From an optimization exercise on the open Yosys and OpenROAD flow, aimed at small area and a short achievable clock period; shortcuts taken in it are not production practice.
RTL that was checked went through simulation tests only; none was proved equivalent to the original.
The series may have gaps, and a smaller design here may also do less where the tests do not look.
Only the layout flow was run in runs 2 and 3; the RTL was not checked for function there.
Power figures rest on the tool's default switching activity, not on a simulated workload.

--- design/flow/flow/run.sh ---
#!/bin/bash
# The standard layout, except that the port buffers are buf_1 cells (ORFS
# otherwise picks clkdlybuf4s50_1 delay cells; every port is still buffered),
# and repair_timing aims for 50 ns of setup slack (an optimisation target
# only: the clock and constraints are unchanged).
set -euo pipefail
bash standard.sh synth > synth.log 2>&1
bash standard.sh "BUFFER_PORTS_ARGS=-buffer_cell sky130_fd_sc_hd__buf_1" SETUP_SLACK_MARGIN=50 finish > layout.log 2>&1
--- design/flow/standard.sh ---
#!/bin/bash
# synth_recipe.tcl (not shown) runs the flow's synth.tcl, then flattens the netlist and writes it again
# the make line also repeats each setting of config.mk as NAME=value (left out here)
make -C /OpenROAD-flow-scripts/flow DESIGN_CONFIG=/design/flow/config.mk WORK_HOME=/design/flow/orfs CLKGATE_MAP_FILE= SYNTH_SCRIPT=/design/flow/synth_recipe.tcl "${@:-finish}"
--- design/flow/config.mk ---
export PLATFORM = sky130hd
export DESIGN_NAME = ALU_Top
export DESIGN_NICKNAME = ALU_Top
export VERILOG_FILES = /design/flow/design.v
export SDC_FILE = /design/flow/constraint.sdc
export NUM_CORES = 4
export LEC_CHECK = 0
export ABC_AREA = 1
export CAP_MARGIN = 20
export CORE_MARGIN = 2
export CORE_UTILIZATION = 40
export CTS_BUF_LIST = sky130_fd_sc_hd__clkbuf_8
export CTS_CLUSTER_SIZE = 25
export SLEW_MARGIN = 20
--- design/flow/constraint.sdc ---
create_clock -name core_clock -period 85.0 [get_ports {CLK}]
set_input_delay 17.0000 -clock core_clock [delete_from_list [all_inputs] [get_ports {CLK}]]
set_output_delay 17.0000 -clock core_clock [all_outputs]
set_load 0.01 [all_outputs]
--- design/flow/design.v ---
module Decoder_2_to_4_Unit
(
    input   wire    [3 : 0] alu_fun,     
    output  reg     arith_En,
    output  reg     logic_En,
    output  reg     cmp_En,
    output  reg     shift_En
);
wire    [1:0]   alu_fun_MSBs = alu_fun[3:2];
always @ (*)
    begin
        case (alu_fun_MSBs)
        2'b00 : begin
                    arith_En = 1'b1;    
                    logic_En = 1'b0;
                    cmp_En = 1'b0;
                    shift_En = 1'b0;
                end 
        2'b01 : begin
                    arith_En = 1'b0;   
                    logic_En = 1'b1;    
                    cmp_En = 1'b0;
                    shift_En = 1'b0;
                end 
        2'b10 : begin
                    arith_En = 1'b0;   
                    logic_En = 1'b0;
                    cmp_En = 1'b1;      
                    shift_En = 1'b0;
                end 
        2'b11 : begin
                    arith_En = 1'b0;   
                    logic_En = 1'b0;
                    cmp_En = 1'b0;
                    shift_En = 1'b1;    
                end 
        endcase
    end
endmodule
module Arithmetic_Unit #(parameter Data_In_Width = 16)
(
    input   wire    signed  [Data_In_Width-1 : 0]    A_in ,
    input   wire    signed  [Data_In_Width-1 : 0]    B_in ,
    input   wire                          [3 : 0]    alu_fun,
    input   wire                                     CLK_in,
    input   wire                                     RST_in,
    input   wire                                     arith_En,
    output  reg         [(2*Data_In_Width)-1 : 0]    arith_out,
    output  reg                                      arith_flag
);
localparam N = Data_In_Width;
wire            sub = alu_fun[0];
wire [N : 0]    addsub = {A_in[N-1], A_in} + ({B_in[N-1], B_in} ^ {(N+1){sub}}) + {{N{1'b0}}, sub};
wire [2*N-1 : 0] prod;
Mul_Booth ins_mul (.a (A_in), .b (B_in), .p (prod));
wire [N-1 : 0]  quot;
Div_Mag ins_div (
    .a ((A_in[N-1]) ? (~A_in + 1'b1) : A_in),
    .b (B_in),
    .q (quot)
);
wire            b_nz = |B_in;
wire            q_neg = A_in[N-1] ^ B_in[N-1];
wire [N : 0]    quot_s = q_neg ? (~{1'b0, quot} + 1'b1) : {1'b0, quot};
reg [2*N-1 : 0] arith_out_comb;
always @ (*)
    begin
        if (arith_En)
            case (alu_fun[1:0])
                2'b00, 2'b01 : arith_out_comb = {{(N-1){addsub[N]}}, addsub};
                2'b10        : arith_out_comb = prod;
                2'b11        : arith_out_comb = b_nz ? {{(N-1){quot_s[N]}}, quot_s} : {(2*N){1'b0}};
            endcase
        else
            arith_out_comb = {(2*N){1'b0}};
    end
always @ (posedge CLK_in or negedge RST_in)
    begin
        if (!RST_in)
            begin
               arith_out  <= {(2*N){1'b0}};
               arith_flag <= 1'b0;
            end
        else
            begin
                arith_out  <= arith_out_comb;
                arith_flag <= arith_En;
            end
    end
endmodule
module Div_Mag
(
    input  wire [15 : 0] a,
    input  wire [15 : 0] b,
    output wire [15 : 0] q
);
wire s = b[15];
wire [15 : 0] bx = b ^ {16{~s}};
wire g15_0;
wire p15_0;
wire g15_c;
wire hi1;
wire [0:0] r15;
wire g14_0;
wire p14_0;
wire g14_1;
wire p14_1;
wire g14_c;
wire x14_g1;
wire x14_p1;
wire hi2;
wire [1:0] r14;
wire g13_0;
wire p13_0;
wire g13_1;
wire p13_1;
wire g13_2;
wire p13_2;
wire g13_c;
wire x13_g1;
wire x13_p1;
wire x13_g2;
wire x13_p2;
wire hi3;
wire [2:0] r13;
wire g12_0;
wire p12_0;
wire g12_1;
wire p12_1;
wire g12_2;
wire p12_2;
wire g12_3;
wire p12_3;
wire g12_c;
wire x12_g1;
wire x12_p1;
wire x12_g2;
wire x12_p2;
wire x12_g3;
wire x12_p3;
wire hi4;
wire [3:0] r12;
wire g11_0;
wire p11_0;
wire g11_1;
wire p11_1;
wire g11_2;
wire p11_2;
wire g11_3;
wire p11_3;
wire g11_4;
wire p11_4;
wire g11_c;
wire x11_g1;
wire x11_p1;
wire x11_g2;
wire x11_p2;
wire x11_g3;
wire x11_p3;
wire x11_g4;
wire x11_p4;
wire hi5;
wire [4:0] r11;
wire g10_0;
wire p10_0;
wire g10_1;
wire p10_1;
wire g10_2;
wire p10_2;
wire g10_3;
wire p10_3;
wire g10_4;
wire p10_4;
wire g10_5;
wire p10_5;
wire g10_c;
wire x10_g1;
wire x10_p1;
wire x10_g2;
wire x10_p2;
wire x10_g3;
wire x10_p3;
wire x10_g4;
wire x10_p4;
wire x10_g5;
wire x10_p5;
wire hi6;
wire [5:0] r10;
wire g9_0;
wire p9_0;
wire g9_1;
wire p9_1;
wire g9_2;
wire p9_2;
wire g9_3;
wire p9_3;
wire g9_4;
wire p9_4;
wire g9_5;
wire p9_5;
wire g9_6;
wire p9_6;
wire g9_c;
wire x9_g1;
wire x9_p1;
wire x9_g2;
wire x9_p2;
wire x9_g3;
wire x9_p3;
wire x9_g4;
wire x9_p4;
wire x9_g5;
wire x9_p5;
wire x9_g6;
wire x9_p6;
wire hi7;
wire [6:0] r9;
wire g8_0;
wire p8_0;
wire g8_1;
wire p8_1;
wire g8_2;
wire p8_2;
wire g8_3;
wire p8_3;
wire g8_4;
wire p8_4;
wire g8_5;
wire p8_5;
wire g8_6;
wire p8_6;
wire g8_7;
wire p8_7;
wire g8_c;
wire x8_g1;
wire x8_p1;
wire x8_g2;
wire x8_p2;
wire x8_g3;
wire x8_p3;
wire x8_g4;
wire x8_p4;
wire x8_g5;
wire x8_p5;
wire x8_g6;
wire x8_p6;
wire x8_g7;
wire x8_p7;
wire hi8;
wire [7:0] r8;
wire g7_0;
wire p7_0;
wire g7_1;
wire p7_1;
wire g7_2;
wire p7_2;
wire g7_3;
wire p7_3;
wire g7_4;
wire p7_4;
wire g7_5;
wire p7_5;
wire g7_6;
wire p7_6;
wire g7_7;
wire p7_7;
wire g7_8;
wire p7_8;
wire g7_c;
wire x7_g1;
wire x7_p1;
wire x7_g2;
wire x7_p2;
wire x7_g3;
wire x7_p3;
wire x7_g4;
wire x7_p4;
wire x7_g5;
wire x7_p5;
wire x7_g6;
wire x7_p6;
wire x7_g7;
wire x7_p7;
wire x7_g8;
wire x7_p8;
wire hi9;
wire [8:0] r7;
wire g6_0;
wire p6_0;
wire g6_1;
wire p6_1;
wire g6_2;
wire p6_2;
wire g6_3;
wire p6_3;
wire g6_4;
wire p6_4;
wire g6_5;
wire p6_5;
wire g6_6;
wire p6_6;
wire g6_7;
wire p6_7;
wire g6_8;
wire p6_8;
wire g6_9;
wire p6_9;
wire g6_c;
wire x6_g1;
wire x6_p1;
wire x6_g2;
wire x6_p2;
wire x6_g3;
wire x6_p3;
wire x6_g4;
wire x6_p4;
wire x6_g5;
wire x6_p5;
wire x6_g6;
wire x6_p6;
wire x6_g7;
wire x6_p7;
wire x6_g8;
wire x6_p8;
wire x6_g9;
wire x6_p9;
wire hi10;
wire [9:0] r6;
wire g5_0;
wire p5_0;
wire g5_1;
wire p5_1;
wire g5_2;
wire p5_2;
wire g5_3;
wire p5_3;
wire g5_4;
wire p5_4;
wire g5_5;
wire p5_5;
wire g5_6;
wire p5_6;
wire g5_7;
wire p5_7;
wire g5_8;
wire p5_8;
wire g5_9;
wire p5_9;
wire g5_10;
wire p5_10;
wire g5_c;
wire x5_g1;
wire x5_p1;
wire x5_g2;
wire x5_p2;
wire x5_g3;
wire x5_p3;
wire x5_g4;
wire x5_p4;
wire x5_g5;
wire x5_p5;
wire x5_g6;
wire x5_p6;
wire x5_g7;
wire x5_p7;
wire x5_g8;
wire x5_p8;
wire x5_g9;
wire x5_p9;
wire x5_g10;
wire x5_p10;
wire hi11;
wire [10:0] r5;
wire g4_0;
wire p4_0;
wire g4_1;
wire p4_1;
wire g4_2;
wire p4_2;
wire g4_3;
wire p4_3;
wire g4_4;
wire p4_4;
wire g4_5;
wire p4_5;
wire g4_6;
wire p4_6;
wire g4_7;
wire p4_7;
wire g4_8;
wire p4_8;
wire g4_9;
wire p4_9;
wire g4_10;
wire p4_10;
wire g4_11;
wire p4_11;
wire g4_c;
wire x4_g1;
wire x4_p1;
wire x4_g2;
wire x4_p2;
wire x4_g3;
wire x4_p3;
wire x4_g4;
wire x4_p4;
wire x4_g5;
wire x4_p5;
wire x4_g6;
wire x4_p6;
wire x4_g7;
wire x4_p7;
wire x4_g8;
wire x4_p8;
wire x4_g9;
wire x4_p9;
wire x4_g10;
wire x4_p10;
wire x4_g11;
wire x4_p11;
wire hi12;
wire [11:0] r4;
wire g3_0;
wire p3_0;
wire g3_1;
wire p3_1;
wire g3_2;
wire p3_2;
wire g3_3;
wire p3_3;
wire g3_4;
wire p3_4;
wire g3_5;
wire p3_5;
wire g3_6;
wire p3_6;
wire g3_7;
wire p3_7;
wire g3_8;
wire p3_8;
wire g3_9;
wire p3_9;
wire g3_10;
wire p3_10;
wire g3_11;
wire p3_11;
wire g3_12;
wire p3_12;
wire g3_c;
wire x3_g1;
wire x3_p1;
wire x3_g2;
wire x3_p2;
wire x3_g3;
wire x3_p3;
wire x3_g4;
wire x3_p4;
wire x3_g5;
wire x3_p5;
wire x3_g6;
wire x3_p6;
wire x3_g7;
wire x3_p7;
wire x3_g8;
wire x3_p8;
wire x3_g9;
wire x3_p9;
wire x3_g10;
wire x3_p10;
wire x3_g11;
wire x3_p11;
wire x3_g12;
wire x3_p12;
wire hi13;
wire [12:0] r3;
wire g2_0;
wire p2_0;
wire g2_1;
wire p2_1;
wire g2_2;
wire p2_2;
wire g2_3;
wire p2_3;
wire g2_4;
wire p2_4;
wire g2_5;
wire p2_5;
wire g2_6;
wire p2_6;
wire g2_7;
wire p2_7;
wire g2_8;
wire p2_8;
wire g2_9;
wire p2_9;
wire g2_10;
wire p2_10;
wire g2_11;
wire p2_11;
wire g2_12;
wire p2_12;
wire g2_13;
wire p2_13;
wire g2_c;
wire x2_g1;
wire x2_p1;
wire x2_g2;
wire x2_p2;
wire x2_g3;
wire x2_p3;
wire x2_g4;
wire x2_p4;
wire x2_g5;
wire x2_p5;
wire x2_g6;
wire x2_p6;
wire x2_g7;
wire x2_p7;
wire x2_g8;
wire x2_p8;
wire x2_g9;
wire x2_p9;
wire x2_g10;
wire x2_p10;
wire x2_g11;
wire x2_p11;
wire x2_g12;
wire x2_p12;
wire x2_g13;
wire x2_p13;
wire hi14;
wire [13:0] r2;
wire g1_0;
wire p1_0;
wire g1_1;
wire p1_1;
wire g1_2;
wire p1_2;
wire g1_3;
wire p1_3;
wire g1_4;
wire p1_4;
wire g1_5;
wire p1_5;
wire g1_6;
wire p1_6;
wire g1_7;
wire p1_7;
wire g1_8;
wire p1_8;
wire g1_9;
wire p1_9;
wire g1_10;
wire p1_10;
wire g1_11;
wire p1_11;
wire g1_12;
wire p1_12;
wire g1_13;
wire p1_13;
wire g1_14;
wire p1_14;
wire g1_c;
wire x1_g1;
wire x1_p1;
wire x1_g2;
wire x1_p2;
wire x1_g3;
wire x1_p3;
wire x1_g4;
wire x1_p4;
wire x1_g5;
wire x1_p5;
wire x1_g6;
wire x1_p6;
wire x1_g7;
wire x1_p7;
wire x1_g8;
wire x1_p8;
wire x1_g9;
wire x1_p9;
wire x1_g10;
wire x1_p10;
wire x1_g11;
wire x1_p11;
wire x1_g12;
wire x1_p12;
wire x1_g13;
wire x1_p13;
wire x1_g14;
wire x1_p14;
wire hi15;
wire [14:0] r1;
wire g0_0;
wire p0_0;
wire g0_1;
wire p0_1;
wire g0_2;
wire p0_2;
wire g0_3;
wire p0_3;
wire g0_4;
wire p0_4;
wire g0_5;
wire p0_5;
wire g0_6;
wire p0_6;
wire g0_7;
wire p0_7;
wire g0_8;
wire p0_8;
wire g0_9;
wire p0_9;
wire g0_10;
wire p0_10;
wire g0_11;
wire p0_11;
wire g0_12;
wire p0_12;
wire g0_13;
wire p0_13;
wire g0_14;
wire p0_14;
wire g0_15;
wire p0_15;
wire g0_c;
wire x0_g1;
wire x0_p1;
wire x0_g2;
wire x0_p2;
wire x0_g3;
wire x0_p3;
wire x0_g4;
wire x0_p4;
wire x0_g5;
wire x0_p5;
wire x0_g6;
wire x0_p6;
wire x0_g7;
wire x0_p7;
wire x0_g8;
wire x0_p8;
wire x0_g9;
wire x0_p9;
wire x0_g10;
wire x0_p10;
wire x0_g11;
wire x0_p11;
wire x0_g12;
wire x0_p12;
wire x0_g13;
wire x0_p13;
wire x0_g14;
wire x0_p14;
wire x0_g15;
wire x0_p15;
assign g15_0 = a[15] & bx[0];
assign p15_0 = a[15] | bx[0];
assign g15_c = g15_0 | (p15_0 & ~s);
assign hi1 = s ? &b[15:1] : ~|b[15:1];
assign q[15] = g15_c & hi1;
assign r15[0] = a[15] ^ (q[15] & (bx[0] ^ ~s));
assign g14_0 = a[14] & bx[0];
assign p14_0 = a[14] | bx[0];
assign g14_1 = r15[0] & bx[1];
assign p14_1 = r15[0] | bx[1];
assign g14_c = g14_0 | (p14_0 & ~s);
assign x14_g1 = g14_1 | (p14_1 & g14_c);
assign x14_p1 = p14_1 & p14_0;
assign hi2 = s ? &b[15:2] : ~|b[15:2];
assign q[14] = x14_g1 & hi2;
assign r14[0] = a[14] ^ (q[14] & (bx[0] ^ ~s));
assign r14[1] = r15[0] ^ (q[14] & (bx[1] ^ g14_c));
assign g13_0 = a[13] & bx[0];
assign p13_0 = a[13] | bx[0];
assign g13_1 = r14[0] & bx[1];
assign p13_1 = r14[0] | bx[1];
assign g13_2 = r14[1] & bx[2];
assign p13_2 = r14[1] | bx[2];
assign g13_c = g13_0 | (p13_0 & ~s);
assign x13_g1 = g13_1 | (p13_1 & g13_c);
assign x13_p1 = p13_1 & p13_0;
assign x13_g2 = g13_2 | (p13_2 & x13_g1);
assign x13_p2 = p13_2 & x13_p1;
assign hi3 = s ? &b[15:3] : ~|b[15:3];
assign q[13] = x13_g2 & hi3;
assign r13[0] = a[13] ^ (q[13] & (bx[0] ^ ~s));
assign r13[1] = r14[0] ^ (q[13] & (bx[1] ^ g13_c));
assign r13[2] = r14[1] ^ (q[13] & (bx[2] ^ x13_g1));
assign g12_0 = a[12] & bx[0];
assign p12_0 = a[12] | bx[0];
assign g12_1 = r13[0] & bx[1];
assign p12_1 = r13[0] | bx[1];
assign g12_2 = r13[1] & bx[2];
assign p12_2 = r13[1] | bx[2];
assign g12_3 = r13[2] & bx[3];
assign p12_3 = r13[2] | bx[3];
assign g12_c = g12_0 | (p12_0 & ~s);
assign x12_g1 = g12_1 | (p12_1 & g12_c);
assign x12_p1 = p12_1 & p12_0;
assign x12_g2 = g12_2 | (p12_2 & x12_g1);
assign x12_p2 = p12_2 & x12_p1;
assign x12_g3 = g12_3 | (p12_3 & x12_g2);
assign x12_p3 = p12_3 & x12_p2;
assign hi4 = s ? &b[15:4] : ~|b[15:4];
assign q[12] = x12_g3 & hi4;
assign r12[0] = a[12] ^ (q[12] & (bx[0] ^ ~s));
assign r12[1] = r13[0] ^ (q[12] & (bx[1] ^ g12_c));
assign r12[2] = r13[1] ^ (q[12] & (bx[2] ^ x12_g1));
assign r12[3] = r13[2] ^ (q[12] & (bx[3] ^ x12_g2));
assign g11_0 = a[11] & bx[0];
assign p11_0 = a[11] | bx[0];
assign g11_1 = r12[0] & bx[1];
assign p11_1 = r12[0] | bx[1];
assign g11_2 = r12[1] & bx[2];
assign p11_2 = r12[1] | bx[2];
assign g11_3 = r12[2] & bx[3];
assign p11_3 = r12[2] | bx[3];
assign g11_4 = r12[3] & bx[4];
assign p11_4 = r12[3] | bx[4];
assign g11_c = g11_0 | (p11_0 & ~s);
assign x11_g1 = g11_1 | (p11_1 & g11_c);
assign x11_p1 = p11_1 & p11_0;
assign x11_g2 = g11_2 | (p11_2 & x11_g1);
assign x11_p2 = p11_2 & x11_p1;
assign x11_g3 = g11_3 | (p11_3 & x11_g2);
assign x11_p3 = p11_3 & x11_p2;
assign x11_g4 = g11_4 | (p11_4 & x11_g3);
assign x11_p4 = p11_4 & x11_p3;
assign hi5 = s ? &b[15:5] : ~|b[15:5];
assign q[11] = x11_g4 & hi5;
assign r11[0] = a[11] ^ (q[11] & (bx[0] ^ ~s));
assign r11[1] = r12[0] ^ (q[11] & (bx[1] ^ g11_c));
assign r11[2] = r12[1] ^ (q[11] & (bx[2] ^ x11_g1));
assign r11[3] = r12[2] ^ (q[11] & (bx[3] ^ x11_g2));
assign r11[4] = r12[3] ^ (q[11] & (bx[4] ^ x11_g3));
assign g10_0 = a[10] & bx[0];
assign p10_0 = a[10] | bx[0];
assign g10_1 = r11[0] & bx[1];
assign p10_1 = r11[0] | bx[1];
assign g10_2 = r11[1] & bx[2];
assign p10_2 = r11[1] | bx[2];
assign g10_3 = r11[2] & bx[3];
assign p10_3 = r11[2] | bx[3];
assign g10_4 = r11[3] & bx[4];
assign p10_4 = r11[3] | bx[4];
assign g10_5 = r11[4] & bx[5];
assign p10_5 = r11[4] | bx[5];
assign g10_c = g10_0 | (p10_0 & ~s);
assign x10_g1 = g10_1 | (p10_1 & g10_c);
assign x10_p1 = p10_1 & p10_0;
assign x10_g2 = g10_2 | (p10_2 & x10_g1);
assign x10_p2 = p10_2 & x10_p1;
assign x10_g3 = g10_3 | (p10_3 & x10_g2);
assign x10_p3 = p10_3 & x10_p2;
assign x10_g4 = g10_4 | (p10_4 & x10_g3);
assign x10_p4 = p10_4 & x10_p3;
assign x10_g5 = g10_5 | (p10_5 & x10_g4);
assign x10_p5 = p10_5 & x10_p4;
assign hi6 = s ? &b[15:6] : ~|b[15:6];
assign q[10] = x10_g5 & hi6;
assign r10[0] = a[10] ^ (q[10] & (bx[0] ^ ~s));
assign r10[1] = r11[0] ^ (q[10] & (bx[1] ^ g10_c));
assign r10[2] = r11[1] ^ (q[10] & (bx[2] ^ x10_g1));
assign r10[3] = r11[2] ^ (q[10] & (bx[3] ^ x10_g2));
assign r10[4] = r11[3] ^ (q[10] & (bx[4] ^ x10_g3));
assign r10[5] = r11[4] ^ (q[10] & (bx[5] ^ x10_g4));
assign g9_0 = a[9] & bx[0];
assign p9_0 = a[9] | bx[0];
assign g9_1 = r10[0] & bx[1];
assign p9_1 = r10[0] | bx[1];
assign g9_2 = r10[1] & bx[2];
assign p9_2 = r10[1] | bx[2];
assign g9_3 = r10[2] & bx[3];
assign p9_3 = r10[2] | bx[3];
assign g9_4 = r10[3] & bx[4];
assign p9_4 = r10[3] | bx[4];
assign g9_5 = r10[4] & bx[5];
assign p9_5 = r10[4] | bx[5];
assign g9_6 = r10[5] & bx[6];
assign p9_6 = r10[5] | bx[6];
assign g9_c = g9_0 | (p9_0 & ~s);
assign x9_g1 = g9_1 | (p9_1 & g9_c);
assign x9_p1 = p9_1 & p9_0;
assign x9_g2 = g9_2 | (p9_2 & x9_g1);
assign x9_p2 = p9_2 & x9_p1;
assign x9_g3 = g9_3 | (p9_3 & x9_g2);
assign x9_p3 = p9_3 & x9_p2;
assign x9_g4 = g9_4 | (p9_4 & x9_g3);
assign x9_p4 = p9_4 & x9_p3;
assign x9_g5 = g9_5 | (p9_5 & x9_g4);
assign x9_p5 = p9_5 & x9_p4;
assign x9_g6 = g9_6 | (p9_6 & x9_g5);
assign x9_p6 = p9_6 & x9_p5;
assign hi7 = s ? &b[15:7] : ~|b[15:7];
assign q[9] = x9_g6 & hi7;
assign r9[0] = a[9] ^ (q[9] & (bx[0] ^ ~s));
assign r9[1] = r10[0] ^ (q[9] & (bx[1] ^ g9_c));
assign r9[2] = r10[1] ^ (q[9] & (bx[2] ^ x9_g1));
assign r9[3] = r10[2] ^ (q[9] & (bx[3] ^ x9_g2));
assign r9[4] = r10[3] ^ (q[9] & (bx[4] ^ x9_g3));
assign r9[5] = r10[4] ^ (q[9] & (bx[5] ^ x9_g4));
assign r9[6] = r10[5] ^ (q[9] & (bx[6] ^ x9_g5));
assign g8_0 = a[8] & bx[0];
assign p8_0 = a[8] | bx[0];
assign g8_1 = r9[0] & bx[1];
assign p8_1 = r9[0] | bx[1];
assign g8_2 = r9[1] & bx[2];
assign p8_2 = r9[1] | bx[2];
assign g8_3 = r9[2] & bx[3];
assign p8_3 = r9[2] | bx[3];
assign g8_4 = r9[3] & bx[4];
assign p8_4 = r9[3] | bx[4];
assign g8_5 = r9[4] & bx[5];
assign p8_5 = r9[4] | bx[5];
assign g8_6 = r9[5] & bx[6];
assign p8_6 = r9[5] | bx[6];
assign g8_7 = r9[6] & bx[7];
assign p8_7 = r9[6] | bx[7];
assign g8_c = g8_0 | (p8_0 & ~s);
assign x8_g1 = g8_1 | (p8_1 & g8_c);
assign x8_p1 = p8_1 & p8_0;
assign x8_g2 = g8_2 | (p8_2 & x8_g1);
assign x8_p2 = p8_2 & x8_p1;
assign x8_g3 = g8_3 | (p8_3 & x8_g2);
assign x8_p3 = p8_3 & x8_p2;
assign x8_g4 = g8_4 | (p8_4 & x8_g3);
assign x8_p4 = p8_4 & x8_p3;
assign x8_g5 = g8_5 | (p8_5 & x8_g4);
assign x8_p5 = p8_5 & x8_p4;
assign x8_g6 = g8_6 | (p8_6 & x8_g5);
assign x8_p6 = p8_6 & x8_p5;
assign x8_g7 = g8_7 | (p8_7 & x8_g6);
assign x8_p7 = p8_7 & x8_p6;
assign hi8 = s ? &b[15:8] : ~|b[15:8];
assign q[8] = x8_g7 & hi8;
assign r8[0] = a[8] ^ (q[8] & (bx[0] ^ ~s));
assign r8[1] = r9[0] ^ (q[8] & (bx[1] ^ g8_c));
assign r8[2] = r9[1] ^ (q[8] & (bx[2] ^ x8_g1));
assign r8[3] = r9[2] ^ (q[8] & (bx[3] ^ x8_g2));
assign r8[4] = r9[3] ^ (q[8] & (bx[4] ^ x8_g3));
assign r8[5] = r9[4] ^ (q[8] & (bx[5] ^ x8_g4));
assign r8[6] = r9[5] ^ (q[8] & (bx[6] ^ x8_g5));
assign r8[7] = r9[6] ^ (q[8] & (bx[7] ^ x8_g6));
assign g7_0 = a[7] & bx[0];
assign p7_0 = a[7] | bx[0];
assign g7_1 = r8[0] & bx[1];
assign p7_1 = r8[0] | bx[1];
assign g7_2 = r8[1] & bx[2];
assign p7_2 = r8[1] | bx[2];
assign g7_3 = r8[2] & bx[3];
assign p7_3 = r8[2] | bx[3];
assign g7_4 = r8[3] & bx[4];
assign p7_4 = r8[3] | bx[4];
assign g7_5 = r8[4] & bx[5];
assign p7_5 = r8[4] | bx[5];
assign g7_6 = r8[5] & bx[6];
assign p7_6 = r8[5] | bx[6];
assign g7_7 = r8[6] & bx[7];
assign p7_7 = r8[6] | bx[7];
assign g7_8 = r8[7] & bx[8];
assign p7_8 = r8[7] | bx[8];
assign g7_c = g7_0 | (p7_0 & ~s);
assign x7_g1 = g7_1 | (p7_1 & g7_c);
assign x7_p1 = p7_1 & p7_0;
assign x7_g2 = g7_2 | (p7_2 & x7_g1);
assign x7_p2 = p7_2 & x7_p1;
assign x7_g3 = g7_3 | (p7_3 & x7_g2);
assign x7_p3 = p7_3 & x7_p2;
assign x7_g4 = g7_4 | (p7_4 & x7_g3);
assign x7_p4 = p7_4 & x7_p3;
assign x7_g5 = g7_5 | (p7_5 & x7_g4);
assign x7_p5 = p7_5 & x7_p4;
assign x7_g6 = g7_6 | (p7_6 & x7_g5);
assign x7_p6 = p7_6 & x7_p5;
assign x7_g7 = g7_7 | (p7_7 & x7_g6);
assign x7_p7 = p7_7 & x7_p6;
assign x7_g8 = g7_8 | (p7_8 & x7_g7);
assign x7_p8 = p7_8 & x7_p7;
assign hi9 = s ? &b[15:9] : ~|b[15:9];
assign q[7] = x7_g8 & hi9;
assign r7[0] = a[7] ^ (q[7] & (bx[0] ^ ~s));
assign r7[1] = r8[0] ^ (q[7] & (bx[1] ^ g7_c));
assign r7[2] = r8[1] ^ (q[7] & (bx[2] ^ x7_g1));
assign r7[3] = r8[2] ^ (q[7] & (bx[3] ^ x7_g2));
assign r7[4] = r8[3] ^ (q[7] & (bx[4] ^ x7_g3));
assign r7[5] = r8[4] ^ (q[7] & (bx[5] ^ x7_g4));
assign r7[6] = r8[5] ^ (q[7] & (bx[6] ^ x7_g5));
assign r7[7] = r8[6] ^ (q[7] & (bx[7] ^ x7_g6));
assign r7[8] = r8[7] ^ (q[7] & (bx[8] ^ x7_g7));
assign g6_0 = a[6] & bx[0];
assign p6_0 = a[6] | bx[0];
assign g6_1 = r7[0] & bx[1];
assign p6_1 = r7[0] | bx[1];
assign g6_2 = r7[1] & bx[2];
assign p6_2 = r7[1] | bx[2];
assign g6_3 = r7[2] & bx[3];
assign p6_3 = r7[2] | bx[3];
assign g6_4 = r7[3] & bx[4];
assign p6_4 = r7[3] | bx[4];
assign g6_5 = r7[4] & bx[5];
assign p6_5 = r7[4] | bx[5];
assign g6_6 = r7[5] & bx[6];
assign p6_6 = r7[5] | bx[6];
assign g6_7 = r7[6] & bx[7];
assign p6_7 = r7[6] | bx[7];
assign g6_8 = r7[7] & bx[8];
assign p6_8 = r7[7] | bx[8];
assign g6_9 = r7[8] & bx[9];
assign p6_9 = r7[8] | bx[9];
assign g6_c = g6_0 | (p6_0 & ~s);
assign x6_g1 = g6_1 | (p6_1 & g6_c);
assign x6_p1 = p6_1 & p6_0;
assign x6_g2 = g6_2 | (p6_2 & x6_g1);
assign x6_p2 = p6_2 & x6_p1;
assign x6_g3 = g6_3 | (p6_3 & x6_g2);
assign x6_p3 = p6_3 & x6_p2;
assign x6_g4 = g6_4 | (p6_4 & x6_g3);
assign x6_p4 = p6_4 & x6_p3;
assign x6_g5 = g6_5 | (p6_5 & x6_g4);
assign x6_p5 = p6_5 & x6_p4;
assign x6_g6 = g6_6 | (p6_6 & x6_g5);
assign x6_p6 = p6_6 & x6_p5;
assign x6_g7 = g6_7 | (p6_7 & x6_g6);
assign x6_p7 = p6_7 & x6_p6;
assign x6_g8 = g6_8 | (p6_8 & x6_g7);
assign x6_p8 = p6_8 & x6_p7;
assign x6_g9 = g6_9 | (p6_9 & x6_g8);
assign x6_p9 = p6_9 & x6_p8;
assign hi10 = s ? &b[15:10] : ~|b[15:10];
assign q[6] = x6_g9 & hi10;
assign r6[0] = a[6] ^ (q[6] & (bx[0] ^ ~s));
assign r6[1] = r7[0] ^ (q[6] & (bx[1] ^ g6_c));
assign r6[2] = r7[1] ^ (q[6] & (bx[2] ^ x6_g1));
assign r6[3] = r7[2] ^ (q[6] & (bx[3] ^ x6_g2));
assign r6[4] = r7[3] ^ (q[6] & (bx[4] ^ x6_g3));
assign r6[5] = r7[4] ^ (q[6] & (bx[5] ^ x6_g4));
assign r6[6] = r7[5] ^ (q[6] & (bx[6] ^ x6_g5));
assign r6[7] = r7[6] ^ (q[6] & (bx[7] ^ x6_g6));
assign r6[8] = r7[7] ^ (q[6] & (bx[8] ^ x6_g7));
assign r6[9] = r7[8] ^ (q[6] & (bx[9] ^ x6_g8));
assign g5_0 = a[5] & bx[0];
assign p5_0 = a[5] | bx[0];
assign g5_1 = r6[0] & bx[1];
assign p5_1 = r6[0] | bx[1];
assign g5_2 = r6[1] & bx[2];
assign p5_2 = r6[1] | bx[2];
assign g5_3 = r6[2] & bx[3];
assign p5_3 = r6[2] | bx[3];
assign g5_4 = r6[3] & bx[4];
assign p5_4 = r6[3] | bx[4];
assign g5_5 = r6[4] & bx[5];
assign p5_5 = r6[4] | bx[5];
assign g5_6 = r6[5] & bx[6];
assign p5_6 = r6[5] | bx[6];
assign g5_7 = r6[6] & bx[7];
assign p5_7 = r6[6] | bx[7];
assign g5_8 = r6[7] & bx[8];
assign p5_8 = r6[7] | bx[8];
assign g5_9 = r6[8] & bx[9];
assign p5_9 = r6[8] | bx[9];
assign g5_10 = r6[9] & bx[10];
assign p5_10 = r6[9] | bx[10];
assign g5_c = g5_0 | (p5_0 & ~s);
assign x5_g1 = g5_1 | (p5_1 & g5_c);
assign x5_p1 = p5_1 & p5_0;
assign x5_g2 = g5_2 | (p5_2 & x5_g1);
assign x5_p2 = p5_2 & x5_p1;
assign x5_g3 = g5_3 | (p5_3 & x5_g2);
assign x5_p3 = p5_3 & x5_p2;
assign x5_g4 = g5_4 | (p5_4 & x5_g3);
assign x5_p4 = p5_4 & x5_p3;
assign x5_g5 = g5_5 | (p5_5 & x5_g4);
assign x5_p5 = p5_5 & x5_p4;
assign x5_g6 = g5_6 | (p5_6 & x5_g5);
assign x5_p6 = p5_6 & x5_p5;
assign x5_g7 = g5_7 | (p5_7 & x5_g6);
assign x5_p7 = p5_7 & x5_p6;
assign x5_g8 = g5_8 | (p5_8 & x5_g7);
assign x5_p8 = p5_8 & x5_p7;
assign x5_g9 = g5_9 | (p5_9 & x5_g8);
assign x5_p9 = p5_9 & x5_p8;
assign x5_g10 = g5_10 | (p5_10 & x5_g9);
assign x5_p10 = p5_10 & x5_p9;
assign hi11 = s ? &b[15:11] : ~|b[15:11];
assign q[5] = x5_g10 & hi11;
assign r5[0] = a[5] ^ (q[5] & (bx[0] ^ ~s));
assign r5[1] = r6[0] ^ (q[5] & (bx[1] ^ g5_c));
assign r5[2] = r6[1] ^ (q[5] & (bx[2] ^ x5_g1));
assign r5[3] = r6[2] ^ (q[5] & (bx[3] ^ x5_g2));
assign r5[4] = r6[3] ^ (q[5] & (bx[4] ^ x5_g3));
assign r5[5] = r6[4] ^ (q[5] & (bx[5] ^ x5_g4));
assign r5[6] = r6[5] ^ (q[5] & (bx[6] ^ x5_g5));
assign r5[7] = r6[6] ^ (q[5] & (bx[7] ^ x5_g6));
assign r5[8] = r6[7] ^ (q[5] & (bx[8] ^ x5_g7));
assign r5[9] = r6[8] ^ (q[5] & (bx[9] ^ x5_g8));
assign r5[10] = r6[9] ^ (q[5] & (bx[10] ^ x5_g9));
assign g4_0 = a[4] & bx[0];
assign p4_0 = a[4] | bx[0];
assign g4_1 = r5[0] & bx[1];
assign p4_1 = r5[0] | bx[1];
assign g4_2 = r5[1] & bx[2];
assign p4_2 = r5[1] | bx[2];
assign g4_3 = r5[2] & bx[3];
assign p4_3 = r5[2] | bx[3];
assign g4_4 = r5[3] & bx[4];
assign p4_4 = r5[3] | bx[4];
assign g4_5 = r5[4] & bx[5];
assign p4_5 = r5[4] | bx[5];
assign g4_6 = r5[5] & bx[6];
assign p4_6 = r5[5] | bx[6];
assign g4_7 = r5[6] & bx[7];
assign p4_7 = r5[6] | bx[7];
assign g4_8 = r5[7] & bx[8];
assign p4_8 = r5[7] | bx[8];
assign g4_9 = r5[8] & bx[9];
assign p4_9 = r5[8] | bx[9];
assign g4_10 = r5[9] & bx[10];
assign p4_10 = r5[9] | bx[10];
assign g4_11 = r5[10] & bx[11];
assign p4_11 = r5[10] | bx[11];
assign g4_c = g4_0 | (p4_0 & ~s);
assign x4_g1 = g4_1 | (p4_1 & g4_c);
assign x4_p1 = p4_1 & p4_0;
assign x4_g2 = g4_2 | (p4_2 & x4_g1);
assign x4_p2 = p4_2 & x4_p1;
assign x4_g3 = g4_3 | (p4_3 & x4_g2);
assign x4_p3 = p4_3 & x4_p2;
assign x4_g4 = g4_4 | (p4_4 & x4_g3);
assign x4_p4 = p4_4 & x4_p3;
assign x4_g5 = g4_5 | (p4_5 & x4_g4);
assign x4_p5 = p4_5 & x4_p4;
assign x4_g6 = g4_6 | (p4_6 & x4_g5);
assign x4_p6 = p4_6 & x4_p5;
assign x4_g7 = g4_7 | (p4_7 & x4_g6);
assign x4_p7 = p4_7 & x4_p6;
assign x4_g8 = g4_8 | (p4_8 & x4_g7);
assign x4_p8 = p4_8 & x4_p7;
assign x4_g9 = g4_9 | (p4_9 & x4_g8);
assign x4_p9 = p4_9 & x4_p8;
assign x4_g10 = g4_10 | (p4_10 & x4_g9);
assign x4_p10 = p4_10 & x4_p9;
assign x4_g11 = g4_11 | (p4_11 & x4_g10);
assign x4_p11 = p4_11 & x4_p10;
assign hi12 = s ? &b[15:12] : ~|b[15:12];
assign q[4] = x4_g11 & hi12;
assign r4[0] = a[4] ^ (q[4] & (bx[0] ^ ~s));
assign r4[1] = r5[0] ^ (q[4] & (bx[1] ^ g4_c));
assign r4[2] = r5[1] ^ (q[4] & (bx[2] ^ x4_g1));
assign r4[3] = r5[2] ^ (q[4] & (bx[3] ^ x4_g2));
assign r4[4] = r5[3] ^ (q[4] & (bx[4] ^ x4_g3));
assign r4[5] = r5[4] ^ (q[4] & (bx[5] ^ x4_g4));
assign r4[6] = r5[5] ^ (q[4] & (bx[6] ^ x4_g5));
assign r4[7] = r5[6] ^ (q[4] & (bx[7] ^ x4_g6));
assign r4[8] = r5[7] ^ (q[4] & (bx[8] ^ x4_g7));
assign r4[9] = r5[8] ^ (q[4] & (bx[9] ^ x4_g8));
assign r4[10] = r5[9] ^ (q[4] & (bx[10] ^ x4_g9));
assign r4[11] = r5[10] ^ (q[4] & (bx[11] ^ x4_g10));
assign g3_0 = a[3] & bx[0];
assign p3_0 = a[3] | bx[0];
assign g3_1 = r4[0] & bx[1];
assign p3_1 = r4[0] | bx[1];
assign g3_2 = r4[1] & bx[2];
assign p3_2 = r4[1] | bx[2];
assign g3_3 = r4[2] & bx[3];
assign p3_3 = r4[2] | bx[3];
assign g3_4 = r4[3] & bx[4];
assign p3_4 = r4[3] | bx[4];
assign g3_5 = r4[4] & bx[5];
assign p3_5 = r4[4] | bx[5];
assign g3_6 = r4[5] & bx[6];
assign p3_6 = r4[5] | bx[6];
assign g3_7 = r4[6] & bx[7];
assign p3_7 = r4[6] | bx[7];
assign g3_8 = r4[7] & bx[8];
assign p3_8 = r4[7] | bx[8];
assign g3_9 = r4[8] & bx[9];
assign p3_9 = r4[8] | bx[9];
assign g3_10 = r4[9] & bx[10];
assign p3_10 = r4[9] | bx[10];
assign g3_11 = r4[10] & bx[11];
assign p3_11 = r4[10] | bx[11];
assign g3_12 = r4[11] & bx[12];
assign p3_12 = r4[11] | bx[12];
assign g3_c = g3_0 | (p3_0 & ~s);
assign x3_g1 = g3_1 | (p3_1 & g3_c);
assign x3_p1 = p3_1 & p3_0;
assign x3_g2 = g3_2 | (p3_2 & x3_g1);
assign x3_p2 = p3_2 & x3_p1;
assign x3_g3 = g3_3 | (p3_3 & x3_g2);
assign x3_p3 = p3_3 & x3_p2;
assign x3_g4 = g3_4 | (p3_4 & x3_g3);
assign x3_p4 = p3_4 & x3_p3;
assign x3_g5 = g3_5 | (p3_5 & x3_g4);
assign x3_p5 = p3_5 & x3_p4;
assign x3_g6 = g3_6 | (p3_6 & x3_g5);
assign x3_p6 = p3_6 & x3_p5;
assign x3_g7 = g3_7 | (p3_7 & x3_g6);
assign x3_p7 = p3_7 & x3_p6;
assign x3_g8 = g3_8 | (p3_8 & x3_g7);
assign x3_p8 = p3_8 & x3_p7;
assign x3_g9 = g3_9 | (p3_9 & x3_g8);
assign x3_p9 = p3_9 & x3_p8;
assign x3_g10 = g3_10 | (p3_10 & x3_g9);
assign x3_p10 = p3_10 & x3_p9;
assign x3_g11 = g3_11 | (p3_11 & x3_g10);
assign x3_p11 = p3_11 & x3_p10;
assign x3_g12 = g3_12 | (p3_12 & x3_g11);
assign x3_p12 = p3_12 & x3_p11;
assign hi13 = s ? &b[15:13] : ~|b[15:13];
assign q[3] = x3_g12 & hi13;
assign r3[0] = a[3] ^ (q[3] & (bx[0] ^ ~s));
assign r3[1] = r4[0] ^ (q[3] & (bx[1] ^ g3_c));
assign r3[2] = r4[1] ^ (q[3] & (bx[2] ^ x3_g1));
assign r3[3] = r4[2] ^ (q[3] & (bx[3] ^ x3_g2));
assign r3[4] = r4[3] ^ (q[3] & (bx[4] ^ x3_g3));
assign r3[5] = r4[4] ^ (q[3] & (bx[5] ^ x3_g4));
assign r3[6] = r4[5] ^ (q[3] & (bx[6] ^ x3_g5));
assign r3[7] = r4[6] ^ (q[3] & (bx[7] ^ x3_g6));
assign r3[8] = r4[7] ^ (q[3] & (bx[8] ^ x3_g7));
assign r3[9] = r4[8] ^ (q[3] & (bx[9] ^ x3_g8));
assign r3[10] = r4[9] ^ (q[3] & (bx[10] ^ x3_g9));
assign r3[11] = r4[10] ^ (q[3] & (bx[11] ^ x3_g10));
assign r3[12] = r4[11] ^ (q[3] & (bx[12] ^ x3_g11));
assign g2_0 = a[2] & bx[0];
assign p2_0 = a[2] | bx[0];
assign g2_1 = r3[0] & bx[1];
assign p2_1 = r3[0] | bx[1];
assign g2_2 = r3[1] & bx[2];
assign p2_2 = r3[1] | bx[2];
assign g2_3 = r3[2] & bx[3];
assign p2_3 = r3[2] | bx[3];
assign g2_4 = r3[3] & bx[4];
assign p2_4 = r3[3] | bx[4];
assign g2_5 = r3[4] & bx[5];
assign p2_5 = r3[4] | bx[5];
assign g2_6 = r3[5] & bx[6];
assign p2_6 = r3[5] | bx[6];
assign g2_7 = r3[6] & bx[7];
assign p2_7 = r3[6] | bx[7];
assign g2_8 = r3[7] & bx[8];
assign p2_8 = r3[7] | bx[8];
assign g2_9 = r3[8] & bx[9];
assign p2_9 = r3[8] | bx[9];
assign g2_10 = r3[9] & bx[10];
assign p2_10 = r3[9] | bx[10];
assign g2_11 = r3[10] & bx[11];
assign p2_11 = r3[10] | bx[11];
assign g2_12 = r3[11] & bx[12];
assign p2_12 = r3[11] | bx[12];
assign g2_13 = r3[12] & bx[13];
assign p2_13 = r3[12] | bx[13];
assign g2_c = g2_0 | (p2_0 & ~s);
assign x2_g1 = g2_1 | (p2_1 & g2_c);
assign x2_p1 = p2_1 & p2_0;
assign x2_g2 = g2_2 | (p2_2 & x2_g1);
assign x2_p2 = p2_2 & x2_p1;
assign x2_g3 = g2_3 | (p2_3 & x2_g2);
assign x2_p3 = p2_3 & x2_p2;
assign x2_g4 = g2_4 | (p2_4 & x2_g3);
assign x2_p4 = p2_4 & x2_p3;
assign x2_g5 = g2_5 | (p2_5 & x2_g4);
assign x2_p5 = p2_5 & x2_p4;
assign x2_g6 = g2_6 | (p2_6 & x2_g5);
assign x2_p6 = p2_6 & x2_p5;
assign x2_g7 = g2_7 | (p2_7 & x2_g6);
assign x2_p7 = p2_7 & x2_p6;
assign x2_g8 = g2_8 | (p2_8 & x2_g7);
assign x2_p8 = p2_8 & x2_p7;
assign x2_g9 = g2_9 | (p2_9 & x2_g8);
assign x2_p9 = p2_9 & x2_p8;
assign x2_g10 = g2_10 | (p2_10 & x2_g9);
assign x2_p10 = p2_10 & x2_p9;
assign x2_g11 = g2_11 | (p2_11 & x2_g10);
assign x2_p11 = p2_11 & x2_p10;
assign x2_g12 = g2_12 | (p2_12 & x2_g11);
assign x2_p12 = p2_12 & x2_p11;
assign x2_g13 = g2_13 | (p2_13 & x2_g12);
assign x2_p13 = p2_13 & x2_p12;
assign hi14 = s ? &b[15:14] : ~|b[15:14];
assign q[2] = x2_g13 & hi14;
assign r2[0] = a[2] ^ (q[2] & (bx[0] ^ ~s));
assign r2[1] = r3[0] ^ (q[2] & (bx[1] ^ g2_c));
assign r2[2] = r3[1] ^ (q[2] & (bx[2] ^ x2_g1));
assign r2[3] = r3[2] ^ (q[2] & (bx[3] ^ x2_g2));
assign r2[4] = r3[3] ^ (q[2] & (bx[4] ^ x2_g3));
assign r2[5] = r3[4] ^ (q[2] & (bx[5] ^ x2_g4));
assign r2[6] = r3[5] ^ (q[2] & (bx[6] ^ x2_g5));
assign r2[7] = r3[6] ^ (q[2] & (bx[7] ^ x2_g6));
assign r2[8] = r3[7] ^ (q[2] & (bx[8] ^ x2_g7));
assign r2[9] = r3[8] ^ (q[2] & (bx[9] ^ x2_g8));
assign r2[10] = r3[9] ^ (q[2] & (bx[10] ^ x2_g9));
assign r2[11] = r3[10] ^ (q[2] & (bx[11] ^ x2_g10));
assign r2[12] = r3[11] ^ (q[2] & (bx[12] ^ x2_g11));
assign r2[13] = r3[12] ^ (q[2] & (bx[13] ^ x2_g12));
assign g1_0 = a[1] & bx[0];
assign p1_0 = a[1] | bx[0];
assign g1_1 = r2[0] & bx[1];
assign p1_1 = r2[0] | bx[1];
assign g1_2 = r2[1] & bx[2];
assign p1_2 = r2[1] | bx[2];
assign g1_3 = r2[2] & bx[3];
assign p1_3 = r2[2] | bx[3];
assign g1_4 = r2[3] & bx[4];
assign p1_4 = r2[3] | bx[4];
assign g1_5 = r2[4] & bx[5];
assign p1_5 = r2[4] | bx[5];
assign g1_6 = r2[5] & bx[6];
assign p1_6 = r2[5] | bx[6];
assign g1_7 = r2[6] & bx[7];
assign p1_7 = r2[6] | bx[7];
assign g1_8 = r2[7] & bx[8];
assign p1_8 = r2[7] | bx[8];
assign g1_9 = r2[8] & bx[9];
assign p1_9 = r2[8] | bx[9];
assign g1_10 = r2[9] & bx[10];
assign p1_10 = r2[9] | bx[10];
assign g1_11 = r2[10] & bx[11];
assign p1_11 = r2[10] | bx[11];
assign g1_12 = r2[11] & bx[12];
assign p1_12 = r2[11] | bx[12];
assign g1_13 = r2[12] & bx[13];
assign p1_13 = r2[12] | bx[13];
assign g1_14 = r2[13] & bx[14];
assign p1_14 = r2[13] | bx[14];
assign g1_c = g1_0 | (p1_0 & ~s);
assign x1_g1 = g1_1 | (p1_1 & g1_c);
assign x1_p1 = p1_1 & p1_0;
assign x1_g2 = g1_2 | (p1_2 & x1_g1);
assign x1_p2 = p1_2 & x1_p1;
assign x1_g3 = g1_3 | (p1_3 & x1_g2);
assign x1_p3 = p1_3 & x1_p2;
assign x1_g4 = g1_4 | (p1_4 & x1_g3);
assign x1_p4 = p1_4 & x1_p3;
assign x1_g5 = g1_5 | (p1_5 & x1_g4);
assign x1_p5 = p1_5 & x1_p4;
assign x1_g6 = g1_6 | (p1_6 & x1_g5);
assign x1_p6 = p1_6 & x1_p5;
assign x1_g7 = g1_7 | (p1_7 & x1_g6);
assign x1_p7 = p1_7 & x1_p6;
assign x1_g8 = g1_8 | (p1_8 & x1_g7);
assign x1_p8 = p1_8 & x1_p7;
assign x1_g9 = g1_9 | (p1_9 & x1_g8);
assign x1_p9 = p1_9 & x1_p8;
assign x1_g10 = g1_10 | (p1_10 & x1_g9);
assign x1_p10 = p1_10 & x1_p9;
assign x1_g11 = g1_11 | (p1_11 & x1_g10);
assign x1_p11 = p1_11 & x1_p10;
assign x1_g12 = g1_12 | (p1_12 & x1_g11);
assign x1_p12 = p1_12 & x1_p11;
assign x1_g13 = g1_13 | (p1_13 & x1_g12);
assign x1_p13 = p1_13 & x1_p12;
assign x1_g14 = g1_14 | (p1_14 & x1_g13);
assign x1_p14 = p1_14 & x1_p13;
assign hi15 = s ? &b[15:15] : ~|b[15:15];
assign q[1] = x1_g14 & hi15;
assign r1[0] = a[1] ^ (q[1] & (bx[0] ^ ~s));
assign r1[1] = r2[0] ^ (q[1] & (bx[1] ^ g1_c));
assign r1[2] = r2[1] ^ (q[1] & (bx[2] ^ x1_g1));
assign r1[3] = r2[2] ^ (q[1] & (bx[3] ^ x1_g2));
assign r1[4] = r2[3] ^ (q[1] & (bx[4] ^ x1_g3));
assign r1[5] = r2[4] ^ (q[1] & (bx[5] ^ x1_g4));
assign r1[6] = r2[5] ^ (q[1] & (bx[6] ^ x1_g5));
assign r1[7] = r2[6] ^ (q[1] & (bx[7] ^ x1_g6));
assign r1[8] = r2[7] ^ (q[1] & (bx[8] ^ x1_g7));
assign r1[9] = r2[8] ^ (q[1] & (bx[9] ^ x1_g8));
assign r1[10] = r2[9] ^ (q[1] & (bx[10] ^ x1_g9));
assign r1[11] = r2[10] ^ (q[1] & (bx[11] ^ x1_g10));
assign r1[12] = r2[11] ^ (q[1] & (bx[12] ^ x1_g11));
assign r1[13] = r2[12] ^ (q[1] & (bx[13] ^ x1_g12));
assign r1[14] = r2[13] ^ (q[1] & (bx[14] ^ x1_g13));
assign g0_0 = a[0] & bx[0];
assign p0_0 = a[0] | bx[0];
assign g0_1 = r1[0] & bx[1];
assign p0_1 = r1[0] | bx[1];
assign g0_2 = r1[1] & bx[2];
assign p0_2 = r1[1] | bx[2];
assign g0_3 = r1[2] & bx[3];
assign p0_3 = r1[2] | bx[3];
assign g0_4 = r1[3] & bx[4];
assign p0_4 = r1[3] | bx[4];
assign g0_5 = r1[4] & bx[5];
assign p0_5 = r1[4] | bx[5];
assign g0_6 = r1[5] & bx[6];
assign p0_6 = r1[5] | bx[6];
assign g0_7 = r1[6] & bx[7];
assign p0_7 = r1[6] | bx[7];
assign g0_8 = r1[7] & bx[8];
assign p0_8 = r1[7] | bx[8];
assign g0_9 = r1[8] & bx[9];
assign p0_9 = r1[8] | bx[9];
assign g0_10 = r1[9] & bx[10];
assign p0_10 = r1[9] | bx[10];
assign g0_11 = r1[10] & bx[11];
assign p0_11 = r1[10] | bx[11];
assign g0_12 = r1[11] & bx[12];
assign p0_12 = r1[11] | bx[12];
assign g0_13 = r1[12] & bx[13];
assign p0_13 = r1[12] | bx[13];
assign g0_14 = r1[13] & bx[14];
assign p0_14 = r1[13] | bx[14];
assign g0_15 = r1[14] & bx[15];
assign p0_15 = r1[14] | bx[15];
assign g0_c = g0_0 | (p0_0 & ~s);
assign x0_g1 = g0_1 | (p0_1 & g0_c);
assign x0_p1 = p0_1 & p0_0;
assign x0_g2 = g0_2 | (p0_2 & x0_g1);
assign x0_p2 = p0_2 & x0_p1;
assign x0_g3 = g0_3 | (p0_3 & x0_g2);
assign x0_p3 = p0_3 & x0_p2;
assign x0_g4 = g0_4 | (p0_4 & x0_g3);
assign x0_p4 = p0_4 & x0_p3;
assign x0_g5 = g0_5 | (p0_5 & x0_g4);
assign x0_p5 = p0_5 & x0_p4;
assign x0_g6 = g0_6 | (p0_6 & x0_g5);
assign x0_p6 = p0_6 & x0_p5;
assign x0_g7 = g0_7 | (p0_7 & x0_g6);
assign x0_p7 = p0_7 & x0_p6;
assign x0_g8 = g0_8 | (p0_8 & x0_g7);
assign x0_p8 = p0_8 & x0_p7;
assign x0_g9 = g0_9 | (p0_9 & x0_g8);
assign x0_p9 = p0_9 & x0_p8;
assign x0_g10 = g0_10 | (p0_10 & x0_g9);
assign x0_p10 = p0_10 & x0_p9;
assign x0_g11 = g0_11 | (p0_11 & x0_g10);
assign x0_p11 = p0_11 & x0_p10;
assign x0_g12 = g0_12 | (p0_12 & x0_g11);
assign x0_p12 = p0_12 & x0_p11;
assign x0_g13 = g0_13 | (p0_13 & x0_g12);
assign x0_p13 = p0_13 & x0_p12;
assign x0_g14 = g0_14 | (p0_14 & x0_g13);
assign x0_p14 = p0_14 & x0_p13;
assign x0_g15 = g0_15 | (p0_15 & x0_g14);
assign x0_p15 = p0_15 & x0_p14;
assign q[0] = x0_g15 & 1'b1;
endmodule
module Mul_Booth
(
    input  wire [15 : 0] a,
    input  wire [15 : 0] b,
    output wire [31 : 0] p
);
wire one0;
wire two0;
wire neg0;
wire y0_1;
wire y0_2;
wire y0_3;
wire y0_4;
wire y0_5;
wire y0_6;
wire y0_7;
wire y0_8;
wire y0_9;
wire y0_10;
wire y0_11;
wire y0_12;
wire y0_13;
wire y0_14;
wire y0_15;
wire y0_16;
wire y0_17;
wire y0_18;
wire one1;
wire two1;
wire neg1;
wire y1_19;
wire y1_20;
wire y1_21;
wire y1_22;
wire y1_23;
wire y1_24;
wire y1_25;
wire y1_26;
wire y1_27;
wire y1_28;
wire y1_29;
wire y1_30;
wire y1_31;
wire y1_32;
wire y1_33;
wire y1_34;
wire y1_35;
wire y1_36;
wire one2;
wire two2;
wire neg2;
wire y2_37;
wire y2_38;
wire y2_39;
wire y2_40;
wire y2_41;
wire y2_42;
wire y2_43;
wire y2_44;
wire y2_45;
wire y2_46;
wire y2_47;
wire y2_48;
wire y2_49;
wire y2_50;
wire y2_51;
wire y2_52;
wire y2_53;
wire y2_54;
wire one3;
wire two3;
wire neg3;
wire y3_55;
wire y3_56;
wire y3_57;
wire y3_58;
wire y3_59;
wire y3_60;
wire y3_61;
wire y3_62;
wire y3_63;
wire y3_64;
wire y3_65;
wire y3_66;
wire y3_67;
wire y3_68;
wire y3_69;
wire y3_70;
wire y3_71;
wire y3_72;
wire one4;
wire two4;
wire neg4;
wire y4_73;
wire y4_74;
wire y4_75;
wire y4_76;
wire y4_77;
wire y4_78;
wire y4_79;
wire y4_80;
wire y4_81;
wire y4_82;
wire y4_83;
wire y4_84;
wire y4_85;
wire y4_86;
wire y4_87;
wire y4_88;
wire y4_89;
wire y4_90;
wire one5;
wire two5;
wire neg5;
wire y5_91;
wire y5_92;
wire y5_93;
wire y5_94;
wire y5_95;
wire y5_96;
wire y5_97;
wire y5_98;
wire y5_99;
wire y5_100;
wire y5_101;
wire y5_102;
wire y5_103;
wire y5_104;
wire y5_105;
wire y5_106;
wire y5_107;
wire y5_108;
wire one6;
wire two6;
wire neg6;
wire y6_109;
wire y6_110;
wire y6_111;
wire y6_112;
wire y6_113;
wire y6_114;
wire y6_115;
wire y6_116;
wire y6_117;
wire y6_118;
wire y6_119;
wire y6_120;
wire y6_121;
wire y6_122;
wire y6_123;
wire y6_124;
wire y6_125;
wire y6_126;
wire one7;
wire two7;
wire neg7;
wire y7_127;
wire y7_128;
wire y7_129;
wire y7_130;
wire y7_131;
wire y7_132;
wire y7_133;
wire y7_134;
wire y7_135;
wire y7_136;
wire y7_137;
wire y7_138;
wire y7_139;
wire y7_140;
wire y7_141;
wire y7_142;
wire y7_143;
wire y7_144;
wire s145;
wire c146;
wire s147;
wire c148;
wire s149;
wire c150;
wire s151;
wire c152;
wire s153;
wire c154;
wire s155;
wire c156;
wire s157;
wire c158;
wire s159;
wire c160;
wire s161;
wire c162;
wire s163;
wire c164;
wire s165;
wire c166;
wire s167;
wire c168;
wire s169;
wire c170;
wire s171;
wire c172;
wire s173;
wire c174;
wire s175;
wire c176;
wire s177;
wire c178;
wire s179;
wire c180;
wire s181;
wire c182;
wire s183;
wire c184;
wire s185;
wire c186;
wire s187;
wire c188;
wire s189;
wire c190;
wire s191;
wire c192;
wire s193;
wire c194;
wire s195;
wire c196;
wire s197;
wire c198;
wire s199;
wire c200;
wire s201;
wire c202;
wire s203;
wire c204;
wire s205;
wire c206;
wire s207;
wire c208;
wire s209;
wire c210;
wire s211;
wire c212;
wire s213;
wire c214;
wire s215;
wire c216;
wire s217;
wire c218;
wire s219;
wire c220;
wire s221;
wire c222;
wire s223;
wire c224;
wire s225;
wire c226;
wire s227;
wire c228;
wire s229;
wire c230;
wire s231;
wire c232;
wire s233;
wire c234;
wire s235;
wire c236;
wire s237;
wire c238;
wire s239;
wire c240;
wire s241;
wire c242;
wire s243;
wire c244;
wire s245;
wire c246;
wire s247;
wire c248;
wire s249;
wire c250;
wire s251;
wire c252;
wire s253;
wire c254;
wire s255;
wire c256;
wire s257;
wire c258;
wire s259;
wire c260;
wire s261;
wire c262;
wire s263;
wire c264;
wire s265;
wire c266;
wire s267;
wire c268;
wire s269;
wire c270;
wire s271;
wire c272;
wire s273;
wire c274;
wire s275;
wire c276;
wire s277;
wire c278;
wire s279;
wire c280;
wire s281;
wire c282;
wire s283;
wire c284;
wire s285;
wire c286;
wire s287;
wire c288;
wire s289;
wire c290;
wire s291;
wire c292;
wire s293;
wire c294;
wire s295;
wire c296;
wire s297;
wire c298;
wire s299;
wire c300;
wire s301;
wire c302;
wire s303;
wire c304;
wire s305;
wire c306;
wire s307;
wire c308;
wire s309;
wire c310;
wire s311;
wire c312;
wire s313;
wire c314;
wire s315;
wire c316;
wire s317;
wire c318;
wire s319;
wire c320;
wire s321;
wire c322;
wire s323;
wire c324;
wire s325;
wire c326;
wire s327;
wire c328;
wire s329;
wire c330;
wire s331;
wire c332;
wire s333;
wire c334;
wire s335;
wire c336;
wire s337;
wire c338;
wire s339;
wire c340;
wire s341;
wire c342;
wire s343;
wire c344;
wire s345;
wire c346;
wire s347;
wire c348;
wire s349;
wire c350;
wire s351;
wire c352;
wire s353;
wire c354;
wire s355;
wire c356;
wire s357;
wire c358;
wire s359;
wire c360;
wire s361;
wire c362;
wire s363;
wire c364;
wire s365;
wire c366;
wire s367;
wire c368;
wire s369;
wire c370;
wire s371;
wire c372;
wire s373;
wire c374;
wire s375;
wire c376;
wire s377;
wire c378;
wire s379;
wire c380;
wire s381;
wire c382;
wire s383;
wire c384;
wire s385;
wire c386;
wire s387;
wire c388;
wire s389;
wire c390;
wire s391;
wire c392;
wire s393;
wire c394;
wire s395;
wire c396;
wire s397;
wire c398;
wire s399;
wire c400;
wire s401;
wire c402;
wire s403;
wire c404;
wire s405;
wire c406;
wire s407;
wire c408;
wire s409;
wire c410;
wire s411;
wire c412;
wire s413;
wire c414;
wire s415;
wire c416;
wire s417;
wire c418;
wire s419;
wire c420;
wire s421;
wire c422;
wire s423;
wire c424;
wire s425;
wire c426;
wire s427;
wire c428;
wire s429;
wire c430;
wire s431;
wire c432;
wire s433;
wire c434;
wire s435;
wire c436;
wire s437;
wire c438;
wire s439;
wire c440;
wire s441;
wire c442;
wire s443;
wire c444;
wire s445;
wire c446;
assign one0 = 1'b0 ^ b[0];
assign two0 = (b[1] & ~b[0] & ~1'b0) | (~b[1] & b[0] & 1'b0);
assign neg0 = b[1];
assign y0_1 = ((one0 & a[0]) | (two0 & 1'b0)) ^ neg0;
assign y0_2 = ((one0 & a[1]) | (two0 & a[0])) ^ neg0;
assign y0_3 = ((one0 & a[2]) | (two0 & a[1])) ^ neg0;
assign y0_4 = ((one0 & a[3]) | (two0 & a[2])) ^ neg0;
assign y0_5 = ((one0 & a[4]) | (two0 & a[3])) ^ neg0;
assign y0_6 = ((one0 & a[5]) | (two0 & a[4])) ^ neg0;
assign y0_7 = ((one0 & a[6]) | (two0 & a[5])) ^ neg0;
assign y0_8 = ((one0 & a[7]) | (two0 & a[6])) ^ neg0;
assign y0_9 = ((one0 & a[8]) | (two0 & a[7])) ^ neg0;
assign y0_10 = ((one0 & a[9]) | (two0 & a[8])) ^ neg0;
assign y0_11 = ((one0 & a[10]) | (two0 & a[9])) ^ neg0;
assign y0_12 = ((one0 & a[11]) | (two0 & a[10])) ^ neg0;
assign y0_13 = ((one0 & a[12]) | (two0 & a[11])) ^ neg0;
assign y0_14 = ((one0 & a[13]) | (two0 & a[12])) ^ neg0;
assign y0_15 = ((one0 & a[14]) | (two0 & a[13])) ^ neg0;
assign y0_16 = ((one0 & a[15]) | (two0 & a[14])) ^ neg0;
assign y0_17 = ((one0 & a[15]) | (two0 & a[15])) ^ neg0;
assign y0_18 = ((one0 & a[15]) | (two0 & a[15])) ^ neg0;
assign one1 = b[1] ^ b[2];
assign two1 = (b[3] & ~b[2] & ~b[1]) | (~b[3] & b[2] & b[1]);
assign neg1 = b[3];
assign y1_19 = ((one1 & a[0]) | (two1 & 1'b0)) ^ neg1;
assign y1_20 = ((one1 & a[1]) | (two1 & a[0])) ^ neg1;
assign y1_21 = ((one1 & a[2]) | (two1 & a[1])) ^ neg1;
assign y1_22 = ((one1 & a[3]) | (two1 & a[2])) ^ neg1;
assign y1_23 = ((one1 & a[4]) | (two1 & a[3])) ^ neg1;
assign y1_24 = ((one1 & a[5]) | (two1 & a[4])) ^ neg1;
assign y1_25 = ((one1 & a[6]) | (two1 & a[5])) ^ neg1;
assign y1_26 = ((one1 & a[7]) | (two1 & a[6])) ^ neg1;
assign y1_27 = ((one1 & a[8]) | (two1 & a[7])) ^ neg1;
assign y1_28 = ((one1 & a[9]) | (two1 & a[8])) ^ neg1;
assign y1_29 = ((one1 & a[10]) | (two1 & a[9])) ^ neg1;
assign y1_30 = ((one1 & a[11]) | (two1 & a[10])) ^ neg1;
assign y1_31 = ((one1 & a[12]) | (two1 & a[11])) ^ neg1;
assign y1_32 = ((one1 & a[13]) | (two1 & a[12])) ^ neg1;
assign y1_33 = ((one1 & a[14]) | (two1 & a[13])) ^ neg1;
assign y1_34 = ((one1 & a[15]) | (two1 & a[14])) ^ neg1;
assign y1_35 = ((one1 & a[15]) | (two1 & a[15])) ^ neg1;
assign y1_36 = ((one1 & a[15]) | (two1 & a[15])) ^ neg1;
assign one2 = b[3] ^ b[4];
assign two2 = (b[5] & ~b[4] & ~b[3]) | (~b[5] & b[4] & b[3]);
assign neg2 = b[5];
assign y2_37 = ((one2 & a[0]) | (two2 & 1'b0)) ^ neg2;
assign y2_38 = ((one2 & a[1]) | (two2 & a[0])) ^ neg2;
assign y2_39 = ((one2 & a[2]) | (two2 & a[1])) ^ neg2;
assign y2_40 = ((one2 & a[3]) | (two2 & a[2])) ^ neg2;
assign y2_41 = ((one2 & a[4]) | (two2 & a[3])) ^ neg2;
assign y2_42 = ((one2 & a[5]) | (two2 & a[4])) ^ neg2;
assign y2_43 = ((one2 & a[6]) | (two2 & a[5])) ^ neg2;
assign y2_44 = ((one2 & a[7]) | (two2 & a[6])) ^ neg2;
assign y2_45 = ((one2 & a[8]) | (two2 & a[7])) ^ neg2;
assign y2_46 = ((one2 & a[9]) | (two2 & a[8])) ^ neg2;
assign y2_47 = ((one2 & a[10]) | (two2 & a[9])) ^ neg2;
assign y2_48 = ((one2 & a[11]) | (two2 & a[10])) ^ neg2;
assign y2_49 = ((one2 & a[12]) | (two2 & a[11])) ^ neg2;
assign y2_50 = ((one2 & a[13]) | (two2 & a[12])) ^ neg2;
assign y2_51 = ((one2 & a[14]) | (two2 & a[13])) ^ neg2;
assign y2_52 = ((one2 & a[15]) | (two2 & a[14])) ^ neg2;
assign y2_53 = ((one2 & a[15]) | (two2 & a[15])) ^ neg2;
assign y2_54 = ((one2 & a[15]) | (two2 & a[15])) ^ neg2;
assign one3 = b[5] ^ b[6];
assign two3 = (b[7] & ~b[6] & ~b[5]) | (~b[7] & b[6] & b[5]);
assign neg3 = b[7];
assign y3_55 = ((one3 & a[0]) | (two3 & 1'b0)) ^ neg3;
assign y3_56 = ((one3 & a[1]) | (two3 & a[0])) ^ neg3;
assign y3_57 = ((one3 & a[2]) | (two3 & a[1])) ^ neg3;
assign y3_58 = ((one3 & a[3]) | (two3 & a[2])) ^ neg3;
assign y3_59 = ((one3 & a[4]) | (two3 & a[3])) ^ neg3;
assign y3_60 = ((one3 & a[5]) | (two3 & a[4])) ^ neg3;
assign y3_61 = ((one3 & a[6]) | (two3 & a[5])) ^ neg3;
assign y3_62 = ((one3 & a[7]) | (two3 & a[6])) ^ neg3;
assign y3_63 = ((one3 & a[8]) | (two3 & a[7])) ^ neg3;
assign y3_64 = ((one3 & a[9]) | (two3 & a[8])) ^ neg3;
assign y3_65 = ((one3 & a[10]) | (two3 & a[9])) ^ neg3;
assign y3_66 = ((one3 & a[11]) | (two3 & a[10])) ^ neg3;
assign y3_67 = ((one3 & a[12]) | (two3 & a[11])) ^ neg3;
assign y3_68 = ((one3 & a[13]) | (two3 & a[12])) ^ neg3;
assign y3_69 = ((one3 & a[14]) | (two3 & a[13])) ^ neg3;
assign y3_70 = ((one3 & a[15]) | (two3 & a[14])) ^ neg3;
assign y3_71 = ((one3 & a[15]) | (two3 & a[15])) ^ neg3;
assign y3_72 = ((one3 & a[15]) | (two3 & a[15])) ^ neg3;
assign one4 = b[7] ^ b[8];
assign two4 = (b[9] & ~b[8] & ~b[7]) | (~b[9] & b[8] & b[7]);
assign neg4 = b[9];
assign y4_73 = ((one4 & a[0]) | (two4 & 1'b0)) ^ neg4;
assign y4_74 = ((one4 & a[1]) | (two4 & a[0])) ^ neg4;
assign y4_75 = ((one4 & a[2]) | (two4 & a[1])) ^ neg4;
assign y4_76 = ((one4 & a[3]) | (two4 & a[2])) ^ neg4;
assign y4_77 = ((one4 & a[4]) | (two4 & a[3])) ^ neg4;
assign y4_78 = ((one4 & a[5]) | (two4 & a[4])) ^ neg4;
assign y4_79 = ((one4 & a[6]) | (two4 & a[5])) ^ neg4;
assign y4_80 = ((one4 & a[7]) | (two4 & a[6])) ^ neg4;
assign y4_81 = ((one4 & a[8]) | (two4 & a[7])) ^ neg4;
assign y4_82 = ((one4 & a[9]) | (two4 & a[8])) ^ neg4;
assign y4_83 = ((one4 & a[10]) | (two4 & a[9])) ^ neg4;
assign y4_84 = ((one4 & a[11]) | (two4 & a[10])) ^ neg4;
assign y4_85 = ((one4 & a[12]) | (two4 & a[11])) ^ neg4;
assign y4_86 = ((one4 & a[13]) | (two4 & a[12])) ^ neg4;
assign y4_87 = ((one4 & a[14]) | (two4 & a[13])) ^ neg4;
assign y4_88 = ((one4 & a[15]) | (two4 & a[14])) ^ neg4;
assign y4_89 = ((one4 & a[15]) | (two4 & a[15])) ^ neg4;
assign y4_90 = ((one4 & a[15]) | (two4 & a[15])) ^ neg4;
assign one5 = b[9] ^ b[10];
assign two5 = (b[11] & ~b[10] & ~b[9]) | (~b[11] & b[10] & b[9]);
assign neg5 = b[11];
assign y5_91 = ((one5 & a[0]) | (two5 & 1'b0)) ^ neg5;
assign y5_92 = ((one5 & a[1]) | (two5 & a[0])) ^ neg5;
assign y5_93 = ((one5 & a[2]) | (two5 & a[1])) ^ neg5;
assign y5_94 = ((one5 & a[3]) | (two5 & a[2])) ^ neg5;
assign y5_95 = ((one5 & a[4]) | (two5 & a[3])) ^ neg5;
assign y5_96 = ((one5 & a[5]) | (two5 & a[4])) ^ neg5;
assign y5_97 = ((one5 & a[6]) | (two5 & a[5])) ^ neg5;
assign y5_98 = ((one5 & a[7]) | (two5 & a[6])) ^ neg5;
assign y5_99 = ((one5 & a[8]) | (two5 & a[7])) ^ neg5;
assign y5_100 = ((one5 & a[9]) | (two5 & a[8])) ^ neg5;
assign y5_101 = ((one5 & a[10]) | (two5 & a[9])) ^ neg5;
assign y5_102 = ((one5 & a[11]) | (two5 & a[10])) ^ neg5;
assign y5_103 = ((one5 & a[12]) | (two5 & a[11])) ^ neg5;
assign y5_104 = ((one5 & a[13]) | (two5 & a[12])) ^ neg5;
assign y5_105 = ((one5 & a[14]) | (two5 & a[13])) ^ neg5;
assign y5_106 = ((one5 & a[15]) | (two5 & a[14])) ^ neg5;
assign y5_107 = ((one5 & a[15]) | (two5 & a[15])) ^ neg5;
assign y5_108 = ((one5 & a[15]) | (two5 & a[15])) ^ neg5;
assign one6 = b[11] ^ b[12];
assign two6 = (b[13] & ~b[12] & ~b[11]) | (~b[13] & b[12] & b[11]);
assign neg6 = b[13];
assign y6_109 = ((one6 & a[0]) | (two6 & 1'b0)) ^ neg6;
assign y6_110 = ((one6 & a[1]) | (two6 & a[0])) ^ neg6;
assign y6_111 = ((one6 & a[2]) | (two6 & a[1])) ^ neg6;
assign y6_112 = ((one6 & a[3]) | (two6 & a[2])) ^ neg6;
assign y6_113 = ((one6 & a[4]) | (two6 & a[3])) ^ neg6;
assign y6_114 = ((one6 & a[5]) | (two6 & a[4])) ^ neg6;
assign y6_115 = ((one6 & a[6]) | (two6 & a[5])) ^ neg6;
assign y6_116 = ((one6 & a[7]) | (two6 & a[6])) ^ neg6;
assign y6_117 = ((one6 & a[8]) | (two6 & a[7])) ^ neg6;
assign y6_118 = ((one6 & a[9]) | (two6 & a[8])) ^ neg6;
assign y6_119 = ((one6 & a[10]) | (two6 & a[9])) ^ neg6;
assign y6_120 = ((one6 & a[11]) | (two6 & a[10])) ^ neg6;
assign y6_121 = ((one6 & a[12]) | (two6 & a[11])) ^ neg6;
assign y6_122 = ((one6 & a[13]) | (two6 & a[12])) ^ neg6;
assign y6_123 = ((one6 & a[14]) | (two6 & a[13])) ^ neg6;
assign y6_124 = ((one6 & a[15]) | (two6 & a[14])) ^ neg6;
assign y6_125 = ((one6 & a[15]) | (two6 & a[15])) ^ neg6;
assign y6_126 = ((one6 & a[15]) | (two6 & a[15])) ^ neg6;
assign one7 = b[13] ^ b[14];
assign two7 = (b[15] & ~b[14] & ~b[13]) | (~b[15] & b[14] & b[13]);
assign neg7 = b[15];
assign y7_127 = ((one7 & a[0]) | (two7 & 1'b0)) ^ neg7;
assign y7_128 = ((one7 & a[1]) | (two7 & a[0])) ^ neg7;
assign y7_129 = ((one7 & a[2]) | (two7 & a[1])) ^ neg7;
assign y7_130 = ((one7 & a[3]) | (two7 & a[2])) ^ neg7;
assign y7_131 = ((one7 & a[4]) | (two7 & a[3])) ^ neg7;
assign y7_132 = ((one7 & a[5]) | (two7 & a[4])) ^ neg7;
assign y7_133 = ((one7 & a[6]) | (two7 & a[5])) ^ neg7;
assign y7_134 = ((one7 & a[7]) | (two7 & a[6])) ^ neg7;
assign y7_135 = ((one7 & a[8]) | (two7 & a[7])) ^ neg7;
assign y7_136 = ((one7 & a[9]) | (two7 & a[8])) ^ neg7;
assign y7_137 = ((one7 & a[10]) | (two7 & a[9])) ^ neg7;
assign y7_138 = ((one7 & a[11]) | (two7 & a[10])) ^ neg7;
assign y7_139 = ((one7 & a[12]) | (two7 & a[11])) ^ neg7;
assign y7_140 = ((one7 & a[13]) | (two7 & a[12])) ^ neg7;
assign y7_141 = ((one7 & a[14]) | (two7 & a[13])) ^ neg7;
assign y7_142 = ((one7 & a[15]) | (two7 & a[14])) ^ neg7;
assign y7_143 = ((one7 & a[15]) | (two7 & a[15])) ^ neg7;
assign y7_144 = ((one7 & a[15]) | (two7 & a[15])) ^ neg7;
assign s145 = y0_11 ^ y1_27;
assign c146 = y0_11 & y1_27;
assign s147 = y0_12 ^ y1_28;
assign c148 = y0_12 & y1_28;
assign s149 = y0_13 ^ y1_29 ^ y2_45;
assign c150 = (y0_13 & y1_29) | (y0_13 & y2_45) | (y1_29 & y2_45);
assign s151 = y3_61 ^ y4_77;
assign c152 = y3_61 & y4_77;
assign s153 = y0_14 ^ y1_30 ^ y2_46;
assign c154 = (y0_14 & y1_30) | (y0_14 & y2_46) | (y1_30 & y2_46);
assign s155 = y3_62 ^ y4_78;
assign c156 = y3_62 & y4_78;
assign s157 = y0_15 ^ y1_31 ^ y2_47;
assign c158 = (y0_15 & y1_31) | (y0_15 & y2_47) | (y1_31 & y2_47);
assign s159 = y3_63 ^ y4_79 ^ y5_95;
assign c160 = (y3_63 & y4_79) | (y3_63 & y5_95) | (y4_79 & y5_95);
assign s161 = y6_111 ^ y7_127;
assign c162 = y6_111 & y7_127;
assign s163 = y0_16 ^ y1_32 ^ y2_48;
assign c164 = (y0_16 & y1_32) | (y0_16 & y2_48) | (y1_32 & y2_48);
assign s165 = y3_64 ^ y4_80 ^ y5_96;
assign c166 = (y3_64 & y4_80) | (y3_64 & y5_96) | (y4_80 & y5_96);
assign s167 = y6_112 ^ y7_128;
assign c168 = y6_112 & y7_128;
assign s169 = y0_17 ^ y1_33 ^ y2_49;
assign c170 = (y0_17 & y1_33) | (y0_17 & y2_49) | (y1_33 & y2_49);
assign s171 = y3_65 ^ y4_81 ^ y5_97;
assign c172 = (y3_65 & y4_81) | (y3_65 & y5_97) | (y4_81 & y5_97);
assign s173 = y6_113 ^ y7_129;
assign c174 = y6_113 & y7_129;
assign s175 = ~y0_18 ^ y1_34 ^ y2_50;
assign c176 = (~y0_18 & y1_34) | (~y0_18 & y2_50) | (y1_34 & y2_50);
assign s177 = y3_66 ^ y4_82 ^ y5_98;
assign c178 = (y3_66 & y4_82) | (y3_66 & y5_98) | (y4_82 & y5_98);
assign s179 = y6_114 ^ y7_130 ^ 1'b1;
assign c180 = (y6_114 & y7_130) | (y6_114 & 1'b1) | (y7_130 & 1'b1);
assign s181 = y1_35 ^ y2_51 ^ y3_67;
assign c182 = (y1_35 & y2_51) | (y1_35 & y3_67) | (y2_51 & y3_67);
assign s183 = y4_83 ^ y5_99 ^ y6_115;
assign c184 = (y4_83 & y5_99) | (y4_83 & y6_115) | (y5_99 & y6_115);
assign s185 = y7_131 ^ 1'b1;
assign c186 = y7_131 & 1'b1;
assign s187 = ~y1_36 ^ y2_52 ^ y3_68;
assign c188 = (~y1_36 & y2_52) | (~y1_36 & y3_68) | (y2_52 & y3_68);
assign s189 = y4_84 ^ y5_100 ^ y6_116;
assign c190 = (y4_84 & y5_100) | (y4_84 & y6_116) | (y5_100 & y6_116);
assign s191 = y2_53 ^ y3_69 ^ y4_85;
assign c192 = (y2_53 & y3_69) | (y2_53 & y4_85) | (y3_69 & y4_85);
assign s193 = y5_101 ^ y6_117;
assign c194 = y5_101 & y6_117;
assign s195 = ~y2_54 ^ y3_70 ^ y4_86;
assign c196 = (~y2_54 & y3_70) | (~y2_54 & y4_86) | (y3_70 & y4_86);
assign s197 = y3_71 ^ y4_87;
assign c198 = y3_71 & y4_87;
assign s199 = y0_7 ^ y1_23;
assign c200 = y0_7 & y1_23;
assign s201 = y0_8 ^ y1_24;
assign c202 = y0_8 & y1_24;
assign s203 = y0_9 ^ y1_25 ^ y2_41;
assign c204 = (y0_9 & y1_25) | (y0_9 & y2_41) | (y1_25 & y2_41);
assign s205 = y3_57 ^ y4_73;
assign c206 = y3_57 & y4_73;
assign s207 = y0_10 ^ y1_26 ^ y2_42;
assign c208 = (y0_10 & y1_26) | (y0_10 & y2_42) | (y1_26 & y2_42);
assign s209 = y3_58 ^ y4_74;
assign c210 = y3_58 & y4_74;
assign s211 = y2_43 ^ y3_59 ^ y4_75;
assign c212 = (y2_43 & y3_59) | (y2_43 & y4_75) | (y3_59 & y4_75);
assign s213 = y5_91 ^ neg5 ^ s145;
assign c214 = (y5_91 & neg5) | (y5_91 & s145) | (neg5 & s145);
assign s215 = y2_44 ^ y3_60 ^ y4_76;
assign c216 = (y2_44 & y3_60) | (y2_44 & y4_76) | (y3_60 & y4_76);
assign s217 = y5_92 ^ s147 ^ c146;
assign c218 = (y5_92 & s147) | (y5_92 & c146) | (s147 & c146);
assign s219 = y5_93 ^ y6_109 ^ neg6;
assign c220 = (y5_93 & y6_109) | (y5_93 & neg6) | (y6_109 & neg6);
assign s221 = s149 ^ s151 ^ c148;
assign c222 = (s149 & s151) | (s149 & c148) | (s151 & c148);
assign s223 = y5_94 ^ y6_110 ^ s153;
assign c224 = (y5_94 & y6_110) | (y5_94 & s153) | (y6_110 & s153);
assign s225 = s155 ^ c150 ^ c152;
assign c226 = (s155 & c150) | (s155 & c152) | (c150 & c152);
assign s227 = neg7 ^ s157 ^ s159;
assign c228 = (neg7 & s157) | (neg7 & s159) | (s157 & s159);
assign s229 = s161 ^ c154 ^ c156;
assign c230 = (s161 & c154) | (s161 & c156) | (c154 & c156);
assign s231 = s163 ^ s165 ^ s167;
assign c232 = (s163 & s165) | (s163 & s167) | (s165 & s167);
assign s233 = c158 ^ c160 ^ c162;
assign c234 = (c158 & c160) | (c158 & c162) | (c160 & c162);
assign s235 = s169 ^ s171 ^ s173;
assign c236 = (s169 & s171) | (s169 & s173) | (s171 & s173);
assign s237 = c164 ^ c166 ^ c168;
assign c238 = (c164 & c166) | (c164 & c168) | (c166 & c168);
assign s239 = s175 ^ s177 ^ s179;
assign c240 = (s175 & s177) | (s175 & s179) | (s177 & s179);
assign s241 = c170 ^ c172 ^ c174;
assign c242 = (c170 & c172) | (c170 & c174) | (c172 & c174);
assign s243 = s181 ^ s183 ^ s185;
assign c244 = (s181 & s183) | (s181 & s185) | (s183 & s185);
assign s245 = c176 ^ c178 ^ c180;
assign c246 = (c176 & c178) | (c176 & c180) | (c178 & c180);
assign s247 = y7_132 ^ s187 ^ s189;
assign c248 = (y7_132 & s187) | (y7_132 & s189) | (s187 & s189);
assign s249 = c182 ^ c184 ^ c186;
assign c250 = (c182 & c184) | (c182 & c186) | (c184 & c186);
assign s251 = y7_133 ^ 1'b1 ^ s191;
assign c252 = (y7_133 & 1'b1) | (y7_133 & s191) | (1'b1 & s191);
assign s253 = s193 ^ c188 ^ c190;
assign c254 = (s193 & c188) | (s193 & c190) | (c188 & c190);
assign s255 = y5_102 ^ y6_118 ^ y7_134;
assign c256 = (y5_102 & y6_118) | (y5_102 & y7_134) | (y6_118 & y7_134);
assign s257 = s195 ^ c192 ^ c194;
assign c258 = (s195 & c192) | (s195 & c194) | (c192 & c194);
assign s259 = y5_103 ^ y6_119 ^ y7_135;
assign c260 = (y5_103 & y6_119) | (y5_103 & y7_135) | (y6_119 & y7_135);
assign s261 = 1'b1 ^ s197 ^ c196;
assign c262 = (1'b1 & s197) | (1'b1 & c196) | (s197 & c196);
assign s263 = ~y3_72 ^ y4_88 ^ y5_104;
assign c264 = (~y3_72 & y4_88) | (~y3_72 & y5_104) | (y4_88 & y5_104);
assign s265 = y6_120 ^ y7_136 ^ c198;
assign c266 = (y6_120 & y7_136) | (y6_120 & c198) | (y7_136 & c198);
assign s267 = y4_89 ^ y5_105 ^ y6_121;
assign c268 = (y4_89 & y5_105) | (y4_89 & y6_121) | (y5_105 & y6_121);
assign s269 = y7_137 ^ 1'b1;
assign c270 = y7_137 & 1'b1;
assign s271 = ~y4_90 ^ y5_106 ^ y6_122;
assign c272 = (~y4_90 & y5_106) | (~y4_90 & y6_122) | (y5_106 & y6_122);
assign s273 = y5_107 ^ y6_123;
assign c274 = y5_107 & y6_123;
assign s275 = y0_5 ^ y1_21;
assign c276 = y0_5 & y1_21;
assign s277 = y0_6 ^ y1_22;
assign c278 = y0_6 & y1_22;
assign s279 = y2_39 ^ y3_55 ^ neg3;
assign c280 = (y2_39 & y3_55) | (y2_39 & neg3) | (y3_55 & neg3);
assign s281 = y2_40 ^ y3_56 ^ s201;
assign c282 = (y2_40 & y3_56) | (y2_40 & s201) | (y3_56 & s201);
assign s283 = neg4 ^ s203 ^ s205;
assign c284 = (neg4 & s203) | (neg4 & s205) | (s203 & s205);
assign s285 = s207 ^ s209 ^ c204;
assign c286 = (s207 & s209) | (s207 & c204) | (s209 & c204);
assign s287 = s211 ^ s213 ^ c208;
assign c288 = (s211 & s213) | (s211 & c208) | (s213 & c208);
assign s289 = s215 ^ s217 ^ c212;
assign c290 = (s215 & s217) | (s215 & c212) | (s217 & c212);
assign s291 = s219 ^ s221 ^ c216;
assign c292 = (s219 & s221) | (s219 & c216) | (s221 & c216);
assign s293 = s223 ^ s225 ^ c220;
assign c294 = (s223 & s225) | (s223 & c220) | (s225 & c220);
assign s295 = s227 ^ s229 ^ c224;
assign c296 = (s227 & s229) | (s227 & c224) | (s229 & c224);
assign s297 = s231 ^ s233 ^ c228;
assign c298 = (s231 & s233) | (s231 & c228) | (s233 & c228);
assign s299 = s235 ^ s237 ^ c232;
assign c300 = (s235 & s237) | (s235 & c232) | (s237 & c232);
assign s301 = s239 ^ s241 ^ c236;
assign c302 = (s239 & s241) | (s239 & c236) | (s241 & c236);
assign s303 = s243 ^ s245 ^ c240;
assign c304 = (s243 & s245) | (s243 & c240) | (s245 & c240);
assign s305 = s247 ^ s249 ^ c244;
assign c306 = (s247 & s249) | (s247 & c244) | (s249 & c244);
assign s307 = s251 ^ s253 ^ c248;
assign c308 = (s251 & s253) | (s251 & c248) | (s253 & c248);
assign s309 = s255 ^ s257 ^ c252;
assign c310 = (s255 & s257) | (s255 & c252) | (s257 & c252);
assign s311 = s259 ^ s261 ^ c256;
assign c312 = (s259 & s261) | (s259 & c256) | (s261 & c256);
assign s313 = s263 ^ s265 ^ c260;
assign c314 = (s263 & s265) | (s263 & c260) | (s265 & c260);
assign s315 = s267 ^ s269 ^ c264;
assign c316 = (s267 & s269) | (s267 & c264) | (s269 & c264);
assign s317 = y7_138 ^ s271 ^ c268;
assign c318 = (y7_138 & s271) | (y7_138 & c268) | (s271 & c268);
assign s319 = y7_139 ^ 1'b1 ^ s273;
assign c320 = (y7_139 & 1'b1) | (y7_139 & s273) | (1'b1 & s273);
assign s321 = ~y5_108 ^ y6_124 ^ y7_140;
assign c322 = (~y5_108 & y6_124) | (~y5_108 & y7_140) | (y6_124 & y7_140);
assign s323 = y6_125 ^ y7_141;
assign c324 = y6_125 & y7_141;
assign s325 = y0_3 ^ y1_19;
assign c326 = y0_3 & y1_19;
assign s327 = y0_4 ^ y1_20;
assign c328 = y0_4 & y1_20;
assign s329 = y2_37 ^ neg2 ^ s275;
assign c330 = (y2_37 & neg2) | (y2_37 & s275) | (neg2 & s275);
assign s331 = y2_38 ^ s277 ^ c276;
assign c332 = (y2_38 & s277) | (y2_38 & c276) | (s277 & c276);
assign s333 = s199 ^ s279 ^ c278;
assign c334 = (s199 & s279) | (s199 & c278) | (s279 & c278);
assign s335 = c200 ^ s281 ^ c280;
assign c336 = (c200 & s281) | (c200 & c280) | (s281 & c280);
assign s337 = c202 ^ s283 ^ c282;
assign c338 = (c202 & s283) | (c202 & c282) | (s283 & c282);
assign s339 = c206 ^ s285 ^ c284;
assign c340 = (c206 & s285) | (c206 & c284) | (s285 & c284);
assign s341 = c210 ^ s287 ^ c286;
assign c342 = (c210 & s287) | (c210 & c286) | (s287 & c286);
assign s343 = c214 ^ s289 ^ c288;
assign c344 = (c214 & s289) | (c214 & c288) | (s289 & c288);
assign s345 = c218 ^ s291 ^ c290;
assign c346 = (c218 & s291) | (c218 & c290) | (s291 & c290);
assign s347 = c222 ^ s293 ^ c292;
assign c348 = (c222 & s293) | (c222 & c292) | (s293 & c292);
assign s349 = c226 ^ s295 ^ c294;
assign c350 = (c226 & s295) | (c226 & c294) | (s295 & c294);
assign s351 = c230 ^ s297 ^ c296;
assign c352 = (c230 & s297) | (c230 & c296) | (s297 & c296);
assign s353 = c234 ^ s299 ^ c298;
assign c354 = (c234 & s299) | (c234 & c298) | (s299 & c298);
assign s355 = c238 ^ s301 ^ c300;
assign c356 = (c238 & s301) | (c238 & c300) | (s301 & c300);
assign s357 = c242 ^ s303 ^ c302;
assign c358 = (c242 & s303) | (c242 & c302) | (s303 & c302);
assign s359 = c246 ^ s305 ^ c304;
assign c360 = (c246 & s305) | (c246 & c304) | (s305 & c304);
assign s361 = c250 ^ s307 ^ c306;
assign c362 = (c250 & s307) | (c250 & c306) | (s307 & c306);
assign s363 = c254 ^ s309 ^ c308;
assign c364 = (c254 & s309) | (c254 & c308) | (s309 & c308);
assign s365 = c258 ^ s311 ^ c310;
assign c366 = (c258 & s311) | (c258 & c310) | (s311 & c310);
assign s367 = c262 ^ s313 ^ c312;
assign c368 = (c262 & s313) | (c262 & c312) | (s313 & c312);
assign s369 = c266 ^ s315 ^ c314;
assign c370 = (c266 & s315) | (c266 & c314) | (s315 & c314);
assign s371 = c270 ^ s317 ^ c316;
assign c372 = (c270 & s317) | (c270 & c316) | (s317 & c316);
assign s373 = c272 ^ s319 ^ c318;
assign c374 = (c272 & s319) | (c272 & c318) | (s319 & c318);
assign s375 = c274 ^ s321 ^ c320;
assign c376 = (c274 & s321) | (c274 & c320) | (s321 & c320);
assign s377 = 1'b1 ^ s323 ^ c322;
assign c378 = (1'b1 & s323) | (1'b1 & c322) | (s323 & c322);
assign s379 = ~y6_126 ^ y7_142 ^ c324;
assign c380 = (~y6_126 & y7_142) | (~y6_126 & c324) | (y7_142 & c324);
assign s381 = y7_143 ^ 1'b1;
assign c382 = y7_143 & 1'b1;
assign s383 = y0_1 ^ neg0;
assign c384 = y0_1 & neg0;
assign s385 = y0_2 ^ c384;
assign c386 = y0_2 & c384;
assign s387 = neg1 ^ s325 ^ c386;
assign c388 = (neg1 & s325) | (neg1 & c386) | (s325 & c386);
assign s389 = s327 ^ c326 ^ c388;
assign c390 = (s327 & c326) | (s327 & c388) | (c326 & c388);
assign s391 = s329 ^ c328 ^ c390;
assign c392 = (s329 & c328) | (s329 & c390) | (c328 & c390);
assign s393 = s331 ^ c330 ^ c392;
assign c394 = (s331 & c330) | (s331 & c392) | (c330 & c392);
assign s395 = s333 ^ c332 ^ c394;
assign c396 = (s333 & c332) | (s333 & c394) | (c332 & c394);
assign s397 = s335 ^ c334 ^ c396;
assign c398 = (s335 & c334) | (s335 & c396) | (c334 & c396);
assign s399 = s337 ^ c336 ^ c398;
assign c400 = (s337 & c336) | (s337 & c398) | (c336 & c398);
assign s401 = s339 ^ c338 ^ c400;
assign c402 = (s339 & c338) | (s339 & c400) | (c338 & c400);
assign s403 = s341 ^ c340 ^ c402;
assign c404 = (s341 & c340) | (s341 & c402) | (c340 & c402);
assign s405 = s343 ^ c342 ^ c404;
assign c406 = (s343 & c342) | (s343 & c404) | (c342 & c404);
assign s407 = s345 ^ c344 ^ c406;
assign c408 = (s345 & c344) | (s345 & c406) | (c344 & c406);
assign s409 = s347 ^ c346 ^ c408;
assign c410 = (s347 & c346) | (s347 & c408) | (c346 & c408);
assign s411 = s349 ^ c348 ^ c410;
assign c412 = (s349 & c348) | (s349 & c410) | (c348 & c410);
assign s413 = s351 ^ c350 ^ c412;
assign c414 = (s351 & c350) | (s351 & c412) | (c350 & c412);
assign s415 = s353 ^ c352 ^ c414;
assign c416 = (s353 & c352) | (s353 & c414) | (c352 & c414);
assign s417 = s355 ^ c354 ^ c416;
assign c418 = (s355 & c354) | (s355 & c416) | (c354 & c416);
assign s419 = s357 ^ c356 ^ c418;
assign c420 = (s357 & c356) | (s357 & c418) | (c356 & c418);
assign s421 = s359 ^ c358 ^ c420;
assign c422 = (s359 & c358) | (s359 & c420) | (c358 & c420);
assign s423 = s361 ^ c360 ^ c422;
assign c424 = (s361 & c360) | (s361 & c422) | (c360 & c422);
assign s425 = s363 ^ c362 ^ c424;
assign c426 = (s363 & c362) | (s363 & c424) | (c362 & c424);
assign s427 = s365 ^ c364 ^ c426;
assign c428 = (s365 & c364) | (s365 & c426) | (c364 & c426);
assign s429 = s367 ^ c366 ^ c428;
assign c430 = (s367 & c366) | (s367 & c428) | (c366 & c428);
assign s431 = s369 ^ c368 ^ c430;
assign c432 = (s369 & c368) | (s369 & c430) | (c368 & c430);
assign s433 = s371 ^ c370 ^ c432;
assign c434 = (s371 & c370) | (s371 & c432) | (c370 & c432);
assign s435 = s373 ^ c372 ^ c434;
assign c436 = (s373 & c372) | (s373 & c434) | (c372 & c434);
assign s437 = s375 ^ c374 ^ c436;
assign c438 = (s375 & c374) | (s375 & c436) | (c374 & c436);
assign s439 = s377 ^ c376 ^ c438;
assign c440 = (s377 & c376) | (s377 & c438) | (c376 & c438);
assign s441 = s379 ^ c378 ^ c440;
assign c442 = (s379 & c378) | (s379 & c440) | (c378 & c440);
assign s443 = s381 ^ c380 ^ c442;
assign c444 = (s381 & c380) | (s381 & c442) | (c380 & c442);
assign s445 = ~y7_144 ^ c382 ^ c444;
assign c446 = (~y7_144 & c382) | (~y7_144 & c444) | (c382 & c444);
assign p[0] = s383;
assign p[1] = s385;
assign p[2] = s387;
assign p[3] = s389;
assign p[4] = s391;
assign p[5] = s393;
assign p[6] = s395;
assign p[7] = s397;
assign p[8] = s399;
assign p[9] = s401;
assign p[10] = s403;
assign p[11] = s405;
assign p[12] = s407;
assign p[13] = s409;
assign p[14] = s411;
assign p[15] = s413;
assign p[16] = s415;
assign p[17] = s417;
assign p[18] = s419;
assign p[19] = s421;
assign p[20] = s423;
assign p[21] = s425;
assign p[22] = s427;
assign p[23] = s429;
assign p[24] = s431;
assign p[25] = s433;
assign p[26] = s435;
assign p[27] = s437;
assign p[28] = s439;
assign p[29] = s441;
assign p[30] = s443;
assign p[31] = s445;
endmodule
module Logic_Unit #(parameter Data_In_Width = 16) 
(
    input   wire    [Data_In_Width-1 : 0]    A_in ,    
    input   wire    [Data_In_Width-1 : 0]    B_in ,    
    input   wire                  [3 : 0]    alu_fun,  
    input   wire                             CLK_in,
    input   wire                             RST_in,
    input   wire                             logic_En,
    output  reg    [Data_In_Width-1 : 0]     logic_out, 
    output  reg                              logic_flag
);
wire    [1:0]   alu_fun_LSBs = alu_fun[1:0];      
reg     [Data_In_Width-1 : 0]   logic_out_comb;
reg     logic_flag_comb;
always @ (posedge CLK_in or negedge RST_in)       
    begin
        if (!RST_in)
            begin
                logic_out  <= 'b0;
                logic_flag <= 1'b0;
            end
        else
            begin
                logic_out  <= logic_out_comb;
                logic_flag <= logic_flag_comb;
            end
    end
always @ (*)
    begin
        if (logic_En)
            begin
                logic_flag_comb = 1'b1;
                case (alu_fun_LSBs)
                2'b00 : logic_out_comb = A_in & B_in;    
                2'b01 : logic_out_comb = A_in | B_in;    
                2'b10 : logic_out_comb = ~(A_in & B_in);     
                2'b11 : logic_out_comb = ~(A_in | B_in);     
                endcase
            end
        else
            begin
                logic_flag_comb = 1'b0;
                logic_out_comb = 'b0;
            end
    end
endmodule
module CMP_Unit #(parameter Data_In_Width = 16)
(
    input   wire    signed  [Data_In_Width-1 : 0]    A_in ,      
    input   wire    signed  [Data_In_Width-1 : 0]    B_in ,      
    input   wire                          [3 : 0]    alu_fun,    
    input   wire                                     CLK_in,
    input   wire                                     RST_in,
    input   wire                                     cmp_En,
    output  reg             [1 : 0]                  cmp_out,
    output  reg                                      cmp_flag
);
wire    [1 : 0]   alu_fun_LSBs = alu_fun[1:0];      
reg     [1 : 0]   cmp_out_comb;
reg     cmp_flag_comb;
always @ (posedge CLK_in or negedge RST_in)
    begin
        if (!RST_in)
            begin
                cmp_out  <= 'sb0;
                cmp_flag <= 1'b0;
            end
        else
            begin
                cmp_out  <= cmp_out_comb;
                cmp_flag <= cmp_flag_comb;
            end
    end
always @ (*)
    begin
        if (cmp_En)
            begin
                case (alu_fun_LSBs)
                2'b00 : begin
                            cmp_flag_comb = 1'b0;
                            cmp_out_comb = 'sb0;
                        end
                2'b01 : begin
                            cmp_flag_comb = 1'b1;
                            cmp_out_comb = (A_in == B_in) ? 'sd1 : 'sd0;
                        end
                2'b10 : begin
                            cmp_flag_comb = 1'b1;
                            cmp_out_comb = (A_in > B_in) ?  'sd2 : 'sd0;
                        end
                2'b11 : begin   
                            cmp_flag_comb = 1'b1;
                            cmp_out_comb = (A_in < B_in) ?  'sd3 : 'sd0;
                        end
                endcase
            end
        else
            begin
                cmp_flag_comb = 1'b0;
                cmp_out_comb = 'sb0;
            end
    end
endmodule
module Shift_unit #(parameter Data_In_Width = 16)
(
    input   wire    signed  [Data_In_Width-1 : 0]    A_in ,      
    input   wire    signed  [Data_In_Width-1 : 0]    B_in ,      
    input   wire                          [3 : 0]    alu_fun,    
    input   wire                                     CLK_in,
    input   wire                                     RST_in,
    input   wire                                     shift_En,
    output  reg     signed  [Data_In_Width-1 : 0]    shift_out, 
    output  reg                                      shift_flag
);
wire    [1:0]   alu_fun_LSBs = alu_fun[1:0];      
reg     [Data_In_Width-1 : 0]   shift_out_comb;
reg     shift_flag_comb;
always @ (posedge CLK_in or negedge RST_in)
    begin
        if (!RST_in)
            begin
                shift_out  <= 'sb0;
                shift_flag <= 1'b0;
            end
        else
            begin
                shift_out  <= shift_out_comb;
                shift_flag <= shift_flag_comb;
            end
    end
always @ (*)
    begin
        if (shift_En)
            begin
                shift_flag_comb = 1'b1;
                case (alu_fun_LSBs)
                2'b00 : shift_out_comb = (A_in >> 1'b1);    
                2'b01 : shift_out_comb = (A_in << 1'b1);    
                2'b10 : shift_out_comb = (B_in >> 1'b1);    
                2'b11 : shift_out_comb = (B_in << 1'b1);    
                endcase
            end
        else
            begin
                shift_flag_comb = 1'b0;
                shift_out_comb = 'sb0;
            end
    end
endmodule
module ALU_Top #(parameter Data_In_Width = 16)
(
    input   wire            [Data_In_Width-1 : 0]    A ,
    input   wire            [Data_In_Width-1 : 0]    B ,
    input   wire                          [3 : 0]    ALU_FUN,
    input   wire                                     CLK,
    input   wire                                     RST,
    output  wire      [(2*Data_In_Width)-1 : 0]      Arith_OUT,
    output  wire                                     Arith_Flag,
    output  wire            [Data_In_Width-1 : 0]    Logic_OUT,
    output  wire                                     Logic_Flag,
    output  wire                          [1 : 0]    CMP_OUT,
    output  wire                                     CMP_Flag,
    output  wire            [Data_In_Width-1 : 0]    Shift_OUT,
    output  wire                                     Shift_Flag
);
wire    Arith_Enable;
wire    Logic_Enable;
wire    CMP_Enable;
wire    Shift_Enable;
Decoder_2_to_4_Unit ins_Decoder_2_to_4_Unit (
    .alu_fun (ALU_FUN),
    .arith_En (Arith_Enable),
    .logic_En (Logic_Enable),
    .cmp_En (CMP_Enable),
    .shift_En (Shift_Enable)
);
Arithmetic_Unit ins_Arithmetic_Unit (
    .A_in (A),
    .B_in (B),
    .alu_fun (ALU_FUN),
    .CLK_in (CLK),
    .RST_in (RST),
    .arith_En (Arith_Enable),
    .arith_out (Arith_OUT),
    .arith_flag (Arith_Flag)
);
Logic_Unit ins_Logic_unit (
    .A_in (A),
    .B_in (B),
    .alu_fun (ALU_FUN),
    .CLK_in (CLK),
    .RST_in (RST),
    .logic_En (Logic_Enable),
    .logic_out (Logic_OUT),
    .logic_flag (Logic_Flag)
);
CMP_Unit ins_CMP_Unit (
    .A_in (A),
    .B_in (B),
    .alu_fun (ALU_FUN),
    .CLK_in (CLK),
    .RST_in (RST),
    .cmp_En (CMP_Enable),
    .cmp_out (CMP_OUT),
    .cmp_flag (CMP_Flag)
);
Shift_unit ins_Shift_Unit (
    .A_in (A),
    .B_in (B),
    .alu_fun (ALU_FUN),
    .CLK_in (CLK),
    .RST_in (RST),
    .shift_En (Shift_Enable),
    .shift_out (Shift_OUT),
    .shift_flag (Shift_Flag)
);
endmodule
==> results.cfg, run 1 <==
[clock_tree]
clock_sinks = 70
h-tree-depth = 3
tritoncts = built
cts_buffers = 9
hold_buffers = 0

[logic_synthesis]
yosysWarnings = 5
ys_types = 66
synth_area_leaders = xor2_1 13%, fa_1 13%, nand2_1 12%
yosys.area.top_type = xor2_1
ys_ff_latch = 70
avgSynthCellArea_sq_um = 6.75
dominantRegCellSynth = dfrtp_1
synthArstFlopShare_pct = 100
yosysSeqAreaShare_pct = 9.60
syn_inst = 2704
synth_area_sq_um = 18200
synth_nets = 2969
synth_top_area_share_pct = 13.2

[detailed_routing]
viasPerCell = 5.67
drtAntennaViolNets = 0
drtPass1Iterations = 7
drt_iter0_drc = 1790

[sta]
clock.fmax_mhz = 28.3
worst_pin_slew_ns = 1.11
rsz0062_at_grt = yes
relSlewSlack_pct = 25.6
fin_crit_ns = 35.38
fin_crit_sh_pct = 41.6
finalSetupViolCount = 0
drv_slew = 0
fin_tns_setup_ns = 0
hold_viol_final = 0

[setup_path]
arrival_ns = 35.59
required_ns = 85.21
worst_path_max_delay_cell = nor3_1
crit_type = input pin to flop
path_max_fanout = 8
endpoint_kind = flop
worst_setup_path_start_kind = input pin
cp_common_cell = nand3_2

[outcome]
outcome = no timing/DRC/antenna violations

[final_layout]
area_delta_synth_final_pct = 26.6
num_antenna_cells = 0
drive_gt1_share_pct = 25.8
final_core_util_pct = 51.1

[floorplanning]
std_cell_rows = 78
start_util_pct = 40.4

[global_routing]
grt_pass1_wl_mm = 108
antenna_found_initial = 0
grt_pass1_vias = 19000
grt_max_degree = 71
overflow = 0
grt_use_total_pct = 29.3

[place]
routabilityCongestion = 0.959
portBuffers = 107

[power]
powerDensity_nw_per_um2 = 24.7
peakVddDrop_uv = 71.3

[min_path]
hold_path_class = input pin to asynchronous set/reset pin

[run]
cap_violations = 0
==> run 1: what timing repair did <==
action,CTS,global route
setup buffers,84,104
pin swaps,30,155
hold endpoints to repair,0,0
gates resized for setup,192,342
setup endpoints to repair,32,32
gates cloned,8,2
==> run 1: worst max-delay path, delay by kind of cell <==
kind	cells	cell delay, ns
simple gates	138	13.04
buf+inv	31	2.90
xor+xnor	8	1.67
compound gates	5	0.74
fa+ha+maj	1	0.13
==> run 1: stage by stage <==
step	cell area (sq um)	hold WS (ns)	setup slack (ns)	std cells	power [mW]
3_5_place_dp	19100	17.26	46.03	3320	0.476
3_3_place_gp	19100	17.24	46.64	3320	0.470
2_1_floorplan	18200	16.70	50.64	2704	0.302
5_1_grt	23100	16.91	48.34	3534	0.616
6_report	23100	16.83	49.62	3534	0.571
4_1_cts	20800	16.85	50.01	3428	0.521
==> run 1: per-layer routing <==
layer,global-route usage [%],wire length [um],vias up
li1,-,-,9176
met1,36.8,28000,9647
met2,49.1,34500,955
met3,3.26,5500,271
met4,16.4,4820,0
met5,0,0,-
==> run 1: logic make-up after synthesis <==
group	Yosys count	synth area share, %
mux	2	0.117
compound gates	449	14.3
buf+inv	543	12.0
xor+xnor	302	14.6
flops	70	9.60
fa+ha+maj	227	20.4
simple gates	1111	29.0
==> run 1: power breakdown <==
part	switching [mW]	internal, mW	total [mW]	leakage [nW]
Clock	0.0160	0.0117	0.0277	0.103
Combinational	0.307	0.197	0.505	10.1
Sequential	0.00143	0.0371	0.0386	0.941
Total	0.325	0.246	0.571	11.2
==> run 1: cell type report <==
| type | count | area share (%) |
|---|---|---|
| clock buffers | 9 | 0.536 |
| clock inverters | 7 | 0.330 |
| inverters | 410 | 7.92 |
| multi-input cells | 2093 | 69.1 |
| flip-flops and latches | 70 | 7.58 |
| well taps | 600 | 3.25 |
| repair buffers | 343 | 11.2 |
| repair inverters | 2 | 0.0596 |
==> run 1: registers in the layout, summed over array words and instances (netlist names) <==
signal and count:
ins_Logic_unit.logic_out 16, ins_CMP_Unit.cmp_out 2, ins_Arithmetic_Unit.arith_out 32, ins_Shift_Unit.shift_out 16, ins_Arithmetic_Unit.arith_flag 1, ins_CMP_Unit.cmp_flag 1, ins_Logic_unit.logic_flag 1, ins_Shift_Unit.shift_flag 1
==> run 1: layout by cell type, fill, tap and decap left out, types with 7 or more instances in the layout <==
cell type	synthesis	final
clkinv_1	9	8
clkbuf_8	0	9
buf_12	0	13
o21ai_1	17	12
xor2_1	275	254
buf_4	7	205
nand3_4	8	41
o22ai_1	136	136
o21ai_0	113	112
nand3_1	206	147
buf_2	20	12
nor2_2	5	10
a21oi_2	1	18
dfrtp_1	70	70
xor2_2	1	20
nand2_2	34	99
nand2_1	579	496
clkinvlp_4	0	7
inv_4	5	12
ha_1	110	96
nand4_1	32	32
ha_4	0	9
nand3_2	66	92
o211ai_1	8	8
a21oi_1	126	103
buf_1	22	80
nand2_4	12	26
fa_1	117	117
buf_6	7	17
nor3_1	12	9
nor2_1	136	119
inv_1	338	311
inv_8	0	12
inv_2	56	50
nor2_4	1	13
xnor2_1	25	20
==> run 1: synth_stat cells, drive strengths merged, types with 4 or more instances <==
| library cell | count |
|---|---|
| fa | 117 |
| xor2 | 276 |
| dfrtp | 70 |
| o21ai | 131 |
| o211ai | 8 |
| nor2 | 142 |
| nand3 | 280 |
| nor4 | 6 |
| or2 | 10 |
| clkbuf | 74 |
| clkinv | 9 |
| o21bai | 5 |
| nor3 | 12 |
| o22ai | 136 |
| nand4 | 32 |
| a221oi | 6 |
| inv | 401 |
| ha | 110 |
| o31ai | 4 |
| nand2 | 625 |
| buf | 56 |
| a21oi | 127 |
| a21boi | 10 |
| xnor2 | 26 |
==> run 1: final timing paths <==
| kind | start | endpoint | slack, ns | cells after the start |
|---|---|---|---|---|
| worst max-delay path | B[13] | ins_Arithmetic_Unit.arith_out[26]$_DFF_PN0_ | 49.62 | 183 |
| worst min-delay path | RST | ins_Arithmetic_Unit.arith_out[26]$_DFF_PN0_ | 16.83 | 2 |
| max in group asynchronous | RST | ins_Arithmetic_Unit.arith_out[9]$_DFF_PN0_ | 67.59 | 2 |
| min in group core_clock | ALU_FUN[2] | ins_Shift_Unit.shift_out[15]$_DFF_PN0_ | 16.95 | 3 |
Figure 1. Finished layout with every layer on (run 1).
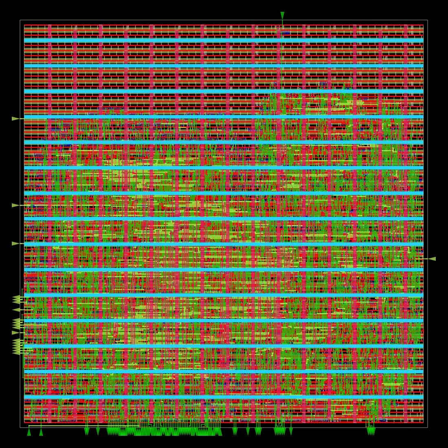
DRT Wirelength: 72.8 mm
Finished Cell Area: 23100 sq um
Total Die Area: 47300 sq um
die width: 218 um
io pins: 108

Figure 2. Routing view (run 1).
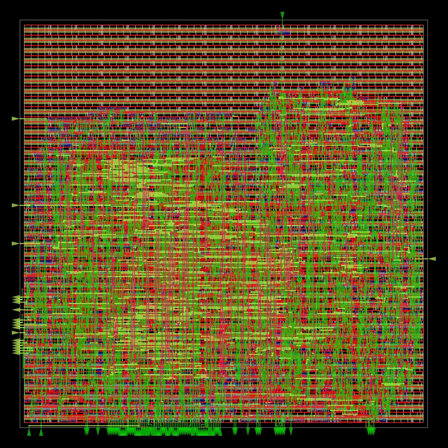
DRT met1 WL: 28.0 mm
per-cell routed wire length: 20.6 um
DR WL met2: 34.5 mm
via count: 20000

Figure 3. Clock network drawn from the DEF (run 1).
The bar under the picture is 50 um long.
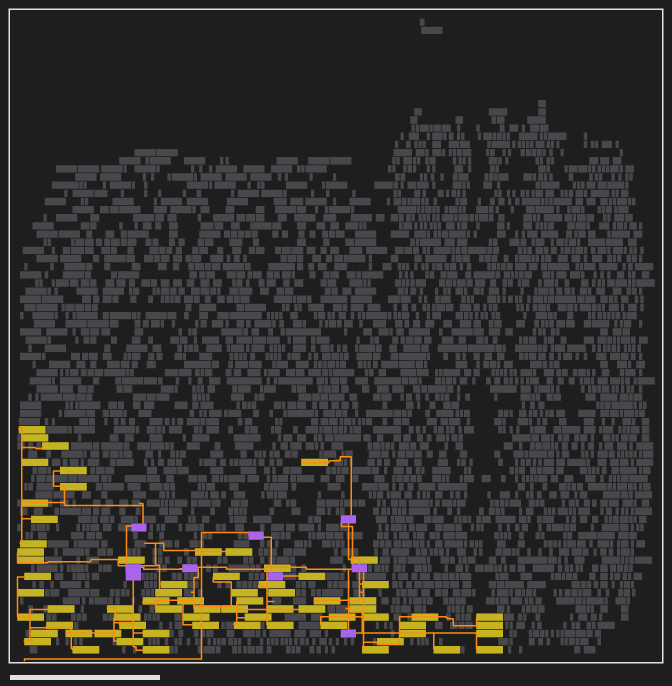
[yellow] flip-flops | count: 70
[orange] clock wires | length: 1030 um
[purple] cells driving clock nets | count: 9
routed clock nets	10

Figure 4. Wiring heat map (run 1).
22 x 22 tiles, from white (low) to dark blue (high), scaled to the fullest tile. Values are wire area over tile area, all layers added.
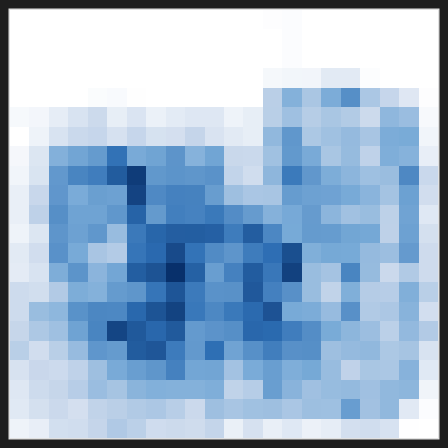

## Run 2: what changed since run 1
--- a/design/flow/design.v
+++ b/design/flow/design.v
@@ -54,14 +54,20 @@
 wire [2*N-1 : 0] prod;
 Mul_Booth ins_mul (.a (A_in), .b (B_in), .p (prod));
 wire [N-1 : 0]  quot;
+wire [N-1 : 0]  a_mag;
 Div_Mag ins_div (
-    .a ((A_in[N-1]) ? (~A_in + 1'b1) : A_in),
+    .a (a_mag),
     .b (B_in),
     .q (quot)
 );
+assign          a_mag = (A_in[N-1]) ? (~A_in + 1'b1) : A_in;
 wire            b_nz = |B_in;
 wire            q_neg = A_in[N-1] ^ B_in[N-1];
-wire [N : 0]    quot_s = q_neg ? (~{1'b0, quot} + 1'b1) : {1'b0, quot};
+wire [N-1 : 0]  b_x = B_in ^ {N{~B_in[N-1]}};
+wire [N : 0]    mag_cmp = {1'b0, a_mag} + {1'b0, b_x} + {{N{1'b0}}, ~B_in[N-1]};
+wire            q_sx = q_neg & mag_cmp[N];
+wire [N-1 : 0]  quot_n = ~quot + 1'b1;
+wire [N : 0]    quot_s = {q_sx, (q_neg ? quot_n : quot)};
 reg [2*N-1 : 0] arith_out_comb;
 always @ (*)
     begin
==> design/flow/flow/run.sh (replaced) <==
#!/bin/bash
# The standard layout, except that the port buffers are buf_1 cells (ORFS
# otherwise picks clkdlybuf4s50_1 delay cells; every port is still buffered),
# and repair_timing aims for 47 ns of setup slack (an optimisation target
# only: the clock and constraints are unchanged).
set -euo pipefail
bash standard.sh synth > synth.log 2>&1
bash standard.sh "BUFFER_PORTS_ARGS=-buffer_cell sky130_fd_sc_hd__buf_1" SETUP_SLACK_MARGIN=47 finish > layout.log 2>&1
Figure 5. Wiring heat map (run 2).
22 x 22 tiles, from white (low) to dark blue (high), scaled to the fullest tile. Values are wire area over tile area, all layers added.
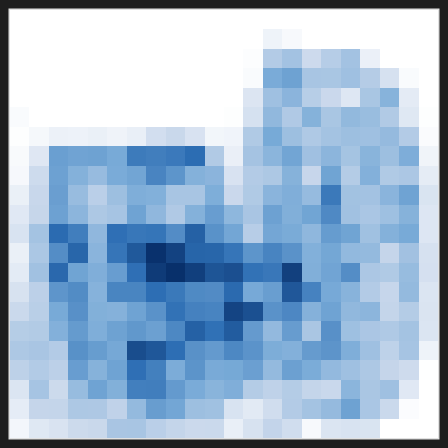
tiles over half the peak	27%
nearly empty tiles	22%
mean over tiles	0.23

Figure 6. Placement by cell class (run 2).
The bar under the picture is 50 um long.
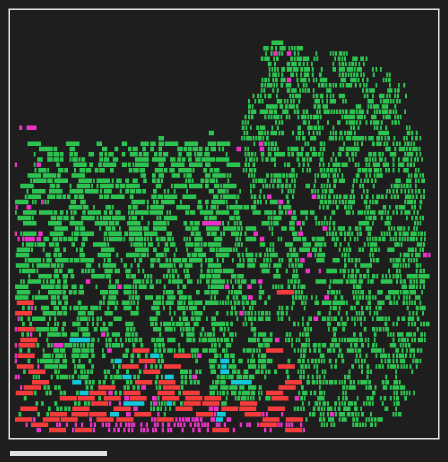
colour	class	cells
magenta	other buffers and delay cells	164
cyan	clock drivers and dummy loads	16
red	flip-flops	70
green	all other logic	2591
Seq area share: 8.74%
# rows: 78
Finished Cell Area: 20000 sq um
Final Util: 44.0%
core area: 45600 sq um

==> run 2 against run 1 <==
Setup slack worse by 0.57 ns. Sequential share of layout area rose by 1.2 points. Non-clock buffer count down 179. Critical path depth is 5 higher. Synthesized cell count grew 3.2%. Final cell count shrank 2.6%. Worst hold slack improved by 0.010 ns. Largest cell class unchanged. Critical path type unchanged. Final area fell by 13%.
==> results.cfg, run 2 <==
[outcome]
outcome = no timing/DRC/antenna violations

[floorplanning]
io_pins = 108
start_util_pct = 40.8
die_area_sq_um = 48200
die_w_um = 219
die_y_um = 219

[detailed_routing]
drt_iter0_drc = 1713
viasPerCell = 5.55
wirelength_mm = 67.3
drt-wirelength-per-cell_um = 19.6
drtPass1Iterations = 6
drtAntennaViolNets = 0
dr_total_vias = 19100

[sta]
relSlewSlack_pct = 28.7
clock.fmax_mhz = 27.8
drv_slew = 0
fin_tns_setup_ns = 0
finalSetupViolCount = 0
whs_ns = 16.84
rsz0062_at_grt = no
hold_viol_final = 0
fin_crit_ns = 35.95
fin_crit_sh_pct = 42.3
worst_pin_slew_ns = 1.07

[place]
dp.cells = 3419
portBuffers = 107
routabilityCongestion = 0.960

[final_layout]
largest-register = ins_Arithmetic_Unit.arith_out
drive_gt1_share_pct = 10.4
final_cell_mix = 562 x nand2_1, 394 x inv_1, 247 x xor2_1
top_regs = ins_Arithmetic_Unit.arith_out: 32 flops, ins_Logic_unit.logic_out: 16 flops, ins_Shift_Unit.shift_out: 16 flops
largest_reg_flops = 32
final_common_cell = nand2_1
area_delta_synth_final_pct = 7.91
num_antenna_cells = 0

[logic_synthesis]
synthSimpleGateAreaFrac_pct = 28.9
avgSynthCellArea_sq_um = 6.65
synth_top_area_share_pct = 12.6
dominantRegCellSynth = dfrtp_1
synth-edff-count = 0
ys_ff_latch = 70
yosysWarnings = 5
synthMuxAreaShare_pct = 0.115
synth_area_leaders = fa_1 13%, xor2_1 12%, nand2_1 11%
synth_adder_area_share_pct = 21.0
yosys.area.top_type = fa_1
synth_top_family_by_area = simple AND/OR/NAND/NOR gates
synth_most_common_cell = nand2_1
synthArstFlopShare_pct = 100
synth_area_sq_um = 18600
synth_compound_area_share_pct = 15.1
synth-xor-area-share_pct = 12.7
synth_nets = 3070

[clock_tree]
tritoncts = built
cts_buffers = 9
h-tree-depth = 3
hold_buffers = 0
clock_sinks = 70

[setup_path]
arrival_ns = 36.21
path_max_fanout = 19
endpoint_kind = flop
crit_type = input pin to flop
required_ns = 85.26
worst_setup_path_start_kind = input pin
worst_path_max_delay_cell = buf_1
cp_common_cell = nand3_2

[power]
cellLeakagePower_nw = 10.2
peakVddDrop_uv = 115
powerDensity_nw_per_um2 = 27.4

[min_path]
hold_path_class = input pin to asynchronous set/reset pin

[global_routing]
grt_use_total_pct = 27.9
overflow = 0
antenna_found_initial = 0
grt_max_degree = 71
grt_pass1_vias = 18900
grt_pass1_wl_mm = 104
==> run 2: final cells by class <==
type	count	area (sq um)	share of cell area, %
clock buffers	9	124	0.618
clock inverters	7	130	0.649
inverters	473	1840	9.20
multi-input cells	2118	14600	72.6
flip-flops and latches	70	1750	8.74
well taps	600	751	3.75
repair buffers	164	885	4.41
==> run 2: power breakdown <==
group	internal [mW]	switching, mW	total [mW]
Combinational	0.177	0.299	0.476
Sequential	0.0372	0.00150	0.0387
Clock	0.0200	0.0151	0.0351
==> run 2: critical path, delay by kind of cell <==
kind	cells	cell delay [ns]
and+or+nand+nor	152	13.81
buffers and inverters	22	2.68
AOI/OAI and AO/OA	11	2.10
xor gates and xnor gates	2	0.37
adders and majority gates	1	0.20
==> run 2: final timing paths <==
kind                       startpoint  depth (start not counted)                                          end  slack (ns)
max                              A[2]                        188  ins_Arithmetic_Unit.arith_out[14]$_DFF_PN0_       49.05
min                               RST                          2        ins_Logic_unit.logic_out[9]$_DFF_PN0_       16.84
max in group asynchronous         RST                          2  ins_Arithmetic_Unit.arith_out[13]$_DFF_PN0_       67.57
min in group core_clock    ALU_FUN[2]                          3       ins_Shift_Unit.shift_out[15]$_DFF_PN0_       16.95
==> run 2: what timing repair did <==
| item | in CTS | in global routing |
|---|---|---|
| setup buffers | 0 | 6 |
| gates resized for setup | 0 | 59 |
| setup endpoints to repair | 0 | 8 |
==> run 2: metrics by stage <==
stage                     cell area, sq um  util (%)  power [mW]  worst slack [ns]
after global routing                 20000      44.0       0.599             47.00
after detailed placement             19600      42.9       0.513             47.95
after CTS                            19800      43.5       0.551             48.29
after floorplan                      18600         -       0.326             51.56
after global placement               19600      42.9       0.508             48.59
final                                20000      44.0       0.550             49.05
==> run 2: per-layer routing <==
metal | track usage, % | up-vias | share of wire (%)
met1 | 34.0 | 9020 | 40
met4 | 12.9 | 0 | 5.0
met2 | 48.0 | 789 | 47
li1 | - | 9077 | -
met5 | 0 | - | 0
met3 | 4.55 | 206 | 7.3
==> run 2: cells by family (layout without fill, tap and decap cells) <==
group | Yosys count | count (layout)
AO/OA/AOI/OAI | 486 | 486
XOR/XNOR | 265 | 265
adder cells (fa/ha/maj) | 241 | 241
buffers and inverters | 603 | 653
flip-flops | 70 | 70
multiplexers | 2 | 2
AND/OR/NAND/NOR | 1124 | 1124
Figure 7. Routing view (run 2).
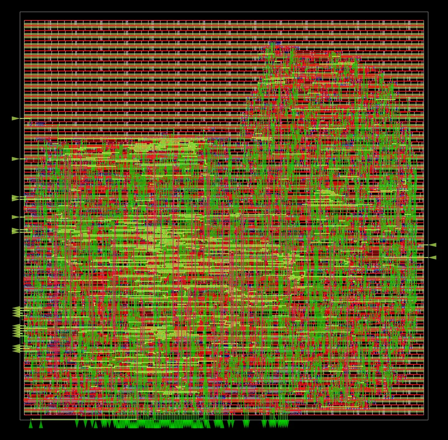

## Run 3: what changed since run 2
--- a/design/flow/design.v
+++ b/design/flow/design.v
@@ -45,29 +45,22 @@
     input   wire                                     CLK_in,
     input   wire                                     RST_in,
     input   wire                                     arith_En,
+    input   wire            [Data_In_Width : 0]      addsub,     
     output  reg         [(2*Data_In_Width)-1 : 0]    arith_out,
     output  reg                                      arith_flag
 );
 localparam N = Data_In_Width;
-wire            sub = alu_fun[0];
-wire [N : 0]    addsub = {A_in[N-1], A_in} + ({B_in[N-1], B_in} ^ {(N+1){sub}}) + {{N{1'b0}}, sub};
 wire [2*N-1 : 0] prod;
 Mul_Booth ins_mul (.a (A_in), .b (B_in), .p (prod));
 wire [N-1 : 0]  quot;
-wire [N-1 : 0]  a_mag;
 Div_Mag ins_div (
-    .a (a_mag),
+    .a ((A_in[N-1]) ? (~A_in + 1'b1) : A_in),
     .b (B_in),
     .q (quot)
 );
-assign          a_mag = (A_in[N-1]) ? (~A_in + 1'b1) : A_in;
 wire            b_nz = |B_in;
 wire            q_neg = A_in[N-1] ^ B_in[N-1];
-wire [N-1 : 0]  b_x = B_in ^ {N{~B_in[N-1]}};
-wire [N : 0]    mag_cmp = {1'b0, a_mag} + {1'b0, b_x} + {{N{1'b0}}, ~B_in[N-1]};
-wire            q_sx = q_neg & mag_cmp[N];
-wire [N-1 : 0]  quot_n = ~quot + 1'b1;
-wire [N : 0]    quot_s = {q_sx, (q_neg ? quot_n : quot)};
+wire [N : 0]    quot_s = q_neg ? (~{1'b0, quot} + 1'b1) : {1'b0, quot};
 reg [2*N-1 : 0] arith_out_comb;
 always @ (*)
     begin
@@ -2373,17 +2366,20 @@
     input   wire                                     CLK_in,
     input   wire                                     RST_in,
     input   wire                                     cmp_En,
+    input   wire                                     a_lt_b,     
     output  reg             [1 : 0]                  cmp_out,
     output  reg                                      cmp_flag
 );
 wire    [1 : 0]   alu_fun_LSBs = alu_fun[1:0];      
+wire              a_eq_b = (A_in == B_in);
+wire              a_gt_b = ~a_lt_b & ~a_eq_b;
 reg     [1 : 0]   cmp_out_comb;
 reg     cmp_flag_comb;
 always @ (posedge CLK_in or negedge RST_in)
     begin
         if (!RST_in)
             begin
-                cmp_out  <= 'sb0;
+                cmp_out  <= 2'b0;
                 cmp_flag <= 1'b0;
             end
         else
@@ -2399,26 +2395,26 @@
                 case (alu_fun_LSBs)
                 2'b00 : begin
                             cmp_flag_comb = 1'b0;
-                            cmp_out_comb = 'sb0;
+                            cmp_out_comb = 2'd0;
                         end
                 2'b01 : begin
                             cmp_flag_comb = 1'b1;
-                            cmp_out_comb = (A_in == B_in) ? 'sd1 : 'sd0;
+                            cmp_out_comb = a_eq_b ? 2'd1 : 2'd0;
                         end
                 2'b10 : begin
                             cmp_flag_comb = 1'b1;
-                            cmp_out_comb = (A_in > B_in) ?  'sd2 : 'sd0;
+                            cmp_out_comb = a_gt_b ? 2'd2 : 2'd0;
                         end
-                2'b11 : begin   
+                2'b11 : begin
                             cmp_flag_comb = 1'b1;
-                            cmp_out_comb = (A_in < B_in) ?  'sd3 : 'sd0;
+                            cmp_out_comb = a_lt_b ? 2'd3 : 2'd0;
                         end
                 endcase
             end
         else
             begin
                 cmp_flag_comb = 1'b0;
-                cmp_out_comb = 'sb0;
+                cmp_out_comb = 2'd0;
             end
     end
 endmodule
@@ -2488,6 +2484,10 @@
 wire    Logic_Enable;
 wire    CMP_Enable;
 wire    Shift_Enable;
+wire                         Sub_Sel = ALU_FUN[0] | ALU_FUN[3];
+wire    [Data_In_Width : 0]  Add_Sub = {A[Data_In_Width-1], A}
+                                     + ({B[Data_In_Width-1], B} ^ {(Data_In_Width+1){Sub_Sel}})
+                                     + {{Data_In_Width{1'b0}}, Sub_Sel};
 Decoder_2_to_4_Unit ins_Decoder_2_to_4_Unit (
     .alu_fun (ALU_FUN),
     .arith_En (Arith_Enable),
@@ -2502,6 +2502,7 @@
     .CLK_in (CLK),
     .RST_in (RST),
     .arith_En (Arith_Enable),
+    .addsub (Add_Sub),
     .arith_out (Arith_OUT),
     .arith_flag (Arith_Flag)
 );
@@ -2522,6 +2523,7 @@
     .CLK_in (CLK),
     .RST_in (RST),
     .cmp_En (CMP_Enable),
+    .a_lt_b (Add_Sub[Data_In_Width]),
     .cmp_out (CMP_OUT),
     .cmp_flag (CMP_Flag)
 );
==> design/flow/flow/run.sh (replaced) <==
#!/bin/bash
# The standard layout, except that the port buffers are buf_1 cells (ORFS
# otherwise picks clkdlybuf4s50_1 delay cells); every port is still buffered.
set -euo pipefail
bash standard.sh synth > synth.log 2>&1
bash standard.sh "BUFFER_PORTS_ARGS=-buffer_cell sky130_fd_sc_hd__buf_1" finish > layout.log 2>&1
--- a/design/flow/config.mk
+++ b/design/flow/config.mk
@@ -9,6 +9,4 @@
 export CAP_MARGIN = 20
 export CORE_MARGIN = 2
 export CORE_UTILIZATION = 40
-export CTS_BUF_LIST = sky130_fd_sc_hd__clkbuf_8
-export CTS_CLUSTER_SIZE = 25
 export SLEW_MARGIN = 20
Figure 8. Routing view (run 3).
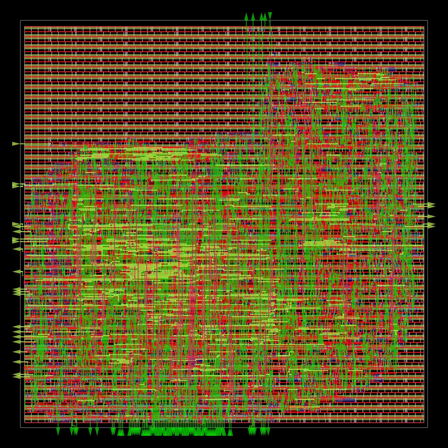
DRT Wirelength: 65.2 mm
highest routed layer: met4
DRT met1 WL: 25.9 mm
metal3 WL: 4.95 mm
DR WL met2: 31.3 mm

==> run 3 against run 2 <==
Count of clock-buffer cells in the layout unchanged. Core utilization decreased by 1.4 points. Final area decreased by 1.0%. Critical endpoint is now ins_Arithmetic_Unit.arith_out[19]$_DFF_PN0_. Largest power group unchanged. Largest cell class unchanged. Synthesized cell count decreased by 5.8%. Via count decreased by 3.2%. Final cell count decreased by 4.9%.
==> results.cfg, run 3 <==
[clock_tree]
post_cts_buffers = 0
path_clk_slew_ns = 0.07
hold_buffers = 0
clock-root-buffer = clkbuf_16
tritoncts = built
cts_repair_resize_count = 0
h-tree-depth = 3
cts_buffers = 9
clockBufferDepth = 2
clock_sinks = 70

[power]
peakVddDrop_uv = 65.5
p_sw_mw = 0.290
powerDensity_nw_per_um2 = 26.0
total_power_mw = 0.515
p_seq_share_pct = 7.5
power.clock.fraction_pct = 7.9
p_int_mw = 0.225
switching_share_pct = 56.3
combPwrFrac_pct = 84.6
cellLeakagePower_nw = 9.81

[sta]
finalSetupViolCount = 0
worst_pin_slew_ns = 1.08
fin_tns_setup_ns = 0
timing.final.ws_setup_ns = 46.58
relSlewSlack_pct = 28.0
rsz0062_at_grt = no
clock.fmax_mhz = 26.0
hold_viol_final = 0
fin_crit_sh_pct = 45.2
fin_crit_ns = 38.42
drv_slew = 0

[logic_synthesis]
synth_nets = 2877
avgSynthCellArea_sq_um = 7.17
synth_top_area_share_pct = 12.4
synthTopCellsByCount = 517 x nand2_1, 331 x inv_1, 254 x xor2_1, 186 x nand3_1, 126 x o22ai_1
ys_ff_latch = 70
yosysWarnings = 5
yosysSeqAreaShare_pct = 9.30
synth_area_leaders = fa_1 12%, xor2_1 12%, nand2_1 10%
syn_inst = 2628
synth_most_common_cell = nand2_1
synth-edff-count = 0
yosys.area.top_type = fa_1
synthArstFlopShare_pct = 100
ys_types = 79
synth_area_sq_um = 18800
dominantRegCellSynth = dfrtp_1

[setup_path]
cp_common_cell = nand3_2
crit_buf_inv = 27
path_max_fanout = 18
cp_top_family = simple AND/OR/NAND/NOR gates
required_ns = 85.21
worst_path_max_delay_cell = clkinv_1
critPathLaunch = B[7]
crit_type = input pin to flop
max_stage_delay_ns = 0.81
worst_setup_path_start_kind = input pin
endpoint_kind = flop
arrival_ns = 38.63

[detailed_routing]
drtPass1Iterations = 6
drc = 0
dr_total_vias = 18500
drtAntennaViolNets = 0
drt_iter0_drc = 1651
viasPerCell = 5.65
drt-wirelength-per-cell_um = 19.9

[final_layout]
nets = 2911
largest_reg_flops = 32
final_core_util_pct = 42.6
fillers = 4817
fin_area_sq_um = 19800
final_cell_mix = 517 x nand2_1, 331 x inv_1, 252 x xor2_1
final_common_cell = nand2_1
top_regs = ins_Arithmetic_Unit.arith_out: 32 flops, ins_Logic_unit.logic_out: 16 flops, ins_Shift_Unit.shift_out: 16 flops
num_antenna_cells = 0
largest-register = ins_Arithmetic_Unit.arith_out
area_delta_synth_final_pct = 5.32
drive_gt1_share_pct = 14.5

[global_routing]
grt_pass1_wl_mm = 103
grt_use_total_pct = 26.3
overflow = 0
grt_pass1_vias = 18300
antenna_found_initial = 0
grt_max_degree = 71

[floorplanning]
die_w_um = 221
die_area_sq_um = 48800
std_cell_rows = 79
io_pins = 108
start_util_pct = 40.5
core-area_sq_um = 46600
die_y_um = 221

[outcome]
outcome = no timing/DRC/antenna violations

[run]
cap_violations = 0

[place]
routabilityCongestion = 0.958
placed_cell_area_sq_um = 19500
dp_hpwl_mm = 49.0
dp_slack_ns = 46.39
portBuffers = 107

[min_path]
hold_path_class = input pin to asynchronous set/reset pin
Figure 9. Clock network drawn from the DEF (run 3).
The bar under the picture is 50 um long.
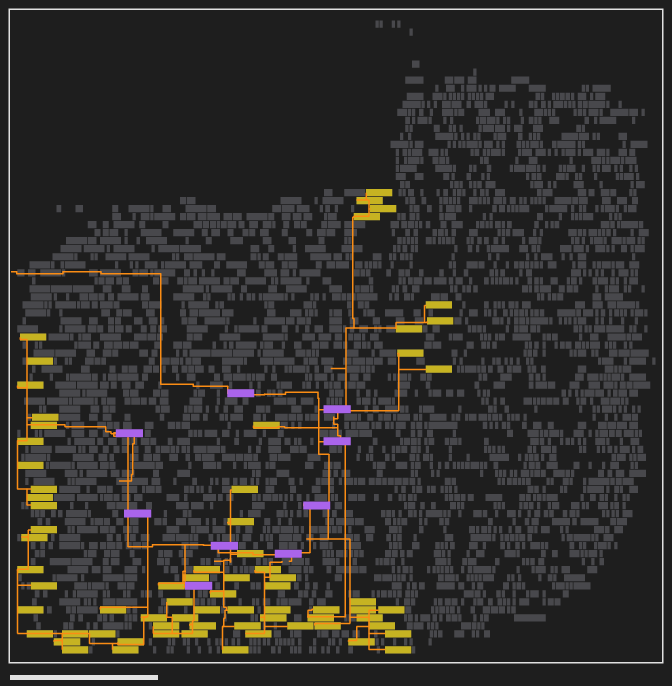
[purple] cells driving clock nets | count: 9
[orange] clock wires | length: 1260 um
[yellow] flip-flops | count: 70
routed clock nets	10

run 3: changes by cell type after synthesis, sizes merged, moves of 11 or more:
cell / change
clkinv: -12
xor2: +12
nor2: -63
nand4: -28
a21oi: -35
inv: -71
nand3: +67
a211oi: +14
ha: -30
o21ai: -41
xnor2: +11
run 3: path summary, 6_finish.rpt:
kind,endpoint,slack (ns),cells past startpoint
max in group asynchronous,ins_Arithmetic_Unit.arith_out[1]$_DFF_PN0_,67.45,2
hold / removal,ins_Shift_Unit.shift_out[4]$_DFF_PN0_,16.85,2
min in group core_clock,ins_CMP_Unit.cmp_flag$_DFF_PN0_,17.01,3
setup / recovery,ins_Arithmetic_Unit.arith_out[19]$_DFF_PN0_,46.58,190
run 3: final cells by class:
| type | count | area (sq um) | area share [%] |
|---|---|---|---|
| timing repair buffer | 158 | 812 | 4.09 |
| tap | 607 | 759 | 3.83 |
| inverter | 397 | 1660 | 8.34 |
| clock inverter | 7 | 81.3 | 0.410 |
| sequential | 70 | 1750 | 8.83 |
| multi-input combinational | 2026 | 14600 | 73.4 |
| clock buffer | 9 | 225 | 1.14 |
run 3: logic make-up (layout without fill, tap and decap cells):
logic type / count (synthesis) / count (layout) / synth area share [%]
adders and majority gates: 211 / 211 / 18.7
DFF: 70 / 70 / 9.30
AOI/OAI and AO/OA: 419 / 419 / 13.4
muxes: 2 / 2 / 0.113
buffers and inverters: 532 / 571 / 13.6
and+or+nand+nor: 1106 / 1106 / 30.8
xor gates and xnor gates: 288 / 288 / 14.1
run 3: layer usage:
layer / global-route usage (%) / wire length, um
met1: 33.1 / 25900
met2: 44.7 / 31300
met3: 3.65 / 4950
met4: 11.6 / 3110
met5: 0 / 0
run 3: power groups by stage:
stage	combinational [mW]	clock, mW	sequential, mW
finish	0.436	0.0405	0.0388
global route	0.488	0.0425	0.0392
CTS	0.446	0.0414	0.0388
detailed placement	0.444	0	0.0394
global placement	0.440	0	0.0394
floorplan	0.275	0	0.0410
run 3: metrics by stage:
step / std cells / hold slack, ns
6_report: 3274 / 16.85
5_1_grt: 3274 / 16.96
4_1_cts: 3273 / 16.92
3_5_place_dp: 3257 / 17.30
3_3_place_gp: 3257 / 17.29
2_1_floorplan: 2628 / 16.70
Figure 10. Finished layout with every layer on (run 3).
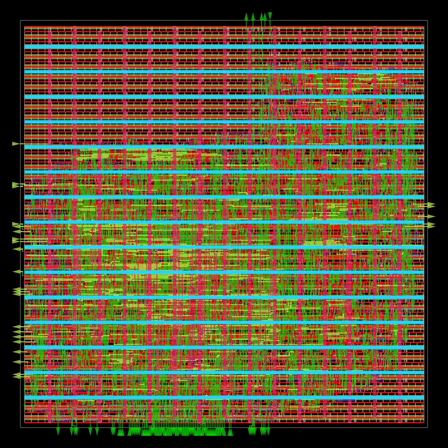

## Run 4: large edit since run 3, in outline
design/flow/design.v: 2540 -> 2728 lines; modules unchanged: 4
  Arithmetic_Unit: edited, 50 -> 51 lines
  Div_Mag: edited, 1246 -> 1442 lines
  CMP_Unit: edited, 60 -> 57 lines
  ALU_Top: edited, 74 -> 68 lines
==> module CMP_Unit as of run 4 <==
module CMP_Unit #(parameter Data_In_Width = 16)
(
    input   wire    signed  [Data_In_Width-1 : 0]    A_in ,      
    input   wire    signed  [Data_In_Width-1 : 0]    B_in ,      
    input   wire                          [3 : 0]    alu_fun,    
    input   wire                                     CLK_in,
    input   wire                                     RST_in,
    input   wire                                     cmp_En,
    output  reg             [1 : 0]                  cmp_out,
    output  reg                                      cmp_flag
);
wire    [1 : 0]   alu_fun_LSBs = alu_fun[1:0];      
reg     [1 : 0]   cmp_out_comb;
reg     cmp_flag_comb;
always @ (posedge CLK_in or negedge RST_in)
    begin
        if (!RST_in)
            begin
                cmp_out  <= 'sb0;
                cmp_flag <= 1'b0;
            end
        else
            begin
                cmp_out  <= cmp_out_comb;
                cmp_flag <= cmp_flag_comb;
            end
    end
always @ (*)
    begin
        if (cmp_En)
            begin
                case (alu_fun_LSBs)
                2'b00 : begin
                            cmp_flag_comb = 1'b0;
                            cmp_out_comb = 'sb0;
                        end
                2'b01 : begin
                            cmp_flag_comb = 1'b1;
                            cmp_out_comb = (A_in == B_in) ? 'sd1 : 'sd0;
                        end
                2'b10 : begin
                            cmp_flag_comb = 1'b1;
                            cmp_out_comb = (A_in > B_in) ?  'sd2 : 'sd0;
                        end
                2'b11 : begin   
                            cmp_flag_comb = 1'b1;
                            cmp_out_comb = (A_in < B_in) ?  'sd3 : 'sd0;
                        end
                endcase
            end
        else
            begin
                cmp_flag_comb = 1'b0;
                cmp_out_comb = 'sb0;
            end
    end
endmodule
==> module Arithmetic_Unit as of run 4 <==
module Arithmetic_Unit #(parameter Data_In_Width = 16)
(
    input   wire    signed  [Data_In_Width-1 : 0]    A_in ,
    input   wire    signed  [Data_In_Width-1 : 0]    B_in ,
    input   wire                          [3 : 0]    alu_fun,
    input   wire                                     CLK_in,
    input   wire                                     RST_in,
    input   wire                                     arith_En,
    output  reg         [(2*Data_In_Width)-1 : 0]    arith_out,
    output  reg                                      arith_flag
);
localparam N = Data_In_Width;
wire            sub = alu_fun[0];
wire [N : 0]    addsub = {A_in[N-1], A_in} + ({B_in[N-1], B_in} ^ {(N+1){sub}}) + {{N{1'b0}}, sub};
wire [2*N-1 : 0] prod;
Mul_Booth ins_mul (.a (A_in), .b (B_in), .p (prod));
wire [N-1 : 0]  quot;
Div_Mag ins_div (
    .a ((A_in[N-1]) ? (~A_in + 1'b1) : A_in),
    .b (B_in),
    .q (quot)
);
wire            b_nz = |B_in;
wire            q_neg = A_in[N-1] ^ B_in[N-1];
wire [N : 0]    quot_s = q_neg ? (~{1'b0, quot} + 1'b1) : {1'b0, quot};
reg [2*N-1 : 0] arith_out_comb;
always @ (*)
    begin
        if (arith_En)
            case (alu_fun[1:0])
                2'b00, 2'b01 : arith_out_comb = {{(N-1){addsub[N]}}, addsub};
                2'b10        : arith_out_comb = prod;
                2'b11        : arith_out_comb = b_nz ? {{(N-1){quot_s[N]}}, quot_s} : {(2*N){1'b0}};
            endcase
        else
            arith_out_comb = {(2*N){1'b0}};
    end
always @ (posedge CLK_in or negedge RST_in)
    begin
        if (!RST_in)
            begin
               arith_out  <= {(2*N){1'b0}};
               arith_flag <= 1'b0;
            end
        else
            begin
                arith_out  <= arith_out_comb;
                arith_flag <= arith_En;
            end
    end
endmodule
==> module ALU_Top as of run 4 <==
module ALU_Top #(parameter Data_In_Width = 16)
(
    input   wire            [Data_In_Width-1 : 0]    A ,
    input   wire            [Data_In_Width-1 : 0]    B ,
    input   wire                          [3 : 0]    ALU_FUN,
    input   wire                                     CLK,
    input   wire                                     RST,
    output  wire      [(2*Data_In_Width)-1 : 0]      Arith_OUT,
    output  wire                                     Arith_Flag,
    output  wire            [Data_In_Width-1 : 0]    Logic_OUT,
    output  wire                                     Logic_Flag,
    output  wire                          [1 : 0]    CMP_OUT,
    output  wire                                     CMP_Flag,
    output  wire            [Data_In_Width-1 : 0]    Shift_OUT,
    output  wire                                     Shift_Flag
);
wire    Arith_Enable;
wire    Logic_Enable;
wire    CMP_Enable;
wire    Shift_Enable;
Decoder_2_to_4_Unit ins_Decoder_2_to_4_Unit (
    .alu_fun (ALU_FUN),
    .arith_En (Arith_Enable),
    .logic_En (Logic_Enable),
    .cmp_En (CMP_Enable),
    .shift_En (Shift_Enable)
);
Arithmetic_Unit ins_Arithmetic_Unit (
    .A_in (A),
    .B_in (B),
    .alu_fun (ALU_FUN),
    .CLK_in (CLK),
    .RST_in (RST),
    .arith_En (Arith_Enable),
    .arith_out (Arith_OUT),
    .arith_flag (Arith_Flag)
);
Logic_Unit ins_Logic_unit (
    .A_in (A),
    .B_in (B),
    .alu_fun (ALU_FUN),
    .CLK_in (CLK),
    .RST_in (RST),
    .logic_En (Logic_Enable),
    .logic_out (Logic_OUT),
    .logic_flag (Logic_Flag)
);
CMP_Unit ins_CMP_Unit (
    .A_in (A),
    .B_in (B),
    .alu_fun (ALU_FUN),
    .CLK_in (CLK),
    .RST_in (RST),
    .cmp_En (CMP_Enable),
    .cmp_out (CMP_OUT),
    .cmp_flag (CMP_Flag)
);
Shift_unit ins_Shift_Unit (
    .A_in (A),
    .B_in (B),
    .alu_fun (ALU_FUN),
    .CLK_in (CLK),
    .RST_in (RST),
    .shift_En (Shift_Enable),
    .shift_out (Shift_OUT),
    .shift_flag (Shift_Flag)
);
endmodule
==> design/flow/flow/run.sh (replaced) <==
#!/bin/bash
# The standard layout, except that the port buffers are buf_1 cells (ORFS
# otherwise picks clkdlybuf4s50_1 delay cells; every port is still buffered),
# and repair_timing aims for 47 ns of setup slack (an optimisation target
# only: the clock and constraints are unchanged).
set -euo pipefail
bash standard.sh synth > synth.log 2>&1
bash standard.sh "BUFFER_PORTS_ARGS=-buffer_cell sky130_fd_sc_hd__buf_1" SETUP_SLACK_MARGIN=47 finish > layout.log 2>&1
--- a/design/flow/config.mk
+++ b/design/flow/config.mk
@@ -10,3 +10,6 @@
 export CORE_MARGIN = 2
 export CORE_UTILIZATION = 40
+export CTS_BUF_LIST = sky130_fd_sc_hd__clkbuf_8
+export CTS_CLUSTER_SIZE = 25
+export GPL_TIMING_DRIVEN = 1
 export SLEW_MARGIN = 20
Figure 11. Finished layout with every layer on (run 4).
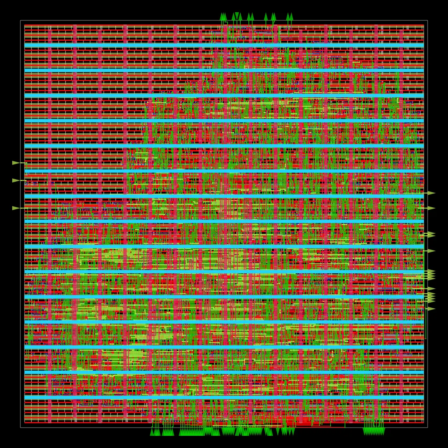
# rows: 79
Total Die Area: 48500 sq um
die width: 220 um

==> run 4 against run 3 <==
Sequential cell count did not move. Final cell count is 3.3% higher. Count of clock-buffer cells in the layout is the same. Critical path type unchanged. Worst hold slack got worse by 0.28 ns. Routed wire length increased by 4.8%. Non-clock buffer count decreased by 10. Global-route usage grew 1.8 points. Largest power group unchanged. Sequential power shrank 1%. Power grew 1.2%. Via count up 3.2%. Sequential share of layout area rose by 0.052 points. Die area shrank 0.76%. Critical endpoint is now ins_Arithmetic_Unit.arith_out[20]$_DFF_PN0_.
==> results.cfg, run 4 <==
[setup_path]
worst_setup_path_start_kind = input pin
endpoint_kind = flop
cp_common_cell = nand2_1
max_stage_delay_ns = 0.55

[sta]
clock.fmax_mhz = 28.0
fin_crit_sh_pct = 42.0
whs_ns = 16.57
timing.final.ws_setup_ns = 49.33
fin_crit_ns = 35.67
rsz0062_at_grt = no
relSlewSlack_pct = 26.4
worst_pin_slew_ns = 1.10

[clock_tree]
path_clk_slew_ns = 0.09
clockBufferDepth = 2
cts_buffers = 9
cts_repair_resize_count = 0
tritoncts = built
h-tree-depth = 3
clock-root-buffer = clkbuf_8
hold_buffers = 0

[global_routing]
grt_use_total_pct = 28.1
grt_pass1_vias = 18400
antenna_found_initial = 2
grt_max_degree = 71
overflow = 0
grt_pass1_wl_mm = 105

[final_layout]
largest_reg_flops = 32
fin_area_sq_um = 19700
fillers = 4842
final_cell_mix = 604 x nand2_1, 318 x inv_1, 242 x xor2_1
top_regs = ins_Arithmetic_Unit.arith_out: 32 flops, ins_Logic_unit.logic_out: 16 flops, ins_Shift_Unit.shift_out: 16 flops
final_common_cell = nand2_1

[min_path]
hold_path_class = input pin to asynchronous set/reset pin

[detailed_routing]
wirelength_mm = 68.4
drt-wirelength-per-cell_um = 20.2
drtPass1Iterations = 5
drtAntennaViolNets = 0
viasPerCell = 5.64
drc = 0
drt_iter0_drc = 1648

[power]
peakVddDrop_uv = 71.4
powerDensity_nw_per_um2 = 26.4

[logic_synthesis]
yosys.area.top_type = fa_1
synth-edff-count = 0
dominantRegCellSynth = dfrtp_1
synthTopCellsByCount = 604 x nand2_1, 318 x inv_1, 245 x xor2_1, 196 x nand3_1, 145 x o21ai_0
ys_types = 72
synthArstFlopShare_pct = 100
yosysWarnings = 5
synth_nets = 3000
synth_area_sq_um = 18700
synth_most_common_cell = nand2_1
yosysSeqAreaShare_pct = 9.37

[floorplanning]
start_util_pct = 40.3
io_pins = 108
core-area_sq_um = 46400

[place]
dp_slack_ns = 48.63
routabilityCongestion = 0.952
portBuffers = 107
dp_hpwl_mm = 51.0

[outcome]
outcome = no timing/DRC/antenna violations

[run]
cap_violations = 0
Figure 12. Placement by cell class (run 4).
The bar under the picture is 50 um long.
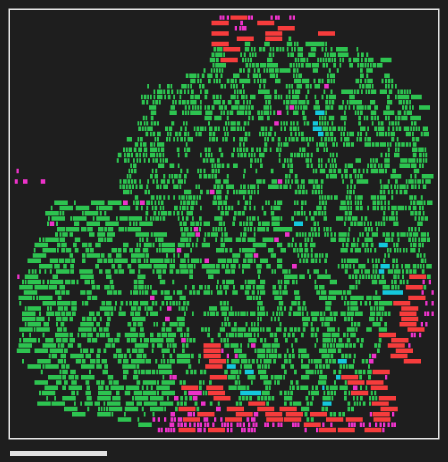
colour	class	cells
magenta	other buffers and delay cells	148
cyan	clock drivers and dummy loads	16
red	flip-flops	70
green	all other logic	2540

## run 4: cell types whose count changed in the layout (fill, tap and decap cells not counted), moves of 11 or more
cell | before | now
or2_2 | 5 | 16
a221oi_1 | 19 | 6
xor2_2 | 18 | 7
nand2_1 | 517 | 604
ha_1 | 94 | 110
nand4_1 | 38 | 51
nand3_2 | 83 | 26
nand2_2 | 73 | 59
o21ai_0 | 88 | 145
inv_1 | 331 | 318
a211oi_1 | 16 | 1
o21ai_1 | 17 | 30
a21oi_1 | 107 | 127
## run 4: where the power goes
group / switching [mW] / internal (mW) / leakage (nW)
Combinational: 0.283 / 0.168 / 8.87
Clock: 0.0156 / 0.0166 / 0.111
Sequential: 0.00126 / 0.0372 / 0.941
Total: 0.300 / 0.222 / 9.92
## run 4: final cells by class
cell class              instances  area [sq um]  share of cell area [%]
multi-input cells            2160         14800                    74.8
well taps                     607           759                    3.85
flip-flops and latches         70          1750                    8.88
clock buffers                   9           124                   0.628
clock inverters                 7          97.6                   0.495
diodes                          1          2.50                  0.0127
repair buffers                148           737                    3.74
repair inverters                1          5.00                  0.0254
inverters                     379          1490                    7.54
## run 4: logic make-up (layout without fill, tap and decap cells)
kind of cell	after synthesis	after routing	share of synthesized area, %
AND/OR/NAND/NOR	1151	1151	29.4
buffers and inverters	505	544	12.0
AO/OA/AOI/OAI	495	495	15.3
XOR/XNOR	285	285	14.0
adder cells (fa/ha/maj)	227	227	19.9
flip-flops	70	70	9.37
multiplexers	2	2	0.114
other	0	1	0
## run 4: worst max-delay path: cells and delay by family
kind / cells / cell delay [ns]
simple gates: 138 / 13.18
buf+inv: 13 / 2.35
compound gates: 12 / 1.99
xor+xnor: 4 / 1.08
fa+ha+maj: 1 / 0.19
## run 4: metal layers
layer  track usage [%]  part of all wire (%)
met1              37.1                    42
met5                 0                     0
met3              3.31                   7.4
met4              13.6                   5.0
met2              45.5                    45
## run 4: through the flow
step | instances | power [mW] | util, %
after global placement | 3363 | 0.481 | 41.9
after global routing | 3381 | 0.574 | 42.5
final | 3382 | 0.522 | 42.5
after detailed placement | 3363 | 0.483 | 41.9
after floorplan | 2735 | 0.315 | -
after CTS | 3379 | 0.518 | 42.4
## run 4: worst max path at each step
stage                                                        to  depth (start not counted)
finish              ins_Arithmetic_Unit.arith_out[20]$_DFF_PN0_                        168
global route        ins_Arithmetic_Unit.arith_out[20]$_DFF_PN0_                        167
CTS                 ins_Arithmetic_Unit.arith_out[20]$_DFF_PN0_                        169
detailed placement  ins_Arithmetic_Unit.arith_out[20]$_DFF_PN0_                        169
global placement    ins_Arithmetic_Unit.arith_out[19]$_DFF_PN0_                        163
floorplan           ins_Arithmetic_Unit.arith_out[21]$_DFF_PN0_                        178
## Run 5: what changed since run 4
--- a/design/flow/config.mk
+++ b/design/flow/config.mk
@@ -11,5 +11,4 @@
 export CORE_UTILIZATION = 40
 export CTS_BUF_LIST = sky130_fd_sc_hd__clkbuf_8
 export CTS_CLUSTER_SIZE = 25
-export GPL_TIMING_DRIVEN = 1
 export SLEW_MARGIN = 20
Figure 13. Clock network drawn from the DEF (run 5).
The bar under the picture is 50 um long.
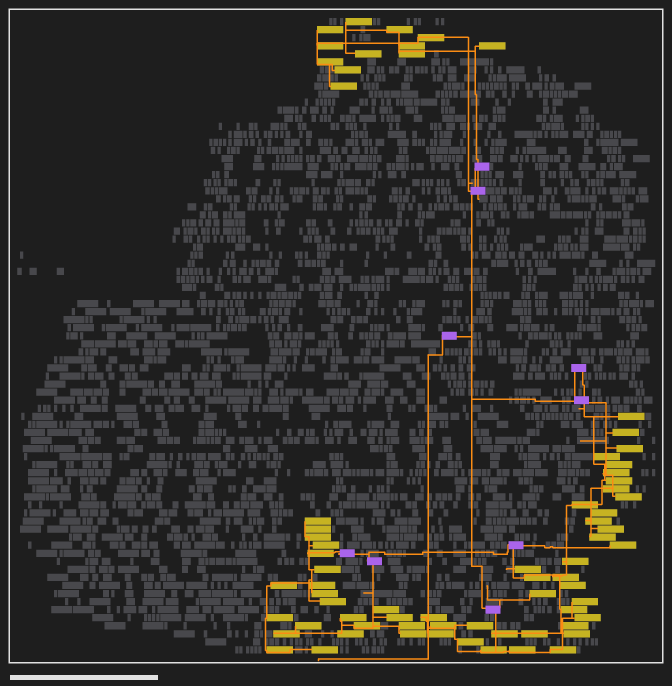
[yellow] flip-flops | count: 70
[purple] cells driving clock nets | count: 9
[orange] clock wires | length: 1320 um
routed clock nets	10

Figure 14. Close-up of the layout (run 5).
Region (145, 35) to (185, 75) um. Cells in grey, sequential cells in the stronger grey; small squares are vias.
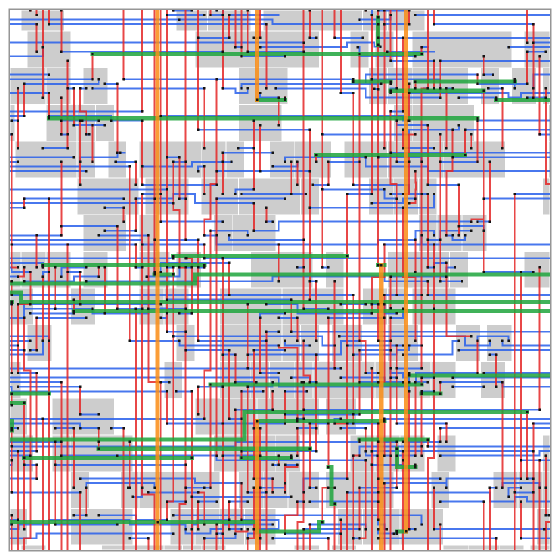
colour	layer
orange	met4
red	met2
blue	met1
green	met3
sequential cells in the window	0
most frequent	a21oi_1 (22), ha_1 (21), inv_1 (15)
cells with their middle in the window	129

==> run 5 against run 4 <==
Still clean on timing, DRC and antenna. Maximum frequency stayed put. Sequential share of layout area stayed put. Clock power hardly changed. Die area stayed put. Final area stayed put. Via count stayed put. Synthesized cell count stayed put. Critical endpoint unchanged.
==> results.cfg, run 5 <==
[logic_synthesis]
ys_types = 72
yosys.area.top_type = fa_1
yosysSeqAreaShare_pct = 9.37
synth_nets = 3000
synthTopCellsByCount = 604 x nand2_1, 318 x inv_1, 245 x xor2_1, 196 x nand3_1, 145 x o21ai_0
ys_ff_latch = 70
syn_inst = 2735
dominantRegCellSynth = dfrtp_1
synth_area_leaders = fa_1 13%, nand2_1 12%, xor2_1 11%
synthArstFlopShare_pct = 100
synth_top_area_share_pct = 12.5
synth_most_common_cell = nand2_1

[place]
dp.cells = 3363
routabilityCongestion = 0.952
placed_cell_area_sq_um = 19400
dp_hpwl_mm = 51.0

[outcome]
outcome = no timing/DRC/antenna violations

[sta]
relSlewSlack_pct = 26.4
hold_viol_final = 0
fin_crit_ns = 35.67
drv_slew = 0
fin_tns_setup_ns = 0
whs_ns = 16.57
finalSetupViolCount = 0
clock.fmax_mhz = 28.0

[detailed_routing]
dr_total_vias = 19100
drt-wirelength-per-cell_um = 20.2
drtAntennaViolNets = 0
wirelength_mm = 68.4
viasPerCell = 5.64

[final_layout]
instances_no_fill = 3382
fin_area_sq_um = 19700
nets = 3034
final_cell_mix = 604 x nand2_1, 318 x inv_1, 242 x xor2_1
fillers = 4842
area_delta_synth_final_pct = 5.52
multi_input_area_sq_um = 14800
top_regs = ins_Arithmetic_Unit.arith_out: 32 flops, ins_Logic_unit.logic_out: 16 flops, ins_Shift_Unit.shift_out: 16 flops

[floorplanning]
die_w_um = 220
core-area_sq_um = 46400
die_y_um = 220
io_pins = 108
start_util_pct = 40.3

[global_routing]
grt_use_total_pct = 28.1
grt_pass1_wl_mm = 105
antenna_found_initial = 2
grt_pass1_vias = 18400
grt_max_degree = 71
overflow = 0

[clock_tree]
cts_buffers = 9
h-tree-depth = 3
clock_sinks = 70
post_cts_buffers = 0
tritoncts = built
clockBufferDepth = 2
clock-root-buffer = clkbuf_8
path_clk_slew_ns = 0.09

[setup_path]
max_stage_delay_ns = 0.55
cp_common_cell = nand2_1
endpoint_kind = flop
worst_path_max_delay_cell = buf_1

[power]
p_int_mw = 0.222
cellLeakagePower_nw = 9.92
peakVddDrop_uv = 71.4
switching_share_pct = 57.5
power.clock.fraction_pct = 6.2
powerDensity_nw_per_um2 = 26.4

[run]
cap_violations = 0
run 5: cell counts after synthesis:
Identical to the previous run, type by type.
run 5: cell families after synthesis:
| kind of cell | Yosys count | synth area share [%] |
|---|---|---|
| buffers and inverters | 505 | 12.0 |
| and+or+nand+nor | 1151 | 29.4 |
| xor gates and xnor gates | 285 | 14.0 |
| adders and majority gates | 227 | 19.9 |
| AOI/OAI and AO/OA | 495 | 15.3 |
| DFF | 70 | 9.37 |
| muxes | 2 | 0.114 |
run 5: routing by layer:
layer | up-vias | part of all wire (%) | GRT usage [%] | routed length (um)
met4 | 0 | 5.0 | 13.6 | 3430
met3 | 189 | 7.4 | 3.31 | 5040
met5 | - | 0 | 0 | 0
met2 | 844 | 45 | 45.5 | 31000
li1 | 8948 | - | - | -
met1 | 9092 | 42 | 37.1 | 28900
run 5: cell type report:
| type | instances | share of cell area [%] |
|---|---|---|
| Tap cell | 607 | 3.85 |
| Timing Repair Buffer | 148 | 3.74 |
| Clock inverter | 7 | 0.495 |
| Clock buffer | 9 | 0.628 |
| Timing Repair inverter | 1 | 0.0254 |
| Inverter | 379 | 7.54 |
| Sequential cell | 70 | 8.88 |
| Multi-Input combinational cell | 2160 | 74.8 |
| Antenna cell | 1 | 0.0127 |
run 5: path summary, 6_finish.rpt:
check / start / to / slack (ns) / depth (start not counted)
max in group asynchronous: RST / ins_Arithmetic_Unit.arith_out[4]$_DFF_PN0_ / 67.83 / 2
hold / removal: RST / ins_Arithmetic_Unit.arith_out[23]$_DFF_PN0_ / 16.57 / 1
min in group core_clock: ALU_FUN[2] / ins_Shift_Unit.shift_out[0]$_DFF_PN0_ / 16.92 / 3
setup / recovery: A[13] / ins_Arithmetic_Unit.arith_out[20]$_DFF_PN0_ / 49.33 / 168
run 5: per-stage QoR:
stage,setup slack [ns],total power [mW],utilization (%)
3_3_place_gp,49.16,0.481,41.9
2_1_floorplan,52.30,0.315,-
6_report,49.33,0.522,42.5
4_1_cts,49.02,0.518,42.4
5_1_grt,47.01,0.574,42.5
3_5_place_dp,48.63,0.483,41.9
run 5: repair_timing:
item,4_1_cts,5_1_grt
endpoints found under the hold margin,0,0
resized for setup,0,21
setup endpoints to repair,0,19
run 5: worst max-delay path, delay by kind of cell:
family	cells	cell delay, ns
simple gates	138	13.18
compound gates	12	1.99
fa+ha+maj	1	0.19
buf+inv	13	2.35
xor+xnor	4	1.08
run 5: power by group through the flow:
stage	Combinational, mW	Sequential [mW]	Clock, mW
3_3_place_gp	0.442	0.0390	0
6_report	0.451	0.0384	0.0322
4_1_cts	0.446	0.0385	0.0331
5_1_grt	0.501	0.0388	0.0340
2_1_floorplan	0.274	0.0411	0
3_5_place_dp	0.444	0.0392	0
Figure 15. Routing view (run 5).
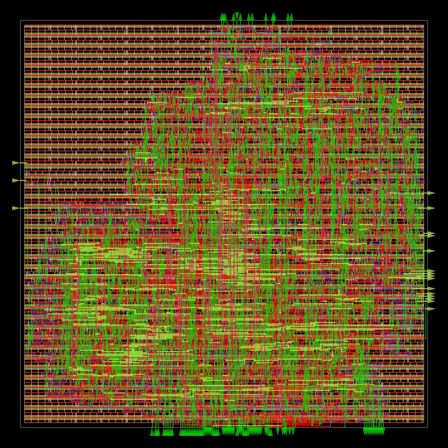

## Run 6: what changed since run 5
--- a/design/flow/config.mk
+++ b/design/flow/config.mk
@@ -6,9 +6,9 @@
 export NUM_CORES = 4
 export LEC_CHECK = 0
 export ABC_AREA = 1
-export CAP_MARGIN = 20
+export CAP_MARGIN = 5
 export CORE_MARGIN = 2
 export CORE_UTILIZATION = 40
 export CTS_BUF_LIST = sky130_fd_sc_hd__clkbuf_8
 export CTS_CLUSTER_SIZE = 25
-export SLEW_MARGIN = 20
+export SLEW_MARGIN = 5
Figure 16. Routing view (run 6).
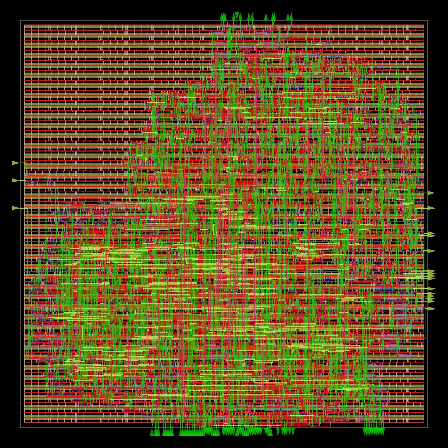
DR WL met2: 31.0 mm
gr usage total: 28.1%

==> run 6 against run 5 <==
Still clean on timing, DRC and antenna. Via count decreased by 0.45%. First-iteration DRC count down 1.5%. Sequential power barely moved. Final cell count unchanged. Worst hold slack improved by 0.21 ns. Final area is essentially flat. Non-clock buffer count did not move. Power is 0.24% higher. Clock power about the same. Sequential cell count stayed put. Setup slack better by 0.13 ns. Critical endpoint unchanged. Largest cell class unchanged. Largest power group unchanged.
==> results.cfg, run 6 <==
[detailed_routing]
wl_met3_mm = 5.06
drc = 0
viasPerCell = 5.61
drtAntennaViolNets = 0
topRoutingLayerUsed = met4
dr_total_vias = 19000
drt-wirelength-per-cell_um = 20.1
drtPass1Iterations = 5
drt_iter0_drc = 1624
wl_met1_mm = 28.8
wirelength_mm = 68.1

[sta]
relSlewSlack_pct = 20.4
hold_viol_final = 0
rsz0062_at_grt = no
fin_tns_setup_ns = 0
clock.fmax_mhz = 28.1
fin_crit_ns = 35.53
worst_pin_slew_ns = 1.19
drv_slew = 0

[logic_synthesis]
synth_area_leaders = fa_1 13%, nand2_1 12%, xor2_1 11%
dominantRegCellSynth = dfrtp_1
synthTopCellsByCount = 604 x nand2_1, 318 x inv_1, 245 x xor2_1, 196 x nand3_1, 145 x o21ai_0
yosysSeqAreaShare_pct = 9.37
yosysWarnings = 5
synth_nets = 3000
synth_top_area_share_pct = 12.5
syn_inst = 2735
synth_most_common_cell = nand2_1
synth-edff-count = 0
synthArstFlopShare_pct = 100
avgSynthCellArea_sq_um = 6.83
ys_types = 72
ys_ff_latch = 70

[run]
cap_violations = 0

[global_routing]
grt_max_degree = 71
grt_pass1_wl_mm = 105
grt_pass1_vias = 18400
overflow = 0

[setup_path]
cp_common_cell = nand2_1
path_max_fanout = 20
max_stage_delay_ns = 0.47
worst_path_max_delay_cell = buf_1
worst_setup_path_start_kind = input pin
required_ns = 85.22
endpoint_kind = flop
arrival_ns = 35.75
crit_type = input pin to flop

[final_layout]
final_cell_mix = 604 x nand2_1, 318 x inv_1, 242 x xor2_1
largest-register = ins_Arithmetic_Unit.arith_out
instances_no_fill = 3382
area_delta_synth_final_pct = 5.47
largest_reg_flops = 32
final_common_cell = nand2_1
top_regs = ins_Arithmetic_Unit.arith_out: 32 flops, ins_Logic_unit.logic_out: 16 flops, ins_Shift_Unit.shift_out: 16 flops
nets = 3034
fillers = 4844

[floorplanning]
io_pins = 108
die_w_um = 220
die_y_um = 220
std_cell_rows = 79
die_area_sq_um = 48500
start_util_pct = 40.3

[clock_tree]
cts_buffers = 9
clockBufferDepth = 2
h-tree-depth = 3
clock_sinks = 70
tritoncts = built
path_clk_slew_ns = 0.09
clock-root-buffer = clkbuf_8

[min_path]
hold_path_class = input pin to asynchronous set/reset pin

[power]
total_power_mw = 0.523
cellLeakagePower_nw = 9.91
powerDensity_nw_per_um2 = 26.5
peakVddDrop_uv = 71.0

[place]
routabilityCongestion = 0.952
dp.cells = 3363
portBuffers = 107
dp_hpwl_mm = 51.0

[outcome]
outcome = no timing/DRC/antenna violations
Figure 17. Placement by cell class (run 6).
The bar under the picture is 50 um long.
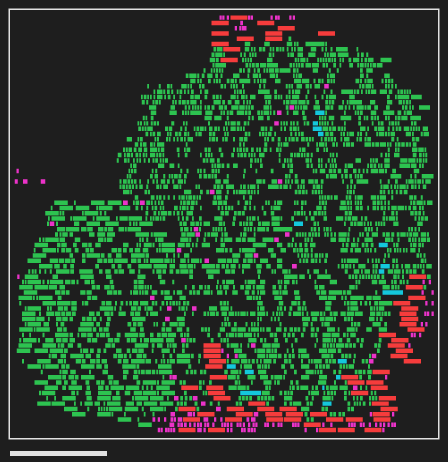
colour	class	cells
green	all other logic	2540
red	flip-flops	70
cyan	clock drivers and dummy loads	16
magenta	other buffers and delay cells	148

run 6: cell types whose count changed in the layout (fill, tap and decap cells not counted):
| cell | before | now |
|---|---|---|
| buf_12 | 1 | 0 |
| buf_4 | 40 | 41 |
| nor3_2 | 2 | 1 |
| nor3_4 | 0 | 1 |
| o21ai_1 | 30 | 31 |
| o21ai_2 | 6 | 5 |
run 6: metrics by stage:
stage | utilization (%) | hold WS (ns) | setup WS (ns) | instance area (sq um)
global route | 42.5 | 16.87 | 47.10 | 19700
detailed placement | 41.9 | 17.25 | 48.63 | 19400
finish | 42.5 | 16.79 | 49.47 | 19700
floorplan | - | 16.70 | 52.30 | 18700
global placement | 41.9 | 17.23 | 49.16 | 19400
CTS | 42.4 | 16.82 | 49.02 | 19700
run 6: metal layers:
layer  up-vias  track usage [%]
met4         0             13.6
met3       183             3.31
met1      9007             37.1
met5         -                0
li1       8946                -
met2       851             45.5
run 6: timing repair:
action | CTS | global route
endpoints found under the setup margin | 0 | 19
hold buffers | 0 | 0
setup buffers | 0 | 1
gates resized for setup | 0 | 22
run 6: area by class of cell:
cell class,instances,area (sq um),area share [%]
inverters,379,1490,7.55
clock inverters,7,97.6,0.495
repair inverters,1,5.00,0.0254
diodes,1,2.50,0.0127
well taps,607,759,3.85
repair buffers,148,724,3.68
clock buffers,9,124,0.628
flip-flops and latches,70,1750,8.89
multi-input cells,2160,14800,74.9
run 6: logic make-up (layout without fill, tap and decap cells):
family / count (synthesis) / count (layout) / share of synthesized area (%)
muxes: 2 / 2 / 0.114
DFF: 70 / 70 / 9.37
xor gates and xnor gates: 285 / 285 / 14.0
buffers and inverters: 505 / 544 / 12.0
adders and majority gates: 227 / 227 / 19.9
AOI/OAI and AO/OA: 495 / 495 / 15.3
other: 0 / 1 / 0
and+or+nand+nor: 1151 / 1151 / 29.4
run 6: power by group:
group / total (mW) / internal (mW) / switching [mW]
registers: 0.0384 / 0.0372 / 0.00125
clock network: 0.0322 / 0.0166 / 0.0156
logic: 0.452 / 0.168 / 0.284
total: 0.523 / 0.222 / 0.301
run 6: worst max-delay path, delay by kind of cell:
family | cells | cell delay (ns)
and+or+nand+nor | 138 | 13.15
AOI/OAI and AO/OA | 13 | 2.19
buffers and inverters | 12 | 2.09
xor gates and xnor gates | 4 | 1.10
adders and majority gates | 1 | 0.19
run 6: worst max path at each step:
stage	start	to	depth (start not counted)
floorplan	B[5]	ins_Arithmetic_Unit.arith_out[21]$_DFF_PN0_	178
global placement	B[8]	ins_Arithmetic_Unit.arith_out[19]$_DFF_PN0_	163
detailed placement	B[14]	ins_Arithmetic_Unit.arith_out[20]$_DFF_PN0_	169
CTS	B[14]	ins_Arithmetic_Unit.arith_out[20]$_DFF_PN0_	169
global route	A[1]	ins_Arithmetic_Unit.arith_out[20]$_DFF_PN0_	169
finish	A[2]	ins_Arithmetic_Unit.arith_out[20]$_DFF_PN0_	168
Figure 18. Close-up of the layout (run 6).
Region (145, 35) to (185, 75) um. Cells in grey, sequential cells in the stronger grey; small squares are vias.
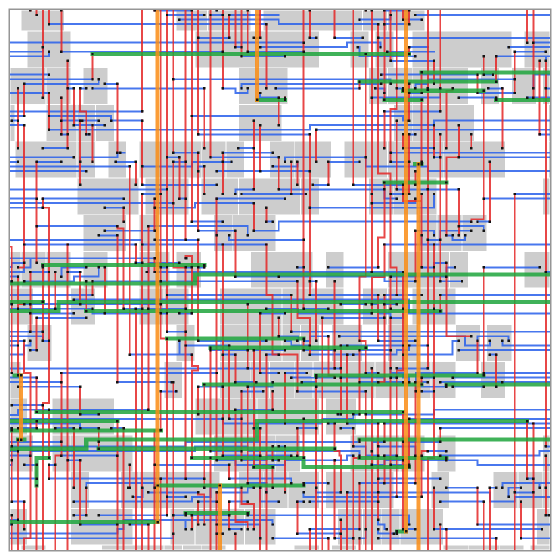

## Run 7: what changed since run 6
==> design/flow/flow/run.sh (replaced) <==
#!/bin/bash
# The standard layout, except that the port buffers are buf_1 cells (ORFS
# otherwise picks clkdlybuf4s50_1 delay cells; every port is still buffered),
# and repair_timing aims for 49 ns of setup slack (an optimisation target
# only: the clock and constraints are unchanged).
set -euo pipefail
bash standard.sh synth > synth.log 2>&1
bash standard.sh "BUFFER_PORTS_ARGS=-buffer_cell sky130_fd_sc_hd__buf_1" SETUP_SLACK_MARGIN=49 finish > layout.log 2>&1
--- a/design/flow/config.mk
+++ b/design/flow/config.mk
@@ -6,9 +6,9 @@
 export NUM_CORES = 4
 export LEC_CHECK = 0
 export ABC_AREA = 1
-export CAP_MARGIN = 5
+export CAP_MARGIN = 20
 export CORE_MARGIN = 2
 export CORE_UTILIZATION = 40
 export CTS_BUF_LIST = sky130_fd_sc_hd__clkbuf_8
 export CTS_CLUSTER_SIZE = 25
-export SLEW_MARGIN = 5
+export SLEW_MARGIN = 20
Figure 19. Close-up of the layout (run 7).
Region (145, 35) to (185, 75) um. Cells in grey, sequential cells in the stronger grey; small squares are vias.
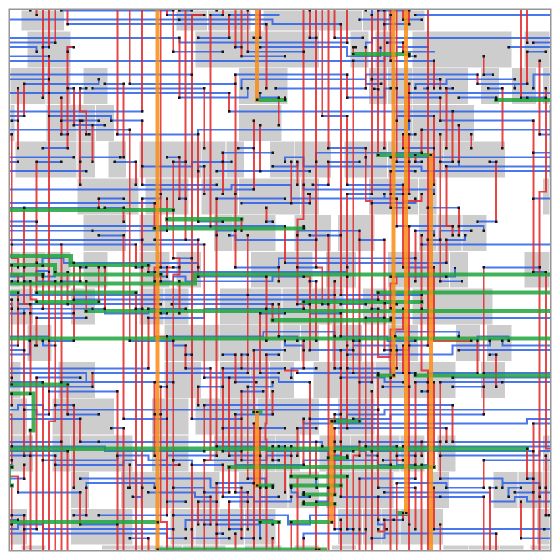
colour	layer
orange	met4
green	met3
red	met2
blue	met1
cells with their middle in the window	134
most frequent	a21oi_1 (22), ha_1 (21), o21ai_0 (14)
sequential cells in the window	0

Figure 20. Finished layout with every layer on (run 7).
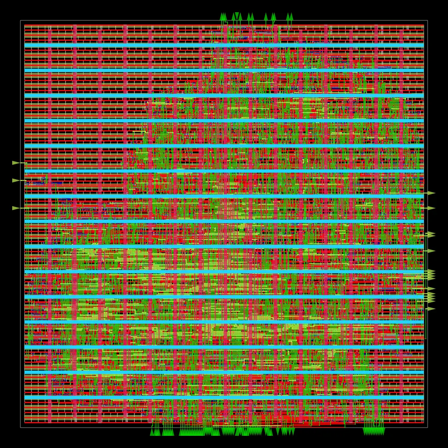
DRT Wirelength: 70.3 mm
Finished Cell Area: 21100 sq um
Final Util: 45.6%
Final Non-Filler Cells: 3470
DIE HEIGHT: 220 um

==> run 7 against run 6 <==
Largest power group unchanged. Sequential cell count stayed put. Non-clock buffer count is 84 higher. Critical path type unchanged. Routed wire length is 3.3% higher. Maximum frequency is 3.4% higher. Combinational power is 4% higher. Sequential power hardly changed. Sequential share of layout area is 0.60 points lower.
==> results.cfg, run 7 <==
[logic_synthesis]
synth_most_common_cell = nand2_1
dominantRegCellSynth = dfrtp_1
yosys.area.top_type = fa_1
synthSimpleGateAreaFrac_pct = 29.4
synth_adder_area_share_pct = 19.9
synth_top_family_by_area = simple AND/OR/NAND/NOR gates
synthArstFlopShare_pct = 100
synthMuxAreaShare_pct = 0.114
synth_area_leaders = fa_1 13%, nand2_1 12%, xor2_1 11%
yosysSeqAreaShare_pct = 9.37
ys_types = 72
synth_compound_area_share_pct = 15.3
ys_ff_latch = 70
synth-xor-area-share_pct = 14.0
syn_inst = 2735
yosysWarnings = 5

[detailed_routing]
drt-wirelength-per-cell_um = 20.3
dr_total_vias = 19500
viasPerCell = 5.63
drc = 0
drtPass1Iterations = 6

[sta]
clock.fmax_mhz = 29.1
relSlewSlack_pct = 24.8
timing.final.ws_setup_ns = 50.63
finalSetupViolCount = 0
fin_crit_ns = 34.37
drv_slew = 0
rsz0062_at_grt = no
worst_pin_slew_ns = 1.12
hold_viol_final = 0
whs_ns = 16.57

[place]
dp_slack_ns = 48.63
portBuffers = 107
dp_hpwl_mm = 51.0

[final_layout]
regArea_sq_um = 1750
drive_gt1_share_pct = 16.7
final_common_cell = nand2_1
area_delta_synth_final_pct = 13.1
fillers = 4753
multi_input_area_sq_um = 15200

[global_routing]
antenna_found_initial = 2
gr-usage-met2_pct = 45.5
overflow = 0
grt_pass1_vias = 18400
use_met3_pct = 3.31
grt_busiest_layer = met2

[clock_tree]
clock_sinks = 70
h-tree-depth = 3
tritoncts = built
clockBufferDepth = 2
clock-root-buffer = clkbuf_8

[power]
peakVddDrop_uv = 71.9
p_int_mw = 0.233
powerDensity_nw_per_um2 = 25.5
cellLeakagePower_nw = 10.5
p_seq_share_pct = 7.1
power.clock.fraction_pct = 6.0
switching_share_pct = 56.9

[floorplanning]
std_cell_rows = 79
core-area_sq_um = 46400
start_util_pct = 40.3

[setup_path]
required_ns = 85.25
critPathLaunch = B[15]
worst_setup_path_start_kind = input pin
worst_path_max_delay_cell = xnor2_1
path_max_fanout = 27
cp-endpoint = ins_Arithmetic_Unit.arith_out[17]$_DFF_PN0_
crit_type = input pin to flop
endpoint_kind = flop
cp_top_family = simple AND/OR/NAND/NOR gates

[outcome]
outcome = no timing/DRC/antenna violations

[min_path]
hold_path_class = input pin to asynchronous set/reset pin
-- run 7: what timing repair did --
item                                    CTS  global route
hold buffers                              0             0
gates resized for setup                   0           237
endpoints found under the setup margin    0            32
buffers inserted                          0            81
-- run 7: worst min path at each step --
| stage | endpoint | slack [ns] |
|---|---|---|
| CTS | ins_Arithmetic_Unit.arith_out[23]$_DFF_PN0_ | 16.82 |
| global route | ins_Arithmetic_Unit.arith_out[23]$_DFF_PN0_ | 16.59 |
| detailed placement | ins_Arithmetic_Unit.arith_out[23]$_DFF_PN0_ | 17.25 |
| floorplan | ins_Arithmetic_Unit.arith_flag$_DFF_PN0_ | 16.70 |
| finish | ins_Arithmetic_Unit.arith_out[23]$_DFF_PN0_ | 16.57 |
| global placement | ins_Arithmetic_Unit.arith_out[22]$_DFF_PN0_ | 17.23 |
-- run 7: power by group through the flow --
| stage | Clock, mW | Combinational, mW | Sequential [mW] |
|---|---|---|---|
| after detailed placement | 0 | 0.444 | 0.0392 |
| after floorplan | 0 | 0.274 | 0.0411 |
| after global placement | 0 | 0.442 | 0.0390 |
| final | 0.0322 | 0.469 | 0.0384 |
| after CTS | 0.0331 | 0.446 | 0.0385 |
| after global routing | 0.0340 | 0.519 | 0.0388 |
-- run 7: final cells by class --
class / instances / share of cell area [%]
tap: 607 / 3.59
clock inverter: 7 / 0.462
timing repair buffer: 232 / 7.35
timing repair inverter: 2 / 0.0651
inverter: 379 / 7.76
multi-input combinational: 2163 / 71.9
sequential: 70 / 8.28
clock buffer: 9 / 0.586
antenna: 1 / 0.0118
-- run 7: cells by family (layout without fill, tap and decap cells) --
group	count (synthesis)	count (layout)
simple gates	1151	1153
buf+inv	505	629
compound gates	495	496
xor+xnor	285	285
fa+ha+maj	227	227
flops	70	70
mux	2	2
other cells	0	1
-- run 7: per-layer routing --
| layer | vias up | routed length (um) |
|---|---|---|
| li1 | 9129 | - |
| met1 | 9318 | 29400 |
| met2 | 892 | 32000 |
| met3 | 191 | 5470 |
| met4 | 0 | 3460 |
| met5 | - | 0 |
-- run 7: per-stage QoR --
step	instance area, sq um	total power [mW]
floorplan	18700	0.315
global placement	19400	0.481
detailed placement	19400	0.483
CTS	19700	0.518
global route	21100	0.592
finish	21100	0.540
Figure 21. Clock network drawn from the DEF (run 7).
The bar under the picture is 50 um long.
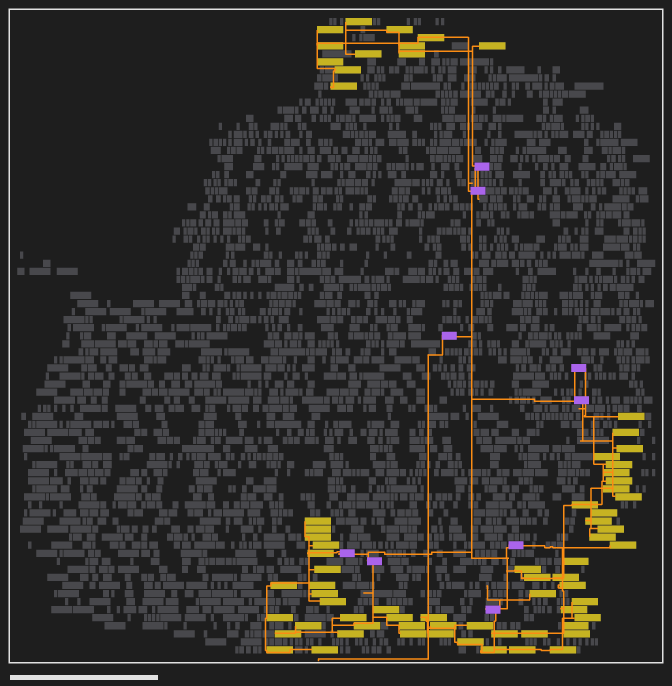

## Run 8: what changed since run 7
--- a/design/flow/design.v
+++ b/design/flow/design.v
@@ -2567,6 +2567,9 @@
     output  reg                                      cmp_flag
 );
 wire    [1 : 0]   alu_fun_LSBs = alu_fun[1:0];      
+wire              a_eq_b = (A_in == B_in);
+wire              a_lt_b = (A_in < B_in);
+wire              a_gt_b = ~a_lt_b & ~a_eq_b;
 reg     [1 : 0]   cmp_out_comb;
 reg     cmp_flag_comb;
 always @ (posedge CLK_in or negedge RST_in)
@@ -2593,15 +2596,15 @@
                         end
                 2'b01 : begin
                             cmp_flag_comb = 1'b1;
-                            cmp_out_comb = (A_in == B_in) ? 'sd1 : 'sd0;
+                            cmp_out_comb = a_eq_b ? 'sd1 : 'sd0;
                         end
                 2'b10 : begin
                             cmp_flag_comb = 1'b1;
-                            cmp_out_comb = (A_in > B_in) ?  'sd2 : 'sd0;
+                            cmp_out_comb = a_gt_b ? 'sd2 : 'sd0;
                         end
                 2'b11 : begin   
                             cmp_flag_comb = 1'b1;
-                            cmp_out_comb = (A_in < B_in) ?  'sd3 : 'sd0;
+                            cmp_out_comb = a_lt_b ? 'sd3 : 'sd0;
                         end
                 endcase
             end
==> design/flow/flow/run.sh (replaced) <==
#!/bin/bash
# The standard layout, except that the port buffers are buf_1 cells (ORFS
# otherwise picks clkdlybuf4s50_1 delay cells; every port is still buffered),
# and repair_timing aims for 47 ns of setup slack (an optimisation target
# only: the clock and constraints are unchanged).
set -euo pipefail
bash standard.sh synth > synth.log 2>&1
bash standard.sh "BUFFER_PORTS_ARGS=-buffer_cell sky130_fd_sc_hd__buf_1" SETUP_SLACK_MARGIN=47 finish > layout.log 2>&1
Figure 22. Clock network drawn from the DEF (run 8).
The bar under the picture is 50 um long.
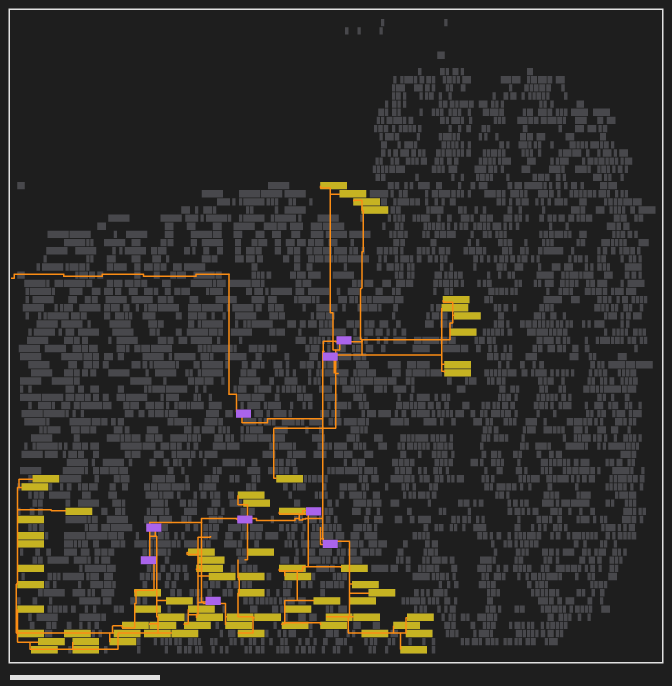
[purple] cells driving clock nets | count: 9
[yellow] flip-flops | count: 70
[orange] clock wires | length: 1250 um
routed clock nets	10
clock power share: 5.7%
clk pwr: 0.0280 mW

==> run 8 against run 7 <==
Final area is 8.0% lower. Global-route usage is 0.47 points lower. First-iteration DRC count is 14% higher. Worst hold slack worse by 0.071 ns. Routed wire length is 6.7% lower. Final cell count is 2.4% lower. Critical path depth is 2 higher. Largest power group unchanged. Area after synthesis is 2.2% lower. Maximum frequency is 3.5% lower. Still clean. Die area is 2.2% lower.
==> results.cfg, run 8 <==
[run]
cap_violations = 0

[logic_synthesis]
synth_top_area_share_pct = 13.2
avgSynthCellArea_sq_um = 6.66
syn_inst = 2746
ys_ff_latch = 70
synthArstFlopShare_pct = 100
dominantRegCellSynth = dfrtp_1
synthTopCellsByCount = 641 x nand2_1, 306 x inv_1, 249 x xor2_1, 223 x nand3_1, 142 x o21ai_0
synth_nets = 3011
yosys.area.top_type = nand2_1

[detailed_routing]
dr_total_vias = 18900
drtAntennaViolNets = 0
drtPass1Iterations = 6
wirelength_mm = 65.6
drc = 0

[setup_path]
required_ns = 85.26
arrival_ns = 35.85
worst_setup_path_start_kind = input pin
endpoint_kind = flop
critPathLaunch = A[1]
max_stage_delay_ns = 0.43

[min_path]
hold_path_class = input pin to asynchronous set/reset pin

[power]
powerDensity_nw_per_um2 = 25.4
cellLeakagePower_nw = 9.83
peakVddDrop_uv = 108

[final_layout]
largest_reg_flops = 32
fillers = 4794
area_delta_synth_final_pct = 6.41
top_regs = ins_Arithmetic_Unit.arith_out: 32 flops, ins_Logic_unit.logic_out: 16 flops, ins_Shift_Unit.shift_out: 16 flops
nets = 3047
final_common_cell = nand2_1
drive_gt1_share_pct = 9.69
largest-register = ins_Arithmetic_Unit.arith_out

[clock_tree]
clock-root-buffer = clkbuf_8
tritoncts = built
cts_buffers = 9
h-tree-depth = 3

[global_routing]
grt_max_degree = 59
grt_pass1_wl_mm = 103
grt_use_total_pct = 27.6
antenna_found_initial = 0
overflow = 0

[sta]
drv_slew = 0
rsz0062_at_grt = no
hold_viol_final = 0
clock.fmax_mhz = 28.1

[place]
routabilityCongestion = 0.920
dp_hpwl_mm = 49.6

[floorplanning]
die_y_um = 218
die_area_sq_um = 47400
start_util_pct = 40.4
die_w_um = 218

[outcome]
outcome = no timing/DRC/antenna violations
Figure 23. Placement by cell class (run 8).
The bar under the picture is 50 um long.
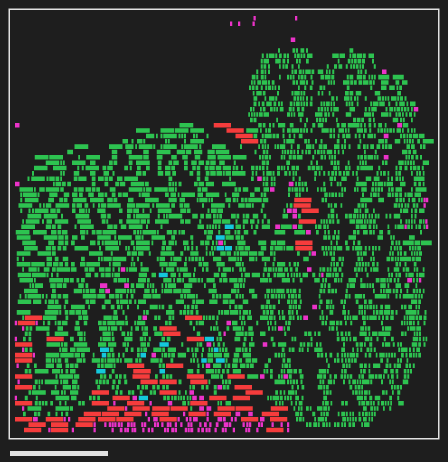
colour	class	cells
green	all other logic	2544
cyan	clock drivers and dummy loads	16
red	flip-flops	70
magenta	other buffers and delay cells	157
Seq area share: 9.01%
core area: 45300 sq um
# rows: 78
Finished Cell Area: 19400 sq um
Final Util: 43.0%

[run 8: changes by cell type after synthesis, sizes merged, moves of 4 or more]
cell	previous run	this run
nand3	230	247
buf	58	69
nand2	695	705
a21oi	129	123
inv	362	356
clkbuf	68	63
nor2	131	135
o211ai	11	7
o21ai	181	177
[run 8: what timing repair did]
item                                    in CTS  in global routing
resized for setup                            0                 34
endpoints found under the setup margin       0                 20
buffers inserted                             0                  3
[run 8: layout make-up]
cell class | count | area, sq um | area share (%)
repair inverters | 1 | 8.76 | 0.0450
well taps | 600 | 751 | 3.86
clock inverters | 7 | 63.8 | 0.328
repair buffers | 157 | 798 | 4.10
flip-flops and latches | 70 | 1750 | 9.01
multi-input cells | 2170 | 14500 | 74.6
clock buffers | 9 | 124 | 0.637
inverters | 373 | 1450 | 7.47
[run 8: report_power, final]
part	switching (mW)	internal [mW]	leakage (nW)
registers	0.00176	0.0372	0.941
logic	0.266	0.162	8.80
clock network	0.0168	0.0113	0.0903
[run 8: per-layer routing]
layer | global-route usage (%) | wire [um] | share of wire (%)
met4 | 11.2 | 2700 | 4.1
met3 | 3.17 | 4450 | 6.8
met1 | 35.1 | 27100 | 41
met2 | 47.5 | 31400 | 48
met5 | 0 | 0 | 0
[run 8: final timing paths]
kind	cells past startpoint	slack, ns	to
min in group core_clock	3	16.93	ins_Shift_Unit.shift_out[15]$_DFF_PN0_
max in group asynchronous	2	67.46	ins_Logic_unit.logic_out[7]$_DFF_PN0_
max	169	49.41	ins_Arithmetic_Unit.arith_out[18]$_DFF_PN0_
min	1	16.50	ins_Arithmetic_Unit.arith_out[2]$_DFF_PN0_
[run 8: metrics by stage]
stage                     util, %  hold slack, ns  setup slack, ns  total power [mW]  std cells
after floorplan                 -           16.70            51.99             0.307       2746
after global placement       42.3           16.93            48.93             0.467       3367
after detailed placement     42.3           16.94            48.58             0.471       3367
after CTS                    42.7           16.51            48.92             0.502       3383
after global routing         43.0           16.51            47.00             0.546       3387
final                        43.0           16.50            49.41             0.495       3387
[run 8: logic make-up (layout without fill, tap and decap cells)]
family	after synthesis	count (layout)	synth area share, %
XOR/XNOR	287	287	14.0
multiplexers	2	2	0.116
flip-flops	70	70	9.58
adder cells (fa/ha/maj)	227	227	20.3
AO/OA/AOI/OAI	484	484	15.2
AND/OR/NAND/NOR	1170	1170	29.2
buffers and inverters	506	547	11.6
[run 8: worst max-delay path, delay by kind of cell]
kind	cells	cell delay [ns]
simple gates	137	13.66
fa+ha+maj	2	0.46
compound gates	13	2.02
xor+xnor	2	0.56
buf+inv	15	2.05
Figure 24. Close-up of the layout (run 8).
Region (143, 34) to (183, 74) um. Cells in grey, sequential cells in the stronger grey; small squares are vias.
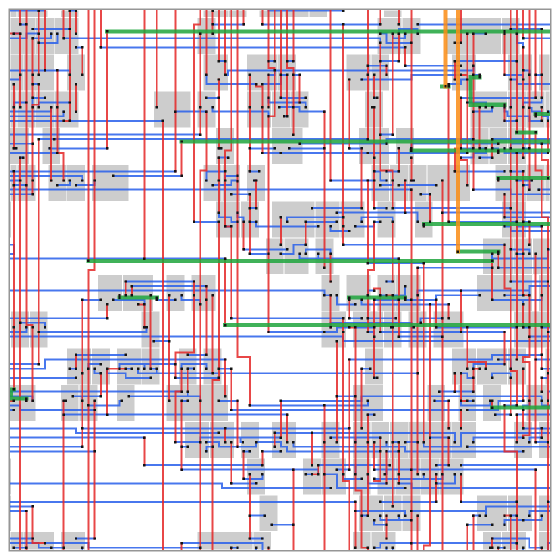

## Run 9: what changed since run 8
--- a/design/flow/config.mk
+++ b/design/flow/config.mk
@@ -9,6 +9,4 @@
 export CAP_MARGIN = 20
 export CORE_MARGIN = 2
 export CORE_UTILIZATION = 40
-export CTS_BUF_LIST = sky130_fd_sc_hd__clkbuf_8
-export CTS_CLUSTER_SIZE = 25
 export SLEW_MARGIN = 20
Figure 25. Close-up of the layout (run 9).
Region (143, 34) to (183, 74) um. Cells in grey, sequential cells in the stronger grey; small squares are vias.
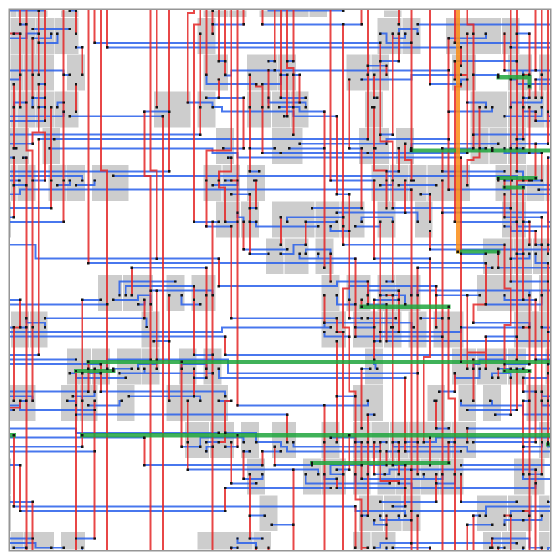
colour	layer
orange	met4
red	met2
blue	met1
green	met3
sequential cells in the window	0
cells with their middle in the window	140
most frequent	nand2_1 (52), nand3_1 (32), inv_1 (19)

==> run 9 against run 8 <==
Routed wire length is 0.62% higher. Via count is 0.62% higher. Setup slack worse by 0.038 ns. Sequential share of layout area is 0.086 points lower. Synthesized cell count stayed put. Largest power group unchanged. Final area is 0.97% higher. Core utilization is 0.41 points higher. Still clean on timing, DRC and antenna. Largest cell class unchanged.
==> results.cfg, run 9 <==
[outcome]
outcome = no timing/DRC/antenna violations

[logic_synthesis]
synthMuxAreaShare_pct = 0.116
ys_ff_latch = 70
dominantRegCellSynth = dfrtp_1
synthArstFlopShare_pct = 100
yosysSeqAreaShare_pct = 9.58
avgSynthCellArea_sq_um = 6.66
synth_compound_area_share_pct = 15.2
synth_adder_area_share_pct = 20.3
synth_top_area_share_pct = 13.2
ys_types = 65
synth_area_sq_um = 18300
synth_area_leaders = nand2_1 13%, fa_1 13%, xor2_1 12%
yosysWarnings = 5

[final_layout]
top_regs = ins_Arithmetic_Unit.arith_out: 32 flops, ins_Logic_unit.logic_out: 16 flops, ins_Shift_Unit.shift_out: 16 flops
num_antenna_cells = 0
nets = 3054
area_delta_synth_final_pct = 7.44
final_common_cell = nand2_1

[sta]
finalSetupViolCount = 0
fin_crit_ns = 35.63
hold_viol_final = 0
rsz0062_at_grt = no
relSlewSlack_pct = 20.5

[setup_path]
cp_common_cell = nand2_1
max_stage_delay_ns = 0.36
arrival_ns = 35.86

[floorplanning]
die_y_um = 218
io_pins = 108
die_area_sq_um = 47400
core-area_sq_um = 45300

[min_path]
hold_path_class = input pin to asynchronous set/reset pin

[clock_tree]
hold_buffers = 0
h-tree-depth = 3
path_clk_slew_ns = 0.08
clock_sinks = 70

[detailed_routing]
drtPass1Iterations = 6
drtAntennaViolNets = 0
dr_total_vias = 19000
viasPerCell = 5.60
drc = 0

[power]
cellLeakagePower_nw = 9.93

[global_routing]
antenna_found_initial = 0

[place]
dp_slack_ns = 48.58
dp.cells = 3367
Figure 26. Placement by cell class (run 9).
The bar under the picture is 50 um long.
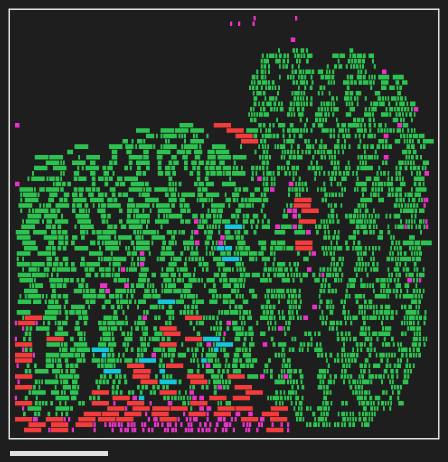
colour	class	cells
cyan	clock drivers and dummy loads	16
red	flip-flops	70
magenta	other buffers and delay cells	164
green	all other logic	2544
Finished Cell Area: 19600 sq um
Final Util: 43.4%

## run 9: where the power goes
group	total (mW)	internal, mW	leakage [nW]	switching [mW]
sequential	0.0389	0.0372	0.941	0.00173
clock	0.0387	0.0205	0.136	0.0182
combinational	0.429	0.162	8.85	0.267
total	0.507	0.220	9.93	0.287
## run 9: cells by family (layout without fill, tap and decap cells)
kind of cell | count (synthesis) | count (layout)
AND/OR/NAND/NOR | 1170 | 1170
buffers and inverters | 506 | 554
AO/OA/AOI/OAI | 484 | 484
XOR/XNOR | 287 | 287
adder cells (fa/ha/maj) | 227 | 227
flip-flops | 70 | 70
multiplexers | 2 | 2
## run 9: area by class of cell
class / count / area, sq um
clock buffer: 9 / 225
clock inverter: 7 / 63.8
fill: 4774 / 25600
inverter: 373 / 1470
multi-input combinational: 2170 / 14500
sequential: 70 / 1750
tap: 600 / 751
timing repair buffer: 164 / 853
timing repair inverter: 1 / 8.76
## run 9: worst paths after layout
| path | from | end | slack [ns] | cells past startpoint |
|---|---|---|---|---|
| setup / recovery | A[1] | ins_Arithmetic_Unit.arith_out[18]$_DFF_PN0_ | 49.37 | 167 |
| hold / removal | RST | ins_Arithmetic_Unit.arith_out[2]$_DFF_PN0_ | 16.55 | 1 |
| max in group asynchronous | RST | ins_Shift_Unit.shift_out[1]$_DFF_PN0_ | 67.42 | 2 |
| min in group core_clock | ALU_FUN[2] | ins_Shift_Unit.shift_out[15]$_DFF_PN0_ | 16.97 | 3 |
## run 9: stage by stage
step                area (sq um)  power [mW]
floorplan                  18300       0.307
global placement           19100       0.467
detailed placement         19100       0.471
CTS                        19400       0.512
global route               19600       0.558
finish                     19600       0.507
## run 9: critical path, delay by kind of cell
kind | cells | cell delay [ns]
adder cells (fa/ha/maj) | 2 | 0.44
AND/OR/NAND/NOR | 131 | 13.05
AO/OA/AOI/OAI | 13 | 2.16
XOR/XNOR | 5 | 1.27
buffers and inverters | 16 | 1.90
## run 9: what timing repair did
item	in CTS	in global routing
endpoints found under the setup margin	0	21
resized for setup	0	45
setup buffers	0	10
## run 9: routing by layer
| layer | GRT usage (%) | share of wire [%] |
|---|---|---|
| met1 | 35.0 | 41 |
| met4 | 11.5 | 4.5 |
| met3 | 3.31 | 7.0 |
| met2 | 47.7 | 47 |
| met5 | 0 | 0 |

-- separate check: timing with driven ports --
In the flow no input, the clock included, has a driving cell. The finished layouts below were timed again as built, in two steps. Step 1, drivers: a clkbuf_16 drives CLK and a buf_2 each remaining input, both assumed. Step 2 also shifts input and output timing later by t, the mid clock arrival at the registers, as if the neighbouring blocks saw the same clock. Three values: ideal, step 1, step 2; two values: the first two.
| run | t (ns) | setup slack, ns | slew at the worst register clock pin (ns) | worst slew at a driven data input, ns |
|---|---|---|---|---|
| run 1 | 0.389 | 49.620 / 49.607 / 49.218 | 0.10 / 0.10 | 0.07 |
| run 2 | 0.390 | 49.054 / 49.022 / 48.632 | 0.10 / 0.10 | 0.07 |
| run 3 | 0.394 | 46.581 / 46.603 / 46.210 | 0.08 / 0.08 | 0.06 |
| run 4 | 0.434 | 49.333 / 49.356 / 48.921 | 0.09 / 0.09 | 0.06 |
| run 5 | 0.434 | 49.333 / 49.356 / 48.921 | 0.09 / 0.09 | 0.06 |
| run 6 | 0.434 | 49.468 / 49.473 / 49.039 | 0.09 / 0.09 | 0.06 |
| run 7 | 0.437 | 50.634 / 50.662 / 50.225 | 0.09 / 0.09 | 0.07 |
| run 8 | 0.424 | 49.405 / 49.427 / 49.002 | 0.12 / 0.12 | 0.08 |
| run 9 | 0.399 | 49.367 / 49.396 / 48.997 | 0.08 / 0.08 | 0.07 |
After both steps setup and hold are still met in every run listed. For run 6, which loses most, drivers alone change the setup slack by +0.005 ns; drivers and shift together by -0.429 ns.
